Background: an optimization exercise with open tools, aiming at small area. Do not read the settings as production practice. Only simulation tests tie the RTL to the original design; equivalence was not proved. Not every run is shown, and edits may drop behaviour that the tests do not exercise. Power is estimated from default activity; no workload was simulated.

Figure 1. Final layout (run 1).
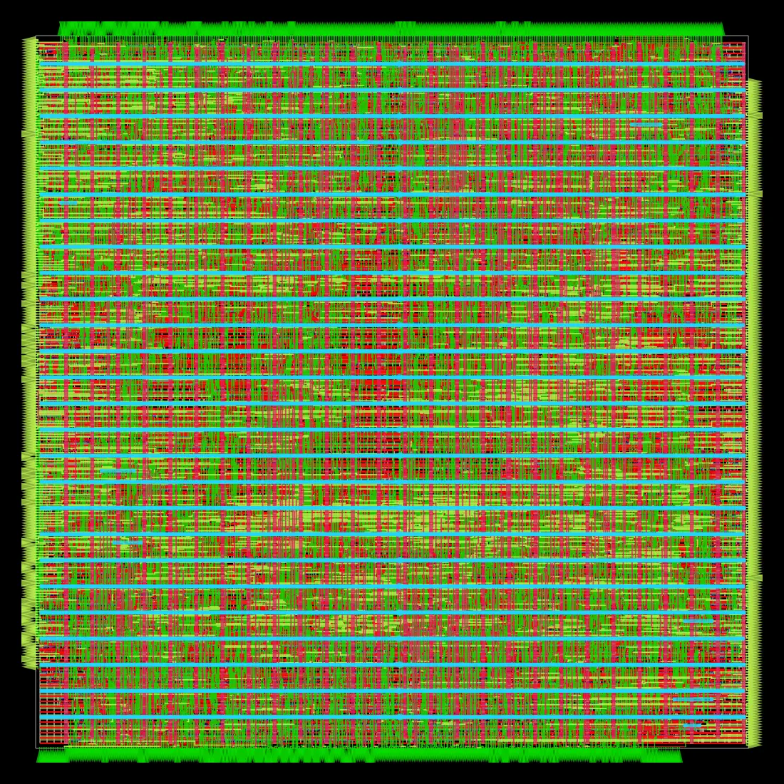
Figure 2. Floorplan with the power grid (run 1).
(1 px per µm) Pins as bars on the die edge. Tap cells in grey.
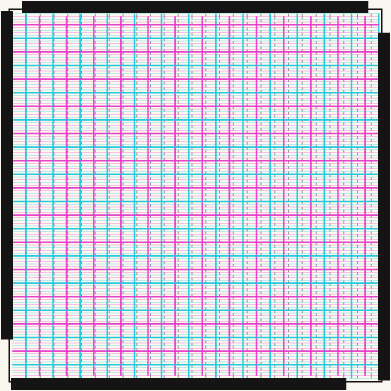
Figure 3. Signal wires on met4 (run 1).
(1.5 px per µm) Supply wires on this layer in grey.
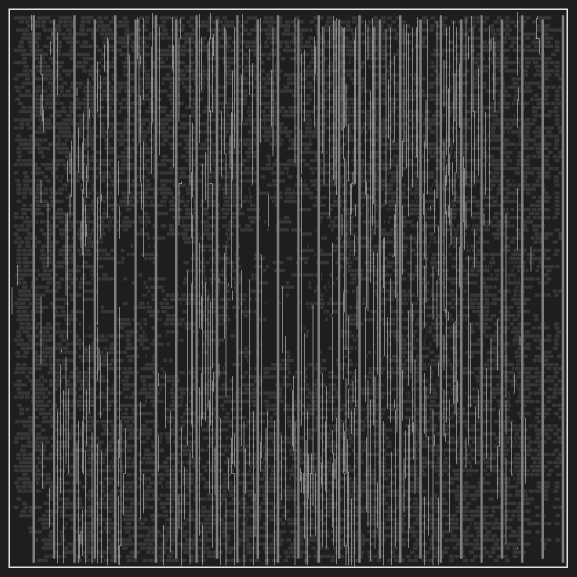
$ cat flow/run.sh
#!/bin/bash
# synth_recipe.tcl (not shown) runs the flow's synth.tcl, then flattens the netlist and writes it again
# the make line also repeats each setting of config.mk as NAME=value (left out here)
make -C /OpenROAD-flow-scripts/flow DESIGN_CONFIG=/design/flow/config.mk WORK_HOME=/design/flow/orfs CLKGATE_MAP_FILE= SYNTH_SCRIPT=/design/flow/synth_recipe.tcl finish
$ cat flow/config.mk
export PLATFORM = sky130hd
export DESIGN_NAME = axi_regs
export DESIGN_NICKNAME = axi_regs
export VERILOG_FILES = /design/flow/design.v
export SDC_FILE = /design/flow/constraint.sdc
export NUM_CORES = 4
export LEC_CHECK = 0
export CAP_MARGIN = 20
export CORE_MARGIN = 2
export CORE_UTILIZATION = 40
export PLACE_DENSITY = 0.6
export SLEW_MARGIN = 20
$ cat flow/constraint.sdc
create_clock -name core_clock -period 5.0 [get_ports {axi_aclk}]
set_input_delay 1.0000 -clock core_clock [delete_from_list [all_inputs] [get_ports {axi_aclk}]]
set_output_delay 1.0000 -clock core_clock [all_outputs]
set_load 0.01 [all_outputs]
$ cat flow/design.v
package axi_regs_pkg;
    localparam AXI_REVISION = 34;
    localparam logic [31:0] AXI_DEFAULT_BASEADDR = 32'h00000000;
    localparam AXI_RANGE_BYTES = 128;
    localparam logic [31:0] REG0_OFFSET = 32'h00000000;  
    localparam REG0_VALUE_BIT_OFFSET = 0;  
    localparam REG0_VALUE_BIT_WIDTH = 32;  
    localparam logic [31:0] REG0_VALUE_RESET = 32'b00000000000000000000000000000000;  
    localparam logic [31:0] REG1_OFFSET = 32'h00000004;  
    localparam REG1_VALUE_BIT_OFFSET = 0;  
    localparam REG1_VALUE_BIT_WIDTH = 32;  
    localparam logic [31:0] REG1_VALUE_RESET = 32'b00000000000000000000000000000000;  
    localparam logic [31:0] REG2_OFFSET = 32'h00000008;  
    localparam REG2_VALUE_BIT_OFFSET = 0;  
    localparam REG2_VALUE_BIT_WIDTH = 32;  
    localparam logic [31:0] REG2_VALUE_RESET = 32'b00000000000000000000000000000000;  
    localparam logic [31:0] REG3_OFFSET = 32'h0000000C;  
    localparam REG3_VALUE_BIT_OFFSET = 0;  
    localparam REG3_VALUE_BIT_WIDTH = 32;  
    localparam logic [31:0] REG3_VALUE_RESET = 32'b00000000000000000000000000000000;  
    localparam logic [31:0] REG4_OFFSET = 32'h00000010;  
    localparam REG4_VALUE_BIT_OFFSET = 0;  
    localparam REG4_VALUE_BIT_WIDTH = 32;  
    localparam logic [31:0] REG4_VALUE_RESET = 32'b00000000000000000000000000000000;  
    localparam logic [31:0] REG5_OFFSET = 32'h00000014;  
    localparam REG5_VALUE_BIT_OFFSET = 0;  
    localparam REG5_VALUE_BIT_WIDTH = 32;  
    localparam logic [31:0] REG5_VALUE_RESET = 32'b00000000000000000000000000000000;  
    localparam logic [31:0] REG6_OFFSET = 32'h00000018;  
    localparam REG6_VALUE_BIT_OFFSET = 0;  
    localparam REG6_VALUE_BIT_WIDTH = 1;  
    localparam logic [0:0] REG6_VALUE_RESET = 1'b0;  
    localparam logic [31:0] REG7_OFFSET = 32'h0000001C;  
    localparam REG7_VALUE_BIT_OFFSET = 0;  
    localparam REG7_VALUE_BIT_WIDTH = 32;  
    localparam logic [31:0] REG7_VALUE_RESET = 32'b00000000000000000000000000000000;  
    localparam logic [31:0] REG8_OFFSET = 32'h00000020;  
    localparam REG8_VALUE_BIT_OFFSET = 0;  
    localparam REG8_VALUE_BIT_WIDTH = 32;  
    localparam logic [31:0] REG8_VALUE_RESET = 32'b00000000000000000000000000000000;  
    localparam logic [31:0] REG9_OFFSET = 32'h00000024;  
    localparam REG9_VALUE_BIT_OFFSET = 0;  
    localparam REG9_VALUE_BIT_WIDTH = 32;  
    localparam logic [31:0] REG9_VALUE_RESET = 32'b00000000000000000000000000000000;  
    localparam logic [31:0] REG10_OFFSET = 32'h00000028;  
    localparam REG10_VALUE_BIT_OFFSET = 0;  
    localparam REG10_VALUE_BIT_WIDTH = 32;  
    localparam logic [31:0] REG10_VALUE_RESET = 32'b00000000000000000000000000000000;  
    localparam logic [31:0] REG11_OFFSET = 32'h0000002C;  
    localparam REG11_VALUE_BIT_OFFSET = 0;  
    localparam REG11_VALUE_BIT_WIDTH = 32;  
    localparam logic [31:0] REG11_VALUE_RESET = 32'b00000000000000000000000000000000;  
    localparam logic [31:0] REG12_OFFSET = 32'h00000030;  
    localparam REG12_VALUE_BIT_OFFSET = 0;  
    localparam REG12_VALUE_BIT_WIDTH = 32;  
    localparam logic [31:0] REG12_VALUE_RESET = 32'b00000000000000000000000000000000;  
    localparam logic [31:0] REG13_OFFSET = 32'h00000034;  
    localparam REG13_VALUE_BIT_OFFSET = 0;  
    localparam REG13_VALUE_BIT_WIDTH = 32;  
    localparam logic [31:0] REG13_VALUE_RESET = 32'b00000000000000000000000000000000;  
    localparam logic [31:0] REG14_OFFSET = 32'h00000038;  
    localparam REG14_VALUE_BIT_OFFSET = 0;  
    localparam REG14_VALUE_BIT_WIDTH = 32;  
    localparam logic [31:0] REG14_VALUE_RESET = 32'b00000000000000000000000000000000;  
    localparam logic [31:0] REG15_OFFSET = 32'h0000003C;  
    localparam REG15_VALUE_BIT_OFFSET = 0;  
    localparam REG15_VALUE_BIT_WIDTH = 32;  
    localparam logic [31:0] REG15_VALUE_RESET = 32'b00000000000000000000000000000000;  
    localparam logic [31:0] REG16_OFFSET = 32'h00000040;  
    localparam REG16_VALUE_BIT_OFFSET = 0;  
    localparam REG16_VALUE_BIT_WIDTH = 32;  
    localparam logic [31:0] REG16_VALUE_RESET = 32'b00000000000000000000000000000000;  
    localparam logic [31:0] REG17_OFFSET = 32'h00000044;  
    localparam REG17_VALUE_BIT_OFFSET = 0;  
    localparam REG17_VALUE_BIT_WIDTH = 32;  
    localparam logic [31:0] REG17_VALUE_RESET = 32'b00000000000000000000000000000000;  
    localparam logic [31:0] REG18_OFFSET = 32'h00000048;  
    localparam REG18_VALUE_BIT_OFFSET = 0;  
    localparam REG18_VALUE_BIT_WIDTH = 32;  
    localparam logic [31:0] REG18_VALUE_RESET = 32'b00000000000000000000000000000000;  
    localparam logic [31:0] REG19_OFFSET = 32'h0000004C;  
    localparam REG19_VALUE_BIT_OFFSET = 0;  
    localparam REG19_VALUE_BIT_WIDTH = 32;  
    localparam logic [31:0] REG19_VALUE_RESET = 32'b00000000000000000000000000000000;  
    localparam logic [31:0] REG20_OFFSET = 32'h00000050;  
    localparam REG20_VALUE_BIT_OFFSET = 0;  
    localparam REG20_VALUE_BIT_WIDTH = 32;  
    localparam logic [31:0] REG20_VALUE_RESET = 32'b00000000000000000000000000000000;  
    localparam logic [31:0] REG21_OFFSET = 32'h00000054;  
    localparam REG21_VALUE_BIT_OFFSET = 0;  
    localparam REG21_VALUE_BIT_WIDTH = 32;  
    localparam logic [31:0] REG21_VALUE_RESET = 32'b00000000000000000000000000000000;  
    localparam logic [31:0] REG22_OFFSET = 32'h00000058;  
    localparam REG22_VALUE_BIT_OFFSET = 0;  
    localparam REG22_VALUE_BIT_WIDTH = 32;  
    localparam logic [31:0] REG22_VALUE_RESET = 32'b00000000000000000000000000000000;  
    localparam logic [31:0] REG23_OFFSET = 32'h0000005C;  
    localparam REG23_VALUE_BIT_OFFSET = 0;  
    localparam REG23_VALUE_BIT_WIDTH = 32;  
    localparam logic [31:0] REG23_VALUE_RESET = 32'b00000000000000000000000000000000;  
    localparam logic [31:0] REG24_OFFSET = 32'h00000060;  
    localparam REG24_VALUE_BIT_OFFSET = 0;  
    localparam REG24_VALUE_BIT_WIDTH = 32;  
    localparam logic [31:0] REG24_VALUE_RESET = 32'b00000000000000000000000000000000;  
    localparam logic [31:0] REG25_OFFSET = 32'h00000064;  
    localparam REG25_VALUE_BIT_OFFSET = 0;  
    localparam REG25_VALUE_BIT_WIDTH = 32;  
    localparam logic [31:0] REG25_VALUE_RESET = 32'b00000000000000000000000000000000;  
    localparam logic [31:0] REG26_OFFSET = 32'h00000068;  
    localparam REG26_VALUE_BIT_OFFSET = 0;  
    localparam REG26_VALUE_BIT_WIDTH = 32;  
    localparam logic [31:0] REG26_VALUE_RESET = 32'b00000000000000000000000000000000;  
    localparam logic [31:0] REG27_OFFSET = 32'h0000006C;  
    localparam REG27_VALUE_BIT_OFFSET = 0;  
    localparam REG27_VALUE_BIT_WIDTH = 32;  
    localparam logic [31:0] REG27_VALUE_RESET = 32'b00000000000000000000000000000000;  
    localparam logic [31:0] REG28_OFFSET = 32'h00000070;  
    localparam REG28_VALUE_BIT_OFFSET = 0;  
    localparam REG28_VALUE_BIT_WIDTH = 32;  
    localparam logic [31:0] REG28_VALUE_RESET = 32'b00000000000000000000000000000000;  
    localparam logic [31:0] REG29_OFFSET = 32'h00000074;  
    localparam REG29_VALUE_BIT_OFFSET = 0;  
    localparam REG29_VALUE_BIT_WIDTH = 32;  
    localparam logic [31:0] REG29_VALUE_RESET = 32'b00000000000000000000000000000000;  
    localparam logic [31:0] REG30_OFFSET = 32'h00000078;  
    localparam REG30_VALUE_BIT_OFFSET = 0;  
    localparam REG30_VALUE_BIT_WIDTH = 32;  
    localparam logic [31:0] REG30_VALUE_RESET = 32'b00000000000000000000000000000000;  
    localparam logic [31:0] REG31_OFFSET = 32'h0000007C;  
    localparam REG31_VALUE_BIT_OFFSET = 0;  
    localparam REG31_VALUE_BIT_WIDTH = 32;  
    localparam logic [31:0] REG31_VALUE_RESET = 32'b00000000000000000000000000000000;  
endpackage: axi_regs_pkg
`default_nettype none
module axi_regs #(
    parameter AXI_ADDR_WIDTH = 32,  
    parameter logic [31:0] BASEADDR = 32'h00000000  
    ) (
    input  wire                      axi_aclk,
    input  wire                      axi_aresetn,
    input  wire [AXI_ADDR_WIDTH-1:0] s_axi_awaddr,
    input  wire [2:0]                s_axi_awprot,
    input  wire                      s_axi_awvalid,
    input  wire [7:0]                s_axi_awid,
    input  wire [7:0]                s_axi_awlen,
    input  wire [2:0]                s_axi_awsize,
    output wire                      s_axi_awready,
    input  wire [31:0]               s_axi_wdata,
    input  wire [3:0]                s_axi_wstrb,
    input  wire                      s_axi_wvalid,
    input  wire                      s_axi_wlast,
    output wire                      s_axi_wready,
    input  wire [AXI_ADDR_WIDTH-1:0] s_axi_araddr,
    input  wire [2:0]                s_axi_arprot,
    input  wire                      s_axi_arvalid,
    input  wire [7:0]                s_axi_arid,
    input  wire [7:0]                s_axi_arlen,
    input  wire [2:0]                s_axi_arsize,
    output wire                      s_axi_arready,
    output wire [31:0]               s_axi_rdata,
    output wire [1:0]                s_axi_rresp,
    output wire                      s_axi_rvalid,
    output wire [7:0]                s_axi_rid,
    output wire                      s_axi_rlast,
    input  wire                      s_axi_rready,
    output wire [1:0]                s_axi_bresp,
    output wire                      s_axi_bvalid,
    output wire [7:0]                s_axi_bid,
    input  wire                      s_axi_bready,
    output wire reg0_strobe,  
    output wire [31:0] reg0_value,  
    output wire reg1_strobe,  
    output wire [31:0] reg1_value,  
    output wire reg2_strobe,  
    output wire [31:0] reg2_value,  
    output wire reg3_strobe,  
    output wire [31:0] reg3_value,  
    output wire reg4_strobe,  
    input wire [31:0] reg4_value,  
    output wire reg5_strobe,  
    output wire [31:0] reg5_value,  
    input wire reg6_value_set,  
    output wire reg7_strobe,  
    output wire [31:0] reg7_value,  
    output wire reg8_strobe,  
    output wire [31:0] reg8_value,  
    output wire reg9_strobe,  
    output wire [31:0] reg9_value,  
    output wire reg10_strobe,  
    output wire [31:0] reg10_value,  
    output wire reg11_strobe,  
    output wire [31:0] reg11_value,  
    output wire reg12_strobe,  
    output wire [31:0] reg12_value,  
    output wire reg13_strobe,  
    output wire [31:0] reg13_value,  
    output wire reg14_strobe,  
    output wire [31:0] reg14_value,  
    output wire reg15_strobe,  
    output wire [31:0] reg15_value,  
    output wire reg16_strobe,  
    output wire [31:0] reg16_value,  
    output wire reg17_strobe,  
    output wire [31:0] reg17_value,  
    output wire reg18_strobe,  
    output wire [31:0] reg18_value,  
    output wire reg19_strobe,  
    output wire [31:0] reg19_value,  
    output wire reg20_strobe,  
    output wire [31:0] reg20_value,  
    output wire reg21_strobe,  
    output wire [31:0] reg21_value,  
    output wire reg22_strobe,  
    output wire [31:0] reg22_value,  
    output wire reg23_strobe,  
    output wire [31:0] reg23_value,  
    output wire reg24_strobe,  
    output wire [31:0] reg24_value,  
    output wire reg25_strobe,  
    output wire [31:0] reg25_value,  
    output wire reg26_strobe,  
    output wire [31:0] reg26_value,  
    output wire reg27_strobe,  
    output wire [31:0] reg27_value,  
    output wire reg28_strobe,  
    output wire [31:0] reg28_value,  
    output wire reg29_strobe,  
    output wire [31:0] reg29_value,  
    output wire reg30_strobe,  
    output wire [31:0] reg30_value,  
    output wire reg31_strobe,  
    output wire [31:0] reg31_value  
    );
    localparam logic [1:0]                      AXI_OKAY        = 2'b00;
    localparam logic [1:0]                      AXI_DECERR      = 2'b11;
    logic                                       s_axi_awready_r;
    logic                                       s_axi_wready_r;
    logic [$bits(s_axi_awaddr)-1:0]             s_axi_awaddr_reg_r;
    logic                                       s_axi_bvalid_r;
    logic [$bits(s_axi_bid)-1:0]                s_axi_bid_r;
    logic [$bits(s_axi_bresp)-1:0]              s_axi_bresp_r;
    logic                                       s_axi_arready_r;
    logic [$bits(s_axi_araddr)-1:0]             s_axi_araddr_reg_r;
    logic                                       s_axi_rvalid_r;
    logic                                       s_axi_rlast_r;
    logic [$bits(s_axi_rid)-1:0]                s_axi_rid_r;
    logic [$bits(s_axi_rresp)-1:0]              s_axi_rresp_r;
    logic [$bits(s_axi_wdata)-1:0]              s_axi_wdata_reg_r;
    logic [$bits(s_axi_wstrb)-1:0]              s_axi_wstrb_reg_r;
    logic [$bits(s_axi_rdata)-1:0]              s_axi_rdata_r;
    logic s_reg0_strobe_r;
    logic [31:0] s_reg_reg0_value_r;
    logic s_reg1_strobe_r;
    logic [31:0] s_reg_reg1_value_r;
    logic s_reg2_strobe_r;
    logic [31:0] s_reg_reg2_value_r;
    logic s_reg3_strobe_r;
    logic [31:0] s_reg_reg3_value_r;
    logic s_reg4_strobe_r;
    logic [31:0] s_reg_reg4_value;
    logic s_reg5_strobe_r;
    logic [31:0] s_reg_reg5_value_r;
    logic [0:0] s_reg_reg6_value_r;
    logic s_reg7_strobe_r;
    logic [31:0] s_reg_reg7_value_r;
    logic s_reg8_strobe_r;
    logic [31:0] s_reg_reg8_value_r;
    logic s_reg9_strobe_r;
    logic [31:0] s_reg_reg9_value_r;
    logic s_reg10_strobe_r;
    logic [31:0] s_reg_reg10_value_r;
    logic s_reg11_strobe_r;
    logic [31:0] s_reg_reg11_value_r;
    logic s_reg12_strobe_r;
    logic [31:0] s_reg_reg12_value_r;
    logic s_reg13_strobe_r;
    logic [31:0] s_reg_reg13_value_r;
    logic s_reg14_strobe_r;
    logic [31:0] s_reg_reg14_value_r;
    logic s_reg15_strobe_r;
    logic [31:0] s_reg_reg15_value_r;
    logic s_reg16_strobe_r;
    logic [31:0] s_reg_reg16_value_r;
    logic s_reg17_strobe_r;
    logic [31:0] s_reg_reg17_value_r;
    logic s_reg18_strobe_r;
    logic [31:0] s_reg_reg18_value_r;
    logic s_reg19_strobe_r;
    logic [31:0] s_reg_reg19_value_r;
    logic s_reg20_strobe_r;
    logic [31:0] s_reg_reg20_value_r;
    logic s_reg21_strobe_r;
    logic [31:0] s_reg_reg21_value_r;
    logic s_reg22_strobe_r;
    logic [31:0] s_reg_reg22_value_r;
    logic s_reg23_strobe_r;
    logic [31:0] s_reg_reg23_value_r;
    logic s_reg24_strobe_r;
    logic [31:0] s_reg_reg24_value_r;
    logic s_reg25_strobe_r;
    logic [31:0] s_reg_reg25_value_r;
    logic s_reg26_strobe_r;
    logic [31:0] s_reg_reg26_value_r;
    logic s_reg27_strobe_r;
    logic [31:0] s_reg_reg27_value_r;
    logic s_reg28_strobe_r;
    logic [31:0] s_reg_reg28_value_r;
    logic s_reg29_strobe_r;
    logic [31:0] s_reg_reg29_value_r;
    logic s_reg30_strobe_r;
    logic [31:0] s_reg_reg30_value_r;
    logic s_reg31_strobe_r;
    logic [31:0] s_reg_reg31_value_r;
    assign s_reg_reg4_value = reg4_value;
    localparam MAX_MEMORY_LATENCY = 5;
    typedef enum {
        READ_IDLE,
        READ_REGISTER,
        WAIT_MEMORY_RDATA,
        READ_RESPONSE,
        READ_DONE
    } read_state_t;
    always_ff@(posedge axi_aclk or negedge axi_aresetn) begin: read_fsm
        read_state_t v_state_r;
        logic [31:0] v_rdata_r;
        logic [1:0] v_rresp_r;
        logic [$clog2(MAX_MEMORY_LATENCY)-1:0] v_mem_wait_count_r;
        logic v_addr_hit;
        logic [AXI_ADDR_WIDTH-1:0] v_mem_addr;
        if (~axi_aresetn) begin
            v_state_r          <= READ_IDLE;
            v_rdata_r          <= '0;
            v_rresp_r          <= '0;
            v_mem_wait_count_r <= '0;
            s_axi_arready_r    <= '0;
            s_axi_rvalid_r     <= '0;
            s_axi_rlast_r      <= '0;
            s_axi_rid_r        <= '0;
            s_axi_rresp_r      <= '0;
            s_axi_araddr_reg_r <= '0;
            s_axi_rdata_r      <= '0;
            s_reg4_strobe_r    <= '0;
        end else begin
            s_axi_arready_r <= 1'b0;
            s_reg4_strobe_r <= '0;
            case (v_state_r)
                READ_IDLE: begin
                    if (s_axi_arvalid) begin
                        s_axi_araddr_reg_r <= s_axi_araddr;      
                        s_axi_rid_r        <= s_axi_arid;        
                        s_axi_arready_r    <= 1'b1;              
                        v_state_r          <= READ_REGISTER;
                    end
                end
                READ_REGISTER: begin
                    v_addr_hit = 1'b0;
                    v_rdata_r  <= '0;
                    if (s_axi_araddr_reg_r[AXI_ADDR_WIDTH-1:2] == BASEADDR[AXI_ADDR_WIDTH-1:2] + axi_regs_pkg::REG0_OFFSET[AXI_ADDR_WIDTH-1:2]) begin
                        v_addr_hit = 1'b1;
                        v_rdata_r[31:0] <= s_reg_reg0_value_r;
                        v_state_r <= READ_RESPONSE;
                    end
                    if (s_axi_araddr_reg_r[AXI_ADDR_WIDTH-1:2] == BASEADDR[AXI_ADDR_WIDTH-1:2] + axi_regs_pkg::REG1_OFFSET[AXI_ADDR_WIDTH-1:2]) begin
                        v_addr_hit = 1'b1;
                        v_rdata_r[31:0] <= s_reg_reg1_value_r;
                        v_state_r <= READ_RESPONSE;
                    end
                    if (s_axi_araddr_reg_r[AXI_ADDR_WIDTH-1:2] == BASEADDR[AXI_ADDR_WIDTH-1:2] + axi_regs_pkg::REG2_OFFSET[AXI_ADDR_WIDTH-1:2]) begin
                        v_addr_hit = 1'b1;
                        v_rdata_r[31:0] <= s_reg_reg2_value_r;
                        v_state_r <= READ_RESPONSE;
                    end
                    if (s_axi_araddr_reg_r[AXI_ADDR_WIDTH-1:2] == BASEADDR[AXI_ADDR_WIDTH-1:2] + axi_regs_pkg::REG3_OFFSET[AXI_ADDR_WIDTH-1:2]) begin
                        v_addr_hit = 1'b1;
                        v_rdata_r[31:0] <= s_reg_reg3_value_r;
                        v_state_r <= READ_RESPONSE;
                    end
                    if (s_axi_araddr_reg_r[AXI_ADDR_WIDTH-1:2] == BASEADDR[AXI_ADDR_WIDTH-1:2] + axi_regs_pkg::REG4_OFFSET[AXI_ADDR_WIDTH-1:2]) begin
                        v_addr_hit = 1'b1;
                        v_rdata_r[31:0] <= s_reg_reg4_value;
                        s_reg4_strobe_r <= 1'b1;
                        v_state_r <= READ_RESPONSE;
                    end
                    if (s_axi_araddr_reg_r[AXI_ADDR_WIDTH-1:2] == BASEADDR[AXI_ADDR_WIDTH-1:2] + axi_regs_pkg::REG6_OFFSET[AXI_ADDR_WIDTH-1:2]) begin
                        v_addr_hit = 1'b1;
                        v_rdata_r[0:0] <= s_reg_reg6_value_r;
                        v_state_r <= READ_RESPONSE;
                    end
                    if (s_axi_araddr_reg_r[AXI_ADDR_WIDTH-1:2] == BASEADDR[AXI_ADDR_WIDTH-1:2] + axi_regs_pkg::REG7_OFFSET[AXI_ADDR_WIDTH-1:2]) begin
                        v_addr_hit = 1'b1;
                        v_rdata_r[31:0] <= s_reg_reg7_value_r;
                        v_state_r <= READ_RESPONSE;
                    end
                    if (s_axi_araddr_reg_r[AXI_ADDR_WIDTH-1:2] == BASEADDR[AXI_ADDR_WIDTH-1:2] + axi_regs_pkg::REG8_OFFSET[AXI_ADDR_WIDTH-1:2]) begin
                        v_addr_hit = 1'b1;
                        v_rdata_r[31:0] <= s_reg_reg8_value_r;
                        v_state_r <= READ_RESPONSE;
                    end
                    if (s_axi_araddr_reg_r[AXI_ADDR_WIDTH-1:2] == BASEADDR[AXI_ADDR_WIDTH-1:2] + axi_regs_pkg::REG9_OFFSET[AXI_ADDR_WIDTH-1:2]) begin
                        v_addr_hit = 1'b1;
                        v_rdata_r[31:0] <= s_reg_reg9_value_r;
                        v_state_r <= READ_RESPONSE;
                    end
                    if (s_axi_araddr_reg_r[AXI_ADDR_WIDTH-1:2] == BASEADDR[AXI_ADDR_WIDTH-1:2] + axi_regs_pkg::REG10_OFFSET[AXI_ADDR_WIDTH-1:2]) begin
                        v_addr_hit = 1'b1;
                        v_rdata_r[31:0] <= s_reg_reg10_value_r;
                        v_state_r <= READ_RESPONSE;
                    end
                    if (s_axi_araddr_reg_r[AXI_ADDR_WIDTH-1:2] == BASEADDR[AXI_ADDR_WIDTH-1:2] + axi_regs_pkg::REG11_OFFSET[AXI_ADDR_WIDTH-1:2]) begin
                        v_addr_hit = 1'b1;
                        v_rdata_r[31:0] <= s_reg_reg11_value_r;
                        v_state_r <= READ_RESPONSE;
                    end
                    if (s_axi_araddr_reg_r[AXI_ADDR_WIDTH-1:2] == BASEADDR[AXI_ADDR_WIDTH-1:2] + axi_regs_pkg::REG12_OFFSET[AXI_ADDR_WIDTH-1:2]) begin
                        v_addr_hit = 1'b1;
                        v_rdata_r[31:0] <= s_reg_reg12_value_r;
                        v_state_r <= READ_RESPONSE;
                    end
                    if (s_axi_araddr_reg_r[AXI_ADDR_WIDTH-1:2] == BASEADDR[AXI_ADDR_WIDTH-1:2] + axi_regs_pkg::REG13_OFFSET[AXI_ADDR_WIDTH-1:2]) begin
                        v_addr_hit = 1'b1;
                        v_rdata_r[31:0] <= s_reg_reg13_value_r;
                        v_state_r <= READ_RESPONSE;
                    end
                    if (s_axi_araddr_reg_r[AXI_ADDR_WIDTH-1:2] == BASEADDR[AXI_ADDR_WIDTH-1:2] + axi_regs_pkg::REG14_OFFSET[AXI_ADDR_WIDTH-1:2]) begin
                        v_addr_hit = 1'b1;
                        v_rdata_r[31:0] <= s_reg_reg14_value_r;
                        v_state_r <= READ_RESPONSE;
                    end
                    if (s_axi_araddr_reg_r[AXI_ADDR_WIDTH-1:2] == BASEADDR[AXI_ADDR_WIDTH-1:2] + axi_regs_pkg::REG15_OFFSET[AXI_ADDR_WIDTH-1:2]) begin
                        v_addr_hit = 1'b1;
                        v_rdata_r[31:0] <= s_reg_reg15_value_r;
                        v_state_r <= READ_RESPONSE;
                    end
                    if (s_axi_araddr_reg_r[AXI_ADDR_WIDTH-1:2] == BASEADDR[AXI_ADDR_WIDTH-1:2] + axi_regs_pkg::REG16_OFFSET[AXI_ADDR_WIDTH-1:2]) begin
                        v_addr_hit = 1'b1;
                        v_rdata_r[31:0] <= s_reg_reg16_value_r;
                        v_state_r <= READ_RESPONSE;
                    end
                    if (s_axi_araddr_reg_r[AXI_ADDR_WIDTH-1:2] == BASEADDR[AXI_ADDR_WIDTH-1:2] + axi_regs_pkg::REG17_OFFSET[AXI_ADDR_WIDTH-1:2]) begin
                        v_addr_hit = 1'b1;
                        v_rdata_r[31:0] <= s_reg_reg17_value_r;
                        v_state_r <= READ_RESPONSE;
                    end
                    if (s_axi_araddr_reg_r[AXI_ADDR_WIDTH-1:2] == BASEADDR[AXI_ADDR_WIDTH-1:2] + axi_regs_pkg::REG18_OFFSET[AXI_ADDR_WIDTH-1:2]) begin
                        v_addr_hit = 1'b1;
                        v_rdata_r[31:0] <= s_reg_reg18_value_r;
                        v_state_r <= READ_RESPONSE;
                    end
                    if (s_axi_araddr_reg_r[AXI_ADDR_WIDTH-1:2] == BASEADDR[AXI_ADDR_WIDTH-1:2] + axi_regs_pkg::REG19_OFFSET[AXI_ADDR_WIDTH-1:2]) begin
                        v_addr_hit = 1'b1;
                        v_rdata_r[31:0] <= s_reg_reg19_value_r;
                        v_state_r <= READ_RESPONSE;
                    end
                    if (s_axi_araddr_reg_r[AXI_ADDR_WIDTH-1:2] == BASEADDR[AXI_ADDR_WIDTH-1:2] + axi_regs_pkg::REG20_OFFSET[AXI_ADDR_WIDTH-1:2]) begin
                        v_addr_hit = 1'b1;
                        v_rdata_r[31:0] <= s_reg_reg20_value_r;
                        v_state_r <= READ_RESPONSE;
                    end
                    if (s_axi_araddr_reg_r[AXI_ADDR_WIDTH-1:2] == BASEADDR[AXI_ADDR_WIDTH-1:2] + axi_regs_pkg::REG21_OFFSET[AXI_ADDR_WIDTH-1:2]) begin
                        v_addr_hit = 1'b1;
                        v_rdata_r[31:0] <= s_reg_reg21_value_r;
                        v_state_r <= READ_RESPONSE;
                    end
                    if (s_axi_araddr_reg_r[AXI_ADDR_WIDTH-1:2] == BASEADDR[AXI_ADDR_WIDTH-1:2] + axi_regs_pkg::REG22_OFFSET[AXI_ADDR_WIDTH-1:2]) begin
                        v_addr_hit = 1'b1;
                        v_rdata_r[31:0] <= s_reg_reg22_value_r;
                        v_state_r <= READ_RESPONSE;
                    end
                    if (s_axi_araddr_reg_r[AXI_ADDR_WIDTH-1:2] == BASEADDR[AXI_ADDR_WIDTH-1:2] + axi_regs_pkg::REG23_OFFSET[AXI_ADDR_WIDTH-1:2]) begin
                        v_addr_hit = 1'b1;
                        v_rdata_r[31:0] <= s_reg_reg23_value_r;
                        v_state_r <= READ_RESPONSE;
                    end
                    if (s_axi_araddr_reg_r[AXI_ADDR_WIDTH-1:2] == BASEADDR[AXI_ADDR_WIDTH-1:2] + axi_regs_pkg::REG24_OFFSET[AXI_ADDR_WIDTH-1:2]) begin
                        v_addr_hit = 1'b1;
                        v_rdata_r[31:0] <= s_reg_reg24_value_r;
                        v_state_r <= READ_RESPONSE;
                    end
                    if (s_axi_araddr_reg_r[AXI_ADDR_WIDTH-1:2] == BASEADDR[AXI_ADDR_WIDTH-1:2] + axi_regs_pkg::REG25_OFFSET[AXI_ADDR_WIDTH-1:2]) begin
                        v_addr_hit = 1'b1;
                        v_rdata_r[31:0] <= s_reg_reg25_value_r;
                        v_state_r <= READ_RESPONSE;
                    end
                    if (s_axi_araddr_reg_r[AXI_ADDR_WIDTH-1:2] == BASEADDR[AXI_ADDR_WIDTH-1:2] + axi_regs_pkg::REG26_OFFSET[AXI_ADDR_WIDTH-1:2]) begin
                        v_addr_hit = 1'b1;
                        v_rdata_r[31:0] <= s_reg_reg26_value_r;
                        v_state_r <= READ_RESPONSE;
                    end
                    if (s_axi_araddr_reg_r[AXI_ADDR_WIDTH-1:2] == BASEADDR[AXI_ADDR_WIDTH-1:2] + axi_regs_pkg::REG27_OFFSET[AXI_ADDR_WIDTH-1:2]) begin
                        v_addr_hit = 1'b1;
                        v_rdata_r[31:0] <= s_reg_reg27_value_r;
                        v_state_r <= READ_RESPONSE;
                    end
                    if (s_axi_araddr_reg_r[AXI_ADDR_WIDTH-1:2] == BASEADDR[AXI_ADDR_WIDTH-1:2] + axi_regs_pkg::REG28_OFFSET[AXI_ADDR_WIDTH-1:2]) begin
                        v_addr_hit = 1'b1;
                        v_rdata_r[31:0] <= s_reg_reg28_value_r;
                        v_state_r <= READ_RESPONSE;
                    end
                    if (s_axi_araddr_reg_r[AXI_ADDR_WIDTH-1:2] == BASEADDR[AXI_ADDR_WIDTH-1:2] + axi_regs_pkg::REG29_OFFSET[AXI_ADDR_WIDTH-1:2]) begin
                        v_addr_hit = 1'b1;
                        v_rdata_r[31:0] <= s_reg_reg29_value_r;
                        v_state_r <= READ_RESPONSE;
                    end
                    if (s_axi_araddr_reg_r[AXI_ADDR_WIDTH-1:2] == BASEADDR[AXI_ADDR_WIDTH-1:2] + axi_regs_pkg::REG30_OFFSET[AXI_ADDR_WIDTH-1:2]) begin
                        v_addr_hit = 1'b1;
                        v_rdata_r[31:0] <= s_reg_reg30_value_r;
                        v_state_r <= READ_RESPONSE;
                    end
                    if (s_axi_araddr_reg_r[AXI_ADDR_WIDTH-1:2] == BASEADDR[AXI_ADDR_WIDTH-1:2] + axi_regs_pkg::REG31_OFFSET[AXI_ADDR_WIDTH-1:2]) begin
                        v_addr_hit = 1'b1;
                        v_rdata_r[31:0] <= s_reg_reg31_value_r;
                        v_state_r <= READ_RESPONSE;
                    end
                    if (v_addr_hit) begin
                        v_rresp_r <= AXI_OKAY;
                    end else begin
                        v_rresp_r <= AXI_DECERR;
                        v_state_r <= READ_RESPONSE;
                    end
                end
                WAIT_MEMORY_RDATA: begin
                    if (v_mem_wait_count_r == 0) begin
                        v_state_r <= READ_RESPONSE;
                    end else begin
                        v_mem_wait_count_r <= v_mem_wait_count_r - 1;
                    end
                end
                READ_RESPONSE: begin
                    s_axi_rvalid_r <= 1'b1;
                    s_axi_rlast_r  <= 1'b1;
                    s_axi_rresp_r  <= v_rresp_r;
                    s_axi_rdata_r  <= v_rdata_r;
                    v_state_r      <= READ_DONE;
                end
                READ_DONE: begin
                    if (s_axi_rready) begin
                        s_axi_rvalid_r <= 1'b0;
                        s_axi_rlast_r  <= 1'b0;
                        s_axi_rdata_r  <= '0;
                        v_state_r      <= READ_IDLE;
                    end
                end
            endcase
        end
    end: read_fsm
    typedef enum {
        WRITE_IDLE,
        WRITE_ADDR_FIRST,
        WRITE_DATA_FIRST,
        WRITE_UPDATE_REGISTER,
        WRITE_DONE
    } write_state_t;
    always_ff@(posedge axi_aclk or negedge axi_aresetn) begin: write_fsm
        write_state_t v_state_r;
        logic v_addr_hit;
        logic [AXI_ADDR_WIDTH-1:0] v_mem_addr;
        if (~axi_aresetn) begin
            v_state_r                   <= WRITE_IDLE;
            s_axi_awready_r             <= 1'b0;
            s_axi_wready_r              <= 1'b0;
            s_axi_awaddr_reg_r          <= '0;
            s_axi_wdata_reg_r           <= '0;
            s_axi_wstrb_reg_r           <= '0;
            s_axi_bvalid_r              <= 1'b0;
            s_axi_bid_r                 <= '0;
            s_axi_bresp_r               <= '0;
            s_reg0_strobe_r <= '0;
            s_reg_reg0_value_r <= axi_regs_pkg::REG0_VALUE_RESET;
            s_reg1_strobe_r <= '0;
            s_reg_reg1_value_r <= axi_regs_pkg::REG1_VALUE_RESET;
            s_reg2_strobe_r <= '0;
            s_reg_reg2_value_r <= axi_regs_pkg::REG2_VALUE_RESET;
            s_reg3_strobe_r <= '0;
            s_reg_reg3_value_r <= axi_regs_pkg::REG3_VALUE_RESET;
            s_reg5_strobe_r <= '0;
            s_reg_reg5_value_r <= axi_regs_pkg::REG5_VALUE_RESET;
            s_reg_reg6_value_r <= axi_regs_pkg::REG6_VALUE_RESET;
            s_reg7_strobe_r <= '0;
            s_reg_reg7_value_r <= axi_regs_pkg::REG7_VALUE_RESET;
            s_reg8_strobe_r <= '0;
            s_reg_reg8_value_r <= axi_regs_pkg::REG8_VALUE_RESET;
            s_reg9_strobe_r <= '0;
            s_reg_reg9_value_r <= axi_regs_pkg::REG9_VALUE_RESET;
            s_reg10_strobe_r <= '0;
            s_reg_reg10_value_r <= axi_regs_pkg::REG10_VALUE_RESET;
            s_reg11_strobe_r <= '0;
            s_reg_reg11_value_r <= axi_regs_pkg::REG11_VALUE_RESET;
            s_reg12_strobe_r <= '0;
            s_reg_reg12_value_r <= axi_regs_pkg::REG12_VALUE_RESET;
            s_reg13_strobe_r <= '0;
            s_reg_reg13_value_r <= axi_regs_pkg::REG13_VALUE_RESET;
            s_reg14_strobe_r <= '0;
            s_reg_reg14_value_r <= axi_regs_pkg::REG14_VALUE_RESET;
            s_reg15_strobe_r <= '0;
            s_reg_reg15_value_r <= axi_regs_pkg::REG15_VALUE_RESET;
            s_reg16_strobe_r <= '0;
            s_reg_reg16_value_r <= axi_regs_pkg::REG16_VALUE_RESET;
            s_reg17_strobe_r <= '0;
            s_reg_reg17_value_r <= axi_regs_pkg::REG17_VALUE_RESET;
            s_reg18_strobe_r <= '0;
            s_reg_reg18_value_r <= axi_regs_pkg::REG18_VALUE_RESET;
            s_reg19_strobe_r <= '0;
            s_reg_reg19_value_r <= axi_regs_pkg::REG19_VALUE_RESET;
            s_reg20_strobe_r <= '0;
            s_reg_reg20_value_r <= axi_regs_pkg::REG20_VALUE_RESET;
            s_reg21_strobe_r <= '0;
            s_reg_reg21_value_r <= axi_regs_pkg::REG21_VALUE_RESET;
            s_reg22_strobe_r <= '0;
            s_reg_reg22_value_r <= axi_regs_pkg::REG22_VALUE_RESET;
            s_reg23_strobe_r <= '0;
            s_reg_reg23_value_r <= axi_regs_pkg::REG23_VALUE_RESET;
            s_reg24_strobe_r <= '0;
            s_reg_reg24_value_r <= axi_regs_pkg::REG24_VALUE_RESET;
            s_reg25_strobe_r <= '0;
            s_reg_reg25_value_r <= axi_regs_pkg::REG25_VALUE_RESET;
            s_reg26_strobe_r <= '0;
            s_reg_reg26_value_r <= axi_regs_pkg::REG26_VALUE_RESET;
            s_reg27_strobe_r <= '0;
            s_reg_reg27_value_r <= axi_regs_pkg::REG27_VALUE_RESET;
            s_reg28_strobe_r <= '0;
            s_reg_reg28_value_r <= axi_regs_pkg::REG28_VALUE_RESET;
            s_reg29_strobe_r <= '0;
            s_reg_reg29_value_r <= axi_regs_pkg::REG29_VALUE_RESET;
            s_reg30_strobe_r <= '0;
            s_reg_reg30_value_r <= axi_regs_pkg::REG30_VALUE_RESET;
            s_reg31_strobe_r <= '0;
            s_reg_reg31_value_r <= axi_regs_pkg::REG31_VALUE_RESET;
        end else begin
            s_axi_awready_r <= 1'b0;
            s_axi_wready_r  <= 1'b0;
            s_reg0_strobe_r <= '0;
            s_reg1_strobe_r <= '0;
            s_reg2_strobe_r <= '0;
            s_reg3_strobe_r <= '0;
            s_reg5_strobe_r <= '0;
            s_reg7_strobe_r <= '0;
            s_reg8_strobe_r <= '0;
            s_reg9_strobe_r <= '0;
            s_reg10_strobe_r <= '0;
            s_reg11_strobe_r <= '0;
            s_reg12_strobe_r <= '0;
            s_reg13_strobe_r <= '0;
            s_reg14_strobe_r <= '0;
            s_reg15_strobe_r <= '0;
            s_reg16_strobe_r <= '0;
            s_reg17_strobe_r <= '0;
            s_reg18_strobe_r <= '0;
            s_reg19_strobe_r <= '0;
            s_reg20_strobe_r <= '0;
            s_reg21_strobe_r <= '0;
            s_reg22_strobe_r <= '0;
            s_reg23_strobe_r <= '0;
            s_reg24_strobe_r <= '0;
            s_reg25_strobe_r <= '0;
            s_reg26_strobe_r <= '0;
            s_reg27_strobe_r <= '0;
            s_reg28_strobe_r <= '0;
            s_reg29_strobe_r <= '0;
            s_reg30_strobe_r <= '0;
            s_reg31_strobe_r <= '0;
            v_addr_hit = 1'b0;
            case (v_state_r)
                WRITE_IDLE: begin
                    if (s_axi_awvalid && s_axi_wvalid) begin
                        s_axi_awaddr_reg_r <= s_axi_awaddr;  
                        s_axi_bid_r        <= s_axi_awid;  
                        s_axi_awready_r    <= 1'b1;  
                        s_axi_wdata_reg_r  <= s_axi_wdata;  
                        s_axi_wstrb_reg_r  <= s_axi_wstrb;  
                        s_axi_wready_r     <= 1'b1;  
                        v_state_r          <= WRITE_UPDATE_REGISTER;
                    end else if (s_axi_awvalid) begin
                        s_axi_awaddr_reg_r <= s_axi_awaddr;  
                        s_axi_bid_r        <= s_axi_awid;  
                        s_axi_awready_r    <= 1'b1;  
                        v_state_r          <= WRITE_ADDR_FIRST;
                    end else if (s_axi_wvalid) begin
                        s_axi_wdata_reg_r <= s_axi_wdata;  
                        s_axi_wstrb_reg_r <= s_axi_wstrb;  
                        s_axi_wready_r    <= 1'b1;  
                        v_state_r         <= WRITE_DATA_FIRST;
                    end
                end
                WRITE_ADDR_FIRST: begin
                    if (s_axi_wvalid) begin
                        s_axi_wdata_reg_r <= s_axi_wdata;  
                        s_axi_wstrb_reg_r <= s_axi_wstrb;  
                        s_axi_wready_r    <= 1'b1;  
                        v_state_r         <= WRITE_UPDATE_REGISTER;
                    end
                end
                WRITE_DATA_FIRST: begin
                    if (s_axi_awvalid) begin
                        s_axi_awaddr_reg_r <= s_axi_awaddr;  
                        s_axi_bid_r        <= s_axi_awid;  
                        s_axi_awready_r    <= 1'b1;  
                        v_state_r          <= WRITE_UPDATE_REGISTER;
                    end
                end
                WRITE_UPDATE_REGISTER: begin
                    s_axi_bresp_r  <= AXI_OKAY;  
                    s_axi_bvalid_r <= 1'b1;
                    if (s_axi_awaddr_reg_r[AXI_ADDR_WIDTH-1:2] == BASEADDR[AXI_ADDR_WIDTH-1:2] + axi_regs_pkg::REG0_OFFSET[AXI_ADDR_WIDTH-1:2]) begin
                        v_addr_hit = 1'b1;
                        s_reg0_strobe_r <= 1'b1;
                        if (s_axi_wstrb_reg_r[0]) begin
                            s_reg_reg0_value_r[0] <= s_axi_wdata_reg_r[0];  
                        end
                        if (s_axi_wstrb_reg_r[0]) begin
                            s_reg_reg0_value_r[1] <= s_axi_wdata_reg_r[1];  
                        end
                        if (s_axi_wstrb_reg_r[0]) begin
                            s_reg_reg0_value_r[2] <= s_axi_wdata_reg_r[2];  
                        end
                        if (s_axi_wstrb_reg_r[0]) begin
                            s_reg_reg0_value_r[3] <= s_axi_wdata_reg_r[3];  
                        end
                        if (s_axi_wstrb_reg_r[0]) begin
                            s_reg_reg0_value_r[4] <= s_axi_wdata_reg_r[4];  
                        end
                        if (s_axi_wstrb_reg_r[0]) begin
                            s_reg_reg0_value_r[5] <= s_axi_wdata_reg_r[5];  
                        end
                        if (s_axi_wstrb_reg_r[0]) begin
                            s_reg_reg0_value_r[6] <= s_axi_wdata_reg_r[6];  
                        end
                        if (s_axi_wstrb_reg_r[0]) begin
                            s_reg_reg0_value_r[7] <= s_axi_wdata_reg_r[7];  
                        end
                        if (s_axi_wstrb_reg_r[1]) begin
                            s_reg_reg0_value_r[8] <= s_axi_wdata_reg_r[8];  
                        end
                        if (s_axi_wstrb_reg_r[1]) begin
                            s_reg_reg0_value_r[9] <= s_axi_wdata_reg_r[9];  
                        end
                        if (s_axi_wstrb_reg_r[1]) begin
                            s_reg_reg0_value_r[10] <= s_axi_wdata_reg_r[10];  
                        end
                        if (s_axi_wstrb_reg_r[1]) begin
                            s_reg_reg0_value_r[11] <= s_axi_wdata_reg_r[11];  
                        end
                        if (s_axi_wstrb_reg_r[1]) begin
                            s_reg_reg0_value_r[12] <= s_axi_wdata_reg_r[12];  
                        end
                        if (s_axi_wstrb_reg_r[1]) begin
                            s_reg_reg0_value_r[13] <= s_axi_wdata_reg_r[13];  
                        end
                        if (s_axi_wstrb_reg_r[1]) begin
                            s_reg_reg0_value_r[14] <= s_axi_wdata_reg_r[14];  
                        end
                        if (s_axi_wstrb_reg_r[1]) begin
                            s_reg_reg0_value_r[15] <= s_axi_wdata_reg_r[15];  
                        end
                        if (s_axi_wstrb_reg_r[2]) begin
                            s_reg_reg0_value_r[16] <= s_axi_wdata_reg_r[16];  
                        end
                        if (s_axi_wstrb_reg_r[2]) begin
                            s_reg_reg0_value_r[17] <= s_axi_wdata_reg_r[17];  
                        end
                        if (s_axi_wstrb_reg_r[2]) begin
                            s_reg_reg0_value_r[18] <= s_axi_wdata_reg_r[18];  
                        end
                        if (s_axi_wstrb_reg_r[2]) begin
                            s_reg_reg0_value_r[19] <= s_axi_wdata_reg_r[19];  
                        end
                        if (s_axi_wstrb_reg_r[2]) begin
                            s_reg_reg0_value_r[20] <= s_axi_wdata_reg_r[20];  
                        end
                        if (s_axi_wstrb_reg_r[2]) begin
                            s_reg_reg0_value_r[21] <= s_axi_wdata_reg_r[21];  
                        end
                        if (s_axi_wstrb_reg_r[2]) begin
                            s_reg_reg0_value_r[22] <= s_axi_wdata_reg_r[22];  
                        end
                        if (s_axi_wstrb_reg_r[2]) begin
                            s_reg_reg0_value_r[23] <= s_axi_wdata_reg_r[23];  
                        end
                        if (s_axi_wstrb_reg_r[3]) begin
                            s_reg_reg0_value_r[24] <= s_axi_wdata_reg_r[24];  
                        end
                        if (s_axi_wstrb_reg_r[3]) begin
                            s_reg_reg0_value_r[25] <= s_axi_wdata_reg_r[25];  
                        end
                        if (s_axi_wstrb_reg_r[3]) begin
                            s_reg_reg0_value_r[26] <= s_axi_wdata_reg_r[26];  
                        end
                        if (s_axi_wstrb_reg_r[3]) begin
                            s_reg_reg0_value_r[27] <= s_axi_wdata_reg_r[27];  
                        end
                        if (s_axi_wstrb_reg_r[3]) begin
                            s_reg_reg0_value_r[28] <= s_axi_wdata_reg_r[28];  
                        end
                        if (s_axi_wstrb_reg_r[3]) begin
                            s_reg_reg0_value_r[29] <= s_axi_wdata_reg_r[29];  
                        end
                        if (s_axi_wstrb_reg_r[3]) begin
                            s_reg_reg0_value_r[30] <= s_axi_wdata_reg_r[30];  
                        end
                        if (s_axi_wstrb_reg_r[3]) begin
                            s_reg_reg0_value_r[31] <= s_axi_wdata_reg_r[31];  
                        end
                    end
                    if (s_axi_awaddr_reg_r[AXI_ADDR_WIDTH-1:2] == BASEADDR[AXI_ADDR_WIDTH-1:2] + axi_regs_pkg::REG1_OFFSET[AXI_ADDR_WIDTH-1:2]) begin
                        v_addr_hit = 1'b1;
                        s_reg1_strobe_r <= 1'b1;
                        if (s_axi_wstrb_reg_r[0]) begin
                            s_reg_reg1_value_r[0] <= s_axi_wdata_reg_r[0];  
                        end
                        if (s_axi_wstrb_reg_r[0]) begin
                            s_reg_reg1_value_r[1] <= s_axi_wdata_reg_r[1];  
                        end
                        if (s_axi_wstrb_reg_r[0]) begin
                            s_reg_reg1_value_r[2] <= s_axi_wdata_reg_r[2];  
                        end
                        if (s_axi_wstrb_reg_r[0]) begin
                            s_reg_reg1_value_r[3] <= s_axi_wdata_reg_r[3];  
                        end
                        if (s_axi_wstrb_reg_r[0]) begin
                            s_reg_reg1_value_r[4] <= s_axi_wdata_reg_r[4];  
                        end
                        if (s_axi_wstrb_reg_r[0]) begin
                            s_reg_reg1_value_r[5] <= s_axi_wdata_reg_r[5];  
                        end
                        if (s_axi_wstrb_reg_r[0]) begin
                            s_reg_reg1_value_r[6] <= s_axi_wdata_reg_r[6];  
                        end
                        if (s_axi_wstrb_reg_r[0]) begin
                            s_reg_reg1_value_r[7] <= s_axi_wdata_reg_r[7];  
                        end
                        if (s_axi_wstrb_reg_r[1]) begin
                            s_reg_reg1_value_r[8] <= s_axi_wdata_reg_r[8];  
                        end
                        if (s_axi_wstrb_reg_r[1]) begin
                            s_reg_reg1_value_r[9] <= s_axi_wdata_reg_r[9];  
                        end
                        if (s_axi_wstrb_reg_r[1]) begin
                            s_reg_reg1_value_r[10] <= s_axi_wdata_reg_r[10];  
                        end
                        if (s_axi_wstrb_reg_r[1]) begin
                            s_reg_reg1_value_r[11] <= s_axi_wdata_reg_r[11];  
                        end
                        if (s_axi_wstrb_reg_r[1]) begin
                            s_reg_reg1_value_r[12] <= s_axi_wdata_reg_r[12];  
                        end
                        if (s_axi_wstrb_reg_r[1]) begin
                            s_reg_reg1_value_r[13] <= s_axi_wdata_reg_r[13];  
                        end
                        if (s_axi_wstrb_reg_r[1]) begin
                            s_reg_reg1_value_r[14] <= s_axi_wdata_reg_r[14];  
                        end
                        if (s_axi_wstrb_reg_r[1]) begin
                            s_reg_reg1_value_r[15] <= s_axi_wdata_reg_r[15];  
                        end
                        if (s_axi_wstrb_reg_r[2]) begin
                            s_reg_reg1_value_r[16] <= s_axi_wdata_reg_r[16];  
                        end
                        if (s_axi_wstrb_reg_r[2]) begin
                            s_reg_reg1_value_r[17] <= s_axi_wdata_reg_r[17];  
                        end
                        if (s_axi_wstrb_reg_r[2]) begin
                            s_reg_reg1_value_r[18] <= s_axi_wdata_reg_r[18];  
                        end
                        if (s_axi_wstrb_reg_r[2]) begin
                            s_reg_reg1_value_r[19] <= s_axi_wdata_reg_r[19];  
                        end
                        if (s_axi_wstrb_reg_r[2]) begin
                            s_reg_reg1_value_r[20] <= s_axi_wdata_reg_r[20];  
                        end
                        if (s_axi_wstrb_reg_r[2]) begin
                            s_reg_reg1_value_r[21] <= s_axi_wdata_reg_r[21];  
                        end
                        if (s_axi_wstrb_reg_r[2]) begin
                            s_reg_reg1_value_r[22] <= s_axi_wdata_reg_r[22];  
                        end
                        if (s_axi_wstrb_reg_r[2]) begin
                            s_reg_reg1_value_r[23] <= s_axi_wdata_reg_r[23];  
                        end
                        if (s_axi_wstrb_reg_r[3]) begin
                            s_reg_reg1_value_r[24] <= s_axi_wdata_reg_r[24];  
                        end
                        if (s_axi_wstrb_reg_r[3]) begin
                            s_reg_reg1_value_r[25] <= s_axi_wdata_reg_r[25];  
                        end
                        if (s_axi_wstrb_reg_r[3]) begin
                            s_reg_reg1_value_r[26] <= s_axi_wdata_reg_r[26];  
                        end
                        if (s_axi_wstrb_reg_r[3]) begin
                            s_reg_reg1_value_r[27] <= s_axi_wdata_reg_r[27];  
                        end
                        if (s_axi_wstrb_reg_r[3]) begin
                            s_reg_reg1_value_r[28] <= s_axi_wdata_reg_r[28];  
                        end
                        if (s_axi_wstrb_reg_r[3]) begin
                            s_reg_reg1_value_r[29] <= s_axi_wdata_reg_r[29];  
                        end
                        if (s_axi_wstrb_reg_r[3]) begin
                            s_reg_reg1_value_r[30] <= s_axi_wdata_reg_r[30];  
                        end
                        if (s_axi_wstrb_reg_r[3]) begin
                            s_reg_reg1_value_r[31] <= s_axi_wdata_reg_r[31];  
                        end
                    end
                    if (s_axi_awaddr_reg_r[AXI_ADDR_WIDTH-1:2] == BASEADDR[AXI_ADDR_WIDTH-1:2] + axi_regs_pkg::REG2_OFFSET[AXI_ADDR_WIDTH-1:2]) begin
                        v_addr_hit = 1'b1;
                        s_reg2_strobe_r <= 1'b1;
                        if (s_axi_wstrb_reg_r[0]) begin
                            s_reg_reg2_value_r[0] <= s_axi_wdata_reg_r[0];  
                        end
                        if (s_axi_wstrb_reg_r[0]) begin
                            s_reg_reg2_value_r[1] <= s_axi_wdata_reg_r[1];  
                        end
                        if (s_axi_wstrb_reg_r[0]) begin
                            s_reg_reg2_value_r[2] <= s_axi_wdata_reg_r[2];  
                        end
                        if (s_axi_wstrb_reg_r[0]) begin
                            s_reg_reg2_value_r[3] <= s_axi_wdata_reg_r[3];  
                        end
                        if (s_axi_wstrb_reg_r[0]) begin
                            s_reg_reg2_value_r[4] <= s_axi_wdata_reg_r[4];  
                        end
                        if (s_axi_wstrb_reg_r[0]) begin
                            s_reg_reg2_value_r[5] <= s_axi_wdata_reg_r[5];  
                        end
                        if (s_axi_wstrb_reg_r[0]) begin
                            s_reg_reg2_value_r[6] <= s_axi_wdata_reg_r[6];  
                        end
                        if (s_axi_wstrb_reg_r[0]) begin
                            s_reg_reg2_value_r[7] <= s_axi_wdata_reg_r[7];  
                        end
                        if (s_axi_wstrb_reg_r[1]) begin
                            s_reg_reg2_value_r[8] <= s_axi_wdata_reg_r[8];  
                        end
                        if (s_axi_wstrb_reg_r[1]) begin
                            s_reg_reg2_value_r[9] <= s_axi_wdata_reg_r[9];  
                        end
                        if (s_axi_wstrb_reg_r[1]) begin
                            s_reg_reg2_value_r[10] <= s_axi_wdata_reg_r[10];  
                        end
                        if (s_axi_wstrb_reg_r[1]) begin
                            s_reg_reg2_value_r[11] <= s_axi_wdata_reg_r[11];  
                        end
                        if (s_axi_wstrb_reg_r[1]) begin
                            s_reg_reg2_value_r[12] <= s_axi_wdata_reg_r[12];  
                        end
                        if (s_axi_wstrb_reg_r[1]) begin
                            s_reg_reg2_value_r[13] <= s_axi_wdata_reg_r[13];  
                        end
                        if (s_axi_wstrb_reg_r[1]) begin
                            s_reg_reg2_value_r[14] <= s_axi_wdata_reg_r[14];  
                        end
                        if (s_axi_wstrb_reg_r[1]) begin
                            s_reg_reg2_value_r[15] <= s_axi_wdata_reg_r[15];  
                        end
                        if (s_axi_wstrb_reg_r[2]) begin
                            s_reg_reg2_value_r[16] <= s_axi_wdata_reg_r[16];  
                        end
                        if (s_axi_wstrb_reg_r[2]) begin
                            s_reg_reg2_value_r[17] <= s_axi_wdata_reg_r[17];  
                        end
                        if (s_axi_wstrb_reg_r[2]) begin
                            s_reg_reg2_value_r[18] <= s_axi_wdata_reg_r[18];  
                        end
                        if (s_axi_wstrb_reg_r[2]) begin
                            s_reg_reg2_value_r[19] <= s_axi_wdata_reg_r[19];  
                        end
                        if (s_axi_wstrb_reg_r[2]) begin
                            s_reg_reg2_value_r[20] <= s_axi_wdata_reg_r[20];  
                        end
                        if (s_axi_wstrb_reg_r[2]) begin
                            s_reg_reg2_value_r[21] <= s_axi_wdata_reg_r[21];  
                        end
                        if (s_axi_wstrb_reg_r[2]) begin
                            s_reg_reg2_value_r[22] <= s_axi_wdata_reg_r[22];  
                        end
                        if (s_axi_wstrb_reg_r[2]) begin
                            s_reg_reg2_value_r[23] <= s_axi_wdata_reg_r[23];  
                        end
                        if (s_axi_wstrb_reg_r[3]) begin
                            s_reg_reg2_value_r[24] <= s_axi_wdata_reg_r[24];  
                        end
                        if (s_axi_wstrb_reg_r[3]) begin
                            s_reg_reg2_value_r[25] <= s_axi_wdata_reg_r[25];  
                        end
                        if (s_axi_wstrb_reg_r[3]) begin
                            s_reg_reg2_value_r[26] <= s_axi_wdata_reg_r[26];  
                        end
                        if (s_axi_wstrb_reg_r[3]) begin
                            s_reg_reg2_value_r[27] <= s_axi_wdata_reg_r[27];  
                        end
                        if (s_axi_wstrb_reg_r[3]) begin
                            s_reg_reg2_value_r[28] <= s_axi_wdata_reg_r[28];  
                        end
                        if (s_axi_wstrb_reg_r[3]) begin
                            s_reg_reg2_value_r[29] <= s_axi_wdata_reg_r[29];  
                        end
                        if (s_axi_wstrb_reg_r[3]) begin
                            s_reg_reg2_value_r[30] <= s_axi_wdata_reg_r[30];  
                        end
                        if (s_axi_wstrb_reg_r[3]) begin
                            s_reg_reg2_value_r[31] <= s_axi_wdata_reg_r[31];  
                        end
                    end
                    if (s_axi_awaddr_reg_r[AXI_ADDR_WIDTH-1:2] == BASEADDR[AXI_ADDR_WIDTH-1:2] + axi_regs_pkg::REG3_OFFSET[AXI_ADDR_WIDTH-1:2]) begin
                        v_addr_hit = 1'b1;
                        s_reg3_strobe_r <= 1'b1;
                        if (s_axi_wstrb_reg_r[0]) begin
                            s_reg_reg3_value_r[0] <= s_axi_wdata_reg_r[0];  
                        end
                        if (s_axi_wstrb_reg_r[0]) begin
                            s_reg_reg3_value_r[1] <= s_axi_wdata_reg_r[1];  
                        end
                        if (s_axi_wstrb_reg_r[0]) begin
                            s_reg_reg3_value_r[2] <= s_axi_wdata_reg_r[2];  
                        end
                        if (s_axi_wstrb_reg_r[0]) begin
                            s_reg_reg3_value_r[3] <= s_axi_wdata_reg_r[3];  
                        end
                        if (s_axi_wstrb_reg_r[0]) begin
                            s_reg_reg3_value_r[4] <= s_axi_wdata_reg_r[4];  
                        end
                        if (s_axi_wstrb_reg_r[0]) begin
                            s_reg_reg3_value_r[5] <= s_axi_wdata_reg_r[5];  
                        end
                        if (s_axi_wstrb_reg_r[0]) begin
                            s_reg_reg3_value_r[6] <= s_axi_wdata_reg_r[6];  
                        end
                        if (s_axi_wstrb_reg_r[0]) begin
                            s_reg_reg3_value_r[7] <= s_axi_wdata_reg_r[7];  
                        end
                        if (s_axi_wstrb_reg_r[1]) begin
                            s_reg_reg3_value_r[8] <= s_axi_wdata_reg_r[8];  
                        end
                        if (s_axi_wstrb_reg_r[1]) begin
                            s_reg_reg3_value_r[9] <= s_axi_wdata_reg_r[9];  
                        end
                        if (s_axi_wstrb_reg_r[1]) begin
                            s_reg_reg3_value_r[10] <= s_axi_wdata_reg_r[10];  
                        end
                        if (s_axi_wstrb_reg_r[1]) begin
                            s_reg_reg3_value_r[11] <= s_axi_wdata_reg_r[11];  
                        end
                        if (s_axi_wstrb_reg_r[1]) begin
                            s_reg_reg3_value_r[12] <= s_axi_wdata_reg_r[12];  
                        end
                        if (s_axi_wstrb_reg_r[1]) begin
                            s_reg_reg3_value_r[13] <= s_axi_wdata_reg_r[13];  
                        end
                        if (s_axi_wstrb_reg_r[1]) begin
                            s_reg_reg3_value_r[14] <= s_axi_wdata_reg_r[14];  
                        end
                        if (s_axi_wstrb_reg_r[1]) begin
                            s_reg_reg3_value_r[15] <= s_axi_wdata_reg_r[15];  
                        end
                        if (s_axi_wstrb_reg_r[2]) begin
                            s_reg_reg3_value_r[16] <= s_axi_wdata_reg_r[16];  
                        end
                        if (s_axi_wstrb_reg_r[2]) begin
                            s_reg_reg3_value_r[17] <= s_axi_wdata_reg_r[17];  
                        end
                        if (s_axi_wstrb_reg_r[2]) begin
                            s_reg_reg3_value_r[18] <= s_axi_wdata_reg_r[18];  
                        end
                        if (s_axi_wstrb_reg_r[2]) begin
                            s_reg_reg3_value_r[19] <= s_axi_wdata_reg_r[19];  
                        end
                        if (s_axi_wstrb_reg_r[2]) begin
                            s_reg_reg3_value_r[20] <= s_axi_wdata_reg_r[20];  
                        end
                        if (s_axi_wstrb_reg_r[2]) begin
                            s_reg_reg3_value_r[21] <= s_axi_wdata_reg_r[21];  
                        end
                        if (s_axi_wstrb_reg_r[2]) begin
                            s_reg_reg3_value_r[22] <= s_axi_wdata_reg_r[22];  
                        end
                        if (s_axi_wstrb_reg_r[2]) begin
                            s_reg_reg3_value_r[23] <= s_axi_wdata_reg_r[23];  
                        end
                        if (s_axi_wstrb_reg_r[3]) begin
                            s_reg_reg3_value_r[24] <= s_axi_wdata_reg_r[24];  
                        end
                        if (s_axi_wstrb_reg_r[3]) begin
                            s_reg_reg3_value_r[25] <= s_axi_wdata_reg_r[25];  
                        end
                        if (s_axi_wstrb_reg_r[3]) begin
                            s_reg_reg3_value_r[26] <= s_axi_wdata_reg_r[26];  
                        end
                        if (s_axi_wstrb_reg_r[3]) begin
                            s_reg_reg3_value_r[27] <= s_axi_wdata_reg_r[27];  
                        end
                        if (s_axi_wstrb_reg_r[3]) begin
                            s_reg_reg3_value_r[28] <= s_axi_wdata_reg_r[28];  
                        end
                        if (s_axi_wstrb_reg_r[3]) begin
                            s_reg_reg3_value_r[29] <= s_axi_wdata_reg_r[29];  
                        end
                        if (s_axi_wstrb_reg_r[3]) begin
                            s_reg_reg3_value_r[30] <= s_axi_wdata_reg_r[30];  
                        end
                        if (s_axi_wstrb_reg_r[3]) begin
                            s_reg_reg3_value_r[31] <= s_axi_wdata_reg_r[31];  
                        end
                    end
                    if (s_axi_awaddr_reg_r[AXI_ADDR_WIDTH-1:2] == BASEADDR[AXI_ADDR_WIDTH-1:2] + axi_regs_pkg::REG5_OFFSET[AXI_ADDR_WIDTH-1:2]) begin
                        v_addr_hit = 1'b1;
                        s_reg5_strobe_r <= 1'b1;
                        if (s_axi_wstrb_reg_r[0]) begin
                            s_reg_reg5_value_r[0] <= s_axi_wdata_reg_r[0];  
                        end
                        if (s_axi_wstrb_reg_r[0]) begin
                            s_reg_reg5_value_r[1] <= s_axi_wdata_reg_r[1];  
                        end
                        if (s_axi_wstrb_reg_r[0]) begin
                            s_reg_reg5_value_r[2] <= s_axi_wdata_reg_r[2];  
                        end
                        if (s_axi_wstrb_reg_r[0]) begin
                            s_reg_reg5_value_r[3] <= s_axi_wdata_reg_r[3];  
                        end
                        if (s_axi_wstrb_reg_r[0]) begin
                            s_reg_reg5_value_r[4] <= s_axi_wdata_reg_r[4];  
                        end
                        if (s_axi_wstrb_reg_r[0]) begin
                            s_reg_reg5_value_r[5] <= s_axi_wdata_reg_r[5];  
                        end
                        if (s_axi_wstrb_reg_r[0]) begin
                            s_reg_reg5_value_r[6] <= s_axi_wdata_reg_r[6];  
                        end
                        if (s_axi_wstrb_reg_r[0]) begin
                            s_reg_reg5_value_r[7] <= s_axi_wdata_reg_r[7];  
                        end
                        if (s_axi_wstrb_reg_r[1]) begin
                            s_reg_reg5_value_r[8] <= s_axi_wdata_reg_r[8];  
                        end
                        if (s_axi_wstrb_reg_r[1]) begin
                            s_reg_reg5_value_r[9] <= s_axi_wdata_reg_r[9];  
                        end
                        if (s_axi_wstrb_reg_r[1]) begin
                            s_reg_reg5_value_r[10] <= s_axi_wdata_reg_r[10];  
                        end
                        if (s_axi_wstrb_reg_r[1]) begin
                            s_reg_reg5_value_r[11] <= s_axi_wdata_reg_r[11];  
                        end
                        if (s_axi_wstrb_reg_r[1]) begin
                            s_reg_reg5_value_r[12] <= s_axi_wdata_reg_r[12];  
                        end
                        if (s_axi_wstrb_reg_r[1]) begin
                            s_reg_reg5_value_r[13] <= s_axi_wdata_reg_r[13];  
                        end
                        if (s_axi_wstrb_reg_r[1]) begin
                            s_reg_reg5_value_r[14] <= s_axi_wdata_reg_r[14];  
                        end
                        if (s_axi_wstrb_reg_r[1]) begin
                            s_reg_reg5_value_r[15] <= s_axi_wdata_reg_r[15];  
                        end
                        if (s_axi_wstrb_reg_r[2]) begin
                            s_reg_reg5_value_r[16] <= s_axi_wdata_reg_r[16];  
                        end
                        if (s_axi_wstrb_reg_r[2]) begin
                            s_reg_reg5_value_r[17] <= s_axi_wdata_reg_r[17];  
                        end
                        if (s_axi_wstrb_reg_r[2]) begin
                            s_reg_reg5_value_r[18] <= s_axi_wdata_reg_r[18];  
                        end
                        if (s_axi_wstrb_reg_r[2]) begin
                            s_reg_reg5_value_r[19] <= s_axi_wdata_reg_r[19];  
                        end
                        if (s_axi_wstrb_reg_r[2]) begin
                            s_reg_reg5_value_r[20] <= s_axi_wdata_reg_r[20];  
                        end
                        if (s_axi_wstrb_reg_r[2]) begin
                            s_reg_reg5_value_r[21] <= s_axi_wdata_reg_r[21];  
                        end
                        if (s_axi_wstrb_reg_r[2]) begin
                            s_reg_reg5_value_r[22] <= s_axi_wdata_reg_r[22];  
                        end
                        if (s_axi_wstrb_reg_r[2]) begin
                            s_reg_reg5_value_r[23] <= s_axi_wdata_reg_r[23];  
                        end
                        if (s_axi_wstrb_reg_r[3]) begin
                            s_reg_reg5_value_r[24] <= s_axi_wdata_reg_r[24];  
                        end
                        if (s_axi_wstrb_reg_r[3]) begin
                            s_reg_reg5_value_r[25] <= s_axi_wdata_reg_r[25];  
                        end
                        if (s_axi_wstrb_reg_r[3]) begin
                            s_reg_reg5_value_r[26] <= s_axi_wdata_reg_r[26];  
                        end
                        if (s_axi_wstrb_reg_r[3]) begin
                            s_reg_reg5_value_r[27] <= s_axi_wdata_reg_r[27];  
                        end
                        if (s_axi_wstrb_reg_r[3]) begin
                            s_reg_reg5_value_r[28] <= s_axi_wdata_reg_r[28];  
                        end
                        if (s_axi_wstrb_reg_r[3]) begin
                            s_reg_reg5_value_r[29] <= s_axi_wdata_reg_r[29];  
                        end
                        if (s_axi_wstrb_reg_r[3]) begin
                            s_reg_reg5_value_r[30] <= s_axi_wdata_reg_r[30];  
                        end
                        if (s_axi_wstrb_reg_r[3]) begin
                            s_reg_reg5_value_r[31] <= s_axi_wdata_reg_r[31];  
                        end
                    end
                    if (s_axi_awaddr_reg_r[AXI_ADDR_WIDTH-1:2] == BASEADDR[AXI_ADDR_WIDTH-1:2] + axi_regs_pkg::REG6_OFFSET[AXI_ADDR_WIDTH-1:2]) begin
                        v_addr_hit = 1'b1;
                        if (s_axi_wstrb_reg_r[0]) begin
                            if (s_axi_wdata_reg_r[0]) begin  
                                s_reg_reg6_value_r[0] <=  1'b0;  
                            end
                        end
                    end
                    if (s_axi_awaddr_reg_r[AXI_ADDR_WIDTH-1:2] == BASEADDR[AXI_ADDR_WIDTH-1:2] + axi_regs_pkg::REG7_OFFSET[AXI_ADDR_WIDTH-1:2]) begin
                        v_addr_hit = 1'b1;
                        s_reg7_strobe_r <= 1'b1;
                        if (s_axi_wstrb_reg_r[0]) begin
                            s_reg_reg7_value_r[0] <= s_axi_wdata_reg_r[0];  
                        end
                        if (s_axi_wstrb_reg_r[0]) begin
                            s_reg_reg7_value_r[1] <= s_axi_wdata_reg_r[1];  
                        end
                        if (s_axi_wstrb_reg_r[0]) begin
                            s_reg_reg7_value_r[2] <= s_axi_wdata_reg_r[2];  
                        end
                        if (s_axi_wstrb_reg_r[0]) begin
                            s_reg_reg7_value_r[3] <= s_axi_wdata_reg_r[3];  
                        end
                        if (s_axi_wstrb_reg_r[0]) begin
                            s_reg_reg7_value_r[4] <= s_axi_wdata_reg_r[4];  
                        end
                        if (s_axi_wstrb_reg_r[0]) begin
                            s_reg_reg7_value_r[5] <= s_axi_wdata_reg_r[5];  
                        end
                        if (s_axi_wstrb_reg_r[0]) begin
                            s_reg_reg7_value_r[6] <= s_axi_wdata_reg_r[6];  
                        end
                        if (s_axi_wstrb_reg_r[0]) begin
                            s_reg_reg7_value_r[7] <= s_axi_wdata_reg_r[7];  
                        end
                        if (s_axi_wstrb_reg_r[1]) begin
                            s_reg_reg7_value_r[8] <= s_axi_wdata_reg_r[8];  
                        end
                        if (s_axi_wstrb_reg_r[1]) begin
                            s_reg_reg7_value_r[9] <= s_axi_wdata_reg_r[9];  
                        end
                        if (s_axi_wstrb_reg_r[1]) begin
                            s_reg_reg7_value_r[10] <= s_axi_wdata_reg_r[10];  
                        end
                        if (s_axi_wstrb_reg_r[1]) begin
                            s_reg_reg7_value_r[11] <= s_axi_wdata_reg_r[11];  
                        end
                        if (s_axi_wstrb_reg_r[1]) begin
                            s_reg_reg7_value_r[12] <= s_axi_wdata_reg_r[12];  
                        end
                        if (s_axi_wstrb_reg_r[1]) begin
                            s_reg_reg7_value_r[13] <= s_axi_wdata_reg_r[13];  
                        end
                        if (s_axi_wstrb_reg_r[1]) begin
                            s_reg_reg7_value_r[14] <= s_axi_wdata_reg_r[14];  
                        end
                        if (s_axi_wstrb_reg_r[1]) begin
                            s_reg_reg7_value_r[15] <= s_axi_wdata_reg_r[15];  
                        end
                        if (s_axi_wstrb_reg_r[2]) begin
                            s_reg_reg7_value_r[16] <= s_axi_wdata_reg_r[16];  
                        end
                        if (s_axi_wstrb_reg_r[2]) begin
                            s_reg_reg7_value_r[17] <= s_axi_wdata_reg_r[17];  
                        end
                        if (s_axi_wstrb_reg_r[2]) begin
                            s_reg_reg7_value_r[18] <= s_axi_wdata_reg_r[18];  
                        end
                        if (s_axi_wstrb_reg_r[2]) begin
                            s_reg_reg7_value_r[19] <= s_axi_wdata_reg_r[19];  
                        end
                        if (s_axi_wstrb_reg_r[2]) begin
                            s_reg_reg7_value_r[20] <= s_axi_wdata_reg_r[20];  
                        end
                        if (s_axi_wstrb_reg_r[2]) begin
                            s_reg_reg7_value_r[21] <= s_axi_wdata_reg_r[21];  
                        end
                        if (s_axi_wstrb_reg_r[2]) begin
                            s_reg_reg7_value_r[22] <= s_axi_wdata_reg_r[22];  
                        end
                        if (s_axi_wstrb_reg_r[2]) begin
                            s_reg_reg7_value_r[23] <= s_axi_wdata_reg_r[23];  
                        end
                        if (s_axi_wstrb_reg_r[3]) begin
                            s_reg_reg7_value_r[24] <= s_axi_wdata_reg_r[24];  
                        end
                        if (s_axi_wstrb_reg_r[3]) begin
                            s_reg_reg7_value_r[25] <= s_axi_wdata_reg_r[25];  
                        end
                        if (s_axi_wstrb_reg_r[3]) begin
                            s_reg_reg7_value_r[26] <= s_axi_wdata_reg_r[26];  
                        end
                        if (s_axi_wstrb_reg_r[3]) begin
                            s_reg_reg7_value_r[27] <= s_axi_wdata_reg_r[27];  
                        end
                        if (s_axi_wstrb_reg_r[3]) begin
                            s_reg_reg7_value_r[28] <= s_axi_wdata_reg_r[28];  
                        end
                        if (s_axi_wstrb_reg_r[3]) begin
                            s_reg_reg7_value_r[29] <= s_axi_wdata_reg_r[29];  
                        end
                        if (s_axi_wstrb_reg_r[3]) begin
                            s_reg_reg7_value_r[30] <= s_axi_wdata_reg_r[30];  
                        end
                        if (s_axi_wstrb_reg_r[3]) begin
                            s_reg_reg7_value_r[31] <= s_axi_wdata_reg_r[31];  
                        end
                    end
                    if (s_axi_awaddr_reg_r[AXI_ADDR_WIDTH-1:2] == BASEADDR[AXI_ADDR_WIDTH-1:2] + axi_regs_pkg::REG8_OFFSET[AXI_ADDR_WIDTH-1:2]) begin
                        v_addr_hit = 1'b1;
                        s_reg8_strobe_r <= 1'b1;
                        if (s_axi_wstrb_reg_r[0]) begin
                            s_reg_reg8_value_r[0] <= s_axi_wdata_reg_r[0];  
                        end
                        if (s_axi_wstrb_reg_r[0]) begin
                            s_reg_reg8_value_r[1] <= s_axi_wdata_reg_r[1];  
                        end
                        if (s_axi_wstrb_reg_r[0]) begin
                            s_reg_reg8_value_r[2] <= s_axi_wdata_reg_r[2];  
                        end
                        if (s_axi_wstrb_reg_r[0]) begin
                            s_reg_reg8_value_r[3] <= s_axi_wdata_reg_r[3];  
                        end
                        if (s_axi_wstrb_reg_r[0]) begin
                            s_reg_reg8_value_r[4] <= s_axi_wdata_reg_r[4];  
                        end
                        if (s_axi_wstrb_reg_r[0]) begin
                            s_reg_reg8_value_r[5] <= s_axi_wdata_reg_r[5];  
                        end
                        if (s_axi_wstrb_reg_r[0]) begin
                            s_reg_reg8_value_r[6] <= s_axi_wdata_reg_r[6];  
                        end
                        if (s_axi_wstrb_reg_r[0]) begin
                            s_reg_reg8_value_r[7] <= s_axi_wdata_reg_r[7];  
                        end
                        if (s_axi_wstrb_reg_r[1]) begin
                            s_reg_reg8_value_r[8] <= s_axi_wdata_reg_r[8];  
                        end
                        if (s_axi_wstrb_reg_r[1]) begin
                            s_reg_reg8_value_r[9] <= s_axi_wdata_reg_r[9];  
                        end
                        if (s_axi_wstrb_reg_r[1]) begin
                            s_reg_reg8_value_r[10] <= s_axi_wdata_reg_r[10];  
                        end
                        if (s_axi_wstrb_reg_r[1]) begin
                            s_reg_reg8_value_r[11] <= s_axi_wdata_reg_r[11];  
                        end
                        if (s_axi_wstrb_reg_r[1]) begin
                            s_reg_reg8_value_r[12] <= s_axi_wdata_reg_r[12];  
                        end
                        if (s_axi_wstrb_reg_r[1]) begin
                            s_reg_reg8_value_r[13] <= s_axi_wdata_reg_r[13];  
                        end
                        if (s_axi_wstrb_reg_r[1]) begin
                            s_reg_reg8_value_r[14] <= s_axi_wdata_reg_r[14];  
                        end
                        if (s_axi_wstrb_reg_r[1]) begin
                            s_reg_reg8_value_r[15] <= s_axi_wdata_reg_r[15];  
                        end
                        if (s_axi_wstrb_reg_r[2]) begin
                            s_reg_reg8_value_r[16] <= s_axi_wdata_reg_r[16];  
                        end
                        if (s_axi_wstrb_reg_r[2]) begin
                            s_reg_reg8_value_r[17] <= s_axi_wdata_reg_r[17];  
                        end
                        if (s_axi_wstrb_reg_r[2]) begin
                            s_reg_reg8_value_r[18] <= s_axi_wdata_reg_r[18];  
                        end
                        if (s_axi_wstrb_reg_r[2]) begin
                            s_reg_reg8_value_r[19] <= s_axi_wdata_reg_r[19];  
                        end
                        if (s_axi_wstrb_reg_r[2]) begin
                            s_reg_reg8_value_r[20] <= s_axi_wdata_reg_r[20];  
                        end
                        if (s_axi_wstrb_reg_r[2]) begin
                            s_reg_reg8_value_r[21] <= s_axi_wdata_reg_r[21];  
                        end
                        if (s_axi_wstrb_reg_r[2]) begin
                            s_reg_reg8_value_r[22] <= s_axi_wdata_reg_r[22];  
                        end
                        if (s_axi_wstrb_reg_r[2]) begin
                            s_reg_reg8_value_r[23] <= s_axi_wdata_reg_r[23];  
                        end
                        if (s_axi_wstrb_reg_r[3]) begin
                            s_reg_reg8_value_r[24] <= s_axi_wdata_reg_r[24];  
                        end
                        if (s_axi_wstrb_reg_r[3]) begin
                            s_reg_reg8_value_r[25] <= s_axi_wdata_reg_r[25];  
                        end
                        if (s_axi_wstrb_reg_r[3]) begin
                            s_reg_reg8_value_r[26] <= s_axi_wdata_reg_r[26];  
                        end
                        if (s_axi_wstrb_reg_r[3]) begin
                            s_reg_reg8_value_r[27] <= s_axi_wdata_reg_r[27];  
                        end
                        if (s_axi_wstrb_reg_r[3]) begin
                            s_reg_reg8_value_r[28] <= s_axi_wdata_reg_r[28];  
                        end
                        if (s_axi_wstrb_reg_r[3]) begin
                            s_reg_reg8_value_r[29] <= s_axi_wdata_reg_r[29];  
                        end
                        if (s_axi_wstrb_reg_r[3]) begin
                            s_reg_reg8_value_r[30] <= s_axi_wdata_reg_r[30];  
                        end
                        if (s_axi_wstrb_reg_r[3]) begin
                            s_reg_reg8_value_r[31] <= s_axi_wdata_reg_r[31];  
                        end
                    end
                    if (s_axi_awaddr_reg_r[AXI_ADDR_WIDTH-1:2] == BASEADDR[AXI_ADDR_WIDTH-1:2] + axi_regs_pkg::REG9_OFFSET[AXI_ADDR_WIDTH-1:2]) begin
                        v_addr_hit = 1'b1;
                        s_reg9_strobe_r <= 1'b1;
                        if (s_axi_wstrb_reg_r[0]) begin
                            s_reg_reg9_value_r[0] <= s_axi_wdata_reg_r[0];  
                        end
                        if (s_axi_wstrb_reg_r[0]) begin
                            s_reg_reg9_value_r[1] <= s_axi_wdata_reg_r[1];  
                        end
                        if (s_axi_wstrb_reg_r[0]) begin
                            s_reg_reg9_value_r[2] <= s_axi_wdata_reg_r[2];  
                        end
                        if (s_axi_wstrb_reg_r[0]) begin
                            s_reg_reg9_value_r[3] <= s_axi_wdata_reg_r[3];  
                        end
                        if (s_axi_wstrb_reg_r[0]) begin
                            s_reg_reg9_value_r[4] <= s_axi_wdata_reg_r[4];  
                        end
                        if (s_axi_wstrb_reg_r[0]) begin
                            s_reg_reg9_value_r[5] <= s_axi_wdata_reg_r[5];  
                        end
                        if (s_axi_wstrb_reg_r[0]) begin
                            s_reg_reg9_value_r[6] <= s_axi_wdata_reg_r[6];  
                        end
                        if (s_axi_wstrb_reg_r[0]) begin
                            s_reg_reg9_value_r[7] <= s_axi_wdata_reg_r[7];  
                        end
                        if (s_axi_wstrb_reg_r[1]) begin
                            s_reg_reg9_value_r[8] <= s_axi_wdata_reg_r[8];  
                        end
                        if (s_axi_wstrb_reg_r[1]) begin
                            s_reg_reg9_value_r[9] <= s_axi_wdata_reg_r[9];  
                        end
                        if (s_axi_wstrb_reg_r[1]) begin
                            s_reg_reg9_value_r[10] <= s_axi_wdata_reg_r[10];  
                        end
                        if (s_axi_wstrb_reg_r[1]) begin
                            s_reg_reg9_value_r[11] <= s_axi_wdata_reg_r[11];  
                        end
                        if (s_axi_wstrb_reg_r[1]) begin
                            s_reg_reg9_value_r[12] <= s_axi_wdata_reg_r[12];  
                        end
                        if (s_axi_wstrb_reg_r[1]) begin
                            s_reg_reg9_value_r[13] <= s_axi_wdata_reg_r[13];  
                        end
                        if (s_axi_wstrb_reg_r[1]) begin
                            s_reg_reg9_value_r[14] <= s_axi_wdata_reg_r[14];  
                        end
                        if (s_axi_wstrb_reg_r[1]) begin
                            s_reg_reg9_value_r[15] <= s_axi_wdata_reg_r[15];  
                        end
                        if (s_axi_wstrb_reg_r[2]) begin
                            s_reg_reg9_value_r[16] <= s_axi_wdata_reg_r[16];  
                        end
                        if (s_axi_wstrb_reg_r[2]) begin
                            s_reg_reg9_value_r[17] <= s_axi_wdata_reg_r[17];  
                        end
                        if (s_axi_wstrb_reg_r[2]) begin
                            s_reg_reg9_value_r[18] <= s_axi_wdata_reg_r[18];  
                        end
                        if (s_axi_wstrb_reg_r[2]) begin
                            s_reg_reg9_value_r[19] <= s_axi_wdata_reg_r[19];  
                        end
                        if (s_axi_wstrb_reg_r[2]) begin
                            s_reg_reg9_value_r[20] <= s_axi_wdata_reg_r[20];  
                        end
                        if (s_axi_wstrb_reg_r[2]) begin
                            s_reg_reg9_value_r[21] <= s_axi_wdata_reg_r[21];  
                        end
                        if (s_axi_wstrb_reg_r[2]) begin
                            s_reg_reg9_value_r[22] <= s_axi_wdata_reg_r[22];  
                        end
                        if (s_axi_wstrb_reg_r[2]) begin
                            s_reg_reg9_value_r[23] <= s_axi_wdata_reg_r[23];  
                        end
                        if (s_axi_wstrb_reg_r[3]) begin
                            s_reg_reg9_value_r[24] <= s_axi_wdata_reg_r[24];  
                        end
                        if (s_axi_wstrb_reg_r[3]) begin
                            s_reg_reg9_value_r[25] <= s_axi_wdata_reg_r[25];  
                        end
                        if (s_axi_wstrb_reg_r[3]) begin
                            s_reg_reg9_value_r[26] <= s_axi_wdata_reg_r[26];  
                        end
                        if (s_axi_wstrb_reg_r[3]) begin
                            s_reg_reg9_value_r[27] <= s_axi_wdata_reg_r[27];  
                        end
                        if (s_axi_wstrb_reg_r[3]) begin
                            s_reg_reg9_value_r[28] <= s_axi_wdata_reg_r[28];  
                        end
                        if (s_axi_wstrb_reg_r[3]) begin
                            s_reg_reg9_value_r[29] <= s_axi_wdata_reg_r[29];  
                        end
                        if (s_axi_wstrb_reg_r[3]) begin
                            s_reg_reg9_value_r[30] <= s_axi_wdata_reg_r[30];  
                        end
                        if (s_axi_wstrb_reg_r[3]) begin
                            s_reg_reg9_value_r[31] <= s_axi_wdata_reg_r[31];  
                        end
                    end
                    if (s_axi_awaddr_reg_r[AXI_ADDR_WIDTH-1:2] == BASEADDR[AXI_ADDR_WIDTH-1:2] + axi_regs_pkg::REG10_OFFSET[AXI_ADDR_WIDTH-1:2]) begin
                        v_addr_hit = 1'b1;
                        s_reg10_strobe_r <= 1'b1;
                        if (s_axi_wstrb_reg_r[0]) begin
                            s_reg_reg10_value_r[0] <= s_axi_wdata_reg_r[0];  
                        end
                        if (s_axi_wstrb_reg_r[0]) begin
                            s_reg_reg10_value_r[1] <= s_axi_wdata_reg_r[1];  
                        end
                        if (s_axi_wstrb_reg_r[0]) begin
                            s_reg_reg10_value_r[2] <= s_axi_wdata_reg_r[2];  
                        end
                        if (s_axi_wstrb_reg_r[0]) begin
                            s_reg_reg10_value_r[3] <= s_axi_wdata_reg_r[3];  
                        end
                        if (s_axi_wstrb_reg_r[0]) begin
                            s_reg_reg10_value_r[4] <= s_axi_wdata_reg_r[4];  
                        end
                        if (s_axi_wstrb_reg_r[0]) begin
                            s_reg_reg10_value_r[5] <= s_axi_wdata_reg_r[5];  
                        end
                        if (s_axi_wstrb_reg_r[0]) begin
                            s_reg_reg10_value_r[6] <= s_axi_wdata_reg_r[6];  
                        end
                        if (s_axi_wstrb_reg_r[0]) begin
                            s_reg_reg10_value_r[7] <= s_axi_wdata_reg_r[7];  
                        end
                        if (s_axi_wstrb_reg_r[1]) begin
                            s_reg_reg10_value_r[8] <= s_axi_wdata_reg_r[8];  
                        end
                        if (s_axi_wstrb_reg_r[1]) begin
                            s_reg_reg10_value_r[9] <= s_axi_wdata_reg_r[9];  
                        end
                        if (s_axi_wstrb_reg_r[1]) begin
                            s_reg_reg10_value_r[10] <= s_axi_wdata_reg_r[10];  
                        end
                        if (s_axi_wstrb_reg_r[1]) begin
                            s_reg_reg10_value_r[11] <= s_axi_wdata_reg_r[11];  
                        end
                        if (s_axi_wstrb_reg_r[1]) begin
                            s_reg_reg10_value_r[12] <= s_axi_wdata_reg_r[12];  
                        end
                        if (s_axi_wstrb_reg_r[1]) begin
                            s_reg_reg10_value_r[13] <= s_axi_wdata_reg_r[13];  
                        end
                        if (s_axi_wstrb_reg_r[1]) begin
                            s_reg_reg10_value_r[14] <= s_axi_wdata_reg_r[14];  
                        end
                        if (s_axi_wstrb_reg_r[1]) begin
                            s_reg_reg10_value_r[15] <= s_axi_wdata_reg_r[15];  
                        end
                        if (s_axi_wstrb_reg_r[2]) begin
                            s_reg_reg10_value_r[16] <= s_axi_wdata_reg_r[16];  
                        end
                        if (s_axi_wstrb_reg_r[2]) begin
                            s_reg_reg10_value_r[17] <= s_axi_wdata_reg_r[17];  
                        end
                        if (s_axi_wstrb_reg_r[2]) begin
                            s_reg_reg10_value_r[18] <= s_axi_wdata_reg_r[18];  
                        end
                        if (s_axi_wstrb_reg_r[2]) begin
                            s_reg_reg10_value_r[19] <= s_axi_wdata_reg_r[19];  
                        end
                        if (s_axi_wstrb_reg_r[2]) begin
                            s_reg_reg10_value_r[20] <= s_axi_wdata_reg_r[20];  
                        end
                        if (s_axi_wstrb_reg_r[2]) begin
                            s_reg_reg10_value_r[21] <= s_axi_wdata_reg_r[21];  
                        end
                        if (s_axi_wstrb_reg_r[2]) begin
                            s_reg_reg10_value_r[22] <= s_axi_wdata_reg_r[22];  
                        end
                        if (s_axi_wstrb_reg_r[2]) begin
                            s_reg_reg10_value_r[23] <= s_axi_wdata_reg_r[23];  
                        end
                        if (s_axi_wstrb_reg_r[3]) begin
                            s_reg_reg10_value_r[24] <= s_axi_wdata_reg_r[24];  
                        end
                        if (s_axi_wstrb_reg_r[3]) begin
                            s_reg_reg10_value_r[25] <= s_axi_wdata_reg_r[25];  
                        end
                        if (s_axi_wstrb_reg_r[3]) begin
                            s_reg_reg10_value_r[26] <= s_axi_wdata_reg_r[26];  
                        end
                        if (s_axi_wstrb_reg_r[3]) begin
                            s_reg_reg10_value_r[27] <= s_axi_wdata_reg_r[27];  
                        end
                        if (s_axi_wstrb_reg_r[3]) begin
                            s_reg_reg10_value_r[28] <= s_axi_wdata_reg_r[28];  
                        end
                        if (s_axi_wstrb_reg_r[3]) begin
                            s_reg_reg10_value_r[29] <= s_axi_wdata_reg_r[29];  
                        end
                        if (s_axi_wstrb_reg_r[3]) begin
                            s_reg_reg10_value_r[30] <= s_axi_wdata_reg_r[30];  
                        end
                        if (s_axi_wstrb_reg_r[3]) begin
                            s_reg_reg10_value_r[31] <= s_axi_wdata_reg_r[31];  
                        end
                    end
                    if (s_axi_awaddr_reg_r[AXI_ADDR_WIDTH-1:2] == BASEADDR[AXI_ADDR_WIDTH-1:2] + axi_regs_pkg::REG11_OFFSET[AXI_ADDR_WIDTH-1:2]) begin
                        v_addr_hit = 1'b1;
                        s_reg11_strobe_r <= 1'b1;
                        if (s_axi_wstrb_reg_r[0]) begin
                            s_reg_reg11_value_r[0] <= s_axi_wdata_reg_r[0];  
                        end
                        if (s_axi_wstrb_reg_r[0]) begin
                            s_reg_reg11_value_r[1] <= s_axi_wdata_reg_r[1];  
                        end
                        if (s_axi_wstrb_reg_r[0]) begin
                            s_reg_reg11_value_r[2] <= s_axi_wdata_reg_r[2];  
                        end
                        if (s_axi_wstrb_reg_r[0]) begin
                            s_reg_reg11_value_r[3] <= s_axi_wdata_reg_r[3];  
                        end
                        if (s_axi_wstrb_reg_r[0]) begin
                            s_reg_reg11_value_r[4] <= s_axi_wdata_reg_r[4];  
                        end
                        if (s_axi_wstrb_reg_r[0]) begin
                            s_reg_reg11_value_r[5] <= s_axi_wdata_reg_r[5];  
                        end
                        if (s_axi_wstrb_reg_r[0]) begin
                            s_reg_reg11_value_r[6] <= s_axi_wdata_reg_r[6];  
                        end
                        if (s_axi_wstrb_reg_r[0]) begin
                            s_reg_reg11_value_r[7] <= s_axi_wdata_reg_r[7];  
                        end
                        if (s_axi_wstrb_reg_r[1]) begin
                            s_reg_reg11_value_r[8] <= s_axi_wdata_reg_r[8];  
                        end
                        if (s_axi_wstrb_reg_r[1]) begin
                            s_reg_reg11_value_r[9] <= s_axi_wdata_reg_r[9];  
                        end
                        if (s_axi_wstrb_reg_r[1]) begin
                            s_reg_reg11_value_r[10] <= s_axi_wdata_reg_r[10];  
                        end
                        if (s_axi_wstrb_reg_r[1]) begin
                            s_reg_reg11_value_r[11] <= s_axi_wdata_reg_r[11];  
                        end
                        if (s_axi_wstrb_reg_r[1]) begin
                            s_reg_reg11_value_r[12] <= s_axi_wdata_reg_r[12];  
                        end
                        if (s_axi_wstrb_reg_r[1]) begin
                            s_reg_reg11_value_r[13] <= s_axi_wdata_reg_r[13];  
                        end
                        if (s_axi_wstrb_reg_r[1]) begin
                            s_reg_reg11_value_r[14] <= s_axi_wdata_reg_r[14];  
                        end
                        if (s_axi_wstrb_reg_r[1]) begin
                            s_reg_reg11_value_r[15] <= s_axi_wdata_reg_r[15];  
                        end
                        if (s_axi_wstrb_reg_r[2]) begin
                            s_reg_reg11_value_r[16] <= s_axi_wdata_reg_r[16];  
                        end
                        if (s_axi_wstrb_reg_r[2]) begin
                            s_reg_reg11_value_r[17] <= s_axi_wdata_reg_r[17];  
                        end
                        if (s_axi_wstrb_reg_r[2]) begin
                            s_reg_reg11_value_r[18] <= s_axi_wdata_reg_r[18];  
                        end
                        if (s_axi_wstrb_reg_r[2]) begin
                            s_reg_reg11_value_r[19] <= s_axi_wdata_reg_r[19];  
                        end
                        if (s_axi_wstrb_reg_r[2]) begin
                            s_reg_reg11_value_r[20] <= s_axi_wdata_reg_r[20];  
                        end
                        if (s_axi_wstrb_reg_r[2]) begin
                            s_reg_reg11_value_r[21] <= s_axi_wdata_reg_r[21];  
                        end
                        if (s_axi_wstrb_reg_r[2]) begin
                            s_reg_reg11_value_r[22] <= s_axi_wdata_reg_r[22];  
                        end
                        if (s_axi_wstrb_reg_r[2]) begin
                            s_reg_reg11_value_r[23] <= s_axi_wdata_reg_r[23];  
                        end
                        if (s_axi_wstrb_reg_r[3]) begin
                            s_reg_reg11_value_r[24] <= s_axi_wdata_reg_r[24];  
                        end
                        if (s_axi_wstrb_reg_r[3]) begin
                            s_reg_reg11_value_r[25] <= s_axi_wdata_reg_r[25];  
                        end
                        if (s_axi_wstrb_reg_r[3]) begin
                            s_reg_reg11_value_r[26] <= s_axi_wdata_reg_r[26];  
                        end
                        if (s_axi_wstrb_reg_r[3]) begin
                            s_reg_reg11_value_r[27] <= s_axi_wdata_reg_r[27];  
                        end
                        if (s_axi_wstrb_reg_r[3]) begin
                            s_reg_reg11_value_r[28] <= s_axi_wdata_reg_r[28];  
                        end
                        if (s_axi_wstrb_reg_r[3]) begin
                            s_reg_reg11_value_r[29] <= s_axi_wdata_reg_r[29];  
                        end
                        if (s_axi_wstrb_reg_r[3]) begin
                            s_reg_reg11_value_r[30] <= s_axi_wdata_reg_r[30];  
                        end
                        if (s_axi_wstrb_reg_r[3]) begin
                            s_reg_reg11_value_r[31] <= s_axi_wdata_reg_r[31];  
                        end
                    end
                    if (s_axi_awaddr_reg_r[AXI_ADDR_WIDTH-1:2] == BASEADDR[AXI_ADDR_WIDTH-1:2] + axi_regs_pkg::REG12_OFFSET[AXI_ADDR_WIDTH-1:2]) begin
                        v_addr_hit = 1'b1;
                        s_reg12_strobe_r <= 1'b1;
                        if (s_axi_wstrb_reg_r[0]) begin
                            s_reg_reg12_value_r[0] <= s_axi_wdata_reg_r[0];  
                        end
                        if (s_axi_wstrb_reg_r[0]) begin
                            s_reg_reg12_value_r[1] <= s_axi_wdata_reg_r[1];  
                        end
                        if (s_axi_wstrb_reg_r[0]) begin
                            s_reg_reg12_value_r[2] <= s_axi_wdata_reg_r[2];  
                        end
                        if (s_axi_wstrb_reg_r[0]) begin
                            s_reg_reg12_value_r[3] <= s_axi_wdata_reg_r[3];  
                        end
                        if (s_axi_wstrb_reg_r[0]) begin
                            s_reg_reg12_value_r[4] <= s_axi_wdata_reg_r[4];  
                        end
                        if (s_axi_wstrb_reg_r[0]) begin
                            s_reg_reg12_value_r[5] <= s_axi_wdata_reg_r[5];  
                        end
                        if (s_axi_wstrb_reg_r[0]) begin
                            s_reg_reg12_value_r[6] <= s_axi_wdata_reg_r[6];  
                        end
                        if (s_axi_wstrb_reg_r[0]) begin
                            s_reg_reg12_value_r[7] <= s_axi_wdata_reg_r[7];  
                        end
                        if (s_axi_wstrb_reg_r[1]) begin
                            s_reg_reg12_value_r[8] <= s_axi_wdata_reg_r[8];  
                        end
                        if (s_axi_wstrb_reg_r[1]) begin
                            s_reg_reg12_value_r[9] <= s_axi_wdata_reg_r[9];  
                        end
                        if (s_axi_wstrb_reg_r[1]) begin
                            s_reg_reg12_value_r[10] <= s_axi_wdata_reg_r[10];  
                        end
                        if (s_axi_wstrb_reg_r[1]) begin
                            s_reg_reg12_value_r[11] <= s_axi_wdata_reg_r[11];  
                        end
                        if (s_axi_wstrb_reg_r[1]) begin
                            s_reg_reg12_value_r[12] <= s_axi_wdata_reg_r[12];  
                        end
                        if (s_axi_wstrb_reg_r[1]) begin
                            s_reg_reg12_value_r[13] <= s_axi_wdata_reg_r[13];  
                        end
                        if (s_axi_wstrb_reg_r[1]) begin
                            s_reg_reg12_value_r[14] <= s_axi_wdata_reg_r[14];  
                        end
                        if (s_axi_wstrb_reg_r[1]) begin
                            s_reg_reg12_value_r[15] <= s_axi_wdata_reg_r[15];  
                        end
                        if (s_axi_wstrb_reg_r[2]) begin
                            s_reg_reg12_value_r[16] <= s_axi_wdata_reg_r[16];  
                        end
                        if (s_axi_wstrb_reg_r[2]) begin
                            s_reg_reg12_value_r[17] <= s_axi_wdata_reg_r[17];  
                        end
                        if (s_axi_wstrb_reg_r[2]) begin
                            s_reg_reg12_value_r[18] <= s_axi_wdata_reg_r[18];  
                        end
                        if (s_axi_wstrb_reg_r[2]) begin
                            s_reg_reg12_value_r[19] <= s_axi_wdata_reg_r[19];  
                        end
                        if (s_axi_wstrb_reg_r[2]) begin
                            s_reg_reg12_value_r[20] <= s_axi_wdata_reg_r[20];  
                        end
                        if (s_axi_wstrb_reg_r[2]) begin
                            s_reg_reg12_value_r[21] <= s_axi_wdata_reg_r[21];  
                        end
                        if (s_axi_wstrb_reg_r[2]) begin
                            s_reg_reg12_value_r[22] <= s_axi_wdata_reg_r[22];  
                        end
                        if (s_axi_wstrb_reg_r[2]) begin
                            s_reg_reg12_value_r[23] <= s_axi_wdata_reg_r[23];  
                        end
                        if (s_axi_wstrb_reg_r[3]) begin
                            s_reg_reg12_value_r[24] <= s_axi_wdata_reg_r[24];  
                        end
                        if (s_axi_wstrb_reg_r[3]) begin
                            s_reg_reg12_value_r[25] <= s_axi_wdata_reg_r[25];  
                        end
                        if (s_axi_wstrb_reg_r[3]) begin
                            s_reg_reg12_value_r[26] <= s_axi_wdata_reg_r[26];  
                        end
                        if (s_axi_wstrb_reg_r[3]) begin
                            s_reg_reg12_value_r[27] <= s_axi_wdata_reg_r[27];  
                        end
                        if (s_axi_wstrb_reg_r[3]) begin
                            s_reg_reg12_value_r[28] <= s_axi_wdata_reg_r[28];  
                        end
                        if (s_axi_wstrb_reg_r[3]) begin
                            s_reg_reg12_value_r[29] <= s_axi_wdata_reg_r[29];  
                        end
                        if (s_axi_wstrb_reg_r[3]) begin
                            s_reg_reg12_value_r[30] <= s_axi_wdata_reg_r[30];  
                        end
                        if (s_axi_wstrb_reg_r[3]) begin
                            s_reg_reg12_value_r[31] <= s_axi_wdata_reg_r[31];  
                        end
                    end
                    if (s_axi_awaddr_reg_r[AXI_ADDR_WIDTH-1:2] == BASEADDR[AXI_ADDR_WIDTH-1:2] + axi_regs_pkg::REG13_OFFSET[AXI_ADDR_WIDTH-1:2]) begin
                        v_addr_hit = 1'b1;
                        s_reg13_strobe_r <= 1'b1;
                        if (s_axi_wstrb_reg_r[0]) begin
                            s_reg_reg13_value_r[0] <= s_axi_wdata_reg_r[0];  
                        end
                        if (s_axi_wstrb_reg_r[0]) begin
                            s_reg_reg13_value_r[1] <= s_axi_wdata_reg_r[1];  
                        end
                        if (s_axi_wstrb_reg_r[0]) begin
                            s_reg_reg13_value_r[2] <= s_axi_wdata_reg_r[2];  
                        end
                        if (s_axi_wstrb_reg_r[0]) begin
                            s_reg_reg13_value_r[3] <= s_axi_wdata_reg_r[3];  
                        end
                        if (s_axi_wstrb_reg_r[0]) begin
                            s_reg_reg13_value_r[4] <= s_axi_wdata_reg_r[4];  
                        end
                        if (s_axi_wstrb_reg_r[0]) begin
                            s_reg_reg13_value_r[5] <= s_axi_wdata_reg_r[5];  
                        end
                        if (s_axi_wstrb_reg_r[0]) begin
                            s_reg_reg13_value_r[6] <= s_axi_wdata_reg_r[6];  
                        end
                        if (s_axi_wstrb_reg_r[0]) begin
                            s_reg_reg13_value_r[7] <= s_axi_wdata_reg_r[7];  
                        end
                        if (s_axi_wstrb_reg_r[1]) begin
                            s_reg_reg13_value_r[8] <= s_axi_wdata_reg_r[8];  
                        end
                        if (s_axi_wstrb_reg_r[1]) begin
                            s_reg_reg13_value_r[9] <= s_axi_wdata_reg_r[9];  
                        end
                        if (s_axi_wstrb_reg_r[1]) begin
                            s_reg_reg13_value_r[10] <= s_axi_wdata_reg_r[10];  
                        end
                        if (s_axi_wstrb_reg_r[1]) begin
                            s_reg_reg13_value_r[11] <= s_axi_wdata_reg_r[11];  
                        end
                        if (s_axi_wstrb_reg_r[1]) begin
                            s_reg_reg13_value_r[12] <= s_axi_wdata_reg_r[12];  
                        end
                        if (s_axi_wstrb_reg_r[1]) begin
                            s_reg_reg13_value_r[13] <= s_axi_wdata_reg_r[13];  
                        end
                        if (s_axi_wstrb_reg_r[1]) begin
                            s_reg_reg13_value_r[14] <= s_axi_wdata_reg_r[14];  
                        end
                        if (s_axi_wstrb_reg_r[1]) begin
                            s_reg_reg13_value_r[15] <= s_axi_wdata_reg_r[15];  
                        end
                        if (s_axi_wstrb_reg_r[2]) begin
                            s_reg_reg13_value_r[16] <= s_axi_wdata_reg_r[16];  
                        end
                        if (s_axi_wstrb_reg_r[2]) begin
                            s_reg_reg13_value_r[17] <= s_axi_wdata_reg_r[17];  
                        end
                        if (s_axi_wstrb_reg_r[2]) begin
                            s_reg_reg13_value_r[18] <= s_axi_wdata_reg_r[18];  
                        end
                        if (s_axi_wstrb_reg_r[2]) begin
                            s_reg_reg13_value_r[19] <= s_axi_wdata_reg_r[19];  
                        end
                        if (s_axi_wstrb_reg_r[2]) begin
                            s_reg_reg13_value_r[20] <= s_axi_wdata_reg_r[20];  
                        end
                        if (s_axi_wstrb_reg_r[2]) begin
                            s_reg_reg13_value_r[21] <= s_axi_wdata_reg_r[21];  
                        end
                        if (s_axi_wstrb_reg_r[2]) begin
                            s_reg_reg13_value_r[22] <= s_axi_wdata_reg_r[22];  
                        end
                        if (s_axi_wstrb_reg_r[2]) begin
                            s_reg_reg13_value_r[23] <= s_axi_wdata_reg_r[23];  
                        end
                        if (s_axi_wstrb_reg_r[3]) begin
                            s_reg_reg13_value_r[24] <= s_axi_wdata_reg_r[24];  
                        end
                        if (s_axi_wstrb_reg_r[3]) begin
                            s_reg_reg13_value_r[25] <= s_axi_wdata_reg_r[25];  
                        end
                        if (s_axi_wstrb_reg_r[3]) begin
                            s_reg_reg13_value_r[26] <= s_axi_wdata_reg_r[26];  
                        end
                        if (s_axi_wstrb_reg_r[3]) begin
                            s_reg_reg13_value_r[27] <= s_axi_wdata_reg_r[27];  
                        end
                        if (s_axi_wstrb_reg_r[3]) begin
                            s_reg_reg13_value_r[28] <= s_axi_wdata_reg_r[28];  
                        end
                        if (s_axi_wstrb_reg_r[3]) begin
                            s_reg_reg13_value_r[29] <= s_axi_wdata_reg_r[29];  
                        end
                        if (s_axi_wstrb_reg_r[3]) begin
                            s_reg_reg13_value_r[30] <= s_axi_wdata_reg_r[30];  
                        end
                        if (s_axi_wstrb_reg_r[3]) begin
                            s_reg_reg13_value_r[31] <= s_axi_wdata_reg_r[31];  
                        end
                    end
                    if (s_axi_awaddr_reg_r[AXI_ADDR_WIDTH-1:2] == BASEADDR[AXI_ADDR_WIDTH-1:2] + axi_regs_pkg::REG14_OFFSET[AXI_ADDR_WIDTH-1:2]) begin
                        v_addr_hit = 1'b1;
                        s_reg14_strobe_r <= 1'b1;
                        if (s_axi_wstrb_reg_r[0]) begin
                            s_reg_reg14_value_r[0] <= s_axi_wdata_reg_r[0];  
                        end
                        if (s_axi_wstrb_reg_r[0]) begin
                            s_reg_reg14_value_r[1] <= s_axi_wdata_reg_r[1];  
                        end
                        if (s_axi_wstrb_reg_r[0]) begin
                            s_reg_reg14_value_r[2] <= s_axi_wdata_reg_r[2];  
                        end
                        if (s_axi_wstrb_reg_r[0]) begin
                            s_reg_reg14_value_r[3] <= s_axi_wdata_reg_r[3];  
                        end
                        if (s_axi_wstrb_reg_r[0]) begin
                            s_reg_reg14_value_r[4] <= s_axi_wdata_reg_r[4];  
                        end
                        if (s_axi_wstrb_reg_r[0]) begin
                            s_reg_reg14_value_r[5] <= s_axi_wdata_reg_r[5];  
                        end
                        if (s_axi_wstrb_reg_r[0]) begin
                            s_reg_reg14_value_r[6] <= s_axi_wdata_reg_r[6];  
                        end
                        if (s_axi_wstrb_reg_r[0]) begin
                            s_reg_reg14_value_r[7] <= s_axi_wdata_reg_r[7];  
                        end
                        if (s_axi_wstrb_reg_r[1]) begin
                            s_reg_reg14_value_r[8] <= s_axi_wdata_reg_r[8];  
                        end
                        if (s_axi_wstrb_reg_r[1]) begin
                            s_reg_reg14_value_r[9] <= s_axi_wdata_reg_r[9];  
                        end
                        if (s_axi_wstrb_reg_r[1]) begin
                            s_reg_reg14_value_r[10] <= s_axi_wdata_reg_r[10];  
                        end
                        if (s_axi_wstrb_reg_r[1]) begin
                            s_reg_reg14_value_r[11] <= s_axi_wdata_reg_r[11];  
                        end
                        if (s_axi_wstrb_reg_r[1]) begin
                            s_reg_reg14_value_r[12] <= s_axi_wdata_reg_r[12];  
                        end
                        if (s_axi_wstrb_reg_r[1]) begin
                            s_reg_reg14_value_r[13] <= s_axi_wdata_reg_r[13];  
                        end
                        if (s_axi_wstrb_reg_r[1]) begin
                            s_reg_reg14_value_r[14] <= s_axi_wdata_reg_r[14];  
                        end
                        if (s_axi_wstrb_reg_r[1]) begin
                            s_reg_reg14_value_r[15] <= s_axi_wdata_reg_r[15];  
                        end
                        if (s_axi_wstrb_reg_r[2]) begin
                            s_reg_reg14_value_r[16] <= s_axi_wdata_reg_r[16];  
                        end
                        if (s_axi_wstrb_reg_r[2]) begin
                            s_reg_reg14_value_r[17] <= s_axi_wdata_reg_r[17];  
                        end
                        if (s_axi_wstrb_reg_r[2]) begin
                            s_reg_reg14_value_r[18] <= s_axi_wdata_reg_r[18];  
                        end
                        if (s_axi_wstrb_reg_r[2]) begin
                            s_reg_reg14_value_r[19] <= s_axi_wdata_reg_r[19];  
                        end
                        if (s_axi_wstrb_reg_r[2]) begin
                            s_reg_reg14_value_r[20] <= s_axi_wdata_reg_r[20];  
                        end
                        if (s_axi_wstrb_reg_r[2]) begin
                            s_reg_reg14_value_r[21] <= s_axi_wdata_reg_r[21];  
                        end
                        if (s_axi_wstrb_reg_r[2]) begin
                            s_reg_reg14_value_r[22] <= s_axi_wdata_reg_r[22];  
                        end
                        if (s_axi_wstrb_reg_r[2]) begin
                            s_reg_reg14_value_r[23] <= s_axi_wdata_reg_r[23];  
                        end
                        if (s_axi_wstrb_reg_r[3]) begin
                            s_reg_reg14_value_r[24] <= s_axi_wdata_reg_r[24];  
                        end
                        if (s_axi_wstrb_reg_r[3]) begin
                            s_reg_reg14_value_r[25] <= s_axi_wdata_reg_r[25];  
                        end
                        if (s_axi_wstrb_reg_r[3]) begin
                            s_reg_reg14_value_r[26] <= s_axi_wdata_reg_r[26];  
                        end
                        if (s_axi_wstrb_reg_r[3]) begin
                            s_reg_reg14_value_r[27] <= s_axi_wdata_reg_r[27];  
                        end
                        if (s_axi_wstrb_reg_r[3]) begin
                            s_reg_reg14_value_r[28] <= s_axi_wdata_reg_r[28];  
                        end
                        if (s_axi_wstrb_reg_r[3]) begin
                            s_reg_reg14_value_r[29] <= s_axi_wdata_reg_r[29];  
                        end
                        if (s_axi_wstrb_reg_r[3]) begin
                            s_reg_reg14_value_r[30] <= s_axi_wdata_reg_r[30];  
                        end
                        if (s_axi_wstrb_reg_r[3]) begin
                            s_reg_reg14_value_r[31] <= s_axi_wdata_reg_r[31];  
                        end
                    end
                    if (s_axi_awaddr_reg_r[AXI_ADDR_WIDTH-1:2] == BASEADDR[AXI_ADDR_WIDTH-1:2] + axi_regs_pkg::REG15_OFFSET[AXI_ADDR_WIDTH-1:2]) begin
                        v_addr_hit = 1'b1;
                        s_reg15_strobe_r <= 1'b1;
                        if (s_axi_wstrb_reg_r[0]) begin
                            s_reg_reg15_value_r[0] <= s_axi_wdata_reg_r[0];  
                        end
                        if (s_axi_wstrb_reg_r[0]) begin
                            s_reg_reg15_value_r[1] <= s_axi_wdata_reg_r[1];  
                        end
                        if (s_axi_wstrb_reg_r[0]) begin
                            s_reg_reg15_value_r[2] <= s_axi_wdata_reg_r[2];  
                        end
                        if (s_axi_wstrb_reg_r[0]) begin
                            s_reg_reg15_value_r[3] <= s_axi_wdata_reg_r[3];  
                        end
                        if (s_axi_wstrb_reg_r[0]) begin
                            s_reg_reg15_value_r[4] <= s_axi_wdata_reg_r[4];  
                        end
                        if (s_axi_wstrb_reg_r[0]) begin
                            s_reg_reg15_value_r[5] <= s_axi_wdata_reg_r[5];  
                        end
                        if (s_axi_wstrb_reg_r[0]) begin
                            s_reg_reg15_value_r[6] <= s_axi_wdata_reg_r[6];  
                        end
                        if (s_axi_wstrb_reg_r[0]) begin
                            s_reg_reg15_value_r[7] <= s_axi_wdata_reg_r[7];  
                        end
                        if (s_axi_wstrb_reg_r[1]) begin
                            s_reg_reg15_value_r[8] <= s_axi_wdata_reg_r[8];  
                        end
                        if (s_axi_wstrb_reg_r[1]) begin
                            s_reg_reg15_value_r[9] <= s_axi_wdata_reg_r[9];  
                        end
                        if (s_axi_wstrb_reg_r[1]) begin
                            s_reg_reg15_value_r[10] <= s_axi_wdata_reg_r[10];  
                        end
                        if (s_axi_wstrb_reg_r[1]) begin
                            s_reg_reg15_value_r[11] <= s_axi_wdata_reg_r[11];  
                        end
                        if (s_axi_wstrb_reg_r[1]) begin
                            s_reg_reg15_value_r[12] <= s_axi_wdata_reg_r[12];  
                        end
                        if (s_axi_wstrb_reg_r[1]) begin
                            s_reg_reg15_value_r[13] <= s_axi_wdata_reg_r[13];  
                        end
                        if (s_axi_wstrb_reg_r[1]) begin
                            s_reg_reg15_value_r[14] <= s_axi_wdata_reg_r[14];  
                        end
                        if (s_axi_wstrb_reg_r[1]) begin
                            s_reg_reg15_value_r[15] <= s_axi_wdata_reg_r[15];  
                        end
                        if (s_axi_wstrb_reg_r[2]) begin
                            s_reg_reg15_value_r[16] <= s_axi_wdata_reg_r[16];  
                        end
                        if (s_axi_wstrb_reg_r[2]) begin
                            s_reg_reg15_value_r[17] <= s_axi_wdata_reg_r[17];  
                        end
                        if (s_axi_wstrb_reg_r[2]) begin
                            s_reg_reg15_value_r[18] <= s_axi_wdata_reg_r[18];  
                        end
                        if (s_axi_wstrb_reg_r[2]) begin
                            s_reg_reg15_value_r[19] <= s_axi_wdata_reg_r[19];  
                        end
                        if (s_axi_wstrb_reg_r[2]) begin
                            s_reg_reg15_value_r[20] <= s_axi_wdata_reg_r[20];  
                        end
                        if (s_axi_wstrb_reg_r[2]) begin
                            s_reg_reg15_value_r[21] <= s_axi_wdata_reg_r[21];  
                        end
                        if (s_axi_wstrb_reg_r[2]) begin
                            s_reg_reg15_value_r[22] <= s_axi_wdata_reg_r[22];  
                        end
                        if (s_axi_wstrb_reg_r[2]) begin
                            s_reg_reg15_value_r[23] <= s_axi_wdata_reg_r[23];  
                        end
                        if (s_axi_wstrb_reg_r[3]) begin
                            s_reg_reg15_value_r[24] <= s_axi_wdata_reg_r[24];  
                        end
                        if (s_axi_wstrb_reg_r[3]) begin
                            s_reg_reg15_value_r[25] <= s_axi_wdata_reg_r[25];  
                        end
                        if (s_axi_wstrb_reg_r[3]) begin
                            s_reg_reg15_value_r[26] <= s_axi_wdata_reg_r[26];  
                        end
                        if (s_axi_wstrb_reg_r[3]) begin
                            s_reg_reg15_value_r[27] <= s_axi_wdata_reg_r[27];  
                        end
                        if (s_axi_wstrb_reg_r[3]) begin
                            s_reg_reg15_value_r[28] <= s_axi_wdata_reg_r[28];  
                        end
                        if (s_axi_wstrb_reg_r[3]) begin
                            s_reg_reg15_value_r[29] <= s_axi_wdata_reg_r[29];  
                        end
                        if (s_axi_wstrb_reg_r[3]) begin
                            s_reg_reg15_value_r[30] <= s_axi_wdata_reg_r[30];  
                        end
                        if (s_axi_wstrb_reg_r[3]) begin
                            s_reg_reg15_value_r[31] <= s_axi_wdata_reg_r[31];  
                        end
                    end
                    if (s_axi_awaddr_reg_r[AXI_ADDR_WIDTH-1:2] == BASEADDR[AXI_ADDR_WIDTH-1:2] + axi_regs_pkg::REG16_OFFSET[AXI_ADDR_WIDTH-1:2]) begin
                        v_addr_hit = 1'b1;
                        s_reg16_strobe_r <= 1'b1;
                        if (s_axi_wstrb_reg_r[0]) begin
                            s_reg_reg16_value_r[0] <= s_axi_wdata_reg_r[0];  
                        end
                        if (s_axi_wstrb_reg_r[0]) begin
                            s_reg_reg16_value_r[1] <= s_axi_wdata_reg_r[1];  
                        end
                        if (s_axi_wstrb_reg_r[0]) begin
                            s_reg_reg16_value_r[2] <= s_axi_wdata_reg_r[2];  
                        end
                        if (s_axi_wstrb_reg_r[0]) begin
                            s_reg_reg16_value_r[3] <= s_axi_wdata_reg_r[3];  
                        end
                        if (s_axi_wstrb_reg_r[0]) begin
                            s_reg_reg16_value_r[4] <= s_axi_wdata_reg_r[4];  
                        end
                        if (s_axi_wstrb_reg_r[0]) begin
                            s_reg_reg16_value_r[5] <= s_axi_wdata_reg_r[5];  
                        end
                        if (s_axi_wstrb_reg_r[0]) begin
                            s_reg_reg16_value_r[6] <= s_axi_wdata_reg_r[6];  
                        end
                        if (s_axi_wstrb_reg_r[0]) begin
                            s_reg_reg16_value_r[7] <= s_axi_wdata_reg_r[7];  
                        end
                        if (s_axi_wstrb_reg_r[1]) begin
                            s_reg_reg16_value_r[8] <= s_axi_wdata_reg_r[8];  
                        end
                        if (s_axi_wstrb_reg_r[1]) begin
                            s_reg_reg16_value_r[9] <= s_axi_wdata_reg_r[9];  
                        end
                        if (s_axi_wstrb_reg_r[1]) begin
                            s_reg_reg16_value_r[10] <= s_axi_wdata_reg_r[10];  
                        end
                        if (s_axi_wstrb_reg_r[1]) begin
                            s_reg_reg16_value_r[11] <= s_axi_wdata_reg_r[11];  
                        end
                        if (s_axi_wstrb_reg_r[1]) begin
                            s_reg_reg16_value_r[12] <= s_axi_wdata_reg_r[12];  
                        end
                        if (s_axi_wstrb_reg_r[1]) begin
                            s_reg_reg16_value_r[13] <= s_axi_wdata_reg_r[13];  
                        end
                        if (s_axi_wstrb_reg_r[1]) begin
                            s_reg_reg16_value_r[14] <= s_axi_wdata_reg_r[14];  
                        end
                        if (s_axi_wstrb_reg_r[1]) begin
                            s_reg_reg16_value_r[15] <= s_axi_wdata_reg_r[15];  
                        end
                        if (s_axi_wstrb_reg_r[2]) begin
                            s_reg_reg16_value_r[16] <= s_axi_wdata_reg_r[16];  
                        end
                        if (s_axi_wstrb_reg_r[2]) begin
                            s_reg_reg16_value_r[17] <= s_axi_wdata_reg_r[17];  
                        end
                        if (s_axi_wstrb_reg_r[2]) begin
                            s_reg_reg16_value_r[18] <= s_axi_wdata_reg_r[18];  
                        end
                        if (s_axi_wstrb_reg_r[2]) begin
                            s_reg_reg16_value_r[19] <= s_axi_wdata_reg_r[19];  
                        end
                        if (s_axi_wstrb_reg_r[2]) begin
                            s_reg_reg16_value_r[20] <= s_axi_wdata_reg_r[20];  
                        end
                        if (s_axi_wstrb_reg_r[2]) begin
                            s_reg_reg16_value_r[21] <= s_axi_wdata_reg_r[21];  
                        end
                        if (s_axi_wstrb_reg_r[2]) begin
                            s_reg_reg16_value_r[22] <= s_axi_wdata_reg_r[22];  
                        end
                        if (s_axi_wstrb_reg_r[2]) begin
                            s_reg_reg16_value_r[23] <= s_axi_wdata_reg_r[23];  
                        end
                        if (s_axi_wstrb_reg_r[3]) begin
                            s_reg_reg16_value_r[24] <= s_axi_wdata_reg_r[24];  
                        end
                        if (s_axi_wstrb_reg_r[3]) begin
                            s_reg_reg16_value_r[25] <= s_axi_wdata_reg_r[25];  
                        end
                        if (s_axi_wstrb_reg_r[3]) begin
                            s_reg_reg16_value_r[26] <= s_axi_wdata_reg_r[26];  
                        end
                        if (s_axi_wstrb_reg_r[3]) begin
                            s_reg_reg16_value_r[27] <= s_axi_wdata_reg_r[27];  
                        end
                        if (s_axi_wstrb_reg_r[3]) begin
                            s_reg_reg16_value_r[28] <= s_axi_wdata_reg_r[28];  
                        end
                        if (s_axi_wstrb_reg_r[3]) begin
                            s_reg_reg16_value_r[29] <= s_axi_wdata_reg_r[29];  
                        end
                        if (s_axi_wstrb_reg_r[3]) begin
                            s_reg_reg16_value_r[30] <= s_axi_wdata_reg_r[30];  
                        end
                        if (s_axi_wstrb_reg_r[3]) begin
                            s_reg_reg16_value_r[31] <= s_axi_wdata_reg_r[31];  
                        end
                    end
                    if (s_axi_awaddr_reg_r[AXI_ADDR_WIDTH-1:2] == BASEADDR[AXI_ADDR_WIDTH-1:2] + axi_regs_pkg::REG17_OFFSET[AXI_ADDR_WIDTH-1:2]) begin
                        v_addr_hit = 1'b1;
                        s_reg17_strobe_r <= 1'b1;
                        if (s_axi_wstrb_reg_r[0]) begin
                            s_reg_reg17_value_r[0] <= s_axi_wdata_reg_r[0];  
                        end
                        if (s_axi_wstrb_reg_r[0]) begin
                            s_reg_reg17_value_r[1] <= s_axi_wdata_reg_r[1];  
                        end
                        if (s_axi_wstrb_reg_r[0]) begin
                            s_reg_reg17_value_r[2] <= s_axi_wdata_reg_r[2];  
                        end
                        if (s_axi_wstrb_reg_r[0]) begin
                            s_reg_reg17_value_r[3] <= s_axi_wdata_reg_r[3];  
                        end
                        if (s_axi_wstrb_reg_r[0]) begin
                            s_reg_reg17_value_r[4] <= s_axi_wdata_reg_r[4];  
                        end
                        if (s_axi_wstrb_reg_r[0]) begin
                            s_reg_reg17_value_r[5] <= s_axi_wdata_reg_r[5];  
                        end
                        if (s_axi_wstrb_reg_r[0]) begin
                            s_reg_reg17_value_r[6] <= s_axi_wdata_reg_r[6];  
                        end
                        if (s_axi_wstrb_reg_r[0]) begin
                            s_reg_reg17_value_r[7] <= s_axi_wdata_reg_r[7];  
                        end
                        if (s_axi_wstrb_reg_r[1]) begin
                            s_reg_reg17_value_r[8] <= s_axi_wdata_reg_r[8];  
                        end
                        if (s_axi_wstrb_reg_r[1]) begin
                            s_reg_reg17_value_r[9] <= s_axi_wdata_reg_r[9];  
                        end
                        if (s_axi_wstrb_reg_r[1]) begin
                            s_reg_reg17_value_r[10] <= s_axi_wdata_reg_r[10];  
                        end
                        if (s_axi_wstrb_reg_r[1]) begin
                            s_reg_reg17_value_r[11] <= s_axi_wdata_reg_r[11];  
                        end
                        if (s_axi_wstrb_reg_r[1]) begin
                            s_reg_reg17_value_r[12] <= s_axi_wdata_reg_r[12];  
                        end
                        if (s_axi_wstrb_reg_r[1]) begin
                            s_reg_reg17_value_r[13] <= s_axi_wdata_reg_r[13];  
                        end
                        if (s_axi_wstrb_reg_r[1]) begin
                            s_reg_reg17_value_r[14] <= s_axi_wdata_reg_r[14];  
                        end
                        if (s_axi_wstrb_reg_r[1]) begin
                            s_reg_reg17_value_r[15] <= s_axi_wdata_reg_r[15];  
                        end
                        if (s_axi_wstrb_reg_r[2]) begin
                            s_reg_reg17_value_r[16] <= s_axi_wdata_reg_r[16];  
                        end
                        if (s_axi_wstrb_reg_r[2]) begin
                            s_reg_reg17_value_r[17] <= s_axi_wdata_reg_r[17];  
                        end
                        if (s_axi_wstrb_reg_r[2]) begin
                            s_reg_reg17_value_r[18] <= s_axi_wdata_reg_r[18];  
                        end
                        if (s_axi_wstrb_reg_r[2]) begin
                            s_reg_reg17_value_r[19] <= s_axi_wdata_reg_r[19];  
                        end
                        if (s_axi_wstrb_reg_r[2]) begin
                            s_reg_reg17_value_r[20] <= s_axi_wdata_reg_r[20];  
                        end
                        if (s_axi_wstrb_reg_r[2]) begin
                            s_reg_reg17_value_r[21] <= s_axi_wdata_reg_r[21];  
                        end
                        if (s_axi_wstrb_reg_r[2]) begin
                            s_reg_reg17_value_r[22] <= s_axi_wdata_reg_r[22];  
                        end
                        if (s_axi_wstrb_reg_r[2]) begin
                            s_reg_reg17_value_r[23] <= s_axi_wdata_reg_r[23];  
                        end
                        if (s_axi_wstrb_reg_r[3]) begin
                            s_reg_reg17_value_r[24] <= s_axi_wdata_reg_r[24];  
                        end
                        if (s_axi_wstrb_reg_r[3]) begin
                            s_reg_reg17_value_r[25] <= s_axi_wdata_reg_r[25];  
                        end
                        if (s_axi_wstrb_reg_r[3]) begin
                            s_reg_reg17_value_r[26] <= s_axi_wdata_reg_r[26];  
                        end
                        if (s_axi_wstrb_reg_r[3]) begin
                            s_reg_reg17_value_r[27] <= s_axi_wdata_reg_r[27];  
                        end
                        if (s_axi_wstrb_reg_r[3]) begin
                            s_reg_reg17_value_r[28] <= s_axi_wdata_reg_r[28];  
                        end
                        if (s_axi_wstrb_reg_r[3]) begin
                            s_reg_reg17_value_r[29] <= s_axi_wdata_reg_r[29];  
                        end
                        if (s_axi_wstrb_reg_r[3]) begin
                            s_reg_reg17_value_r[30] <= s_axi_wdata_reg_r[30];  
                        end
                        if (s_axi_wstrb_reg_r[3]) begin
                            s_reg_reg17_value_r[31] <= s_axi_wdata_reg_r[31];  
                        end
                    end
                    if (s_axi_awaddr_reg_r[AXI_ADDR_WIDTH-1:2] == BASEADDR[AXI_ADDR_WIDTH-1:2] + axi_regs_pkg::REG18_OFFSET[AXI_ADDR_WIDTH-1:2]) begin
                        v_addr_hit = 1'b1;
                        s_reg18_strobe_r <= 1'b1;
                        if (s_axi_wstrb_reg_r[0]) begin
                            s_reg_reg18_value_r[0] <= s_axi_wdata_reg_r[0];  
                        end
                        if (s_axi_wstrb_reg_r[0]) begin
                            s_reg_reg18_value_r[1] <= s_axi_wdata_reg_r[1];  
                        end
                        if (s_axi_wstrb_reg_r[0]) begin
                            s_reg_reg18_value_r[2] <= s_axi_wdata_reg_r[2];  
                        end
                        if (s_axi_wstrb_reg_r[0]) begin
                            s_reg_reg18_value_r[3] <= s_axi_wdata_reg_r[3];  
                        end
                        if (s_axi_wstrb_reg_r[0]) begin
                            s_reg_reg18_value_r[4] <= s_axi_wdata_reg_r[4];  
                        end
                        if (s_axi_wstrb_reg_r[0]) begin
                            s_reg_reg18_value_r[5] <= s_axi_wdata_reg_r[5];  
                        end
                        if (s_axi_wstrb_reg_r[0]) begin
                            s_reg_reg18_value_r[6] <= s_axi_wdata_reg_r[6];  
                        end
                        if (s_axi_wstrb_reg_r[0]) begin
                            s_reg_reg18_value_r[7] <= s_axi_wdata_reg_r[7];  
                        end
                        if (s_axi_wstrb_reg_r[1]) begin
                            s_reg_reg18_value_r[8] <= s_axi_wdata_reg_r[8];  
                        end
                        if (s_axi_wstrb_reg_r[1]) begin
                            s_reg_reg18_value_r[9] <= s_axi_wdata_reg_r[9];  
                        end
                        if (s_axi_wstrb_reg_r[1]) begin
                            s_reg_reg18_value_r[10] <= s_axi_wdata_reg_r[10];  
                        end
                        if (s_axi_wstrb_reg_r[1]) begin
                            s_reg_reg18_value_r[11] <= s_axi_wdata_reg_r[11];  
                        end
                        if (s_axi_wstrb_reg_r[1]) begin
                            s_reg_reg18_value_r[12] <= s_axi_wdata_reg_r[12];  
                        end
                        if (s_axi_wstrb_reg_r[1]) begin
                            s_reg_reg18_value_r[13] <= s_axi_wdata_reg_r[13];  
                        end
                        if (s_axi_wstrb_reg_r[1]) begin
                            s_reg_reg18_value_r[14] <= s_axi_wdata_reg_r[14];  
                        end
                        if (s_axi_wstrb_reg_r[1]) begin
                            s_reg_reg18_value_r[15] <= s_axi_wdata_reg_r[15];  
                        end
                        if (s_axi_wstrb_reg_r[2]) begin
                            s_reg_reg18_value_r[16] <= s_axi_wdata_reg_r[16];  
                        end
                        if (s_axi_wstrb_reg_r[2]) begin
                            s_reg_reg18_value_r[17] <= s_axi_wdata_reg_r[17];  
                        end
                        if (s_axi_wstrb_reg_r[2]) begin
                            s_reg_reg18_value_r[18] <= s_axi_wdata_reg_r[18];  
                        end
                        if (s_axi_wstrb_reg_r[2]) begin
                            s_reg_reg18_value_r[19] <= s_axi_wdata_reg_r[19];  
                        end
                        if (s_axi_wstrb_reg_r[2]) begin
                            s_reg_reg18_value_r[20] <= s_axi_wdata_reg_r[20];  
                        end
                        if (s_axi_wstrb_reg_r[2]) begin
                            s_reg_reg18_value_r[21] <= s_axi_wdata_reg_r[21];  
                        end
                        if (s_axi_wstrb_reg_r[2]) begin
                            s_reg_reg18_value_r[22] <= s_axi_wdata_reg_r[22];  
                        end
                        if (s_axi_wstrb_reg_r[2]) begin
                            s_reg_reg18_value_r[23] <= s_axi_wdata_reg_r[23];  
                        end
                        if (s_axi_wstrb_reg_r[3]) begin
                            s_reg_reg18_value_r[24] <= s_axi_wdata_reg_r[24];  
                        end
                        if (s_axi_wstrb_reg_r[3]) begin
                            s_reg_reg18_value_r[25] <= s_axi_wdata_reg_r[25];  
                        end
                        if (s_axi_wstrb_reg_r[3]) begin
                            s_reg_reg18_value_r[26] <= s_axi_wdata_reg_r[26];  
                        end
                        if (s_axi_wstrb_reg_r[3]) begin
                            s_reg_reg18_value_r[27] <= s_axi_wdata_reg_r[27];  
                        end
                        if (s_axi_wstrb_reg_r[3]) begin
                            s_reg_reg18_value_r[28] <= s_axi_wdata_reg_r[28];  
                        end
                        if (s_axi_wstrb_reg_r[3]) begin
                            s_reg_reg18_value_r[29] <= s_axi_wdata_reg_r[29];  
                        end
                        if (s_axi_wstrb_reg_r[3]) begin
                            s_reg_reg18_value_r[30] <= s_axi_wdata_reg_r[30];  
                        end
                        if (s_axi_wstrb_reg_r[3]) begin
                            s_reg_reg18_value_r[31] <= s_axi_wdata_reg_r[31];  
                        end
                    end
                    if (s_axi_awaddr_reg_r[AXI_ADDR_WIDTH-1:2] == BASEADDR[AXI_ADDR_WIDTH-1:2] + axi_regs_pkg::REG19_OFFSET[AXI_ADDR_WIDTH-1:2]) begin
                        v_addr_hit = 1'b1;
                        s_reg19_strobe_r <= 1'b1;
                        if (s_axi_wstrb_reg_r[0]) begin
                            s_reg_reg19_value_r[0] <= s_axi_wdata_reg_r[0];  
                        end
                        if (s_axi_wstrb_reg_r[0]) begin
                            s_reg_reg19_value_r[1] <= s_axi_wdata_reg_r[1];  
                        end
                        if (s_axi_wstrb_reg_r[0]) begin
                            s_reg_reg19_value_r[2] <= s_axi_wdata_reg_r[2];  
                        end
                        if (s_axi_wstrb_reg_r[0]) begin
                            s_reg_reg19_value_r[3] <= s_axi_wdata_reg_r[3];  
                        end
                        if (s_axi_wstrb_reg_r[0]) begin
                            s_reg_reg19_value_r[4] <= s_axi_wdata_reg_r[4];  
                        end
                        if (s_axi_wstrb_reg_r[0]) begin
                            s_reg_reg19_value_r[5] <= s_axi_wdata_reg_r[5];  
                        end
                        if (s_axi_wstrb_reg_r[0]) begin
                            s_reg_reg19_value_r[6] <= s_axi_wdata_reg_r[6];  
                        end
                        if (s_axi_wstrb_reg_r[0]) begin
                            s_reg_reg19_value_r[7] <= s_axi_wdata_reg_r[7];  
                        end
                        if (s_axi_wstrb_reg_r[1]) begin
                            s_reg_reg19_value_r[8] <= s_axi_wdata_reg_r[8];  
                        end
                        if (s_axi_wstrb_reg_r[1]) begin
                            s_reg_reg19_value_r[9] <= s_axi_wdata_reg_r[9];  
                        end
                        if (s_axi_wstrb_reg_r[1]) begin
                            s_reg_reg19_value_r[10] <= s_axi_wdata_reg_r[10];  
                        end
                        if (s_axi_wstrb_reg_r[1]) begin
                            s_reg_reg19_value_r[11] <= s_axi_wdata_reg_r[11];  
                        end
                        if (s_axi_wstrb_reg_r[1]) begin
                            s_reg_reg19_value_r[12] <= s_axi_wdata_reg_r[12];  
                        end
                        if (s_axi_wstrb_reg_r[1]) begin
                            s_reg_reg19_value_r[13] <= s_axi_wdata_reg_r[13];  
                        end
                        if (s_axi_wstrb_reg_r[1]) begin
                            s_reg_reg19_value_r[14] <= s_axi_wdata_reg_r[14];  
                        end
                        if (s_axi_wstrb_reg_r[1]) begin
                            s_reg_reg19_value_r[15] <= s_axi_wdata_reg_r[15];  
                        end
                        if (s_axi_wstrb_reg_r[2]) begin
                            s_reg_reg19_value_r[16] <= s_axi_wdata_reg_r[16];  
                        end
                        if (s_axi_wstrb_reg_r[2]) begin
                            s_reg_reg19_value_r[17] <= s_axi_wdata_reg_r[17];  
                        end
                        if (s_axi_wstrb_reg_r[2]) begin
                            s_reg_reg19_value_r[18] <= s_axi_wdata_reg_r[18];  
                        end
                        if (s_axi_wstrb_reg_r[2]) begin
                            s_reg_reg19_value_r[19] <= s_axi_wdata_reg_r[19];  
                        end
                        if (s_axi_wstrb_reg_r[2]) begin
                            s_reg_reg19_value_r[20] <= s_axi_wdata_reg_r[20];  
                        end
                        if (s_axi_wstrb_reg_r[2]) begin
                            s_reg_reg19_value_r[21] <= s_axi_wdata_reg_r[21];  
                        end
                        if (s_axi_wstrb_reg_r[2]) begin
                            s_reg_reg19_value_r[22] <= s_axi_wdata_reg_r[22];  
                        end
                        if (s_axi_wstrb_reg_r[2]) begin
                            s_reg_reg19_value_r[23] <= s_axi_wdata_reg_r[23];  
                        end
                        if (s_axi_wstrb_reg_r[3]) begin
                            s_reg_reg19_value_r[24] <= s_axi_wdata_reg_r[24];  
                        end
                        if (s_axi_wstrb_reg_r[3]) begin
                            s_reg_reg19_value_r[25] <= s_axi_wdata_reg_r[25];  
                        end
                        if (s_axi_wstrb_reg_r[3]) begin
                            s_reg_reg19_value_r[26] <= s_axi_wdata_reg_r[26];  
                        end
                        if (s_axi_wstrb_reg_r[3]) begin
                            s_reg_reg19_value_r[27] <= s_axi_wdata_reg_r[27];  
                        end
                        if (s_axi_wstrb_reg_r[3]) begin
                            s_reg_reg19_value_r[28] <= s_axi_wdata_reg_r[28];  
                        end
                        if (s_axi_wstrb_reg_r[3]) begin
                            s_reg_reg19_value_r[29] <= s_axi_wdata_reg_r[29];  
                        end
                        if (s_axi_wstrb_reg_r[3]) begin
                            s_reg_reg19_value_r[30] <= s_axi_wdata_reg_r[30];  
                        end
                        if (s_axi_wstrb_reg_r[3]) begin
                            s_reg_reg19_value_r[31] <= s_axi_wdata_reg_r[31];  
                        end
                    end
                    if (s_axi_awaddr_reg_r[AXI_ADDR_WIDTH-1:2] == BASEADDR[AXI_ADDR_WIDTH-1:2] + axi_regs_pkg::REG20_OFFSET[AXI_ADDR_WIDTH-1:2]) begin
                        v_addr_hit = 1'b1;
                        s_reg20_strobe_r <= 1'b1;
                        if (s_axi_wstrb_reg_r[0]) begin
                            s_reg_reg20_value_r[0] <= s_axi_wdata_reg_r[0];  
                        end
                        if (s_axi_wstrb_reg_r[0]) begin
                            s_reg_reg20_value_r[1] <= s_axi_wdata_reg_r[1];  
                        end
                        if (s_axi_wstrb_reg_r[0]) begin
                            s_reg_reg20_value_r[2] <= s_axi_wdata_reg_r[2];  
                        end
                        if (s_axi_wstrb_reg_r[0]) begin
                            s_reg_reg20_value_r[3] <= s_axi_wdata_reg_r[3];  
                        end
                        if (s_axi_wstrb_reg_r[0]) begin
                            s_reg_reg20_value_r[4] <= s_axi_wdata_reg_r[4];  
                        end
                        if (s_axi_wstrb_reg_r[0]) begin
                            s_reg_reg20_value_r[5] <= s_axi_wdata_reg_r[5];  
                        end
                        if (s_axi_wstrb_reg_r[0]) begin
                            s_reg_reg20_value_r[6] <= s_axi_wdata_reg_r[6];  
                        end
                        if (s_axi_wstrb_reg_r[0]) begin
                            s_reg_reg20_value_r[7] <= s_axi_wdata_reg_r[7];  
                        end
                        if (s_axi_wstrb_reg_r[1]) begin
                            s_reg_reg20_value_r[8] <= s_axi_wdata_reg_r[8];  
                        end
                        if (s_axi_wstrb_reg_r[1]) begin
                            s_reg_reg20_value_r[9] <= s_axi_wdata_reg_r[9];  
                        end
                        if (s_axi_wstrb_reg_r[1]) begin
                            s_reg_reg20_value_r[10] <= s_axi_wdata_reg_r[10];  
                        end
                        if (s_axi_wstrb_reg_r[1]) begin
                            s_reg_reg20_value_r[11] <= s_axi_wdata_reg_r[11];  
                        end
                        if (s_axi_wstrb_reg_r[1]) begin
                            s_reg_reg20_value_r[12] <= s_axi_wdata_reg_r[12];  
                        end
                        if (s_axi_wstrb_reg_r[1]) begin
                            s_reg_reg20_value_r[13] <= s_axi_wdata_reg_r[13];  
                        end
                        if (s_axi_wstrb_reg_r[1]) begin
                            s_reg_reg20_value_r[14] <= s_axi_wdata_reg_r[14];  
                        end
                        if (s_axi_wstrb_reg_r[1]) begin
                            s_reg_reg20_value_r[15] <= s_axi_wdata_reg_r[15];  
                        end
                        if (s_axi_wstrb_reg_r[2]) begin
                            s_reg_reg20_value_r[16] <= s_axi_wdata_reg_r[16];  
                        end
                        if (s_axi_wstrb_reg_r[2]) begin
                            s_reg_reg20_value_r[17] <= s_axi_wdata_reg_r[17];  
                        end
                        if (s_axi_wstrb_reg_r[2]) begin
                            s_reg_reg20_value_r[18] <= s_axi_wdata_reg_r[18];  
                        end
                        if (s_axi_wstrb_reg_r[2]) begin
                            s_reg_reg20_value_r[19] <= s_axi_wdata_reg_r[19];  
                        end
                        if (s_axi_wstrb_reg_r[2]) begin
                            s_reg_reg20_value_r[20] <= s_axi_wdata_reg_r[20];  
                        end
                        if (s_axi_wstrb_reg_r[2]) begin
                            s_reg_reg20_value_r[21] <= s_axi_wdata_reg_r[21];  
                        end
                        if (s_axi_wstrb_reg_r[2]) begin
                            s_reg_reg20_value_r[22] <= s_axi_wdata_reg_r[22];  
                        end
                        if (s_axi_wstrb_reg_r[2]) begin
                            s_reg_reg20_value_r[23] <= s_axi_wdata_reg_r[23];  
                        end
                        if (s_axi_wstrb_reg_r[3]) begin
                            s_reg_reg20_value_r[24] <= s_axi_wdata_reg_r[24];  
                        end
                        if (s_axi_wstrb_reg_r[3]) begin
                            s_reg_reg20_value_r[25] <= s_axi_wdata_reg_r[25];  
                        end
                        if (s_axi_wstrb_reg_r[3]) begin
                            s_reg_reg20_value_r[26] <= s_axi_wdata_reg_r[26];  
                        end
                        if (s_axi_wstrb_reg_r[3]) begin
                            s_reg_reg20_value_r[27] <= s_axi_wdata_reg_r[27];  
                        end
                        if (s_axi_wstrb_reg_r[3]) begin
                            s_reg_reg20_value_r[28] <= s_axi_wdata_reg_r[28];  
                        end
                        if (s_axi_wstrb_reg_r[3]) begin
                            s_reg_reg20_value_r[29] <= s_axi_wdata_reg_r[29];  
                        end
                        if (s_axi_wstrb_reg_r[3]) begin
                            s_reg_reg20_value_r[30] <= s_axi_wdata_reg_r[30];  
                        end
                        if (s_axi_wstrb_reg_r[3]) begin
                            s_reg_reg20_value_r[31] <= s_axi_wdata_reg_r[31];  
                        end
                    end
                    if (s_axi_awaddr_reg_r[AXI_ADDR_WIDTH-1:2] == BASEADDR[AXI_ADDR_WIDTH-1:2] + axi_regs_pkg::REG21_OFFSET[AXI_ADDR_WIDTH-1:2]) begin
                        v_addr_hit = 1'b1;
                        s_reg21_strobe_r <= 1'b1;
                        if (s_axi_wstrb_reg_r[0]) begin
                            s_reg_reg21_value_r[0] <= s_axi_wdata_reg_r[0];  
                        end
                        if (s_axi_wstrb_reg_r[0]) begin
                            s_reg_reg21_value_r[1] <= s_axi_wdata_reg_r[1];  
                        end
                        if (s_axi_wstrb_reg_r[0]) begin
                            s_reg_reg21_value_r[2] <= s_axi_wdata_reg_r[2];  
                        end
                        if (s_axi_wstrb_reg_r[0]) begin
                            s_reg_reg21_value_r[3] <= s_axi_wdata_reg_r[3];  
                        end
                        if (s_axi_wstrb_reg_r[0]) begin
                            s_reg_reg21_value_r[4] <= s_axi_wdata_reg_r[4];  
                        end
                        if (s_axi_wstrb_reg_r[0]) begin
                            s_reg_reg21_value_r[5] <= s_axi_wdata_reg_r[5];  
                        end
                        if (s_axi_wstrb_reg_r[0]) begin
                            s_reg_reg21_value_r[6] <= s_axi_wdata_reg_r[6];  
                        end
                        if (s_axi_wstrb_reg_r[0]) begin
                            s_reg_reg21_value_r[7] <= s_axi_wdata_reg_r[7];  
                        end
                        if (s_axi_wstrb_reg_r[1]) begin
                            s_reg_reg21_value_r[8] <= s_axi_wdata_reg_r[8];  
                        end
                        if (s_axi_wstrb_reg_r[1]) begin
                            s_reg_reg21_value_r[9] <= s_axi_wdata_reg_r[9];  
                        end
                        if (s_axi_wstrb_reg_r[1]) begin
                            s_reg_reg21_value_r[10] <= s_axi_wdata_reg_r[10];  
                        end
                        if (s_axi_wstrb_reg_r[1]) begin
                            s_reg_reg21_value_r[11] <= s_axi_wdata_reg_r[11];  
                        end
                        if (s_axi_wstrb_reg_r[1]) begin
                            s_reg_reg21_value_r[12] <= s_axi_wdata_reg_r[12];  
                        end
                        if (s_axi_wstrb_reg_r[1]) begin
                            s_reg_reg21_value_r[13] <= s_axi_wdata_reg_r[13];  
                        end
                        if (s_axi_wstrb_reg_r[1]) begin
                            s_reg_reg21_value_r[14] <= s_axi_wdata_reg_r[14];  
                        end
                        if (s_axi_wstrb_reg_r[1]) begin
                            s_reg_reg21_value_r[15] <= s_axi_wdata_reg_r[15];  
                        end
                        if (s_axi_wstrb_reg_r[2]) begin
                            s_reg_reg21_value_r[16] <= s_axi_wdata_reg_r[16];  
                        end
                        if (s_axi_wstrb_reg_r[2]) begin
                            s_reg_reg21_value_r[17] <= s_axi_wdata_reg_r[17];  
                        end
                        if (s_axi_wstrb_reg_r[2]) begin
                            s_reg_reg21_value_r[18] <= s_axi_wdata_reg_r[18];  
                        end
                        if (s_axi_wstrb_reg_r[2]) begin
                            s_reg_reg21_value_r[19] <= s_axi_wdata_reg_r[19];  
                        end
                        if (s_axi_wstrb_reg_r[2]) begin
                            s_reg_reg21_value_r[20] <= s_axi_wdata_reg_r[20];  
                        end
                        if (s_axi_wstrb_reg_r[2]) begin
                            s_reg_reg21_value_r[21] <= s_axi_wdata_reg_r[21];  
                        end
                        if (s_axi_wstrb_reg_r[2]) begin
                            s_reg_reg21_value_r[22] <= s_axi_wdata_reg_r[22];  
                        end
                        if (s_axi_wstrb_reg_r[2]) begin
                            s_reg_reg21_value_r[23] <= s_axi_wdata_reg_r[23];  
                        end
                        if (s_axi_wstrb_reg_r[3]) begin
                            s_reg_reg21_value_r[24] <= s_axi_wdata_reg_r[24];  
                        end
                        if (s_axi_wstrb_reg_r[3]) begin
                            s_reg_reg21_value_r[25] <= s_axi_wdata_reg_r[25];  
                        end
                        if (s_axi_wstrb_reg_r[3]) begin
                            s_reg_reg21_value_r[26] <= s_axi_wdata_reg_r[26];  
                        end
                        if (s_axi_wstrb_reg_r[3]) begin
                            s_reg_reg21_value_r[27] <= s_axi_wdata_reg_r[27];  
                        end
                        if (s_axi_wstrb_reg_r[3]) begin
                            s_reg_reg21_value_r[28] <= s_axi_wdata_reg_r[28];  
                        end
                        if (s_axi_wstrb_reg_r[3]) begin
                            s_reg_reg21_value_r[29] <= s_axi_wdata_reg_r[29];  
                        end
                        if (s_axi_wstrb_reg_r[3]) begin
                            s_reg_reg21_value_r[30] <= s_axi_wdata_reg_r[30];  
                        end
                        if (s_axi_wstrb_reg_r[3]) begin
                            s_reg_reg21_value_r[31] <= s_axi_wdata_reg_r[31];  
                        end
                    end
                    if (s_axi_awaddr_reg_r[AXI_ADDR_WIDTH-1:2] == BASEADDR[AXI_ADDR_WIDTH-1:2] + axi_regs_pkg::REG22_OFFSET[AXI_ADDR_WIDTH-1:2]) begin
                        v_addr_hit = 1'b1;
                        s_reg22_strobe_r <= 1'b1;
                        if (s_axi_wstrb_reg_r[0]) begin
                            s_reg_reg22_value_r[0] <= s_axi_wdata_reg_r[0];  
                        end
                        if (s_axi_wstrb_reg_r[0]) begin
                            s_reg_reg22_value_r[1] <= s_axi_wdata_reg_r[1];  
                        end
                        if (s_axi_wstrb_reg_r[0]) begin
                            s_reg_reg22_value_r[2] <= s_axi_wdata_reg_r[2];  
                        end
                        if (s_axi_wstrb_reg_r[0]) begin
                            s_reg_reg22_value_r[3] <= s_axi_wdata_reg_r[3];  
                        end
                        if (s_axi_wstrb_reg_r[0]) begin
                            s_reg_reg22_value_r[4] <= s_axi_wdata_reg_r[4];  
                        end
                        if (s_axi_wstrb_reg_r[0]) begin
                            s_reg_reg22_value_r[5] <= s_axi_wdata_reg_r[5];  
                        end
                        if (s_axi_wstrb_reg_r[0]) begin
                            s_reg_reg22_value_r[6] <= s_axi_wdata_reg_r[6];  
                        end
                        if (s_axi_wstrb_reg_r[0]) begin
                            s_reg_reg22_value_r[7] <= s_axi_wdata_reg_r[7];  
                        end
                        if (s_axi_wstrb_reg_r[1]) begin
                            s_reg_reg22_value_r[8] <= s_axi_wdata_reg_r[8];  
                        end
                        if (s_axi_wstrb_reg_r[1]) begin
                            s_reg_reg22_value_r[9] <= s_axi_wdata_reg_r[9];  
                        end
                        if (s_axi_wstrb_reg_r[1]) begin
                            s_reg_reg22_value_r[10] <= s_axi_wdata_reg_r[10];  
                        end
                        if (s_axi_wstrb_reg_r[1]) begin
                            s_reg_reg22_value_r[11] <= s_axi_wdata_reg_r[11];  
                        end
                        if (s_axi_wstrb_reg_r[1]) begin
                            s_reg_reg22_value_r[12] <= s_axi_wdata_reg_r[12];  
                        end
                        if (s_axi_wstrb_reg_r[1]) begin
                            s_reg_reg22_value_r[13] <= s_axi_wdata_reg_r[13];  
                        end
                        if (s_axi_wstrb_reg_r[1]) begin
                            s_reg_reg22_value_r[14] <= s_axi_wdata_reg_r[14];  
                        end
                        if (s_axi_wstrb_reg_r[1]) begin
                            s_reg_reg22_value_r[15] <= s_axi_wdata_reg_r[15];  
                        end
                        if (s_axi_wstrb_reg_r[2]) begin
                            s_reg_reg22_value_r[16] <= s_axi_wdata_reg_r[16];  
                        end
                        if (s_axi_wstrb_reg_r[2]) begin
                            s_reg_reg22_value_r[17] <= s_axi_wdata_reg_r[17];  
                        end
                        if (s_axi_wstrb_reg_r[2]) begin
                            s_reg_reg22_value_r[18] <= s_axi_wdata_reg_r[18];  
                        end
                        if (s_axi_wstrb_reg_r[2]) begin
                            s_reg_reg22_value_r[19] <= s_axi_wdata_reg_r[19];  
                        end
                        if (s_axi_wstrb_reg_r[2]) begin
                            s_reg_reg22_value_r[20] <= s_axi_wdata_reg_r[20];  
                        end
                        if (s_axi_wstrb_reg_r[2]) begin
                            s_reg_reg22_value_r[21] <= s_axi_wdata_reg_r[21];  
                        end
                        if (s_axi_wstrb_reg_r[2]) begin
                            s_reg_reg22_value_r[22] <= s_axi_wdata_reg_r[22];  
                        end
                        if (s_axi_wstrb_reg_r[2]) begin
                            s_reg_reg22_value_r[23] <= s_axi_wdata_reg_r[23];  
                        end
                        if (s_axi_wstrb_reg_r[3]) begin
                            s_reg_reg22_value_r[24] <= s_axi_wdata_reg_r[24];  
                        end
                        if (s_axi_wstrb_reg_r[3]) begin
                            s_reg_reg22_value_r[25] <= s_axi_wdata_reg_r[25];  
                        end
                        if (s_axi_wstrb_reg_r[3]) begin
                            s_reg_reg22_value_r[26] <= s_axi_wdata_reg_r[26];  
                        end
                        if (s_axi_wstrb_reg_r[3]) begin
                            s_reg_reg22_value_r[27] <= s_axi_wdata_reg_r[27];  
                        end
                        if (s_axi_wstrb_reg_r[3]) begin
                            s_reg_reg22_value_r[28] <= s_axi_wdata_reg_r[28];  
                        end
                        if (s_axi_wstrb_reg_r[3]) begin
                            s_reg_reg22_value_r[29] <= s_axi_wdata_reg_r[29];  
                        end
                        if (s_axi_wstrb_reg_r[3]) begin
                            s_reg_reg22_value_r[30] <= s_axi_wdata_reg_r[30];  
                        end
                        if (s_axi_wstrb_reg_r[3]) begin
                            s_reg_reg22_value_r[31] <= s_axi_wdata_reg_r[31];  
                        end
                    end
                    if (s_axi_awaddr_reg_r[AXI_ADDR_WIDTH-1:2] == BASEADDR[AXI_ADDR_WIDTH-1:2] + axi_regs_pkg::REG23_OFFSET[AXI_ADDR_WIDTH-1:2]) begin
                        v_addr_hit = 1'b1;
                        s_reg23_strobe_r <= 1'b1;
                        if (s_axi_wstrb_reg_r[0]) begin
                            s_reg_reg23_value_r[0] <= s_axi_wdata_reg_r[0];  
                        end
                        if (s_axi_wstrb_reg_r[0]) begin
                            s_reg_reg23_value_r[1] <= s_axi_wdata_reg_r[1];  
                        end
                        if (s_axi_wstrb_reg_r[0]) begin
                            s_reg_reg23_value_r[2] <= s_axi_wdata_reg_r[2];  
                        end
                        if (s_axi_wstrb_reg_r[0]) begin
                            s_reg_reg23_value_r[3] <= s_axi_wdata_reg_r[3];  
                        end
                        if (s_axi_wstrb_reg_r[0]) begin
                            s_reg_reg23_value_r[4] <= s_axi_wdata_reg_r[4];  
                        end
                        if (s_axi_wstrb_reg_r[0]) begin
                            s_reg_reg23_value_r[5] <= s_axi_wdata_reg_r[5];  
                        end
                        if (s_axi_wstrb_reg_r[0]) begin
                            s_reg_reg23_value_r[6] <= s_axi_wdata_reg_r[6];  
                        end
                        if (s_axi_wstrb_reg_r[0]) begin
                            s_reg_reg23_value_r[7] <= s_axi_wdata_reg_r[7];  
                        end
                        if (s_axi_wstrb_reg_r[1]) begin
                            s_reg_reg23_value_r[8] <= s_axi_wdata_reg_r[8];  
                        end
                        if (s_axi_wstrb_reg_r[1]) begin
                            s_reg_reg23_value_r[9] <= s_axi_wdata_reg_r[9];  
                        end
                        if (s_axi_wstrb_reg_r[1]) begin
                            s_reg_reg23_value_r[10] <= s_axi_wdata_reg_r[10];  
                        end
                        if (s_axi_wstrb_reg_r[1]) begin
                            s_reg_reg23_value_r[11] <= s_axi_wdata_reg_r[11];  
                        end
                        if (s_axi_wstrb_reg_r[1]) begin
                            s_reg_reg23_value_r[12] <= s_axi_wdata_reg_r[12];  
                        end
                        if (s_axi_wstrb_reg_r[1]) begin
                            s_reg_reg23_value_r[13] <= s_axi_wdata_reg_r[13];  
                        end
                        if (s_axi_wstrb_reg_r[1]) begin
                            s_reg_reg23_value_r[14] <= s_axi_wdata_reg_r[14];  
                        end
                        if (s_axi_wstrb_reg_r[1]) begin
                            s_reg_reg23_value_r[15] <= s_axi_wdata_reg_r[15];  
                        end
                        if (s_axi_wstrb_reg_r[2]) begin
                            s_reg_reg23_value_r[16] <= s_axi_wdata_reg_r[16];  
                        end
                        if (s_axi_wstrb_reg_r[2]) begin
                            s_reg_reg23_value_r[17] <= s_axi_wdata_reg_r[17];  
                        end
                        if (s_axi_wstrb_reg_r[2]) begin
                            s_reg_reg23_value_r[18] <= s_axi_wdata_reg_r[18];  
                        end
                        if (s_axi_wstrb_reg_r[2]) begin
                            s_reg_reg23_value_r[19] <= s_axi_wdata_reg_r[19];  
                        end
                        if (s_axi_wstrb_reg_r[2]) begin
                            s_reg_reg23_value_r[20] <= s_axi_wdata_reg_r[20];  
                        end
                        if (s_axi_wstrb_reg_r[2]) begin
                            s_reg_reg23_value_r[21] <= s_axi_wdata_reg_r[21];  
                        end
                        if (s_axi_wstrb_reg_r[2]) begin
                            s_reg_reg23_value_r[22] <= s_axi_wdata_reg_r[22];  
                        end
                        if (s_axi_wstrb_reg_r[2]) begin
                            s_reg_reg23_value_r[23] <= s_axi_wdata_reg_r[23];  
                        end
                        if (s_axi_wstrb_reg_r[3]) begin
                            s_reg_reg23_value_r[24] <= s_axi_wdata_reg_r[24];  
                        end
                        if (s_axi_wstrb_reg_r[3]) begin
                            s_reg_reg23_value_r[25] <= s_axi_wdata_reg_r[25];  
                        end
                        if (s_axi_wstrb_reg_r[3]) begin
                            s_reg_reg23_value_r[26] <= s_axi_wdata_reg_r[26];  
                        end
                        if (s_axi_wstrb_reg_r[3]) begin
                            s_reg_reg23_value_r[27] <= s_axi_wdata_reg_r[27];  
                        end
                        if (s_axi_wstrb_reg_r[3]) begin
                            s_reg_reg23_value_r[28] <= s_axi_wdata_reg_r[28];  
                        end
                        if (s_axi_wstrb_reg_r[3]) begin
                            s_reg_reg23_value_r[29] <= s_axi_wdata_reg_r[29];  
                        end
                        if (s_axi_wstrb_reg_r[3]) begin
                            s_reg_reg23_value_r[30] <= s_axi_wdata_reg_r[30];  
                        end
                        if (s_axi_wstrb_reg_r[3]) begin
                            s_reg_reg23_value_r[31] <= s_axi_wdata_reg_r[31];  
                        end
                    end
                    if (s_axi_awaddr_reg_r[AXI_ADDR_WIDTH-1:2] == BASEADDR[AXI_ADDR_WIDTH-1:2] + axi_regs_pkg::REG24_OFFSET[AXI_ADDR_WIDTH-1:2]) begin
                        v_addr_hit = 1'b1;
                        s_reg24_strobe_r <= 1'b1;
                        if (s_axi_wstrb_reg_r[0]) begin
                            s_reg_reg24_value_r[0] <= s_axi_wdata_reg_r[0];  
                        end
                        if (s_axi_wstrb_reg_r[0]) begin
                            s_reg_reg24_value_r[1] <= s_axi_wdata_reg_r[1];  
                        end
                        if (s_axi_wstrb_reg_r[0]) begin
                            s_reg_reg24_value_r[2] <= s_axi_wdata_reg_r[2];  
                        end
                        if (s_axi_wstrb_reg_r[0]) begin
                            s_reg_reg24_value_r[3] <= s_axi_wdata_reg_r[3];  
                        end
                        if (s_axi_wstrb_reg_r[0]) begin
                            s_reg_reg24_value_r[4] <= s_axi_wdata_reg_r[4];  
                        end
                        if (s_axi_wstrb_reg_r[0]) begin
                            s_reg_reg24_value_r[5] <= s_axi_wdata_reg_r[5];  
                        end
                        if (s_axi_wstrb_reg_r[0]) begin
                            s_reg_reg24_value_r[6] <= s_axi_wdata_reg_r[6];  
                        end
                        if (s_axi_wstrb_reg_r[0]) begin
                            s_reg_reg24_value_r[7] <= s_axi_wdata_reg_r[7];  
                        end
                        if (s_axi_wstrb_reg_r[1]) begin
                            s_reg_reg24_value_r[8] <= s_axi_wdata_reg_r[8];  
                        end
                        if (s_axi_wstrb_reg_r[1]) begin
                            s_reg_reg24_value_r[9] <= s_axi_wdata_reg_r[9];  
                        end
                        if (s_axi_wstrb_reg_r[1]) begin
                            s_reg_reg24_value_r[10] <= s_axi_wdata_reg_r[10];  
                        end
                        if (s_axi_wstrb_reg_r[1]) begin
                            s_reg_reg24_value_r[11] <= s_axi_wdata_reg_r[11];  
                        end
                        if (s_axi_wstrb_reg_r[1]) begin
                            s_reg_reg24_value_r[12] <= s_axi_wdata_reg_r[12];  
                        end
                        if (s_axi_wstrb_reg_r[1]) begin
                            s_reg_reg24_value_r[13] <= s_axi_wdata_reg_r[13];  
                        end
                        if (s_axi_wstrb_reg_r[1]) begin
                            s_reg_reg24_value_r[14] <= s_axi_wdata_reg_r[14];  
                        end
                        if (s_axi_wstrb_reg_r[1]) begin
                            s_reg_reg24_value_r[15] <= s_axi_wdata_reg_r[15];  
                        end
                        if (s_axi_wstrb_reg_r[2]) begin
                            s_reg_reg24_value_r[16] <= s_axi_wdata_reg_r[16];  
                        end
                        if (s_axi_wstrb_reg_r[2]) begin
                            s_reg_reg24_value_r[17] <= s_axi_wdata_reg_r[17];  
                        end
                        if (s_axi_wstrb_reg_r[2]) begin
                            s_reg_reg24_value_r[18] <= s_axi_wdata_reg_r[18];  
                        end
                        if (s_axi_wstrb_reg_r[2]) begin
                            s_reg_reg24_value_r[19] <= s_axi_wdata_reg_r[19];  
                        end
                        if (s_axi_wstrb_reg_r[2]) begin
                            s_reg_reg24_value_r[20] <= s_axi_wdata_reg_r[20];  
                        end
                        if (s_axi_wstrb_reg_r[2]) begin
                            s_reg_reg24_value_r[21] <= s_axi_wdata_reg_r[21];  
                        end
                        if (s_axi_wstrb_reg_r[2]) begin
                            s_reg_reg24_value_r[22] <= s_axi_wdata_reg_r[22];  
                        end
                        if (s_axi_wstrb_reg_r[2]) begin
                            s_reg_reg24_value_r[23] <= s_axi_wdata_reg_r[23];  
                        end
                        if (s_axi_wstrb_reg_r[3]) begin
                            s_reg_reg24_value_r[24] <= s_axi_wdata_reg_r[24];  
                        end
                        if (s_axi_wstrb_reg_r[3]) begin
                            s_reg_reg24_value_r[25] <= s_axi_wdata_reg_r[25];  
                        end
                        if (s_axi_wstrb_reg_r[3]) begin
                            s_reg_reg24_value_r[26] <= s_axi_wdata_reg_r[26];  
                        end
                        if (s_axi_wstrb_reg_r[3]) begin
                            s_reg_reg24_value_r[27] <= s_axi_wdata_reg_r[27];  
                        end
                        if (s_axi_wstrb_reg_r[3]) begin
                            s_reg_reg24_value_r[28] <= s_axi_wdata_reg_r[28];  
                        end
                        if (s_axi_wstrb_reg_r[3]) begin
                            s_reg_reg24_value_r[29] <= s_axi_wdata_reg_r[29];  
                        end
                        if (s_axi_wstrb_reg_r[3]) begin
                            s_reg_reg24_value_r[30] <= s_axi_wdata_reg_r[30];  
                        end
                        if (s_axi_wstrb_reg_r[3]) begin
                            s_reg_reg24_value_r[31] <= s_axi_wdata_reg_r[31];  
                        end
                    end
                    if (s_axi_awaddr_reg_r[AXI_ADDR_WIDTH-1:2] == BASEADDR[AXI_ADDR_WIDTH-1:2] + axi_regs_pkg::REG25_OFFSET[AXI_ADDR_WIDTH-1:2]) begin
                        v_addr_hit = 1'b1;
                        s_reg25_strobe_r <= 1'b1;
                        if (s_axi_wstrb_reg_r[0]) begin
                            s_reg_reg25_value_r[0] <= s_axi_wdata_reg_r[0];  
                        end
                        if (s_axi_wstrb_reg_r[0]) begin
                            s_reg_reg25_value_r[1] <= s_axi_wdata_reg_r[1];  
                        end
                        if (s_axi_wstrb_reg_r[0]) begin
                            s_reg_reg25_value_r[2] <= s_axi_wdata_reg_r[2];  
                        end
                        if (s_axi_wstrb_reg_r[0]) begin
                            s_reg_reg25_value_r[3] <= s_axi_wdata_reg_r[3];  
                        end
                        if (s_axi_wstrb_reg_r[0]) begin
                            s_reg_reg25_value_r[4] <= s_axi_wdata_reg_r[4];  
                        end
                        if (s_axi_wstrb_reg_r[0]) begin
                            s_reg_reg25_value_r[5] <= s_axi_wdata_reg_r[5];  
                        end
                        if (s_axi_wstrb_reg_r[0]) begin
                            s_reg_reg25_value_r[6] <= s_axi_wdata_reg_r[6];  
                        end
                        if (s_axi_wstrb_reg_r[0]) begin
                            s_reg_reg25_value_r[7] <= s_axi_wdata_reg_r[7];  
                        end
                        if (s_axi_wstrb_reg_r[1]) begin
                            s_reg_reg25_value_r[8] <= s_axi_wdata_reg_r[8];  
                        end
                        if (s_axi_wstrb_reg_r[1]) begin
                            s_reg_reg25_value_r[9] <= s_axi_wdata_reg_r[9];  
                        end
                        if (s_axi_wstrb_reg_r[1]) begin
                            s_reg_reg25_value_r[10] <= s_axi_wdata_reg_r[10];  
                        end
                        if (s_axi_wstrb_reg_r[1]) begin
                            s_reg_reg25_value_r[11] <= s_axi_wdata_reg_r[11];  
                        end
                        if (s_axi_wstrb_reg_r[1]) begin
                            s_reg_reg25_value_r[12] <= s_axi_wdata_reg_r[12];  
                        end
                        if (s_axi_wstrb_reg_r[1]) begin
                            s_reg_reg25_value_r[13] <= s_axi_wdata_reg_r[13];  
                        end
                        if (s_axi_wstrb_reg_r[1]) begin
                            s_reg_reg25_value_r[14] <= s_axi_wdata_reg_r[14];  
                        end
                        if (s_axi_wstrb_reg_r[1]) begin
                            s_reg_reg25_value_r[15] <= s_axi_wdata_reg_r[15];  
                        end
                        if (s_axi_wstrb_reg_r[2]) begin
                            s_reg_reg25_value_r[16] <= s_axi_wdata_reg_r[16];  
                        end
                        if (s_axi_wstrb_reg_r[2]) begin
                            s_reg_reg25_value_r[17] <= s_axi_wdata_reg_r[17];  
                        end
                        if (s_axi_wstrb_reg_r[2]) begin
                            s_reg_reg25_value_r[18] <= s_axi_wdata_reg_r[18];  
                        end
                        if (s_axi_wstrb_reg_r[2]) begin
                            s_reg_reg25_value_r[19] <= s_axi_wdata_reg_r[19];  
                        end
                        if (s_axi_wstrb_reg_r[2]) begin
                            s_reg_reg25_value_r[20] <= s_axi_wdata_reg_r[20];  
                        end
                        if (s_axi_wstrb_reg_r[2]) begin
                            s_reg_reg25_value_r[21] <= s_axi_wdata_reg_r[21];  
                        end
                        if (s_axi_wstrb_reg_r[2]) begin
                            s_reg_reg25_value_r[22] <= s_axi_wdata_reg_r[22];  
                        end
                        if (s_axi_wstrb_reg_r[2]) begin
                            s_reg_reg25_value_r[23] <= s_axi_wdata_reg_r[23];  
                        end
                        if (s_axi_wstrb_reg_r[3]) begin
                            s_reg_reg25_value_r[24] <= s_axi_wdata_reg_r[24];  
                        end
                        if (s_axi_wstrb_reg_r[3]) begin
                            s_reg_reg25_value_r[25] <= s_axi_wdata_reg_r[25];  
                        end
                        if (s_axi_wstrb_reg_r[3]) begin
                            s_reg_reg25_value_r[26] <= s_axi_wdata_reg_r[26];  
                        end
                        if (s_axi_wstrb_reg_r[3]) begin
                            s_reg_reg25_value_r[27] <= s_axi_wdata_reg_r[27];  
                        end
                        if (s_axi_wstrb_reg_r[3]) begin
                            s_reg_reg25_value_r[28] <= s_axi_wdata_reg_r[28];  
                        end
                        if (s_axi_wstrb_reg_r[3]) begin
                            s_reg_reg25_value_r[29] <= s_axi_wdata_reg_r[29];  
                        end
                        if (s_axi_wstrb_reg_r[3]) begin
                            s_reg_reg25_value_r[30] <= s_axi_wdata_reg_r[30];  
                        end
                        if (s_axi_wstrb_reg_r[3]) begin
                            s_reg_reg25_value_r[31] <= s_axi_wdata_reg_r[31];  
                        end
                    end
                    if (s_axi_awaddr_reg_r[AXI_ADDR_WIDTH-1:2] == BASEADDR[AXI_ADDR_WIDTH-1:2] + axi_regs_pkg::REG26_OFFSET[AXI_ADDR_WIDTH-1:2]) begin
                        v_addr_hit = 1'b1;
                        s_reg26_strobe_r <= 1'b1;
                        if (s_axi_wstrb_reg_r[0]) begin
                            s_reg_reg26_value_r[0] <= s_axi_wdata_reg_r[0];  
                        end
                        if (s_axi_wstrb_reg_r[0]) begin
                            s_reg_reg26_value_r[1] <= s_axi_wdata_reg_r[1];  
                        end
                        if (s_axi_wstrb_reg_r[0]) begin
                            s_reg_reg26_value_r[2] <= s_axi_wdata_reg_r[2];  
                        end
                        if (s_axi_wstrb_reg_r[0]) begin
                            s_reg_reg26_value_r[3] <= s_axi_wdata_reg_r[3];  
                        end
                        if (s_axi_wstrb_reg_r[0]) begin
                            s_reg_reg26_value_r[4] <= s_axi_wdata_reg_r[4];  
                        end
                        if (s_axi_wstrb_reg_r[0]) begin
                            s_reg_reg26_value_r[5] <= s_axi_wdata_reg_r[5];  
                        end
                        if (s_axi_wstrb_reg_r[0]) begin
                            s_reg_reg26_value_r[6] <= s_axi_wdata_reg_r[6];  
                        end
                        if (s_axi_wstrb_reg_r[0]) begin
                            s_reg_reg26_value_r[7] <= s_axi_wdata_reg_r[7];  
                        end
                        if (s_axi_wstrb_reg_r[1]) begin
                            s_reg_reg26_value_r[8] <= s_axi_wdata_reg_r[8];  
                        end
                        if (s_axi_wstrb_reg_r[1]) begin
                            s_reg_reg26_value_r[9] <= s_axi_wdata_reg_r[9];  
                        end
                        if (s_axi_wstrb_reg_r[1]) begin
                            s_reg_reg26_value_r[10] <= s_axi_wdata_reg_r[10];  
                        end
                        if (s_axi_wstrb_reg_r[1]) begin
                            s_reg_reg26_value_r[11] <= s_axi_wdata_reg_r[11];  
                        end
                        if (s_axi_wstrb_reg_r[1]) begin
                            s_reg_reg26_value_r[12] <= s_axi_wdata_reg_r[12];  
                        end
                        if (s_axi_wstrb_reg_r[1]) begin
                            s_reg_reg26_value_r[13] <= s_axi_wdata_reg_r[13];  
                        end
                        if (s_axi_wstrb_reg_r[1]) begin
                            s_reg_reg26_value_r[14] <= s_axi_wdata_reg_r[14];  
                        end
                        if (s_axi_wstrb_reg_r[1]) begin
                            s_reg_reg26_value_r[15] <= s_axi_wdata_reg_r[15];  
                        end
                        if (s_axi_wstrb_reg_r[2]) begin
                            s_reg_reg26_value_r[16] <= s_axi_wdata_reg_r[16];  
                        end
                        if (s_axi_wstrb_reg_r[2]) begin
                            s_reg_reg26_value_r[17] <= s_axi_wdata_reg_r[17];  
                        end
                        if (s_axi_wstrb_reg_r[2]) begin
                            s_reg_reg26_value_r[18] <= s_axi_wdata_reg_r[18];  
                        end
                        if (s_axi_wstrb_reg_r[2]) begin
                            s_reg_reg26_value_r[19] <= s_axi_wdata_reg_r[19];  
                        end
                        if (s_axi_wstrb_reg_r[2]) begin
                            s_reg_reg26_value_r[20] <= s_axi_wdata_reg_r[20];  
                        end
                        if (s_axi_wstrb_reg_r[2]) begin
                            s_reg_reg26_value_r[21] <= s_axi_wdata_reg_r[21];  
                        end
                        if (s_axi_wstrb_reg_r[2]) begin
                            s_reg_reg26_value_r[22] <= s_axi_wdata_reg_r[22];  
                        end
                        if (s_axi_wstrb_reg_r[2]) begin
                            s_reg_reg26_value_r[23] <= s_axi_wdata_reg_r[23];  
                        end
                        if (s_axi_wstrb_reg_r[3]) begin
                            s_reg_reg26_value_r[24] <= s_axi_wdata_reg_r[24];  
                        end
                        if (s_axi_wstrb_reg_r[3]) begin
                            s_reg_reg26_value_r[25] <= s_axi_wdata_reg_r[25];  
                        end
                        if (s_axi_wstrb_reg_r[3]) begin
                            s_reg_reg26_value_r[26] <= s_axi_wdata_reg_r[26];  
                        end
                        if (s_axi_wstrb_reg_r[3]) begin
                            s_reg_reg26_value_r[27] <= s_axi_wdata_reg_r[27];  
                        end
                        if (s_axi_wstrb_reg_r[3]) begin
                            s_reg_reg26_value_r[28] <= s_axi_wdata_reg_r[28];  
                        end
                        if (s_axi_wstrb_reg_r[3]) begin
                            s_reg_reg26_value_r[29] <= s_axi_wdata_reg_r[29];  
                        end
                        if (s_axi_wstrb_reg_r[3]) begin
                            s_reg_reg26_value_r[30] <= s_axi_wdata_reg_r[30];  
                        end
                        if (s_axi_wstrb_reg_r[3]) begin
                            s_reg_reg26_value_r[31] <= s_axi_wdata_reg_r[31];  
                        end
                    end
                    if (s_axi_awaddr_reg_r[AXI_ADDR_WIDTH-1:2] == BASEADDR[AXI_ADDR_WIDTH-1:2] + axi_regs_pkg::REG27_OFFSET[AXI_ADDR_WIDTH-1:2]) begin
                        v_addr_hit = 1'b1;
                        s_reg27_strobe_r <= 1'b1;
                        if (s_axi_wstrb_reg_r[0]) begin
                            s_reg_reg27_value_r[0] <= s_axi_wdata_reg_r[0];  
                        end
                        if (s_axi_wstrb_reg_r[0]) begin
                            s_reg_reg27_value_r[1] <= s_axi_wdata_reg_r[1];  
                        end
                        if (s_axi_wstrb_reg_r[0]) begin
                            s_reg_reg27_value_r[2] <= s_axi_wdata_reg_r[2];  
                        end
                        if (s_axi_wstrb_reg_r[0]) begin
                            s_reg_reg27_value_r[3] <= s_axi_wdata_reg_r[3];  
                        end
                        if (s_axi_wstrb_reg_r[0]) begin
                            s_reg_reg27_value_r[4] <= s_axi_wdata_reg_r[4];  
                        end
                        if (s_axi_wstrb_reg_r[0]) begin
                            s_reg_reg27_value_r[5] <= s_axi_wdata_reg_r[5];  
                        end
                        if (s_axi_wstrb_reg_r[0]) begin
                            s_reg_reg27_value_r[6] <= s_axi_wdata_reg_r[6];  
                        end
                        if (s_axi_wstrb_reg_r[0]) begin
                            s_reg_reg27_value_r[7] <= s_axi_wdata_reg_r[7];  
                        end
                        if (s_axi_wstrb_reg_r[1]) begin
                            s_reg_reg27_value_r[8] <= s_axi_wdata_reg_r[8];  
                        end
                        if (s_axi_wstrb_reg_r[1]) begin
                            s_reg_reg27_value_r[9] <= s_axi_wdata_reg_r[9];  
                        end
                        if (s_axi_wstrb_reg_r[1]) begin
                            s_reg_reg27_value_r[10] <= s_axi_wdata_reg_r[10];  
                        end
                        if (s_axi_wstrb_reg_r[1]) begin
                            s_reg_reg27_value_r[11] <= s_axi_wdata_reg_r[11];  
                        end
                        if (s_axi_wstrb_reg_r[1]) begin
                            s_reg_reg27_value_r[12] <= s_axi_wdata_reg_r[12];  
                        end
                        if (s_axi_wstrb_reg_r[1]) begin
                            s_reg_reg27_value_r[13] <= s_axi_wdata_reg_r[13];  
                        end
                        if (s_axi_wstrb_reg_r[1]) begin
                            s_reg_reg27_value_r[14] <= s_axi_wdata_reg_r[14];  
                        end
                        if (s_axi_wstrb_reg_r[1]) begin
                            s_reg_reg27_value_r[15] <= s_axi_wdata_reg_r[15];  
                        end
                        if (s_axi_wstrb_reg_r[2]) begin
                            s_reg_reg27_value_r[16] <= s_axi_wdata_reg_r[16];  
                        end
                        if (s_axi_wstrb_reg_r[2]) begin
                            s_reg_reg27_value_r[17] <= s_axi_wdata_reg_r[17];  
                        end
                        if (s_axi_wstrb_reg_r[2]) begin
                            s_reg_reg27_value_r[18] <= s_axi_wdata_reg_r[18];  
                        end
                        if (s_axi_wstrb_reg_r[2]) begin
                            s_reg_reg27_value_r[19] <= s_axi_wdata_reg_r[19];  
                        end
                        if (s_axi_wstrb_reg_r[2]) begin
                            s_reg_reg27_value_r[20] <= s_axi_wdata_reg_r[20];  
                        end
                        if (s_axi_wstrb_reg_r[2]) begin
                            s_reg_reg27_value_r[21] <= s_axi_wdata_reg_r[21];  
                        end
                        if (s_axi_wstrb_reg_r[2]) begin
                            s_reg_reg27_value_r[22] <= s_axi_wdata_reg_r[22];  
                        end
                        if (s_axi_wstrb_reg_r[2]) begin
                            s_reg_reg27_value_r[23] <= s_axi_wdata_reg_r[23];  
                        end
                        if (s_axi_wstrb_reg_r[3]) begin
                            s_reg_reg27_value_r[24] <= s_axi_wdata_reg_r[24];  
                        end
                        if (s_axi_wstrb_reg_r[3]) begin
                            s_reg_reg27_value_r[25] <= s_axi_wdata_reg_r[25];  
                        end
                        if (s_axi_wstrb_reg_r[3]) begin
                            s_reg_reg27_value_r[26] <= s_axi_wdata_reg_r[26];  
                        end
                        if (s_axi_wstrb_reg_r[3]) begin
                            s_reg_reg27_value_r[27] <= s_axi_wdata_reg_r[27];  
                        end
                        if (s_axi_wstrb_reg_r[3]) begin
                            s_reg_reg27_value_r[28] <= s_axi_wdata_reg_r[28];  
                        end
                        if (s_axi_wstrb_reg_r[3]) begin
                            s_reg_reg27_value_r[29] <= s_axi_wdata_reg_r[29];  
                        end
                        if (s_axi_wstrb_reg_r[3]) begin
                            s_reg_reg27_value_r[30] <= s_axi_wdata_reg_r[30];  
                        end
                        if (s_axi_wstrb_reg_r[3]) begin
                            s_reg_reg27_value_r[31] <= s_axi_wdata_reg_r[31];  
                        end
                    end
                    if (s_axi_awaddr_reg_r[AXI_ADDR_WIDTH-1:2] == BASEADDR[AXI_ADDR_WIDTH-1:2] + axi_regs_pkg::REG28_OFFSET[AXI_ADDR_WIDTH-1:2]) begin
                        v_addr_hit = 1'b1;
                        s_reg28_strobe_r <= 1'b1;
                        if (s_axi_wstrb_reg_r[0]) begin
                            s_reg_reg28_value_r[0] <= s_axi_wdata_reg_r[0];  
                        end
                        if (s_axi_wstrb_reg_r[0]) begin
                            s_reg_reg28_value_r[1] <= s_axi_wdata_reg_r[1];  
                        end
                        if (s_axi_wstrb_reg_r[0]) begin
                            s_reg_reg28_value_r[2] <= s_axi_wdata_reg_r[2];  
                        end
                        if (s_axi_wstrb_reg_r[0]) begin
                            s_reg_reg28_value_r[3] <= s_axi_wdata_reg_r[3];  
                        end
                        if (s_axi_wstrb_reg_r[0]) begin
                            s_reg_reg28_value_r[4] <= s_axi_wdata_reg_r[4];  
                        end
                        if (s_axi_wstrb_reg_r[0]) begin
                            s_reg_reg28_value_r[5] <= s_axi_wdata_reg_r[5];  
                        end
                        if (s_axi_wstrb_reg_r[0]) begin
                            s_reg_reg28_value_r[6] <= s_axi_wdata_reg_r[6];  
                        end
                        if (s_axi_wstrb_reg_r[0]) begin
                            s_reg_reg28_value_r[7] <= s_axi_wdata_reg_r[7];  
                        end
                        if (s_axi_wstrb_reg_r[1]) begin
                            s_reg_reg28_value_r[8] <= s_axi_wdata_reg_r[8];  
                        end
                        if (s_axi_wstrb_reg_r[1]) begin
                            s_reg_reg28_value_r[9] <= s_axi_wdata_reg_r[9];  
                        end
                        if (s_axi_wstrb_reg_r[1]) begin
                            s_reg_reg28_value_r[10] <= s_axi_wdata_reg_r[10];  
                        end
                        if (s_axi_wstrb_reg_r[1]) begin
                            s_reg_reg28_value_r[11] <= s_axi_wdata_reg_r[11];  
                        end
                        if (s_axi_wstrb_reg_r[1]) begin
                            s_reg_reg28_value_r[12] <= s_axi_wdata_reg_r[12];  
                        end
                        if (s_axi_wstrb_reg_r[1]) begin
                            s_reg_reg28_value_r[13] <= s_axi_wdata_reg_r[13];  
                        end
                        if (s_axi_wstrb_reg_r[1]) begin
                            s_reg_reg28_value_r[14] <= s_axi_wdata_reg_r[14];  
                        end
                        if (s_axi_wstrb_reg_r[1]) begin
                            s_reg_reg28_value_r[15] <= s_axi_wdata_reg_r[15];  
                        end
                        if (s_axi_wstrb_reg_r[2]) begin
                            s_reg_reg28_value_r[16] <= s_axi_wdata_reg_r[16];  
                        end
                        if (s_axi_wstrb_reg_r[2]) begin
                            s_reg_reg28_value_r[17] <= s_axi_wdata_reg_r[17];  
                        end
                        if (s_axi_wstrb_reg_r[2]) begin
                            s_reg_reg28_value_r[18] <= s_axi_wdata_reg_r[18];  
                        end
                        if (s_axi_wstrb_reg_r[2]) begin
                            s_reg_reg28_value_r[19] <= s_axi_wdata_reg_r[19];  
                        end
                        if (s_axi_wstrb_reg_r[2]) begin
                            s_reg_reg28_value_r[20] <= s_axi_wdata_reg_r[20];  
                        end
                        if (s_axi_wstrb_reg_r[2]) begin
                            s_reg_reg28_value_r[21] <= s_axi_wdata_reg_r[21];  
                        end
                        if (s_axi_wstrb_reg_r[2]) begin
                            s_reg_reg28_value_r[22] <= s_axi_wdata_reg_r[22];  
                        end
                        if (s_axi_wstrb_reg_r[2]) begin
                            s_reg_reg28_value_r[23] <= s_axi_wdata_reg_r[23];  
                        end
                        if (s_axi_wstrb_reg_r[3]) begin
                            s_reg_reg28_value_r[24] <= s_axi_wdata_reg_r[24];  
                        end
                        if (s_axi_wstrb_reg_r[3]) begin
                            s_reg_reg28_value_r[25] <= s_axi_wdata_reg_r[25];  
                        end
                        if (s_axi_wstrb_reg_r[3]) begin
                            s_reg_reg28_value_r[26] <= s_axi_wdata_reg_r[26];  
                        end
                        if (s_axi_wstrb_reg_r[3]) begin
                            s_reg_reg28_value_r[27] <= s_axi_wdata_reg_r[27];  
                        end
                        if (s_axi_wstrb_reg_r[3]) begin
                            s_reg_reg28_value_r[28] <= s_axi_wdata_reg_r[28];  
                        end
                        if (s_axi_wstrb_reg_r[3]) begin
                            s_reg_reg28_value_r[29] <= s_axi_wdata_reg_r[29];  
                        end
                        if (s_axi_wstrb_reg_r[3]) begin
                            s_reg_reg28_value_r[30] <= s_axi_wdata_reg_r[30];  
                        end
                        if (s_axi_wstrb_reg_r[3]) begin
                            s_reg_reg28_value_r[31] <= s_axi_wdata_reg_r[31];  
                        end
                    end
                    if (s_axi_awaddr_reg_r[AXI_ADDR_WIDTH-1:2] == BASEADDR[AXI_ADDR_WIDTH-1:2] + axi_regs_pkg::REG29_OFFSET[AXI_ADDR_WIDTH-1:2]) begin
                        v_addr_hit = 1'b1;
                        s_reg29_strobe_r <= 1'b1;
                        if (s_axi_wstrb_reg_r[0]) begin
                            s_reg_reg29_value_r[0] <= s_axi_wdata_reg_r[0];  
                        end
                        if (s_axi_wstrb_reg_r[0]) begin
                            s_reg_reg29_value_r[1] <= s_axi_wdata_reg_r[1];  
                        end
                        if (s_axi_wstrb_reg_r[0]) begin
                            s_reg_reg29_value_r[2] <= s_axi_wdata_reg_r[2];  
                        end
                        if (s_axi_wstrb_reg_r[0]) begin
                            s_reg_reg29_value_r[3] <= s_axi_wdata_reg_r[3];  
                        end
                        if (s_axi_wstrb_reg_r[0]) begin
                            s_reg_reg29_value_r[4] <= s_axi_wdata_reg_r[4];  
                        end
                        if (s_axi_wstrb_reg_r[0]) begin
                            s_reg_reg29_value_r[5] <= s_axi_wdata_reg_r[5];  
                        end
                        if (s_axi_wstrb_reg_r[0]) begin
                            s_reg_reg29_value_r[6] <= s_axi_wdata_reg_r[6];  
                        end
                        if (s_axi_wstrb_reg_r[0]) begin
                            s_reg_reg29_value_r[7] <= s_axi_wdata_reg_r[7];  
                        end
                        if (s_axi_wstrb_reg_r[1]) begin
                            s_reg_reg29_value_r[8] <= s_axi_wdata_reg_r[8];  
                        end
                        if (s_axi_wstrb_reg_r[1]) begin
                            s_reg_reg29_value_r[9] <= s_axi_wdata_reg_r[9];  
                        end
                        if (s_axi_wstrb_reg_r[1]) begin
                            s_reg_reg29_value_r[10] <= s_axi_wdata_reg_r[10];  
                        end
                        if (s_axi_wstrb_reg_r[1]) begin
                            s_reg_reg29_value_r[11] <= s_axi_wdata_reg_r[11];  
                        end
                        if (s_axi_wstrb_reg_r[1]) begin
                            s_reg_reg29_value_r[12] <= s_axi_wdata_reg_r[12];  
                        end
                        if (s_axi_wstrb_reg_r[1]) begin
                            s_reg_reg29_value_r[13] <= s_axi_wdata_reg_r[13];  
                        end
                        if (s_axi_wstrb_reg_r[1]) begin
                            s_reg_reg29_value_r[14] <= s_axi_wdata_reg_r[14];  
                        end
                        if (s_axi_wstrb_reg_r[1]) begin
                            s_reg_reg29_value_r[15] <= s_axi_wdata_reg_r[15];  
                        end
                        if (s_axi_wstrb_reg_r[2]) begin
                            s_reg_reg29_value_r[16] <= s_axi_wdata_reg_r[16];  
                        end
                        if (s_axi_wstrb_reg_r[2]) begin
                            s_reg_reg29_value_r[17] <= s_axi_wdata_reg_r[17];  
                        end
                        if (s_axi_wstrb_reg_r[2]) begin
                            s_reg_reg29_value_r[18] <= s_axi_wdata_reg_r[18];  
                        end
                        if (s_axi_wstrb_reg_r[2]) begin
                            s_reg_reg29_value_r[19] <= s_axi_wdata_reg_r[19];  
                        end
                        if (s_axi_wstrb_reg_r[2]) begin
                            s_reg_reg29_value_r[20] <= s_axi_wdata_reg_r[20];  
                        end
                        if (s_axi_wstrb_reg_r[2]) begin
                            s_reg_reg29_value_r[21] <= s_axi_wdata_reg_r[21];  
                        end
                        if (s_axi_wstrb_reg_r[2]) begin
                            s_reg_reg29_value_r[22] <= s_axi_wdata_reg_r[22];  
                        end
                        if (s_axi_wstrb_reg_r[2]) begin
                            s_reg_reg29_value_r[23] <= s_axi_wdata_reg_r[23];  
                        end
                        if (s_axi_wstrb_reg_r[3]) begin
                            s_reg_reg29_value_r[24] <= s_axi_wdata_reg_r[24];  
                        end
                        if (s_axi_wstrb_reg_r[3]) begin
                            s_reg_reg29_value_r[25] <= s_axi_wdata_reg_r[25];  
                        end
                        if (s_axi_wstrb_reg_r[3]) begin
                            s_reg_reg29_value_r[26] <= s_axi_wdata_reg_r[26];  
                        end
                        if (s_axi_wstrb_reg_r[3]) begin
                            s_reg_reg29_value_r[27] <= s_axi_wdata_reg_r[27];  
                        end
                        if (s_axi_wstrb_reg_r[3]) begin
                            s_reg_reg29_value_r[28] <= s_axi_wdata_reg_r[28];  
                        end
                        if (s_axi_wstrb_reg_r[3]) begin
                            s_reg_reg29_value_r[29] <= s_axi_wdata_reg_r[29];  
                        end
                        if (s_axi_wstrb_reg_r[3]) begin
                            s_reg_reg29_value_r[30] <= s_axi_wdata_reg_r[30];  
                        end
                        if (s_axi_wstrb_reg_r[3]) begin
                            s_reg_reg29_value_r[31] <= s_axi_wdata_reg_r[31];  
                        end
                    end
                    if (s_axi_awaddr_reg_r[AXI_ADDR_WIDTH-1:2] == BASEADDR[AXI_ADDR_WIDTH-1:2] + axi_regs_pkg::REG30_OFFSET[AXI_ADDR_WIDTH-1:2]) begin
                        v_addr_hit = 1'b1;
                        s_reg30_strobe_r <= 1'b1;
                        if (s_axi_wstrb_reg_r[0]) begin
                            s_reg_reg30_value_r[0] <= s_axi_wdata_reg_r[0];  
                        end
                        if (s_axi_wstrb_reg_r[0]) begin
                            s_reg_reg30_value_r[1] <= s_axi_wdata_reg_r[1];  
                        end
                        if (s_axi_wstrb_reg_r[0]) begin
                            s_reg_reg30_value_r[2] <= s_axi_wdata_reg_r[2];  
                        end
                        if (s_axi_wstrb_reg_r[0]) begin
                            s_reg_reg30_value_r[3] <= s_axi_wdata_reg_r[3];  
                        end
                        if (s_axi_wstrb_reg_r[0]) begin
                            s_reg_reg30_value_r[4] <= s_axi_wdata_reg_r[4];  
                        end
                        if (s_axi_wstrb_reg_r[0]) begin
                            s_reg_reg30_value_r[5] <= s_axi_wdata_reg_r[5];  
                        end
                        if (s_axi_wstrb_reg_r[0]) begin
                            s_reg_reg30_value_r[6] <= s_axi_wdata_reg_r[6];  
                        end
                        if (s_axi_wstrb_reg_r[0]) begin
                            s_reg_reg30_value_r[7] <= s_axi_wdata_reg_r[7];  
                        end
                        if (s_axi_wstrb_reg_r[1]) begin
                            s_reg_reg30_value_r[8] <= s_axi_wdata_reg_r[8];  
                        end
                        if (s_axi_wstrb_reg_r[1]) begin
                            s_reg_reg30_value_r[9] <= s_axi_wdata_reg_r[9];  
                        end
                        if (s_axi_wstrb_reg_r[1]) begin
                            s_reg_reg30_value_r[10] <= s_axi_wdata_reg_r[10];  
                        end
                        if (s_axi_wstrb_reg_r[1]) begin
                            s_reg_reg30_value_r[11] <= s_axi_wdata_reg_r[11];  
                        end
                        if (s_axi_wstrb_reg_r[1]) begin
                            s_reg_reg30_value_r[12] <= s_axi_wdata_reg_r[12];  
                        end
                        if (s_axi_wstrb_reg_r[1]) begin
                            s_reg_reg30_value_r[13] <= s_axi_wdata_reg_r[13];  
                        end
                        if (s_axi_wstrb_reg_r[1]) begin
                            s_reg_reg30_value_r[14] <= s_axi_wdata_reg_r[14];  
                        end
                        if (s_axi_wstrb_reg_r[1]) begin
                            s_reg_reg30_value_r[15] <= s_axi_wdata_reg_r[15];  
                        end
                        if (s_axi_wstrb_reg_r[2]) begin
                            s_reg_reg30_value_r[16] <= s_axi_wdata_reg_r[16];  
                        end
                        if (s_axi_wstrb_reg_r[2]) begin
                            s_reg_reg30_value_r[17] <= s_axi_wdata_reg_r[17];  
                        end
                        if (s_axi_wstrb_reg_r[2]) begin
                            s_reg_reg30_value_r[18] <= s_axi_wdata_reg_r[18];  
                        end
                        if (s_axi_wstrb_reg_r[2]) begin
                            s_reg_reg30_value_r[19] <= s_axi_wdata_reg_r[19];  
                        end
                        if (s_axi_wstrb_reg_r[2]) begin
                            s_reg_reg30_value_r[20] <= s_axi_wdata_reg_r[20];  
                        end
                        if (s_axi_wstrb_reg_r[2]) begin
                            s_reg_reg30_value_r[21] <= s_axi_wdata_reg_r[21];  
                        end
                        if (s_axi_wstrb_reg_r[2]) begin
                            s_reg_reg30_value_r[22] <= s_axi_wdata_reg_r[22];  
                        end
                        if (s_axi_wstrb_reg_r[2]) begin
                            s_reg_reg30_value_r[23] <= s_axi_wdata_reg_r[23];  
                        end
                        if (s_axi_wstrb_reg_r[3]) begin
                            s_reg_reg30_value_r[24] <= s_axi_wdata_reg_r[24];  
                        end
                        if (s_axi_wstrb_reg_r[3]) begin
                            s_reg_reg30_value_r[25] <= s_axi_wdata_reg_r[25];  
                        end
                        if (s_axi_wstrb_reg_r[3]) begin
                            s_reg_reg30_value_r[26] <= s_axi_wdata_reg_r[26];  
                        end
                        if (s_axi_wstrb_reg_r[3]) begin
                            s_reg_reg30_value_r[27] <= s_axi_wdata_reg_r[27];  
                        end
                        if (s_axi_wstrb_reg_r[3]) begin
                            s_reg_reg30_value_r[28] <= s_axi_wdata_reg_r[28];  
                        end
                        if (s_axi_wstrb_reg_r[3]) begin
                            s_reg_reg30_value_r[29] <= s_axi_wdata_reg_r[29];  
                        end
                        if (s_axi_wstrb_reg_r[3]) begin
                            s_reg_reg30_value_r[30] <= s_axi_wdata_reg_r[30];  
                        end
                        if (s_axi_wstrb_reg_r[3]) begin
                            s_reg_reg30_value_r[31] <= s_axi_wdata_reg_r[31];  
                        end
                    end
                    if (s_axi_awaddr_reg_r[AXI_ADDR_WIDTH-1:2] == BASEADDR[AXI_ADDR_WIDTH-1:2] + axi_regs_pkg::REG31_OFFSET[AXI_ADDR_WIDTH-1:2]) begin
                        v_addr_hit = 1'b1;
                        s_reg31_strobe_r <= 1'b1;
                        if (s_axi_wstrb_reg_r[0]) begin
                            s_reg_reg31_value_r[0] <= s_axi_wdata_reg_r[0];  
                        end
                        if (s_axi_wstrb_reg_r[0]) begin
                            s_reg_reg31_value_r[1] <= s_axi_wdata_reg_r[1];  
                        end
                        if (s_axi_wstrb_reg_r[0]) begin
                            s_reg_reg31_value_r[2] <= s_axi_wdata_reg_r[2];  
                        end
                        if (s_axi_wstrb_reg_r[0]) begin
                            s_reg_reg31_value_r[3] <= s_axi_wdata_reg_r[3];  
                        end
                        if (s_axi_wstrb_reg_r[0]) begin
                            s_reg_reg31_value_r[4] <= s_axi_wdata_reg_r[4];  
                        end
                        if (s_axi_wstrb_reg_r[0]) begin
                            s_reg_reg31_value_r[5] <= s_axi_wdata_reg_r[5];  
                        end
                        if (s_axi_wstrb_reg_r[0]) begin
                            s_reg_reg31_value_r[6] <= s_axi_wdata_reg_r[6];  
                        end
                        if (s_axi_wstrb_reg_r[0]) begin
                            s_reg_reg31_value_r[7] <= s_axi_wdata_reg_r[7];  
                        end
                        if (s_axi_wstrb_reg_r[1]) begin
                            s_reg_reg31_value_r[8] <= s_axi_wdata_reg_r[8];  
                        end
                        if (s_axi_wstrb_reg_r[1]) begin
                            s_reg_reg31_value_r[9] <= s_axi_wdata_reg_r[9];  
                        end
                        if (s_axi_wstrb_reg_r[1]) begin
                            s_reg_reg31_value_r[10] <= s_axi_wdata_reg_r[10];  
                        end
                        if (s_axi_wstrb_reg_r[1]) begin
                            s_reg_reg31_value_r[11] <= s_axi_wdata_reg_r[11];  
                        end
                        if (s_axi_wstrb_reg_r[1]) begin
                            s_reg_reg31_value_r[12] <= s_axi_wdata_reg_r[12];  
                        end
                        if (s_axi_wstrb_reg_r[1]) begin
                            s_reg_reg31_value_r[13] <= s_axi_wdata_reg_r[13];  
                        end
                        if (s_axi_wstrb_reg_r[1]) begin
                            s_reg_reg31_value_r[14] <= s_axi_wdata_reg_r[14];  
                        end
                        if (s_axi_wstrb_reg_r[1]) begin
                            s_reg_reg31_value_r[15] <= s_axi_wdata_reg_r[15];  
                        end
                        if (s_axi_wstrb_reg_r[2]) begin
                            s_reg_reg31_value_r[16] <= s_axi_wdata_reg_r[16];  
                        end
                        if (s_axi_wstrb_reg_r[2]) begin
                            s_reg_reg31_value_r[17] <= s_axi_wdata_reg_r[17];  
                        end
                        if (s_axi_wstrb_reg_r[2]) begin
                            s_reg_reg31_value_r[18] <= s_axi_wdata_reg_r[18];  
                        end
                        if (s_axi_wstrb_reg_r[2]) begin
                            s_reg_reg31_value_r[19] <= s_axi_wdata_reg_r[19];  
                        end
                        if (s_axi_wstrb_reg_r[2]) begin
                            s_reg_reg31_value_r[20] <= s_axi_wdata_reg_r[20];  
                        end
                        if (s_axi_wstrb_reg_r[2]) begin
                            s_reg_reg31_value_r[21] <= s_axi_wdata_reg_r[21];  
                        end
                        if (s_axi_wstrb_reg_r[2]) begin
                            s_reg_reg31_value_r[22] <= s_axi_wdata_reg_r[22];  
                        end
                        if (s_axi_wstrb_reg_r[2]) begin
                            s_reg_reg31_value_r[23] <= s_axi_wdata_reg_r[23];  
                        end
                        if (s_axi_wstrb_reg_r[3]) begin
                            s_reg_reg31_value_r[24] <= s_axi_wdata_reg_r[24];  
                        end
                        if (s_axi_wstrb_reg_r[3]) begin
                            s_reg_reg31_value_r[25] <= s_axi_wdata_reg_r[25];  
                        end
                        if (s_axi_wstrb_reg_r[3]) begin
                            s_reg_reg31_value_r[26] <= s_axi_wdata_reg_r[26];  
                        end
                        if (s_axi_wstrb_reg_r[3]) begin
                            s_reg_reg31_value_r[27] <= s_axi_wdata_reg_r[27];  
                        end
                        if (s_axi_wstrb_reg_r[3]) begin
                            s_reg_reg31_value_r[28] <= s_axi_wdata_reg_r[28];  
                        end
                        if (s_axi_wstrb_reg_r[3]) begin
                            s_reg_reg31_value_r[29] <= s_axi_wdata_reg_r[29];  
                        end
                        if (s_axi_wstrb_reg_r[3]) begin
                            s_reg_reg31_value_r[30] <= s_axi_wdata_reg_r[30];  
                        end
                        if (s_axi_wstrb_reg_r[3]) begin
                            s_reg_reg31_value_r[31] <= s_axi_wdata_reg_r[31];  
                        end
                    end
                    if (!v_addr_hit) begin
                        s_axi_bresp_r   <= AXI_DECERR;
                    end
                    v_state_r <= WRITE_DONE;
                end
                WRITE_DONE: begin
                    if (s_axi_bready) begin
                        s_axi_bvalid_r <= 1'b0;
                        v_state_r      <= WRITE_IDLE;
                    end
                end
            endcase
            if (reg6_value_set) begin  
                s_reg_reg6_value_r <= '1;
            end
        end
    end: write_fsm
    assign s_axi_awready = s_axi_awready_r;
    assign s_axi_wready  = s_axi_wready_r;
    assign s_axi_bvalid  = s_axi_bvalid_r;
    assign s_axi_bresp   = s_axi_bresp_r;
    assign s_axi_arready = s_axi_arready_r;
    assign s_axi_rvalid  = s_axi_rvalid_r;
    assign s_axi_rlast   = s_axi_rlast_r;
    assign s_axi_rresp   = s_axi_rresp_r;
    assign s_axi_rid     = s_axi_rid_r;
    assign s_axi_bid     = s_axi_bid_r;
    assign s_axi_rdata   = s_axi_rdata_r;
    assign reg0_strobe = s_reg0_strobe_r;
    assign reg0_value = s_reg_reg0_value_r;
    assign reg1_strobe = s_reg1_strobe_r;
    assign reg1_value = s_reg_reg1_value_r;
    assign reg2_strobe = s_reg2_strobe_r;
    assign reg2_value = s_reg_reg2_value_r;
    assign reg3_strobe = s_reg3_strobe_r;
    assign reg3_value = s_reg_reg3_value_r;
    assign reg4_strobe = s_reg4_strobe_r;
    assign reg5_strobe = s_reg5_strobe_r;
    assign reg5_value = s_reg_reg5_value_r;
    assign reg7_strobe = s_reg7_strobe_r;
    assign reg7_value = s_reg_reg7_value_r;
    assign reg8_strobe = s_reg8_strobe_r;
    assign reg8_value = s_reg_reg8_value_r;
    assign reg9_strobe = s_reg9_strobe_r;
    assign reg9_value = s_reg_reg9_value_r;
    assign reg10_strobe = s_reg10_strobe_r;
    assign reg10_value = s_reg_reg10_value_r;
    assign reg11_strobe = s_reg11_strobe_r;
    assign reg11_value = s_reg_reg11_value_r;
    assign reg12_strobe = s_reg12_strobe_r;
    assign reg12_value = s_reg_reg12_value_r;
    assign reg13_strobe = s_reg13_strobe_r;
    assign reg13_value = s_reg_reg13_value_r;
    assign reg14_strobe = s_reg14_strobe_r;
    assign reg14_value = s_reg_reg14_value_r;
    assign reg15_strobe = s_reg15_strobe_r;
    assign reg15_value = s_reg_reg15_value_r;
    assign reg16_strobe = s_reg16_strobe_r;
    assign reg16_value = s_reg_reg16_value_r;
    assign reg17_strobe = s_reg17_strobe_r;
    assign reg17_value = s_reg_reg17_value_r;
    assign reg18_strobe = s_reg18_strobe_r;
    assign reg18_value = s_reg_reg18_value_r;
    assign reg19_strobe = s_reg19_strobe_r;
    assign reg19_value = s_reg_reg19_value_r;
    assign reg20_strobe = s_reg20_strobe_r;
    assign reg20_value = s_reg_reg20_value_r;
    assign reg21_strobe = s_reg21_strobe_r;
    assign reg21_value = s_reg_reg21_value_r;
    assign reg22_strobe = s_reg22_strobe_r;
    assign reg22_value = s_reg_reg22_value_r;
    assign reg23_strobe = s_reg23_strobe_r;
    assign reg23_value = s_reg_reg23_value_r;
    assign reg24_strobe = s_reg24_strobe_r;
    assign reg24_value = s_reg_reg24_value_r;
    assign reg25_strobe = s_reg25_strobe_r;
    assign reg25_value = s_reg_reg25_value_r;
    assign reg26_strobe = s_reg26_strobe_r;
    assign reg26_value = s_reg_reg26_value_r;
    assign reg27_strobe = s_reg27_strobe_r;
    assign reg27_value = s_reg_reg27_value_r;
    assign reg28_strobe = s_reg28_strobe_r;
    assign reg28_value = s_reg_reg28_value_r;
    assign reg29_strobe = s_reg29_strobe_r;
    assign reg29_value = s_reg_reg29_value_r;
    assign reg30_strobe = s_reg30_strobe_r;
    assign reg30_value = s_reg_reg30_value_r;
    assign reg31_strobe = s_reg31_strobe_r;
    assign reg31_value = s_reg_reg31_value_r;
endmodule
`resetall
==> reports/metrics.csv, run 1 <==
stage,metric,value,unit
layout,Clock-cell share,5.930,%
die,Initial Util,40.32,%
layout,multi-input gates,2746,
clock_tree,postcts setup bufs,0,
clock_tree,Clock Pin Slew Worst Setup and Hold Paths,0.06,ns
sta,Setup TNS,0,ns
power,switching share of total power,32.91,%
yosys,Synth Area in Adders,0.04644,%
routing,DR vias,47860,
power,Comb group,5.37,mW
power,Max IR drop VDD,0.0003364,V
routing,DRT met1 WL,115500,µm
critical_path,crit path from,s_axi_araddr_reg_r[4],
yosys,main flop type after synthesis,dfrtp_1,
routing,drt wl/cell,42.35,µm
power,Seq power,10.5,mW
critical_path,CP Data Required Time,5.71,ns
layout,Top class by area,sequential cells,
clock_tree,clock latency (worst-skew pair),0.79,ns
power,sequential share of power,40.4,%
sta,Slew Limit Headroom,20.49,%
layout,clkbuf count,196,
routing,Post-route DRC,0,
yosys,Synth warnings,1,
sta,minimum clock period after layout,4.417,ns
yosys,XOR/XNOR Fraction of Synth Area,0.06502,%
critical_path,Reg2Reg Launch Point,s_axi_araddr_reg_r[4],
clock_tree,clk root buf,clkbuf_16,
status,outcome,no timing/DRC/antenna violations,
critical_path,CP max stage cell,and4b_1,
layout,most frequent cells in the layout,"1199 x clkdlybuf4s50_1, 1177 x dfrtp_1, 1059 x mux2_2",
placement,Post-DP HPWL,244800,µm
routing,Detailed Routing Iterations Pass 1,6,
die,die height,371.0,µm
sta,fin. max-slew vios,0,
clock_tree,clk sinks,1185,
placement,dpl ws,0.7385,ns
yosys,Post-Syn Area per Cell,12.68,µm²
die,IO Pins,1234,
yosys,top-count cell post-synth,dfrtp_1,
clock_tree,worst-case clock buffer depth,3,
critical_path,Setup CP Type,reg -> reg,
layout,Final nets,5754,
critical_path,CP cell instances,and4b_1 -> buf_4 -> a22oi_1 -> nand3_1 -> o2111ai_1 -> a311oi_1 -> o221ai_1 -> nand3_1,
yosys,async set or reset register ratio after synthesis,100.0,%
power,Clk pwr share,38.8,%
layout,sequential cell count,1185,
sta,Final Hold Vio Count,0,
power,PwrDens,351.3,mW/mm²
placement,port buffer count,1200,
layout,Non-CTS buffers,1481,
clock_tree,CTS Hold Bufs,0,
layout,"most common cell after layout, fill and taps aside",clkdlybuf4s50_1,
global_routing,total congestion overflow,0,
global_routing,M2 GR Usage,69.41,%
global_routing,largest net degree at the start of global routing,118,
yosys,library cells used by synthesis,98,
global_routing,Global Route met3 Usage,15.05,%
yosys,mux contribution to synthesized area,23.24,%
layout,final non-filler cell total,7436,
yosys,"Seq/Total Area, Yosys",55.03,%
yosys,main combinational cell family by area after synthesis,multiplexers,
layout,non-clk buf share,19.38,%
placement,DP Cell Count,7195,
sta,PnR worst setup slack,0.5833,ns
routing,final wirelength,314900,µm
yosys,Synth Area in Compound Gates,10.98,%
routing,max layer used,met5,
routing,met3 wire len,35740,µm
sta,RSZ-0062 raised after global routing,no,
yosys,Synth Instances,4250,
critical_path,Max Fanout on Critical Path,27,
critical_path,CP Capture Point,read_fsm.v_rdata_r[18],
yosys,number of synthesized flops with an enable pin,0,
clock_tree,Post-CTS Resized,0,
critical_path,Max stage delay on crit path,1.01,ns
layout,fraction of area in multi-input gates,31.31,%
die,Well Taps,1768,
placement,routability cong.,0.9937,
layout,share of layout cells above drive strength 1,29.55,%
yosys,post-synthesis simple-gate area fraction,7.995,%
critical_path,Crit. End Element,register,
critical_path,flop2flop setup slack,0.58,ns
clock_tree,CTS tree,done,
power,sw power,8.517,mW
layout,area grow syn2layout,36.75,%
layout,area of the multi-input gates,0.02307,mm²
global_routing,wire length of the first global-routing pass,415100,µm
sta,Final Skew,0.02038,ns
critical_path,Crit path max-delay family,compound AO/OA/AOI/OAI gates,
routing,antenna-violating nets left,0,
clock_tree,depth of the CTS H-tree,4,
critical_path,arrival time worst endpoint,5.12,ns
power,Tot Pwr,25.88,mW
yosys,"top cells by area, synth","dfrtp_1 55%, mux2_2 22%, nand2_1 1.9%",
global_routing,met1 Use GR,54.45,%
power,Top power group,sequential cells,
power,clk pwr,10.0,mW
placement,"Cell Area, Placed",0.06928,mm²
hold_path,type of the worst min-delay path,in -> async,
About Figure 1:
standard-cell rows: 134
cell area after layout: 0.07368 mm²

About Figure 2:
Cyan shows VSS. Magenta shows VDD.
135 met1 rails follow the rows. 27 straps on met4. 26 straps on met5. The core has 134 rows.

About Figure 3:
The layer carries 21.4 mm of wire. The layer holds 6.8% of the routed length.

## Run 2: files that changed since run 1, shown whole
==> flow/design.v <==
package axi_regs_pkg;
    localparam AXI_REVISION = 34;
    localparam logic [31:0] AXI_DEFAULT_BASEADDR = 32'h00000000;
    localparam AXI_RANGE_BYTES = 128;
    localparam logic [31:0] REG0_OFFSET = 32'h00000000;  
    localparam REG0_VALUE_BIT_OFFSET = 0;  
    localparam REG0_VALUE_BIT_WIDTH = 32;  
    localparam logic [31:0] REG0_VALUE_RESET = 32'b00000000000000000000000000000000;  
    localparam logic [31:0] REG1_OFFSET = 32'h00000004;  
    localparam REG1_VALUE_BIT_OFFSET = 0;  
    localparam REG1_VALUE_BIT_WIDTH = 32;  
    localparam logic [31:0] REG1_VALUE_RESET = 32'b00000000000000000000000000000000;  
    localparam logic [31:0] REG2_OFFSET = 32'h00000008;  
    localparam REG2_VALUE_BIT_OFFSET = 0;  
    localparam REG2_VALUE_BIT_WIDTH = 32;  
    localparam logic [31:0] REG2_VALUE_RESET = 32'b00000000000000000000000000000000;  
    localparam logic [31:0] REG3_OFFSET = 32'h0000000C;  
    localparam REG3_VALUE_BIT_OFFSET = 0;  
    localparam REG3_VALUE_BIT_WIDTH = 32;  
    localparam logic [31:0] REG3_VALUE_RESET = 32'b00000000000000000000000000000000;  
    localparam logic [31:0] REG4_OFFSET = 32'h00000010;  
    localparam REG4_VALUE_BIT_OFFSET = 0;  
    localparam REG4_VALUE_BIT_WIDTH = 32;  
    localparam logic [31:0] REG4_VALUE_RESET = 32'b00000000000000000000000000000000;  
    localparam logic [31:0] REG5_OFFSET = 32'h00000014;  
    localparam REG5_VALUE_BIT_OFFSET = 0;  
    localparam REG5_VALUE_BIT_WIDTH = 32;  
    localparam logic [31:0] REG5_VALUE_RESET = 32'b00000000000000000000000000000000;  
    localparam logic [31:0] REG6_OFFSET = 32'h00000018;  
    localparam REG6_VALUE_BIT_OFFSET = 0;  
    localparam REG6_VALUE_BIT_WIDTH = 1;  
    localparam logic [0:0] REG6_VALUE_RESET = 1'b0;  
    localparam logic [31:0] REG7_OFFSET = 32'h0000001C;  
    localparam REG7_VALUE_BIT_OFFSET = 0;  
    localparam REG7_VALUE_BIT_WIDTH = 32;  
    localparam logic [31:0] REG7_VALUE_RESET = 32'b00000000000000000000000000000000;  
    localparam logic [31:0] REG8_OFFSET = 32'h00000020;  
    localparam REG8_VALUE_BIT_OFFSET = 0;  
    localparam REG8_VALUE_BIT_WIDTH = 32;  
    localparam logic [31:0] REG8_VALUE_RESET = 32'b00000000000000000000000000000000;  
    localparam logic [31:0] REG9_OFFSET = 32'h00000024;  
    localparam REG9_VALUE_BIT_OFFSET = 0;  
    localparam REG9_VALUE_BIT_WIDTH = 32;  
    localparam logic [31:0] REG9_VALUE_RESET = 32'b00000000000000000000000000000000;  
    localparam logic [31:0] REG10_OFFSET = 32'h00000028;  
    localparam REG10_VALUE_BIT_OFFSET = 0;  
    localparam REG10_VALUE_BIT_WIDTH = 32;  
    localparam logic [31:0] REG10_VALUE_RESET = 32'b00000000000000000000000000000000;  
    localparam logic [31:0] REG11_OFFSET = 32'h0000002C;  
    localparam REG11_VALUE_BIT_OFFSET = 0;  
    localparam REG11_VALUE_BIT_WIDTH = 32;  
    localparam logic [31:0] REG11_VALUE_RESET = 32'b00000000000000000000000000000000;  
    localparam logic [31:0] REG12_OFFSET = 32'h00000030;  
    localparam REG12_VALUE_BIT_OFFSET = 0;  
    localparam REG12_VALUE_BIT_WIDTH = 32;  
    localparam logic [31:0] REG12_VALUE_RESET = 32'b00000000000000000000000000000000;  
    localparam logic [31:0] REG13_OFFSET = 32'h00000034;  
    localparam REG13_VALUE_BIT_OFFSET = 0;  
    localparam REG13_VALUE_BIT_WIDTH = 32;  
    localparam logic [31:0] REG13_VALUE_RESET = 32'b00000000000000000000000000000000;  
    localparam logic [31:0] REG14_OFFSET = 32'h00000038;  
    localparam REG14_VALUE_BIT_OFFSET = 0;  
    localparam REG14_VALUE_BIT_WIDTH = 32;  
    localparam logic [31:0] REG14_VALUE_RESET = 32'b00000000000000000000000000000000;  
    localparam logic [31:0] REG15_OFFSET = 32'h0000003C;  
    localparam REG15_VALUE_BIT_OFFSET = 0;  
    localparam REG15_VALUE_BIT_WIDTH = 32;  
    localparam logic [31:0] REG15_VALUE_RESET = 32'b00000000000000000000000000000000;  
    localparam logic [31:0] REG16_OFFSET = 32'h00000040;  
    localparam REG16_VALUE_BIT_OFFSET = 0;  
    localparam REG16_VALUE_BIT_WIDTH = 32;  
    localparam logic [31:0] REG16_VALUE_RESET = 32'b00000000000000000000000000000000;  
    localparam logic [31:0] REG17_OFFSET = 32'h00000044;  
    localparam REG17_VALUE_BIT_OFFSET = 0;  
    localparam REG17_VALUE_BIT_WIDTH = 32;  
    localparam logic [31:0] REG17_VALUE_RESET = 32'b00000000000000000000000000000000;  
    localparam logic [31:0] REG18_OFFSET = 32'h00000048;  
    localparam REG18_VALUE_BIT_OFFSET = 0;  
    localparam REG18_VALUE_BIT_WIDTH = 32;  
    localparam logic [31:0] REG18_VALUE_RESET = 32'b00000000000000000000000000000000;  
    localparam logic [31:0] REG19_OFFSET = 32'h0000004C;  
    localparam REG19_VALUE_BIT_OFFSET = 0;  
    localparam REG19_VALUE_BIT_WIDTH = 32;  
    localparam logic [31:0] REG19_VALUE_RESET = 32'b00000000000000000000000000000000;  
    localparam logic [31:0] REG20_OFFSET = 32'h00000050;  
    localparam REG20_VALUE_BIT_OFFSET = 0;  
    localparam REG20_VALUE_BIT_WIDTH = 32;  
    localparam logic [31:0] REG20_VALUE_RESET = 32'b00000000000000000000000000000000;  
    localparam logic [31:0] REG21_OFFSET = 32'h00000054;  
    localparam REG21_VALUE_BIT_OFFSET = 0;  
    localparam REG21_VALUE_BIT_WIDTH = 32;  
    localparam logic [31:0] REG21_VALUE_RESET = 32'b00000000000000000000000000000000;  
    localparam logic [31:0] REG22_OFFSET = 32'h00000058;  
    localparam REG22_VALUE_BIT_OFFSET = 0;  
    localparam REG22_VALUE_BIT_WIDTH = 32;  
    localparam logic [31:0] REG22_VALUE_RESET = 32'b00000000000000000000000000000000;  
    localparam logic [31:0] REG23_OFFSET = 32'h0000005C;  
    localparam REG23_VALUE_BIT_OFFSET = 0;  
    localparam REG23_VALUE_BIT_WIDTH = 32;  
    localparam logic [31:0] REG23_VALUE_RESET = 32'b00000000000000000000000000000000;  
    localparam logic [31:0] REG24_OFFSET = 32'h00000060;  
    localparam REG24_VALUE_BIT_OFFSET = 0;  
    localparam REG24_VALUE_BIT_WIDTH = 32;  
    localparam logic [31:0] REG24_VALUE_RESET = 32'b00000000000000000000000000000000;  
    localparam logic [31:0] REG25_OFFSET = 32'h00000064;  
    localparam REG25_VALUE_BIT_OFFSET = 0;  
    localparam REG25_VALUE_BIT_WIDTH = 32;  
    localparam logic [31:0] REG25_VALUE_RESET = 32'b00000000000000000000000000000000;  
    localparam logic [31:0] REG26_OFFSET = 32'h00000068;  
    localparam REG26_VALUE_BIT_OFFSET = 0;  
    localparam REG26_VALUE_BIT_WIDTH = 32;  
    localparam logic [31:0] REG26_VALUE_RESET = 32'b00000000000000000000000000000000;  
    localparam logic [31:0] REG27_OFFSET = 32'h0000006C;  
    localparam REG27_VALUE_BIT_OFFSET = 0;  
    localparam REG27_VALUE_BIT_WIDTH = 32;  
    localparam logic [31:0] REG27_VALUE_RESET = 32'b00000000000000000000000000000000;  
    localparam logic [31:0] REG28_OFFSET = 32'h00000070;  
    localparam REG28_VALUE_BIT_OFFSET = 0;  
    localparam REG28_VALUE_BIT_WIDTH = 32;  
    localparam logic [31:0] REG28_VALUE_RESET = 32'b00000000000000000000000000000000;  
    localparam logic [31:0] REG29_OFFSET = 32'h00000074;  
    localparam REG29_VALUE_BIT_OFFSET = 0;  
    localparam REG29_VALUE_BIT_WIDTH = 32;  
    localparam logic [31:0] REG29_VALUE_RESET = 32'b00000000000000000000000000000000;  
    localparam logic [31:0] REG30_OFFSET = 32'h00000078;  
    localparam REG30_VALUE_BIT_OFFSET = 0;  
    localparam REG30_VALUE_BIT_WIDTH = 32;  
    localparam logic [31:0] REG30_VALUE_RESET = 32'b00000000000000000000000000000000;  
    localparam logic [31:0] REG31_OFFSET = 32'h0000007C;  
    localparam REG31_VALUE_BIT_OFFSET = 0;  
    localparam REG31_VALUE_BIT_WIDTH = 32;  
    localparam logic [31:0] REG31_VALUE_RESET = 32'b00000000000000000000000000000000;  
endpackage: axi_regs_pkg
`default_nettype none
module axi_regs #(
    parameter AXI_ADDR_WIDTH = 32,  
    parameter logic [31:0] BASEADDR = 32'h00000000  
    ) (
    input  wire                      axi_aclk,
    input  wire                      axi_aresetn,
    input  wire [AXI_ADDR_WIDTH-1:0] s_axi_awaddr,
    input  wire [2:0]                s_axi_awprot,
    input  wire                      s_axi_awvalid,
    input  wire [7:0]                s_axi_awid,
    input  wire [7:0]                s_axi_awlen,
    input  wire [2:0]                s_axi_awsize,
    output wire                      s_axi_awready,
    input  wire [31:0]               s_axi_wdata,
    input  wire [3:0]                s_axi_wstrb,
    input  wire                      s_axi_wvalid,
    input  wire                      s_axi_wlast,
    output wire                      s_axi_wready,
    input  wire [AXI_ADDR_WIDTH-1:0] s_axi_araddr,
    input  wire [2:0]                s_axi_arprot,
    input  wire                      s_axi_arvalid,
    input  wire [7:0]                s_axi_arid,
    input  wire [7:0]                s_axi_arlen,
    input  wire [2:0]                s_axi_arsize,
    output wire                      s_axi_arready,
    output wire [31:0]               s_axi_rdata,
    output wire [1:0]                s_axi_rresp,
    output wire                      s_axi_rvalid,
    output wire [7:0]                s_axi_rid,
    output wire                      s_axi_rlast,
    input  wire                      s_axi_rready,
    output wire [1:0]                s_axi_bresp,
    output wire                      s_axi_bvalid,
    output wire [7:0]                s_axi_bid,
    input  wire                      s_axi_bready,
    output wire reg0_strobe,  
    output wire [31:0] reg0_value,  
    output wire reg1_strobe,  
    output wire [31:0] reg1_value,  
    output wire reg2_strobe,  
    output wire [31:0] reg2_value,  
    output wire reg3_strobe,  
    output wire [31:0] reg3_value,  
    output wire reg4_strobe,  
    input wire [31:0] reg4_value,  
    output wire reg5_strobe,  
    output wire [31:0] reg5_value,  
    input wire reg6_value_set,  
    output wire reg7_strobe,  
    output wire [31:0] reg7_value,  
    output wire reg8_strobe,  
    output wire [31:0] reg8_value,  
    output wire reg9_strobe,  
    output wire [31:0] reg9_value,  
    output wire reg10_strobe,  
    output wire [31:0] reg10_value,  
    output wire reg11_strobe,  
    output wire [31:0] reg11_value,  
    output wire reg12_strobe,  
    output wire [31:0] reg12_value,  
    output wire reg13_strobe,  
    output wire [31:0] reg13_value,  
    output wire reg14_strobe,  
    output wire [31:0] reg14_value,  
    output wire reg15_strobe,  
    output wire [31:0] reg15_value,  
    output wire reg16_strobe,  
    output wire [31:0] reg16_value,  
    output wire reg17_strobe,  
    output wire [31:0] reg17_value,  
    output wire reg18_strobe,  
    output wire [31:0] reg18_value,  
    output wire reg19_strobe,  
    output wire [31:0] reg19_value,  
    output wire reg20_strobe,  
    output wire [31:0] reg20_value,  
    output wire reg21_strobe,  
    output wire [31:0] reg21_value,  
    output wire reg22_strobe,  
    output wire [31:0] reg22_value,  
    output wire reg23_strobe,  
    output wire [31:0] reg23_value,  
    output wire reg24_strobe,  
    output wire [31:0] reg24_value,  
    output wire reg25_strobe,  
    output wire [31:0] reg25_value,  
    output wire reg26_strobe,  
    output wire [31:0] reg26_value,  
    output wire reg27_strobe,  
    output wire [31:0] reg27_value,  
    output wire reg28_strobe,  
    output wire [31:0] reg28_value,  
    output wire reg29_strobe,  
    output wire [31:0] reg29_value,  
    output wire reg30_strobe,  
    output wire [31:0] reg30_value,  
    output wire reg31_strobe,  
    output wire [31:0] reg31_value  
    );
    localparam int AW = AXI_ADDR_WIDTH;
    wire [AW-3:0] aw_off = s_axi_awaddr[AW-1:2] - BASEADDR[AW-1:2];
    wire [AW-3:0] ar_off = s_axi_araddr[AW-1:2] - BASEADDR[AW-1:2];
    wire          aw_in  = (aw_off[AW-3:5] == '0);
    wire          ar_in  = (ar_off[AW-3:5] == '0);
    logic       aw_got, w_got, awready_q, wready_q, bvalid_q, bresp_q, upd_q;
    logic [7:0] bid_q;
    logic       wa_in;
    logic [4:0] wa_idx;
    logic [31:0] wd_q;
    logic [3:0]  ws_q;
    wire upd     = aw_got & w_got;
    wire aw_take = s_axi_awvalid & ~aw_got & ~bvalid_q;
    wire w_take  = s_axi_wvalid  & ~w_got  & ~bvalid_q;
    always_ff @(posedge axi_aclk or negedge axi_aresetn) begin
        if (~axi_aresetn) begin
            aw_got    <= 1'b0;
            w_got     <= 1'b0;
            awready_q <= 1'b0;
            wready_q  <= 1'b0;
            bvalid_q  <= 1'b0;
            bresp_q   <= 1'b0;
            upd_q     <= 1'b0;
            bid_q     <= '0;
        end else begin
            awready_q <= aw_take;
            wready_q  <= w_take;
            aw_got    <= ~upd & (aw_got | aw_take);
            w_got     <= ~upd & (w_got | w_take);
            upd_q     <= upd;
            bvalid_q  <= upd | (bvalid_q & ~s_axi_bready);
            if (upd)     bresp_q <= ~(wa_in & (wa_idx != 5'd4));
            if (aw_take) bid_q   <= s_axi_awid;
        end
    end
    always_ff @(posedge axi_aclk) begin
        if (~aw_got) begin
            wa_in  <= aw_in;
            wa_idx <= aw_off[4:0];
        end
        if (~w_got) begin
            wd_q <= s_axi_wdata;
            ws_q <= s_axi_wstrb;
        end
    end
    logic [31:0] wdec;
    always_comb begin
        wdec = '0;
        wdec[wa_idx] = wa_in;
    end
    wire  [31:0] rv [0:31];
    logic        reg6_q;
    for (genvar r = 0; r < 32; r++) begin: g_reg
        if (r != 4 && r != 6) begin: g_rw
            wire sel = upd & wdec[r];
            logic [31:0] q;
            always_ff @(posedge axi_aclk or negedge axi_aresetn) begin
                if (~axi_aresetn) begin
                    q <= '0;
                end else begin
                    for (int b = 0; b < 4; b++)
                        if (sel & ws_q[b]) q[8*b +: 8] <= wd_q[8*b +: 8];
                end
            end
            assign rv[r] = q;
        end else begin: g_none
            assign rv[r] = '0;
        end
    end
    always_ff @(posedge axi_aclk or negedge axi_aresetn) begin
        if (~axi_aresetn)
            reg6_q <= 1'b0;
        else if (reg6_value_set)
            reg6_q <= 1'b1;
        else if (upd & wdec[6] & ws_q[0] & wd_q[0])
            reg6_q <= 1'b0;
    end
    logic       arready_q, resp_q, rvalid_q, rresp_v, rresp_q, reg4_strobe_q;
    logic [7:0] rid_q;
    logic [31:0] rd_q;
    wire ar_take = s_axi_arvalid & ~arready_q & ~resp_q & ~rvalid_q;
    always_ff @(posedge axi_aclk or negedge axi_aresetn) begin
        if (~axi_aresetn) begin
            arready_q     <= 1'b0;
            resp_q        <= 1'b0;
            rvalid_q      <= 1'b0;
            rresp_q       <= 1'b0;
            reg4_strobe_q <= 1'b0;
            rid_q         <= '0;
        end else begin
            arready_q     <= ar_take;
            resp_q        <= arready_q;
            rvalid_q      <= resp_q | (rvalid_q & ~s_axi_rready);
            reg4_strobe_q <= arready_q & ar_in & (ar_off[4:0] == 5'd4);
            if (resp_q)  rresp_q <= rresp_v;
            if (ar_take) rid_q   <= s_axi_arid;
        end
    end
    wire [31:0] rsrc [0:31];
    wire [31:0] rsel;
    for (genvar r = 0; r < 32; r++) begin: g_rsrc
        if (r == 4)      begin: g4 assign rsrc[r] = reg4_value; end
        else if (r == 5) begin: g5 assign rsrc[r] = '0; end
        else if (r == 6) begin: g6 assign rsrc[r] = {31'b0, reg6_q}; end
        else             begin: gr assign rsrc[r] = rv[r]; end
        assign rsel[r] = ar_in & (ar_off[4:0] == r);
    end
    logic [31:0] rmux;
    always_comb begin
        rmux = '0;
        for (int r = 0; r < 32; r++)
            rmux = rmux | (rsrc[r] & {32{rsel[r]}});
    end
    always_ff @(posedge axi_aclk) begin
        rresp_v <= ~ar_in | (ar_off[4:0] == 5'd5);
        if (arready_q) rd_q <= rmux;
    end
    assign s_axi_awready = awready_q;
    assign s_axi_wready  = wready_q;
    assign s_axi_bvalid  = bvalid_q;
    assign s_axi_bresp   = {2{bresp_q}};
    assign s_axi_bid     = bid_q;
    assign s_axi_arready = arready_q;
    assign s_axi_rvalid  = rvalid_q;
    assign s_axi_rlast   = rvalid_q;
    assign s_axi_rresp   = {2{rresp_q}};
    assign s_axi_rid     = rid_q;
    assign s_axi_rdata   = rd_q & {32{rvalid_q}};
    assign reg4_strobe = reg4_strobe_q;
    assign reg0_value  = rv[0];
    assign reg0_strobe = upd_q & wdec[0];
    assign reg1_value  = rv[1];
    assign reg1_strobe = upd_q & wdec[1];
    assign reg2_value  = rv[2];
    assign reg2_strobe = upd_q & wdec[2];
    assign reg3_value  = rv[3];
    assign reg3_strobe = upd_q & wdec[3];
    assign reg5_value  = rv[5];
    assign reg5_strobe = upd_q & wdec[5];
    assign reg7_value  = rv[7];
    assign reg7_strobe = upd_q & wdec[7];
    assign reg8_value  = rv[8];
    assign reg8_strobe = upd_q & wdec[8];
    assign reg9_value  = rv[9];
    assign reg9_strobe = upd_q & wdec[9];
    assign reg10_value  = rv[10];
    assign reg10_strobe = upd_q & wdec[10];
    assign reg11_value  = rv[11];
    assign reg11_strobe = upd_q & wdec[11];
    assign reg12_value  = rv[12];
    assign reg12_strobe = upd_q & wdec[12];
    assign reg13_value  = rv[13];
    assign reg13_strobe = upd_q & wdec[13];
    assign reg14_value  = rv[14];
    assign reg14_strobe = upd_q & wdec[14];
    assign reg15_value  = rv[15];
    assign reg15_strobe = upd_q & wdec[15];
    assign reg16_value  = rv[16];
    assign reg16_strobe = upd_q & wdec[16];
    assign reg17_value  = rv[17];
    assign reg17_strobe = upd_q & wdec[17];
    assign reg18_value  = rv[18];
    assign reg18_strobe = upd_q & wdec[18];
    assign reg19_value  = rv[19];
    assign reg19_strobe = upd_q & wdec[19];
    assign reg20_value  = rv[20];
    assign reg20_strobe = upd_q & wdec[20];
    assign reg21_value  = rv[21];
    assign reg21_strobe = upd_q & wdec[21];
    assign reg22_value  = rv[22];
    assign reg22_strobe = upd_q & wdec[22];
    assign reg23_value  = rv[23];
    assign reg23_strobe = upd_q & wdec[23];
    assign reg24_value  = rv[24];
    assign reg24_strobe = upd_q & wdec[24];
    assign reg25_value  = rv[25];
    assign reg25_strobe = upd_q & wdec[25];
    assign reg26_value  = rv[26];
    assign reg26_strobe = upd_q & wdec[26];
    assign reg27_value  = rv[27];
    assign reg27_strobe = upd_q & wdec[27];
    assign reg28_value  = rv[28];
    assign reg28_strobe = upd_q & wdec[28];
    assign reg29_value  = rv[29];
    assign reg29_strobe = upd_q & wdec[29];
    assign reg30_value  = rv[30];
    assign reg30_strobe = upd_q & wdec[30];
    assign reg31_value  = rv[31];
    assign reg31_strobe = upd_q & wdec[31];
endmodule
==> flow/config.mk <==
export PLATFORM = sky130hd
export DESIGN_NAME = axi_regs
export DESIGN_NICKNAME = axi_regs
export VERILOG_FILES = /design/flow/design.v
export SDC_FILE = /design/flow/constraint.sdc
export NUM_CORES = 4
export LEC_CHECK = 0
export CAP_MARGIN = 20
export CORE_MARGIN = 2
export CORE_UTILIZATION = 40
export CTS_CLUSTER_DIAMETER = 100
export CTS_CLUSTER_SIZE = 30
export PLACE_DENSITY = 0.6
export SLEW_MARGIN = 20
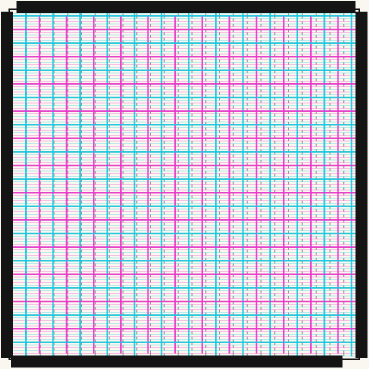
Figure 4: run 2, floorplan with the power grid.
(1 px per µm) Pins as bars on the die edge. Tap cells in grey.
Magenta shows VDD. Cyan shows VSS.
25 straps on met5. 1234 signal pins sit on the boundary. 1536 tap cells. The core has 126 rows.
die height: 348.6 µm
Max IR drop VDD: 0.0003366 V

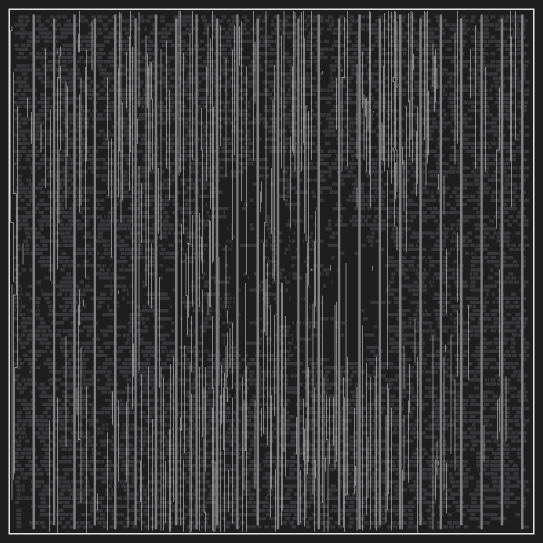
Figure 5: run 2, signal wires on met4.
(1.5 px per µm) Supply wires on this layer in grey.
The wires run mostly vertical. The layer holds 7.5% of the routed length. The longest straight run is 241 µm.
final wirelength: 278100 µm
DR vias: 40.65k

==> reports/metrics.csv, run 2 <==
stage,metric,value,unit,change
placement,routability cong.,0.9494,,-4.5%
yosys,library cells used by synthesis,68,,-31%
status,outcome,no timing/DRC/antenna violations,,
layout,area of the multi-input gates,0.01959,mm²,-15%
yosys,Synth warnings,1,,unchanged
yosys,Synth Area in Adders,0.02634,%,-0.020 points
critical_path,Reg2Reg Launch Point,wa_idx[0],,
yosys,post-synthesis simple-gate area fraction,5.217,%,-2.8 points
clock_tree,CTS Hold Bufs,0,,unchanged
yosys,Synth Instances,3576,,-16%
power,Top power group,sequential cells,,
yosys,XOR/XNOR Fraction of Synth Area,0.1501,%,+0.085 points
power,Seq power,11.9,mW,+13%
power,clk pwr,5.21,mW,-48%
power,Tot Pwr,24.37,mW,-5.8%
clock_tree,postcts setup bufs,0,,unchanged
global_routing,M2 GR Usage,67.37,%,-2.0 points
sta,Final Hold Vio Count,0,,unchanged
layout,fraction of area in multi-input gates,30.66,%,-0.65 points
layout,cell area after layout,0.06391,mm²,-13%
hold_path,type of the worst min-delay path,in -> async,,
critical_path,CP Data Required Time,4.00,ns,-1.71 ns
yosys,number of synthesized flops with an enable pin,74,,+74
yosys,async set or reset register ratio after synthesis,92.95,%,-7.0 points
layout,"most common cell after layout, fill and taps aside",clkdlybuf4s50_1,,
yosys,"top cells by area, synth","dfrtp_1 52%, mux2_2 24%, edfxtp_1 4.7%",,
power,Clk pwr share,21.4,%,-17 points
layout,Top class by area,sequential cells,,
routing,antenna-violating nets left,0,,unchanged
routing,drt wl/cell,43.94,µm,+3.7%
critical_path,crit path from,wa_idx[0],,
die,Initial Util,40.29,%,about the same
routing,max layer used,met5,,
yosys,"Seq/Total Area, Yosys",56.81,%,+1.8 points
routing,Detailed Routing Iterations Pass 1,8,,+2
critical_path,Setup CP Type,reg -> out,,
yosys,mux contribution to synthesized area,25.86,%,+2.6 points
sta,Setup TNS,0,ns,unchanged
clock_tree,Post-CTS Resized,0,,unchanged
global_routing,wire length of the first global-routing pass,363000,µm,-13%
clock_tree,Clock Pin Slew Worst Setup and Hold Paths,0.12,ns,+0.06 ns
yosys,Post-Syn Area per Cell,13.28,µm²,+4.8%
layout,share of layout cells above drive strength 1,27.94,%,-1.6 points
yosys,Synth Area in Compound Gates,9.595,%,-1.4 points
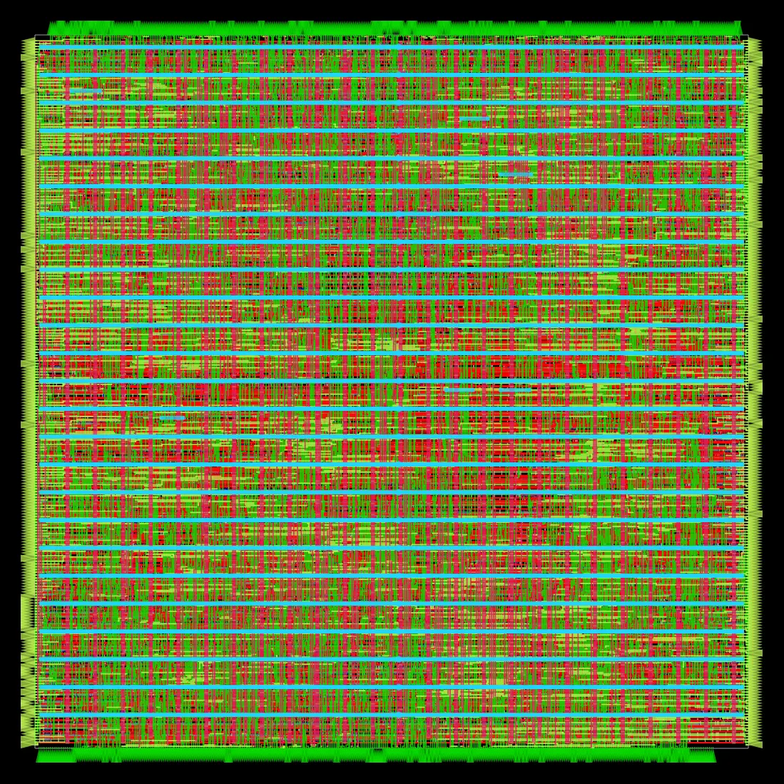
Figure 6: run 2, final layout.
Die Area: 0.1215 mm²
final non-filler cell total: 6329
Die X: 348.6 µm
standard-cell rows: 126
Util after Layout: 54.19%

==> inputs of run 3 (changes only) <==
--- a/flow/config.mk
+++ b/flow/config.mk
@@ -10,4 +10,2 @@
 export CORE_UTILIZATION = 40
-export CTS_CLUSTER_DIAMETER = 100
-export CTS_CLUSTER_SIZE = 30
 export PLACE_DENSITY = 0.6
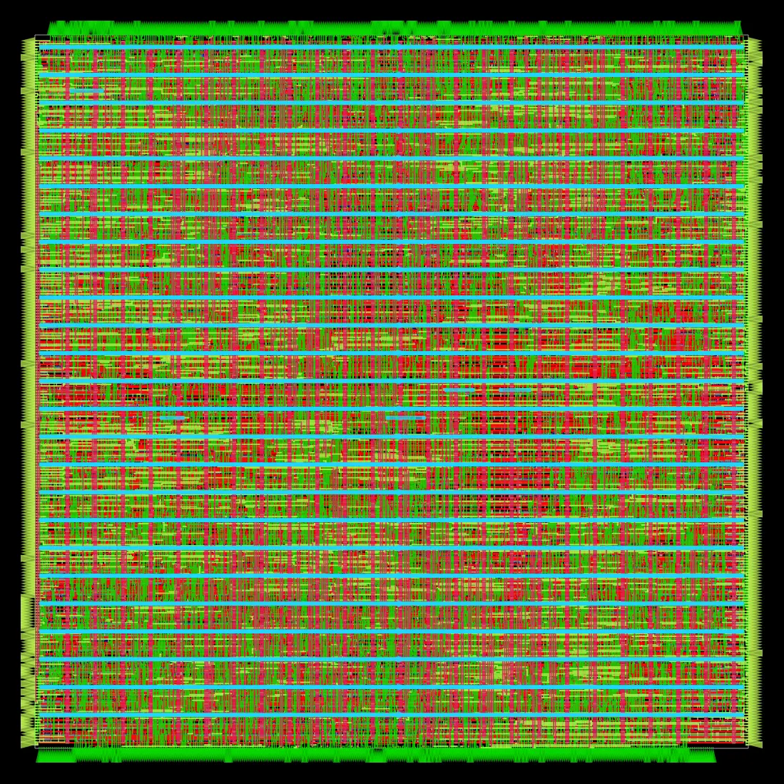
Figure 7: run 3, final layout.
IO Pins: 1234
final non-filler cell total: 6473
Util after Layout: 56.26%
cell area after layout: 0.06634 mm²
final wirelength: 280000 µm

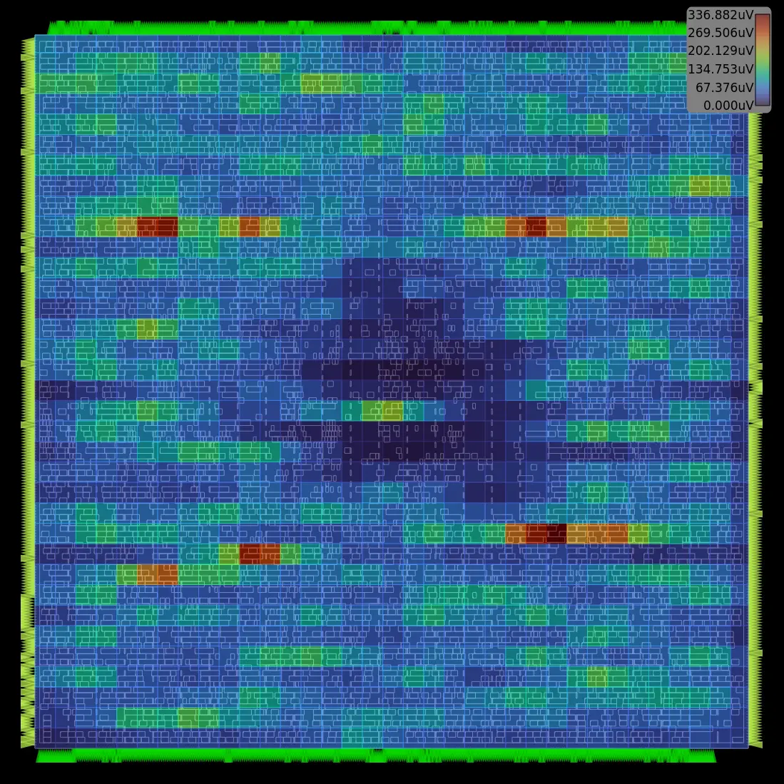
Figure 8: run 3, supply voltage drop heat map.
PwrDens: 426.7 mW/mm²
sw power: 9.396 mW
Tot Pwr: 28.31 mW

==> reports/metrics.csv, run 3 <==
stage,metric,value,unit,change
global_routing,M2 GR Usage,67.88,%,+0.51 points
power,Seq power,12.0,mW,about the same
layout,Final nets,4987,,
critical_path,CP Capture Point,reg16_strobe,,
clock_tree,CTS Buf Count,119,,
layout,clkbuf count,175,,
layout,area of the multi-input gates,0.01960,mm²,about the same
critical_path,crit path from,wa_idx[0],,
placement,"Cell Area, Placed",0.06206,mm²,
clock_tree,CTS Hold Bufs,0,,unchanged
global_routing,vias in the first global route,39110,,
layout,Top class by area,sequential cells,,
clock_tree,clock latency (worst-skew pair),0.75,ns,
hold_path,type of the worst min-delay path,in -> async,,
yosys,"Seq/Total Area, Yosys",56.81,%,unchanged
die,die height,348.6,µm,unchanged
die,Initial Util,40.29,%,unchanged
critical_path,reg2reg path depth,8,,
yosys,XOR/XNOR Fraction of Synth Area,0.1501,%,unchanged
global_routing,largest net degree at the start of global routing,101,,
placement,routability cong.,0.9494,,unchanged
yosys,Synth Area in Compound Gates,9.595,%,unchanged
sta,Setup TNS,0,ns,unchanged
power,switching share of total power,33.19,%,
clock_tree,Post-CTS Resized,0,,unchanged
placement,dpl ws,0.3908,ns,
yosys,Synth Area in Adders,0.02634,%,unchanged
global_routing,Global Route met3 Usage,13.38,%,
yosys,async set or reset register ratio after synthesis,92.95,%,unchanged
critical_path,CP bufs+invs,2,,
critical_path,Reg2Reg Launch Point,wa_idx[0],,
die,Die Area,0.1215,mm²,unchanged
clock_tree,worst-case clock buffer depth,3,,
die,Well Taps,1536,,
yosys,mux contribution to synthesized area,25.86,%,unchanged
sta,setup violators final,0,,
power,Clk pwr share,32.2,%,+11 points
critical_path,Setup CP Type,reg -> out,,
layout,fraction of area in multi-input gates,29.54,%,-1.1 points
routing,met3 wire len,30220,µm,
power,Comb pwr share,25.5,%,
layout,area grow syn2layout,39.65,%,
routing,max layer used,met5,,
clock_tree,Clock Pin Slew Worst Setup and Hold Paths,0.06,ns,-0.06 ns
layout,"most common cell after layout, fill and taps aside",clkdlybuf4s50_1,,
critical_path,Max Fanout on Critical Path,7,,
yosys,library cells used by synthesis,68,,unchanged
layout,most frequent cells in the layout,"1194 x clkdlybuf4s50_1, 1002 x mux2_2, 987 x dfrtp_1",,
routing,Detailed Routing Iterations Pass 1,6,,-2
routing,Iteration-0 DRC Markers,5826,,
critical_path,Max stage delay on crit path,0.64,ns,
critical_path,Crit. End Element,primary output,,
sta,final worst-path cycle share,95.86,%,
power,Max IR drop VDD,0.0003489,V,+3.6%
die,standard-cell rows,126,,unchanged
routing,antenna-violating nets left,0,,unchanged
clock_tree,postcts setup bufs,0,,unchanged
clock_tree,clk sinks,1064,,
yosys,Post-Syn Area per Cell,13.28,µm²,unchanged
yosys,Synth Instances,3576,,unchanged
yosys,number of synthesized flops with an enable pin,74,,unchanged
routing,Post-route DRC,0,,
critical_path,instance count on the critical path,7,,
placement,Post-DP HPWL,206000,µm,
die,Die X,348.6,µm,unchanged
yosys,"top cells by area, synth","dfrtp_1 52%, mux2_2 24%, edfxtp_1 4.7%",,
sta,Slew Limit Headroom,22.43,%,
status,outcome,no timing/DRC/antenna violations,,
sta,max frequency,208.6,MHz,
routing,DR vias,41390,,+1.8%
yosys,Synth warnings,1,,unchanged
critical_path,CP Data Required Time,4.00,ns,about the same
routing,drt wl/cell,43.25,µm,-1.6%
layout,number of fill cells in the layout,10090,,
critical_path,arrival time worst endpoint,3.79,ns,
power,clk pwr,9.12,mW,+75%
flow_run,number of max-cap violations,0,,
global_routing,wire length of the first global-routing pass,366600,µm,+0.99%
layout,ANT cells,32,,
sta,Final Hold Vio Count,0,,unchanged
yosys,post-synthesis simple-gate area fraction,5.217,%,unchanged
power,Top power group,sequential cells,,
layout,share of layout cells above drive strength 1,29.42,%,+1.5 points
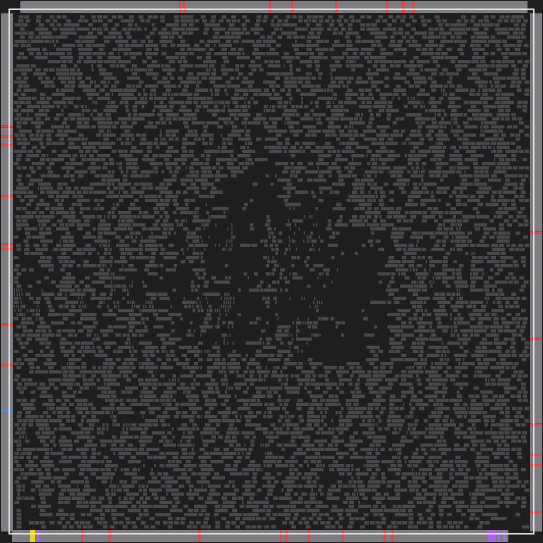
Figure 9: run 3, ports around the boundary.
(1.5 px per µm) Pins as bars across the die edge, other pins in grey.
Purple shows s_axi_awlen, pins 8, direction input, edge bottom. Yellow shows s_axi_arsize, pins 3, direction input, edge bottom. Red shows reg31_value, pins 32, direction output, edge 9 bottom, 9 top, 8 left, 6 right. Blue shows reg26_strobe, pins 1, direction output, edge left.
port buffer count: 1200

==> inputs of run 4 (changes only) <==
==> flow/flow/run.sh (new file) <==
#!/bin/bash
# Standard ORFS layout; the port buffers use the smallest buffer cell.
export BUFFER_PORTS_ARGS="-buffer_cell sky130_fd_sc_hd__buf_1"
bash standard.sh > standard.log 2>&1
==> flow/standard.sh (new file) <==
#!/bin/bash
# synth_recipe.tcl (not shown) runs the flow's synth.tcl, then flattens the netlist and writes it again
# the make line also repeats each setting of config.mk as NAME=value (left out here)
make -C /OpenROAD-flow-scripts/flow DESIGN_CONFIG=/design/flow/config.mk WORK_HOME=/design/flow/orfs CLKGATE_MAP_FILE= SYNTH_SCRIPT=/design/flow/synth_recipe.tcl "${@:-finish}"
removed: flow/run.sh
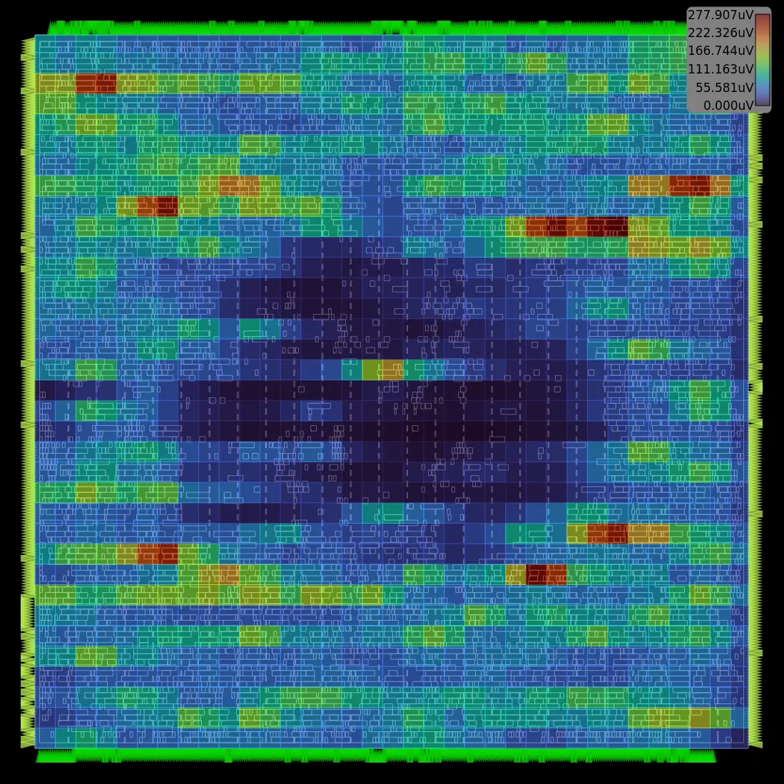
Figure 10: run 4, supply voltage drop heat map.
Int Pwr: 16.67 mW
sw power: 9.071 mW
Tot Pwr: 25.74 mW
PwrDens: 439.2 mW/mm²

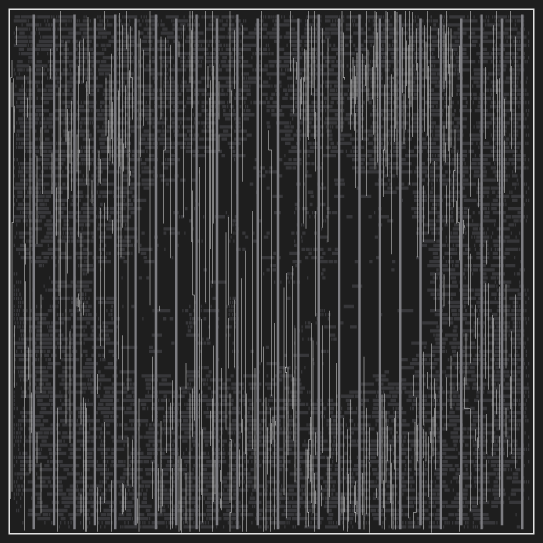
Figure 11: run 4, signal wires on met4.
(1.5 px per µm) Supply wires on this layer in grey.
275 nets have wire on it. The wires run mostly vertical. The layer holds 7.9% of the routed length. The longest straight run is 303 µm.

==> reports/metrics.csv, run 4 <==
stage,metric,value,unit,change
layout,"most common cell after layout, fill and taps aside",buf_1,,
critical_path,CP bufs+invs,1,,-1
yosys,Post-Syn Area per Cell,13.28,µm²,unchanged
critical_path,Reg2Reg Launch Point,wa_idx[0],,
layout,Final nets,4984,,-0.060%
routing,Iteration-0 DRC Markers,5499,,-5.6%
clock_tree,CTS Hold Bufs,0,,unchanged
routing,drt wl/cell,42.07,µm,-2.7%
routing,met3 wire len,30920,µm,+2.3%
critical_path,Max Fanout on Critical Path,8,,+1
yosys,Synth Instances,3576,,unchanged
die,Well Taps,1536,,unchanged
layout,ANT cells,33,,+3.1%
power,switching share of total power,35.24,%,+2.0 points
sta,final worst-path cycle share,89.32,%,-6.5 points
yosys,async set or reset register ratio after synthesis,92.95,%,unchanged
yosys,mux contribution to synthesized area,25.86,%,unchanged
yosys,number of synthesized flops with an enable pin,74,,unchanged
clock_tree,clk sinks,1064,,unchanged
critical_path,Crit. End Element,register,,
die,Die X,348.6,µm,unchanged
hold_path,type of the worst min-delay path,in -> async,,
placement,routability cong.,0.9671,,+1.9%
clock_tree,postcts setup bufs,0,,unchanged
status,outcome,no timing/DRC/antenna violations,,
critical_path,Max stage delay on crit path,0.96,ns,+0.32 ns
layout,clkbuf count,173,,-1.1%
layout,most frequent cells in the layout,"1194 x buf_1, 1002 x mux2_2, 987 x dfrtp_1",,
layout,share of layout cells above drive strength 1,29.30,%,-0.12 points
global_routing,largest net degree at the start of global routing,169,,+67%
power,clk pwr,8.42,mW,-7.7%
sta,Setup TNS,0,ns,unchanged
layout,number of fill cells in the layout,10970,,+8.8%
layout,final non-filler cell total,6463,,-0.15%
placement,dpl ws,0.8414,ns,+0.4506 ns
clock_tree,CTS Buf Count,113,,-5.0%
global_routing,M2 GR Usage,64.36,%,-3.5 points
routing,antenna-violating nets left,0,,unchanged
layout,area of the multi-input gates,0.01960,mm²,about the same
layout,cell area after layout,0.05862,mm²,-12%
global_routing,wire length of the first global-routing pass,356300,µm,-2.8%
yosys,library cells used by synthesis,68,,unchanged
die,Initial Util,40.29,%,unchanged
sta,Final Hold Vio Count,0,,unchanged
yosys,"Seq/Total Area, Yosys",56.81,%,unchanged
placement,Post-DP HPWL,196100,µm,-4.8%
die,IO Pins,1234,,unchanged
routing,max layer used,met5,,
yosys,"top cells by area, synth","dfrtp_1 52%, mux2_2 24%, edfxtp_1 4.7%",,
power,Comb pwr share,21.3,%,-4.2 points
clock_tree,clock latency (worst-skew pair),0.74,ns,about the same
placement,"Cell Area, Placed",0.05463,mm²,-12%
global_routing,vias in the first global route,39280,,+0.45%
yosys,post-synthesis simple-gate area fraction,5.217,%,unchanged
sta,Slew Limit Headroom,20.41,%,-2.0 points
sta,max frequency,223.9,MHz,+7.3%
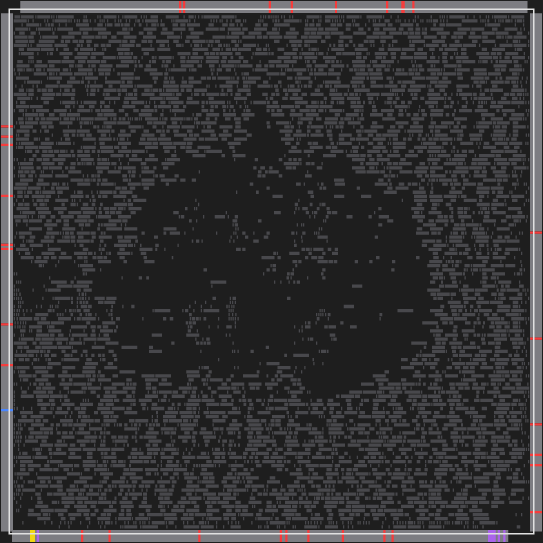
Figure 12: run 4, ports around the boundary.
(1.5 px per µm) Pins as bars across the die edge, other pins in grey.
Blue shows reg26_strobe, pins 1, direction output, edge left. Purple shows s_axi_awlen, pins 8, direction input, edge bottom. Yellow shows s_axi_arsize, pins 3, direction input, edge bottom. Red shows reg31_value, pins 32, direction output, edge 9 bottom, 9 top, 8 left, 6 right.

==> inputs of run 5 (changes only) <==
--- a/flow/design.v
+++ b/flow/design.v
@@ -234,4 +234,10 @@
     localparam int AW = AXI_ADDR_WIDTH;
-    wire [AW-3:0] aw_off = s_axi_awaddr[AW-1:2] - BASEADDR[AW-1:2];
-    wire [AW-3:0] ar_off = s_axi_araddr[AW-1:2] - BASEADDR[AW-1:2];
+    wire [AW-3:0] aw_off, ar_off;
+    if (BASEADDR[6:2] == 5'd0) begin: g_aligned
+        assign aw_off = {s_axi_awaddr[AW-1:7] ^ BASEADDR[AW-1:7], s_axi_awaddr[6:2]};
+        assign ar_off = {s_axi_araddr[AW-1:7] ^ BASEADDR[AW-1:7], s_axi_araddr[6:2]};
+    end else begin: g_unaligned
+        assign aw_off = s_axi_awaddr[AW-1:2] - BASEADDR[AW-1:2];
+        assign ar_off = s_axi_araddr[AW-1:2] - BASEADDR[AW-1:2];
+    end
     wire          aw_in  = (aw_off[AW-3:5] == '0);
@@ -247,2 +253,6 @@
     wire w_take  = s_axi_wvalid  & ~w_got  & ~bvalid_q;
+    wire [7:0] bid_d;
+    for (genvar i = 0; i < 8; i++) begin: g_bid
+        axr_ao22 u_bid (.a1(aw_take), .a2(s_axi_awid[i]), .b1(~aw_take), .b2(bid_q[i]), .y(bid_d[i]));
+    end
     always_ff @(posedge axi_aclk or negedge axi_aresetn) begin
@@ -264,15 +274,19 @@
             bvalid_q  <= upd | (bvalid_q & ~s_axi_bready);
-            if (upd)     bresp_q <= ~(wa_in & (wa_idx != 5'd4));
-            if (aw_take) bid_q   <= s_axi_awid;
+            if (upd) bresp_q <= ~(wa_in & (wa_idx != 5'd4));
+            bid_q     <= bid_d;
         end
     end
+    wire [5:0]  wa_d;
+    wire [35:0] wd_d;
+    for (genvar i = 0; i < 6; i++) begin: g_wa
+        axr_ao22 u_wa (.a1(~aw_got), .a2(i == 5 ? aw_in : aw_off[i]), .b1(aw_got),
+                       .b2(i == 5 ? wa_in : wa_idx[i]), .y(wa_d[i]));
+    end
+    for (genvar i = 0; i < 36; i++) begin: g_wd
+        axr_ao22 u_wd (.a1(~w_got), .a2(i < 32 ? s_axi_wdata[i] : s_axi_wstrb[i-32]), .b1(w_got),
+                       .b2(i < 32 ? wd_q[i] : ws_q[i-32]), .y(wd_d[i]));
+    end
     always_ff @(posedge axi_aclk) begin
-        if (~aw_got) begin
-            wa_in  <= aw_in;
-            wa_idx <= aw_off[4:0];
-        end
-        if (~w_got) begin
-            wd_q <= s_axi_wdata;
-            ws_q <= s_axi_wstrb;
-        end
+        {wa_in, wa_idx} <= wa_d;
+        {ws_q, wd_q}    <= wd_d;
     end
@@ -287,11 +301,11 @@
         if (r != 4 && r != 6) begin: g_rw
-            wire sel = upd & wdec[r];
+            wire [3:0] we = {4{upd & wdec[r]}} & ws_q;
+            wire [31:0] d;
             logic [31:0] q;
+            for (genvar i = 0; i < 32; i++) begin: g_bit
+                axr_ao22 u_bit (.a1(we[i/8]), .a2(wd_q[i]), .b1(~we[i/8]), .b2(q[i]), .y(d[i]));
+            end
             always_ff @(posedge axi_aclk or negedge axi_aresetn) begin
-                if (~axi_aresetn) begin
-                    q <= '0;
-                end else begin
-                    for (int b = 0; b < 4; b++)
-                        if (sel & ws_q[b]) q[8*b +: 8] <= wd_q[8*b +: 8];
-                end
+                if (~axi_aresetn) q <= '0;
+                else              q <= d;
             end
@@ -312,4 +326,7 @@
     logic [7:0] rid_q;
-    logic [31:0] rd_q;
     wire ar_take = s_axi_arvalid & ~arready_q & ~resp_q & ~rvalid_q;
+    wire [7:0] rid_d;
+    for (genvar i = 0; i < 8; i++) begin: g_rid
+        axr_ao22 u_rid (.a1(ar_take), .a2(s_axi_arid[i]), .b1(~ar_take), .b2(rid_q[i]), .y(rid_d[i]));
+    end
     always_ff @(posedge axi_aclk or negedge axi_aresetn) begin
@@ -327,4 +344,4 @@
             reg4_strobe_q <= arready_q & ar_in & (ar_off[4:0] == 5'd4);
-            if (resp_q)  rresp_q <= rresp_v;
-            if (ar_take) rid_q   <= s_axi_arid;
+            if (resp_q) rresp_q <= rresp_v;
+            rid_q         <= rid_d;
         end
@@ -338,9 +355,26 @@
         else             begin: gr assign rsrc[r] = rv[r]; end
-        assign rsel[r] = ar_in & (ar_off[4:0] == r);
+        assign rsel[r] = arready_q & ar_in & (ar_off[4:0] == r);
     end
-    logic [31:0] rmux;
-    always_comb begin
-        rmux = '0;
-        for (int r = 0; r < 32; r++)
-            rmux = rmux | (rsrc[r] & {32{rsel[r]}});
+    logic [31:0] rd_n;
+    wire  [31:0] rd_n_d;
+    for (genvar i = 0; i < 32; i++) begin: g_rbit
+        localparam int NS = (i == 0) ? 31 : 30;
+        localparam int NG = (NS + 2) / 3;
+        wire [3*NG-1:0] s, v;
+        for (genvar k = 0; k < 3*NG; k++) begin: g_src
+            localparam int R = (k < 5) ? k : k + ((i == 0) ? 1 : 2);
+            if (k < NS) begin: g_on
+                assign s[k] = rsel[R];
+                assign v[k] = rsrc[R][i];
+            end else begin: g_off
+                assign s[k] = 1'b0;
+                assign v[k] = 1'b0;
+            end
+        end
+        wire [NG-1:0] y;
+        for (genvar g = 0; g < NG; g++) begin: g_grp
+            axr_aoi222 u_aoi (.a1(s[3*g]), .a2(v[3*g]), .b1(s[3*g+1]), .b2(v[3*g+1]),
+                              .c1(s[3*g+2]), .c2(v[3*g+2]), .y(y[g]));
+        end
+        assign rd_n_d[i] = (&y) & (arready_q | rd_n[i]);
     end
@@ -348,3 +382,3 @@
         rresp_v <= ~ar_in | (ar_off[4:0] == 5'd5);
-        if (arready_q) rd_q <= rmux;
+        rd_n    <= rd_n_d;
     end
@@ -360,3 +394,3 @@
     assign s_axi_rid     = rid_q;
-    assign s_axi_rdata   = rd_q & {32{rvalid_q}};
+    assign s_axi_rdata   = ~(rd_n | {32{~rvalid_q}});
     assign reg4_strobe = reg4_strobe_q;
@@ -423 +457,13 @@
 endmodule
+module axr_ao22 (
+    input  wire a1, a2, b1, b2,
+    output wire y
+);
+    assign y = (a1 & a2) | (b1 & b2);
+endmodule
+module axr_aoi222 (
+    input  wire a1, a2, b1, b2, c1, c2,
+    output wire y
+);
+    assign y = ~((a1 & a2) | (b1 & b2) | (c1 & c2));
+endmodule
==> flow/flow/run.sh (replaced) <==
#!/bin/bash
# The standard ORFS layout (standard.sh), with two changes in how the
# layout is built:
#  - port buffers use the smallest buffer cell (buf_1) instead of the
#    delay-buffer cell buffer_ports picks by default;
#  - CTS clusters more sinks per leaf buffer and adds no dummy loads.
export BUFFER_PORTS_ARGS="-buffer_cell sky130_fd_sc_hd__buf_1"
export CTS_ARGS="-sink_clustering_enable -repair_clock_nets -dont_use_dummy_load -sink_clustering_size 25 -sink_clustering_max_diameter 100"
bash standard.sh > standard.log 2>&1
--- a/flow/config.mk
+++ b/flow/config.mk
@@ -9,4 +9,5 @@
 export CORE_MARGIN = 2
-export CORE_UTILIZATION = 40
-export PLACE_DENSITY = 0.6
+export CORE_UTILIZATION = 65
+export PLACE_DENSITY = 0.75
 export SLEW_MARGIN = 20
+export SYNTH_HIERARCHICAL = 1
==> reports/metrics.csv, run 5 <==
stage,metric,value,unit,change
status,outcome,aborted with a tool error,,
status,Stopped at,3_2_place_iop,,
status,First Err,[ERROR PPL-0024] Number of IO pins (1234) exceeds maximum number of available positions (930). Increase the die perimeter from 1032.64um to 1678.24um.,,
yosys,Synth Instances,3104,,-13%
yosys,mux contribution to synthesized area,0.02682,%,-26 points
yosys,dominant cell type by area after synthesis,dfrtp_1,,
yosys,XOR/XNOR Fraction of Synth Area,0.08046,%,
die,die height,258.2,µm,
die,Initial Util,65.49,%,+25 points
yosys,library cells used by synthesis,51,,-25%
yosys,Post-Syn Area per Cell,13.53,µm²,+1.8%
die,Die X,258.2,µm,-26%
yosys,number of synthesized flops with an enable pin,0,,-100%
yosys,Synth Register Bits,1064,,
die,standard-cell rows,93,,
yosys,main combinational cell family by area after synthesis,compound AO/OA/AOI/OAI gates,,
yosys,async set or reset register ratio after synthesis,92.95,%,unchanged
yosys,"Seq/Total Area, Yosys",62.52,%,+5.7 points
yosys,Synth Area in Compound Gates,29.82,%,
yosys,Synth Area in Adders,0.02980,%,
yosys,"top cells by area, synth","dfrtp_1 59%, a22o_1 21%, a222oi_1 7.7%",,
yosys,post-synthesis simple-gate area fraction,6.612,%,+1.4 points
yosys,top-count cell post-synth,a22o_1,,
yosys,Mapped Area,0.04199,mm²,
yosys,main flop type after synthesis,dfrtp_1,,
yosys,Synth top cells by count,"1018 x a22o_1, 989 x dfrtp_1, 321 x a222oi_1, 182 x nor2_1, 106 x nand3_1",,
yosys,Synth warnings,7,,
yosys,top cell type's share of synthesized area,58.94,%,
==> inputs of run 6 (changes only) <==
--- a/flow/config.mk
+++ b/flow/config.mk
@@ -9,4 +9,4 @@
 export CORE_MARGIN = 2
-export CORE_UTILIZATION = 65
-export PLACE_DENSITY = 0.75
+export CORE_UTILIZATION = 40
+export PLACE_DENSITY = 0.6
 export SLEW_MARGIN = 20
==> reports/metrics.csv, run 6 <==
stage,metric,value,unit,change
yosys,Synth Area in Compound Gates,29.82,%,unchanged
die,standard-cell rows,118,,+27%
die,Die X,328.0,µm,+27%
status,First Err,[ERROR PPL-0024] Number of IO pins (1234) exceeds maximum number of available positions (1184). Increase the die perimeter from 1311.98um to 1678.24um.,,
yosys,Synth warnings,7,,unchanged
yosys,dominant cell type by area after synthesis,dfrtp_1,,
yosys,Post-Syn Area per Cell,13.53,µm²,unchanged
yosys,Mapped Area,0.04199,mm²,unchanged
yosys,mux contribution to synthesized area,0.02682,%,unchanged
yosys,top-count cell post-synth,a22o_1,,
yosys,library cells used by synthesis,51,,unchanged
status,outcome,aborted with a tool error,,
yosys,XOR/XNOR Fraction of Synth Area,0.08046,%,unchanged
die,Initial Util,40.45,%,-25 points
yosys,main combinational cell family by area after synthesis,compound AO/OA/AOI/OAI gates,,
yosys,async set or reset register ratio after synthesis,92.95,%,unchanged
status,Stopped at,3_2_place_iop,,
yosys,"top cells by area, synth","dfrtp_1 59%, a22o_1 21%, a222oi_1 7.7%",,
yosys,top cell type's share of synthesized area,58.94,%,unchanged
yosys,Synth Area in Adders,0.02980,%,unchanged
yosys,Synth Register Bits,1064,,unchanged
yosys,Synth Instances,3104,,unchanged
yosys,main flop type after synthesis,dfrtp_1,,
yosys,number of synthesized flops with an enable pin,0,,unchanged
yosys,post-synthesis simple-gate area fraction,6.612,%,unchanged
die,die height,328.0,µm,+27%
yosys,Synth top cells by count,"1018 x a22o_1, 989 x dfrtp_1, 321 x a222oi_1, 182 x nor2_1, 106 x nand3_1",,
yosys,"Seq/Total Area, Yosys",62.52,%,unchanged
==> inputs of run 7 (changes only) <==
--- a/flow/config.mk
+++ b/flow/config.mk
@@ -8,4 +8,4 @@
 export CAP_MARGIN = 20
-export CORE_MARGIN = 2
-export CORE_UTILIZATION = 40
+export CORE_AREA = 4 4 421 421
+export DIE_AREA = 0 0 425 425
 export PLACE_DENSITY = 0.6
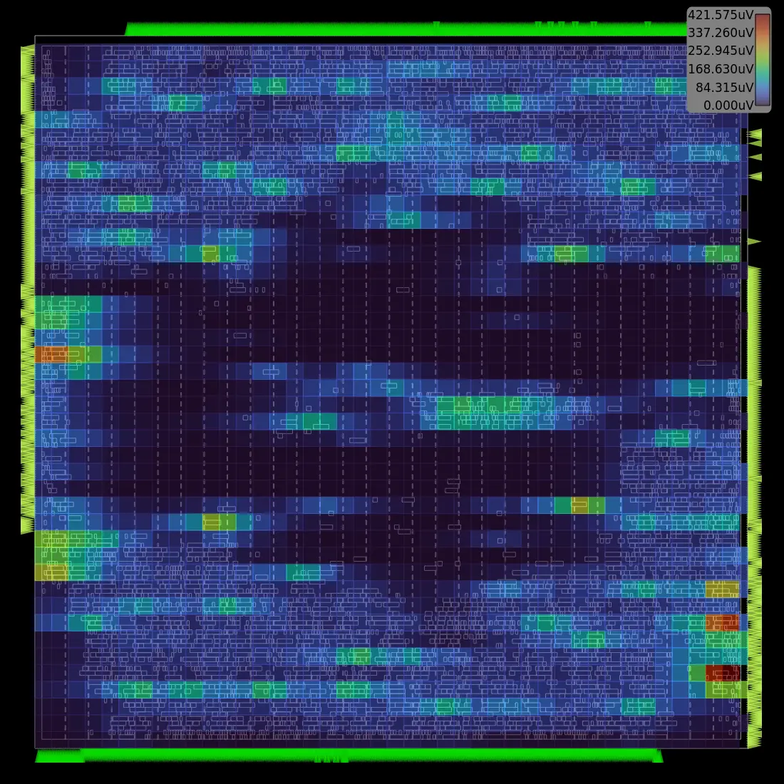
Figure 13: run 7, supply voltage drop heat map.
Int Pwr: 11.58 mW
Tot Pwr: 18.44 mW

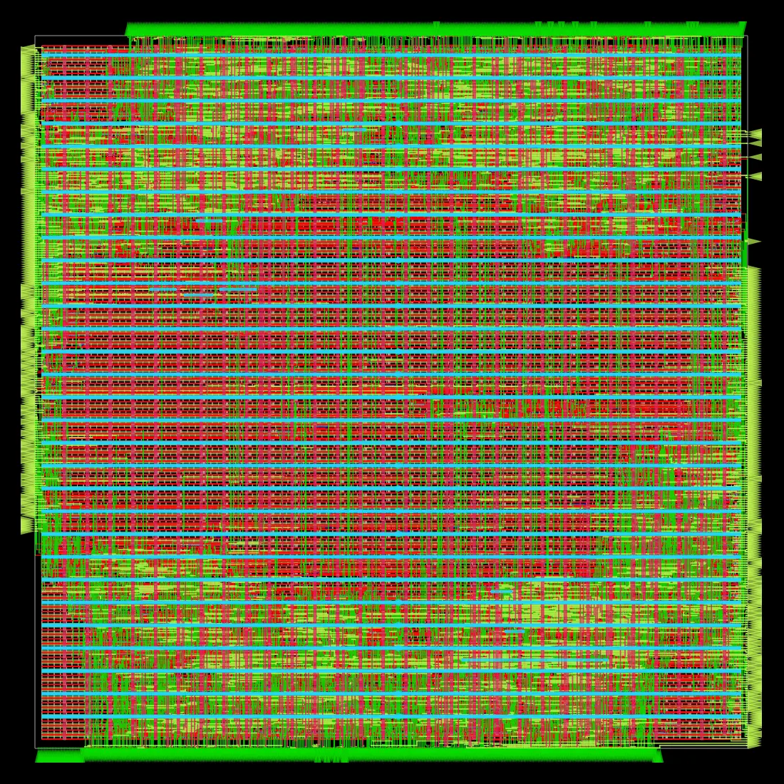
Figure 14: run 7, final layout.
die height: 425 µm
Die Area: 0.1806 mm²
standard-cell rows: 152
Util after Layout: 30.25%

==> reports/metrics.csv, run 7 <==
stage,metric,value,unit,change
status,outcome,no timing/DRC/antenna violations,,
clock_tree,CTS Hold Bufs,0,,
placement,dpl ws,0.7424,ns,
layout,most frequent cells in the layout,"1199 x buf_1, 1018 x a22o_1, 986 x dfrtp_1",,
routing,wire length on met2,121100,µm,
placement,routability cong.,0.9871,,
layout,area of the multi-input gates,0.01568,mm²,
layout,Biggest register,g.g_rw.q,,
power,switching share of total power,37.20,%,
yosys,Mapped Area,0.04199,mm²,unchanged
critical_path,Setup crit start kind,register,,
routing,drt wl/cell,40.84,µm,
clock_tree,CTS Buf Count,57,,
power,sequential share of power,58.1,%,
placement,"Cell Area, Placed",0.05065,mm²,
layout,cell area after layout,0.05213,mm²,
power,LEAKAGE,21.77,nW,
yosys,"Seq/Total Area, Yosys",62.52,%,unchanged
layout,non-clk buf share,11.04,%,
clock_tree,clk root buf,clkbuf_16,,
layout,final non-filler cell total,6740,,
yosys,Synth warnings,7,,unchanged
yosys,main flop type after synthesis,dfrtp_1,,
layout,number of fill cells in the layout,17870,,
layout,fraction of area in multi-input gates,30.08,%,
clock_tree,CTS tree,done,,
yosys,Synth top cells by count,"1018 x a22o_1, 989 x dfrtp_1, 321 x a222oi_1, 182 x nor2_1, 106 x nand3_1",,
critical_path,Crit path max-delay family,simple AND/OR/NAND/NOR gates,,
power,Seq power,10.7,mW,
global_routing,gr usage total,29.03,%,
layout,Top class by area,sequential cells,,
yosys,"top cells by area, synth","dfrtp_1 59%, a22o_1 21%, a222oi_1 7.7%",,
global_routing,wire length of the first global-routing pass,365000,µm,
sta,worst slew pin tran,1.189,ns,
critical_path,CP max stage cell,o32ai_1,,
critical_path,CP cell instances,inv_1 -> ha_1 -> nand3b_1 -> o32ai_1 -> or2_2 -> and3_1 -> buf_1,,
sta,Setup TNS,0,ns,
critical_path,Max Fanout on Critical Path,12,,
yosys,number of synthesized flops with an enable pin,0,,unchanged
yosys,top cell type's share of synthesized area,58.94,%,unchanged
routing,Post-route DRC,0,,
global_routing,antenna violations before repair,35,,
layout,sequential cell count,1064,,
clock_tree,Clock Pin Slew Worst Setup and Hold Paths,0.10,ns,
critical_path,CP Capture Point,reg2_strobe,,
yosys,async set or reset register ratio after synthesis,92.95,%,unchanged
yosys,Synth Register Bits,1064,,unchanged
critical_path,instance count on the critical path,7,,
sta,minimum clock period after layout,4.720,ns,
global_routing,Global Route met3 Usage,11.25,%,
clock_tree,clock latency (worst-skew pair),0.73,ns,
yosys,dominant cell type by area after synthesis,dfrtp_1,,
hold_path,hold-critical path endpoint,rvalid_q,,
layout,Inverters,11,,
die,Core ar.,0.1723,mm²,
sta,Final Skew,0.08983,ns,
clock_tree,Post-CTS Resized,0,,
power,Max IR drop VDD,0.0005709,V,
yosys,main combinational cell family by area after synthesis,compound AO/OA/AOI/OAI gates,,
critical_path,Crit. End Element,primary output,,
sta,PnR worst setup slack,0.2802,ns,
power,sw power,6.859,mW,
routing,DRT met1 WL,98030,µm,
clock_tree,clk sinks,1064,,
sta,Slew Limit Headroom,20.72,%,
placement,Post-DP HPWL,211200,µm,
clock_tree,postcts setup bufs,0,,
hold_path,type of the worst min-delay path,reg -> reg,,
critical_path,crit path from,wa_idx[0],,
critical_path,Max stage delay on crit path,0.51,ns,
yosys,XOR/XNOR Fraction of Synth Area,0.08046,%,unchanged
routing,met3 wire len,38400,µm,
yosys,library cells used by synthesis,51,,unchanged
layout,sequential cell area,0.02629,mm²,
yosys,Synth Instances,3104,,unchanged
hold_path,Hold Path Cell Cnt,1,,
critical_path,CP bufs+invs,2,,
layout,Largest register FFs,960,,
routing,antenna-violating nets left,0,,
yosys,mux contribution to synthesized area,0.02682,%,unchanged
die,Initial Util,24.37,%,-16 points
sta,final worst-path cycle share,94.40,%,
sta,RSZ-0062 raised after global routing,no,,
sta,hold_ws,0.4464,ns,
layout,Clock-cell share,2.736,%,
flow_run,number of max-cap violations,0,,
die,Well Taps,2310,,
global_routing,gr busiest metal,met2,,
routing,max layer used,met5,,
yosys,Post-Syn Area per Cell,13.53,µm²,unchanged
yosys,top-count cell post-synth,a22o_1,,
layout,multi-input gates,1961,,
layout,ANT cells,19,,
yosys,Synth Area in Compound Gates,29.82,%,unchanged
placement,port buffer count,1200,,
power,PwrDens,353.7,mW/mm²,
layout,area grow syn2layout,24.15,%,
yosys,post-synthesis simple-gate area fraction,6.612,%,unchanged
critical_path,arrival time worst endpoint,3.72,ns,
yosys,Synth Area in Adders,0.02980,%,unchanged
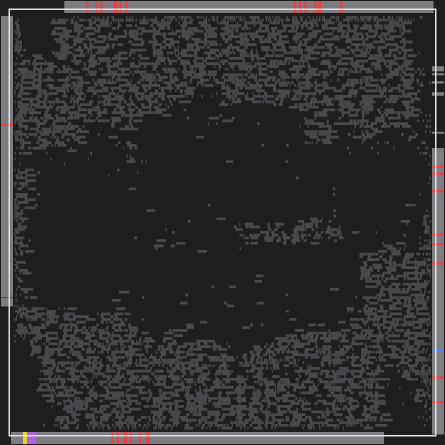
Figure 15: run 7, ports around the boundary.
(1 px per µm) Pins as bars across the die edge, other pins in grey.
Red shows reg31_value, pins 32, direction output, edge 15 top, 8 right, 8 bottom, 1 left. Purple shows s_axi_awlen, pins 8, direction input, edge bottom. Yellow shows s_axi_arsize, pins 3, direction input, edge bottom. Blue shows reg26_strobe, pins 1, direction output, edge right.
All pins by edge: 404 bottom, 400 top, 218 right, 212 left.
Die X: 425 µm

[afterwards: timing with drivers on the ports]
Ports are ideal in the flow. The routed layouts listed here were re-timed in OpenROAD.
Step 1 assumes that a clkbuf_16 drives the clock port and a buf_2 every other input.
Step 2 also shifts input and output timing later by t, the mid clock arrival at the registers, as if the neighbouring blocks saw the same clock.
Three values: ideal, step 1, step 2; two values: the first two.
run	t, ns	setup WS [ns]	worst setup path after step 2	worst data-port slew with drivers (ns)
run 1	0.863	0.583 / 0.583 / 0.583	register to register	0.13
run 2	0.772	0.233 / 0.146 / 0.224	input to register	0.26
run 3	0.819	0.207 / 0.124 / 0.431	input to register	0.29
run 4	0.803	0.534 / 0.534 / 0.534	register to register	0.28
run 7	0.764	0.280 / 0.194 / 0.651	input to register	0.27
After both steps every run listed still meets setup and hold. For run 2, which loses most, drivers alone change the setup slack by -0.087 ns; drivers and shift together by -0.009 ns.
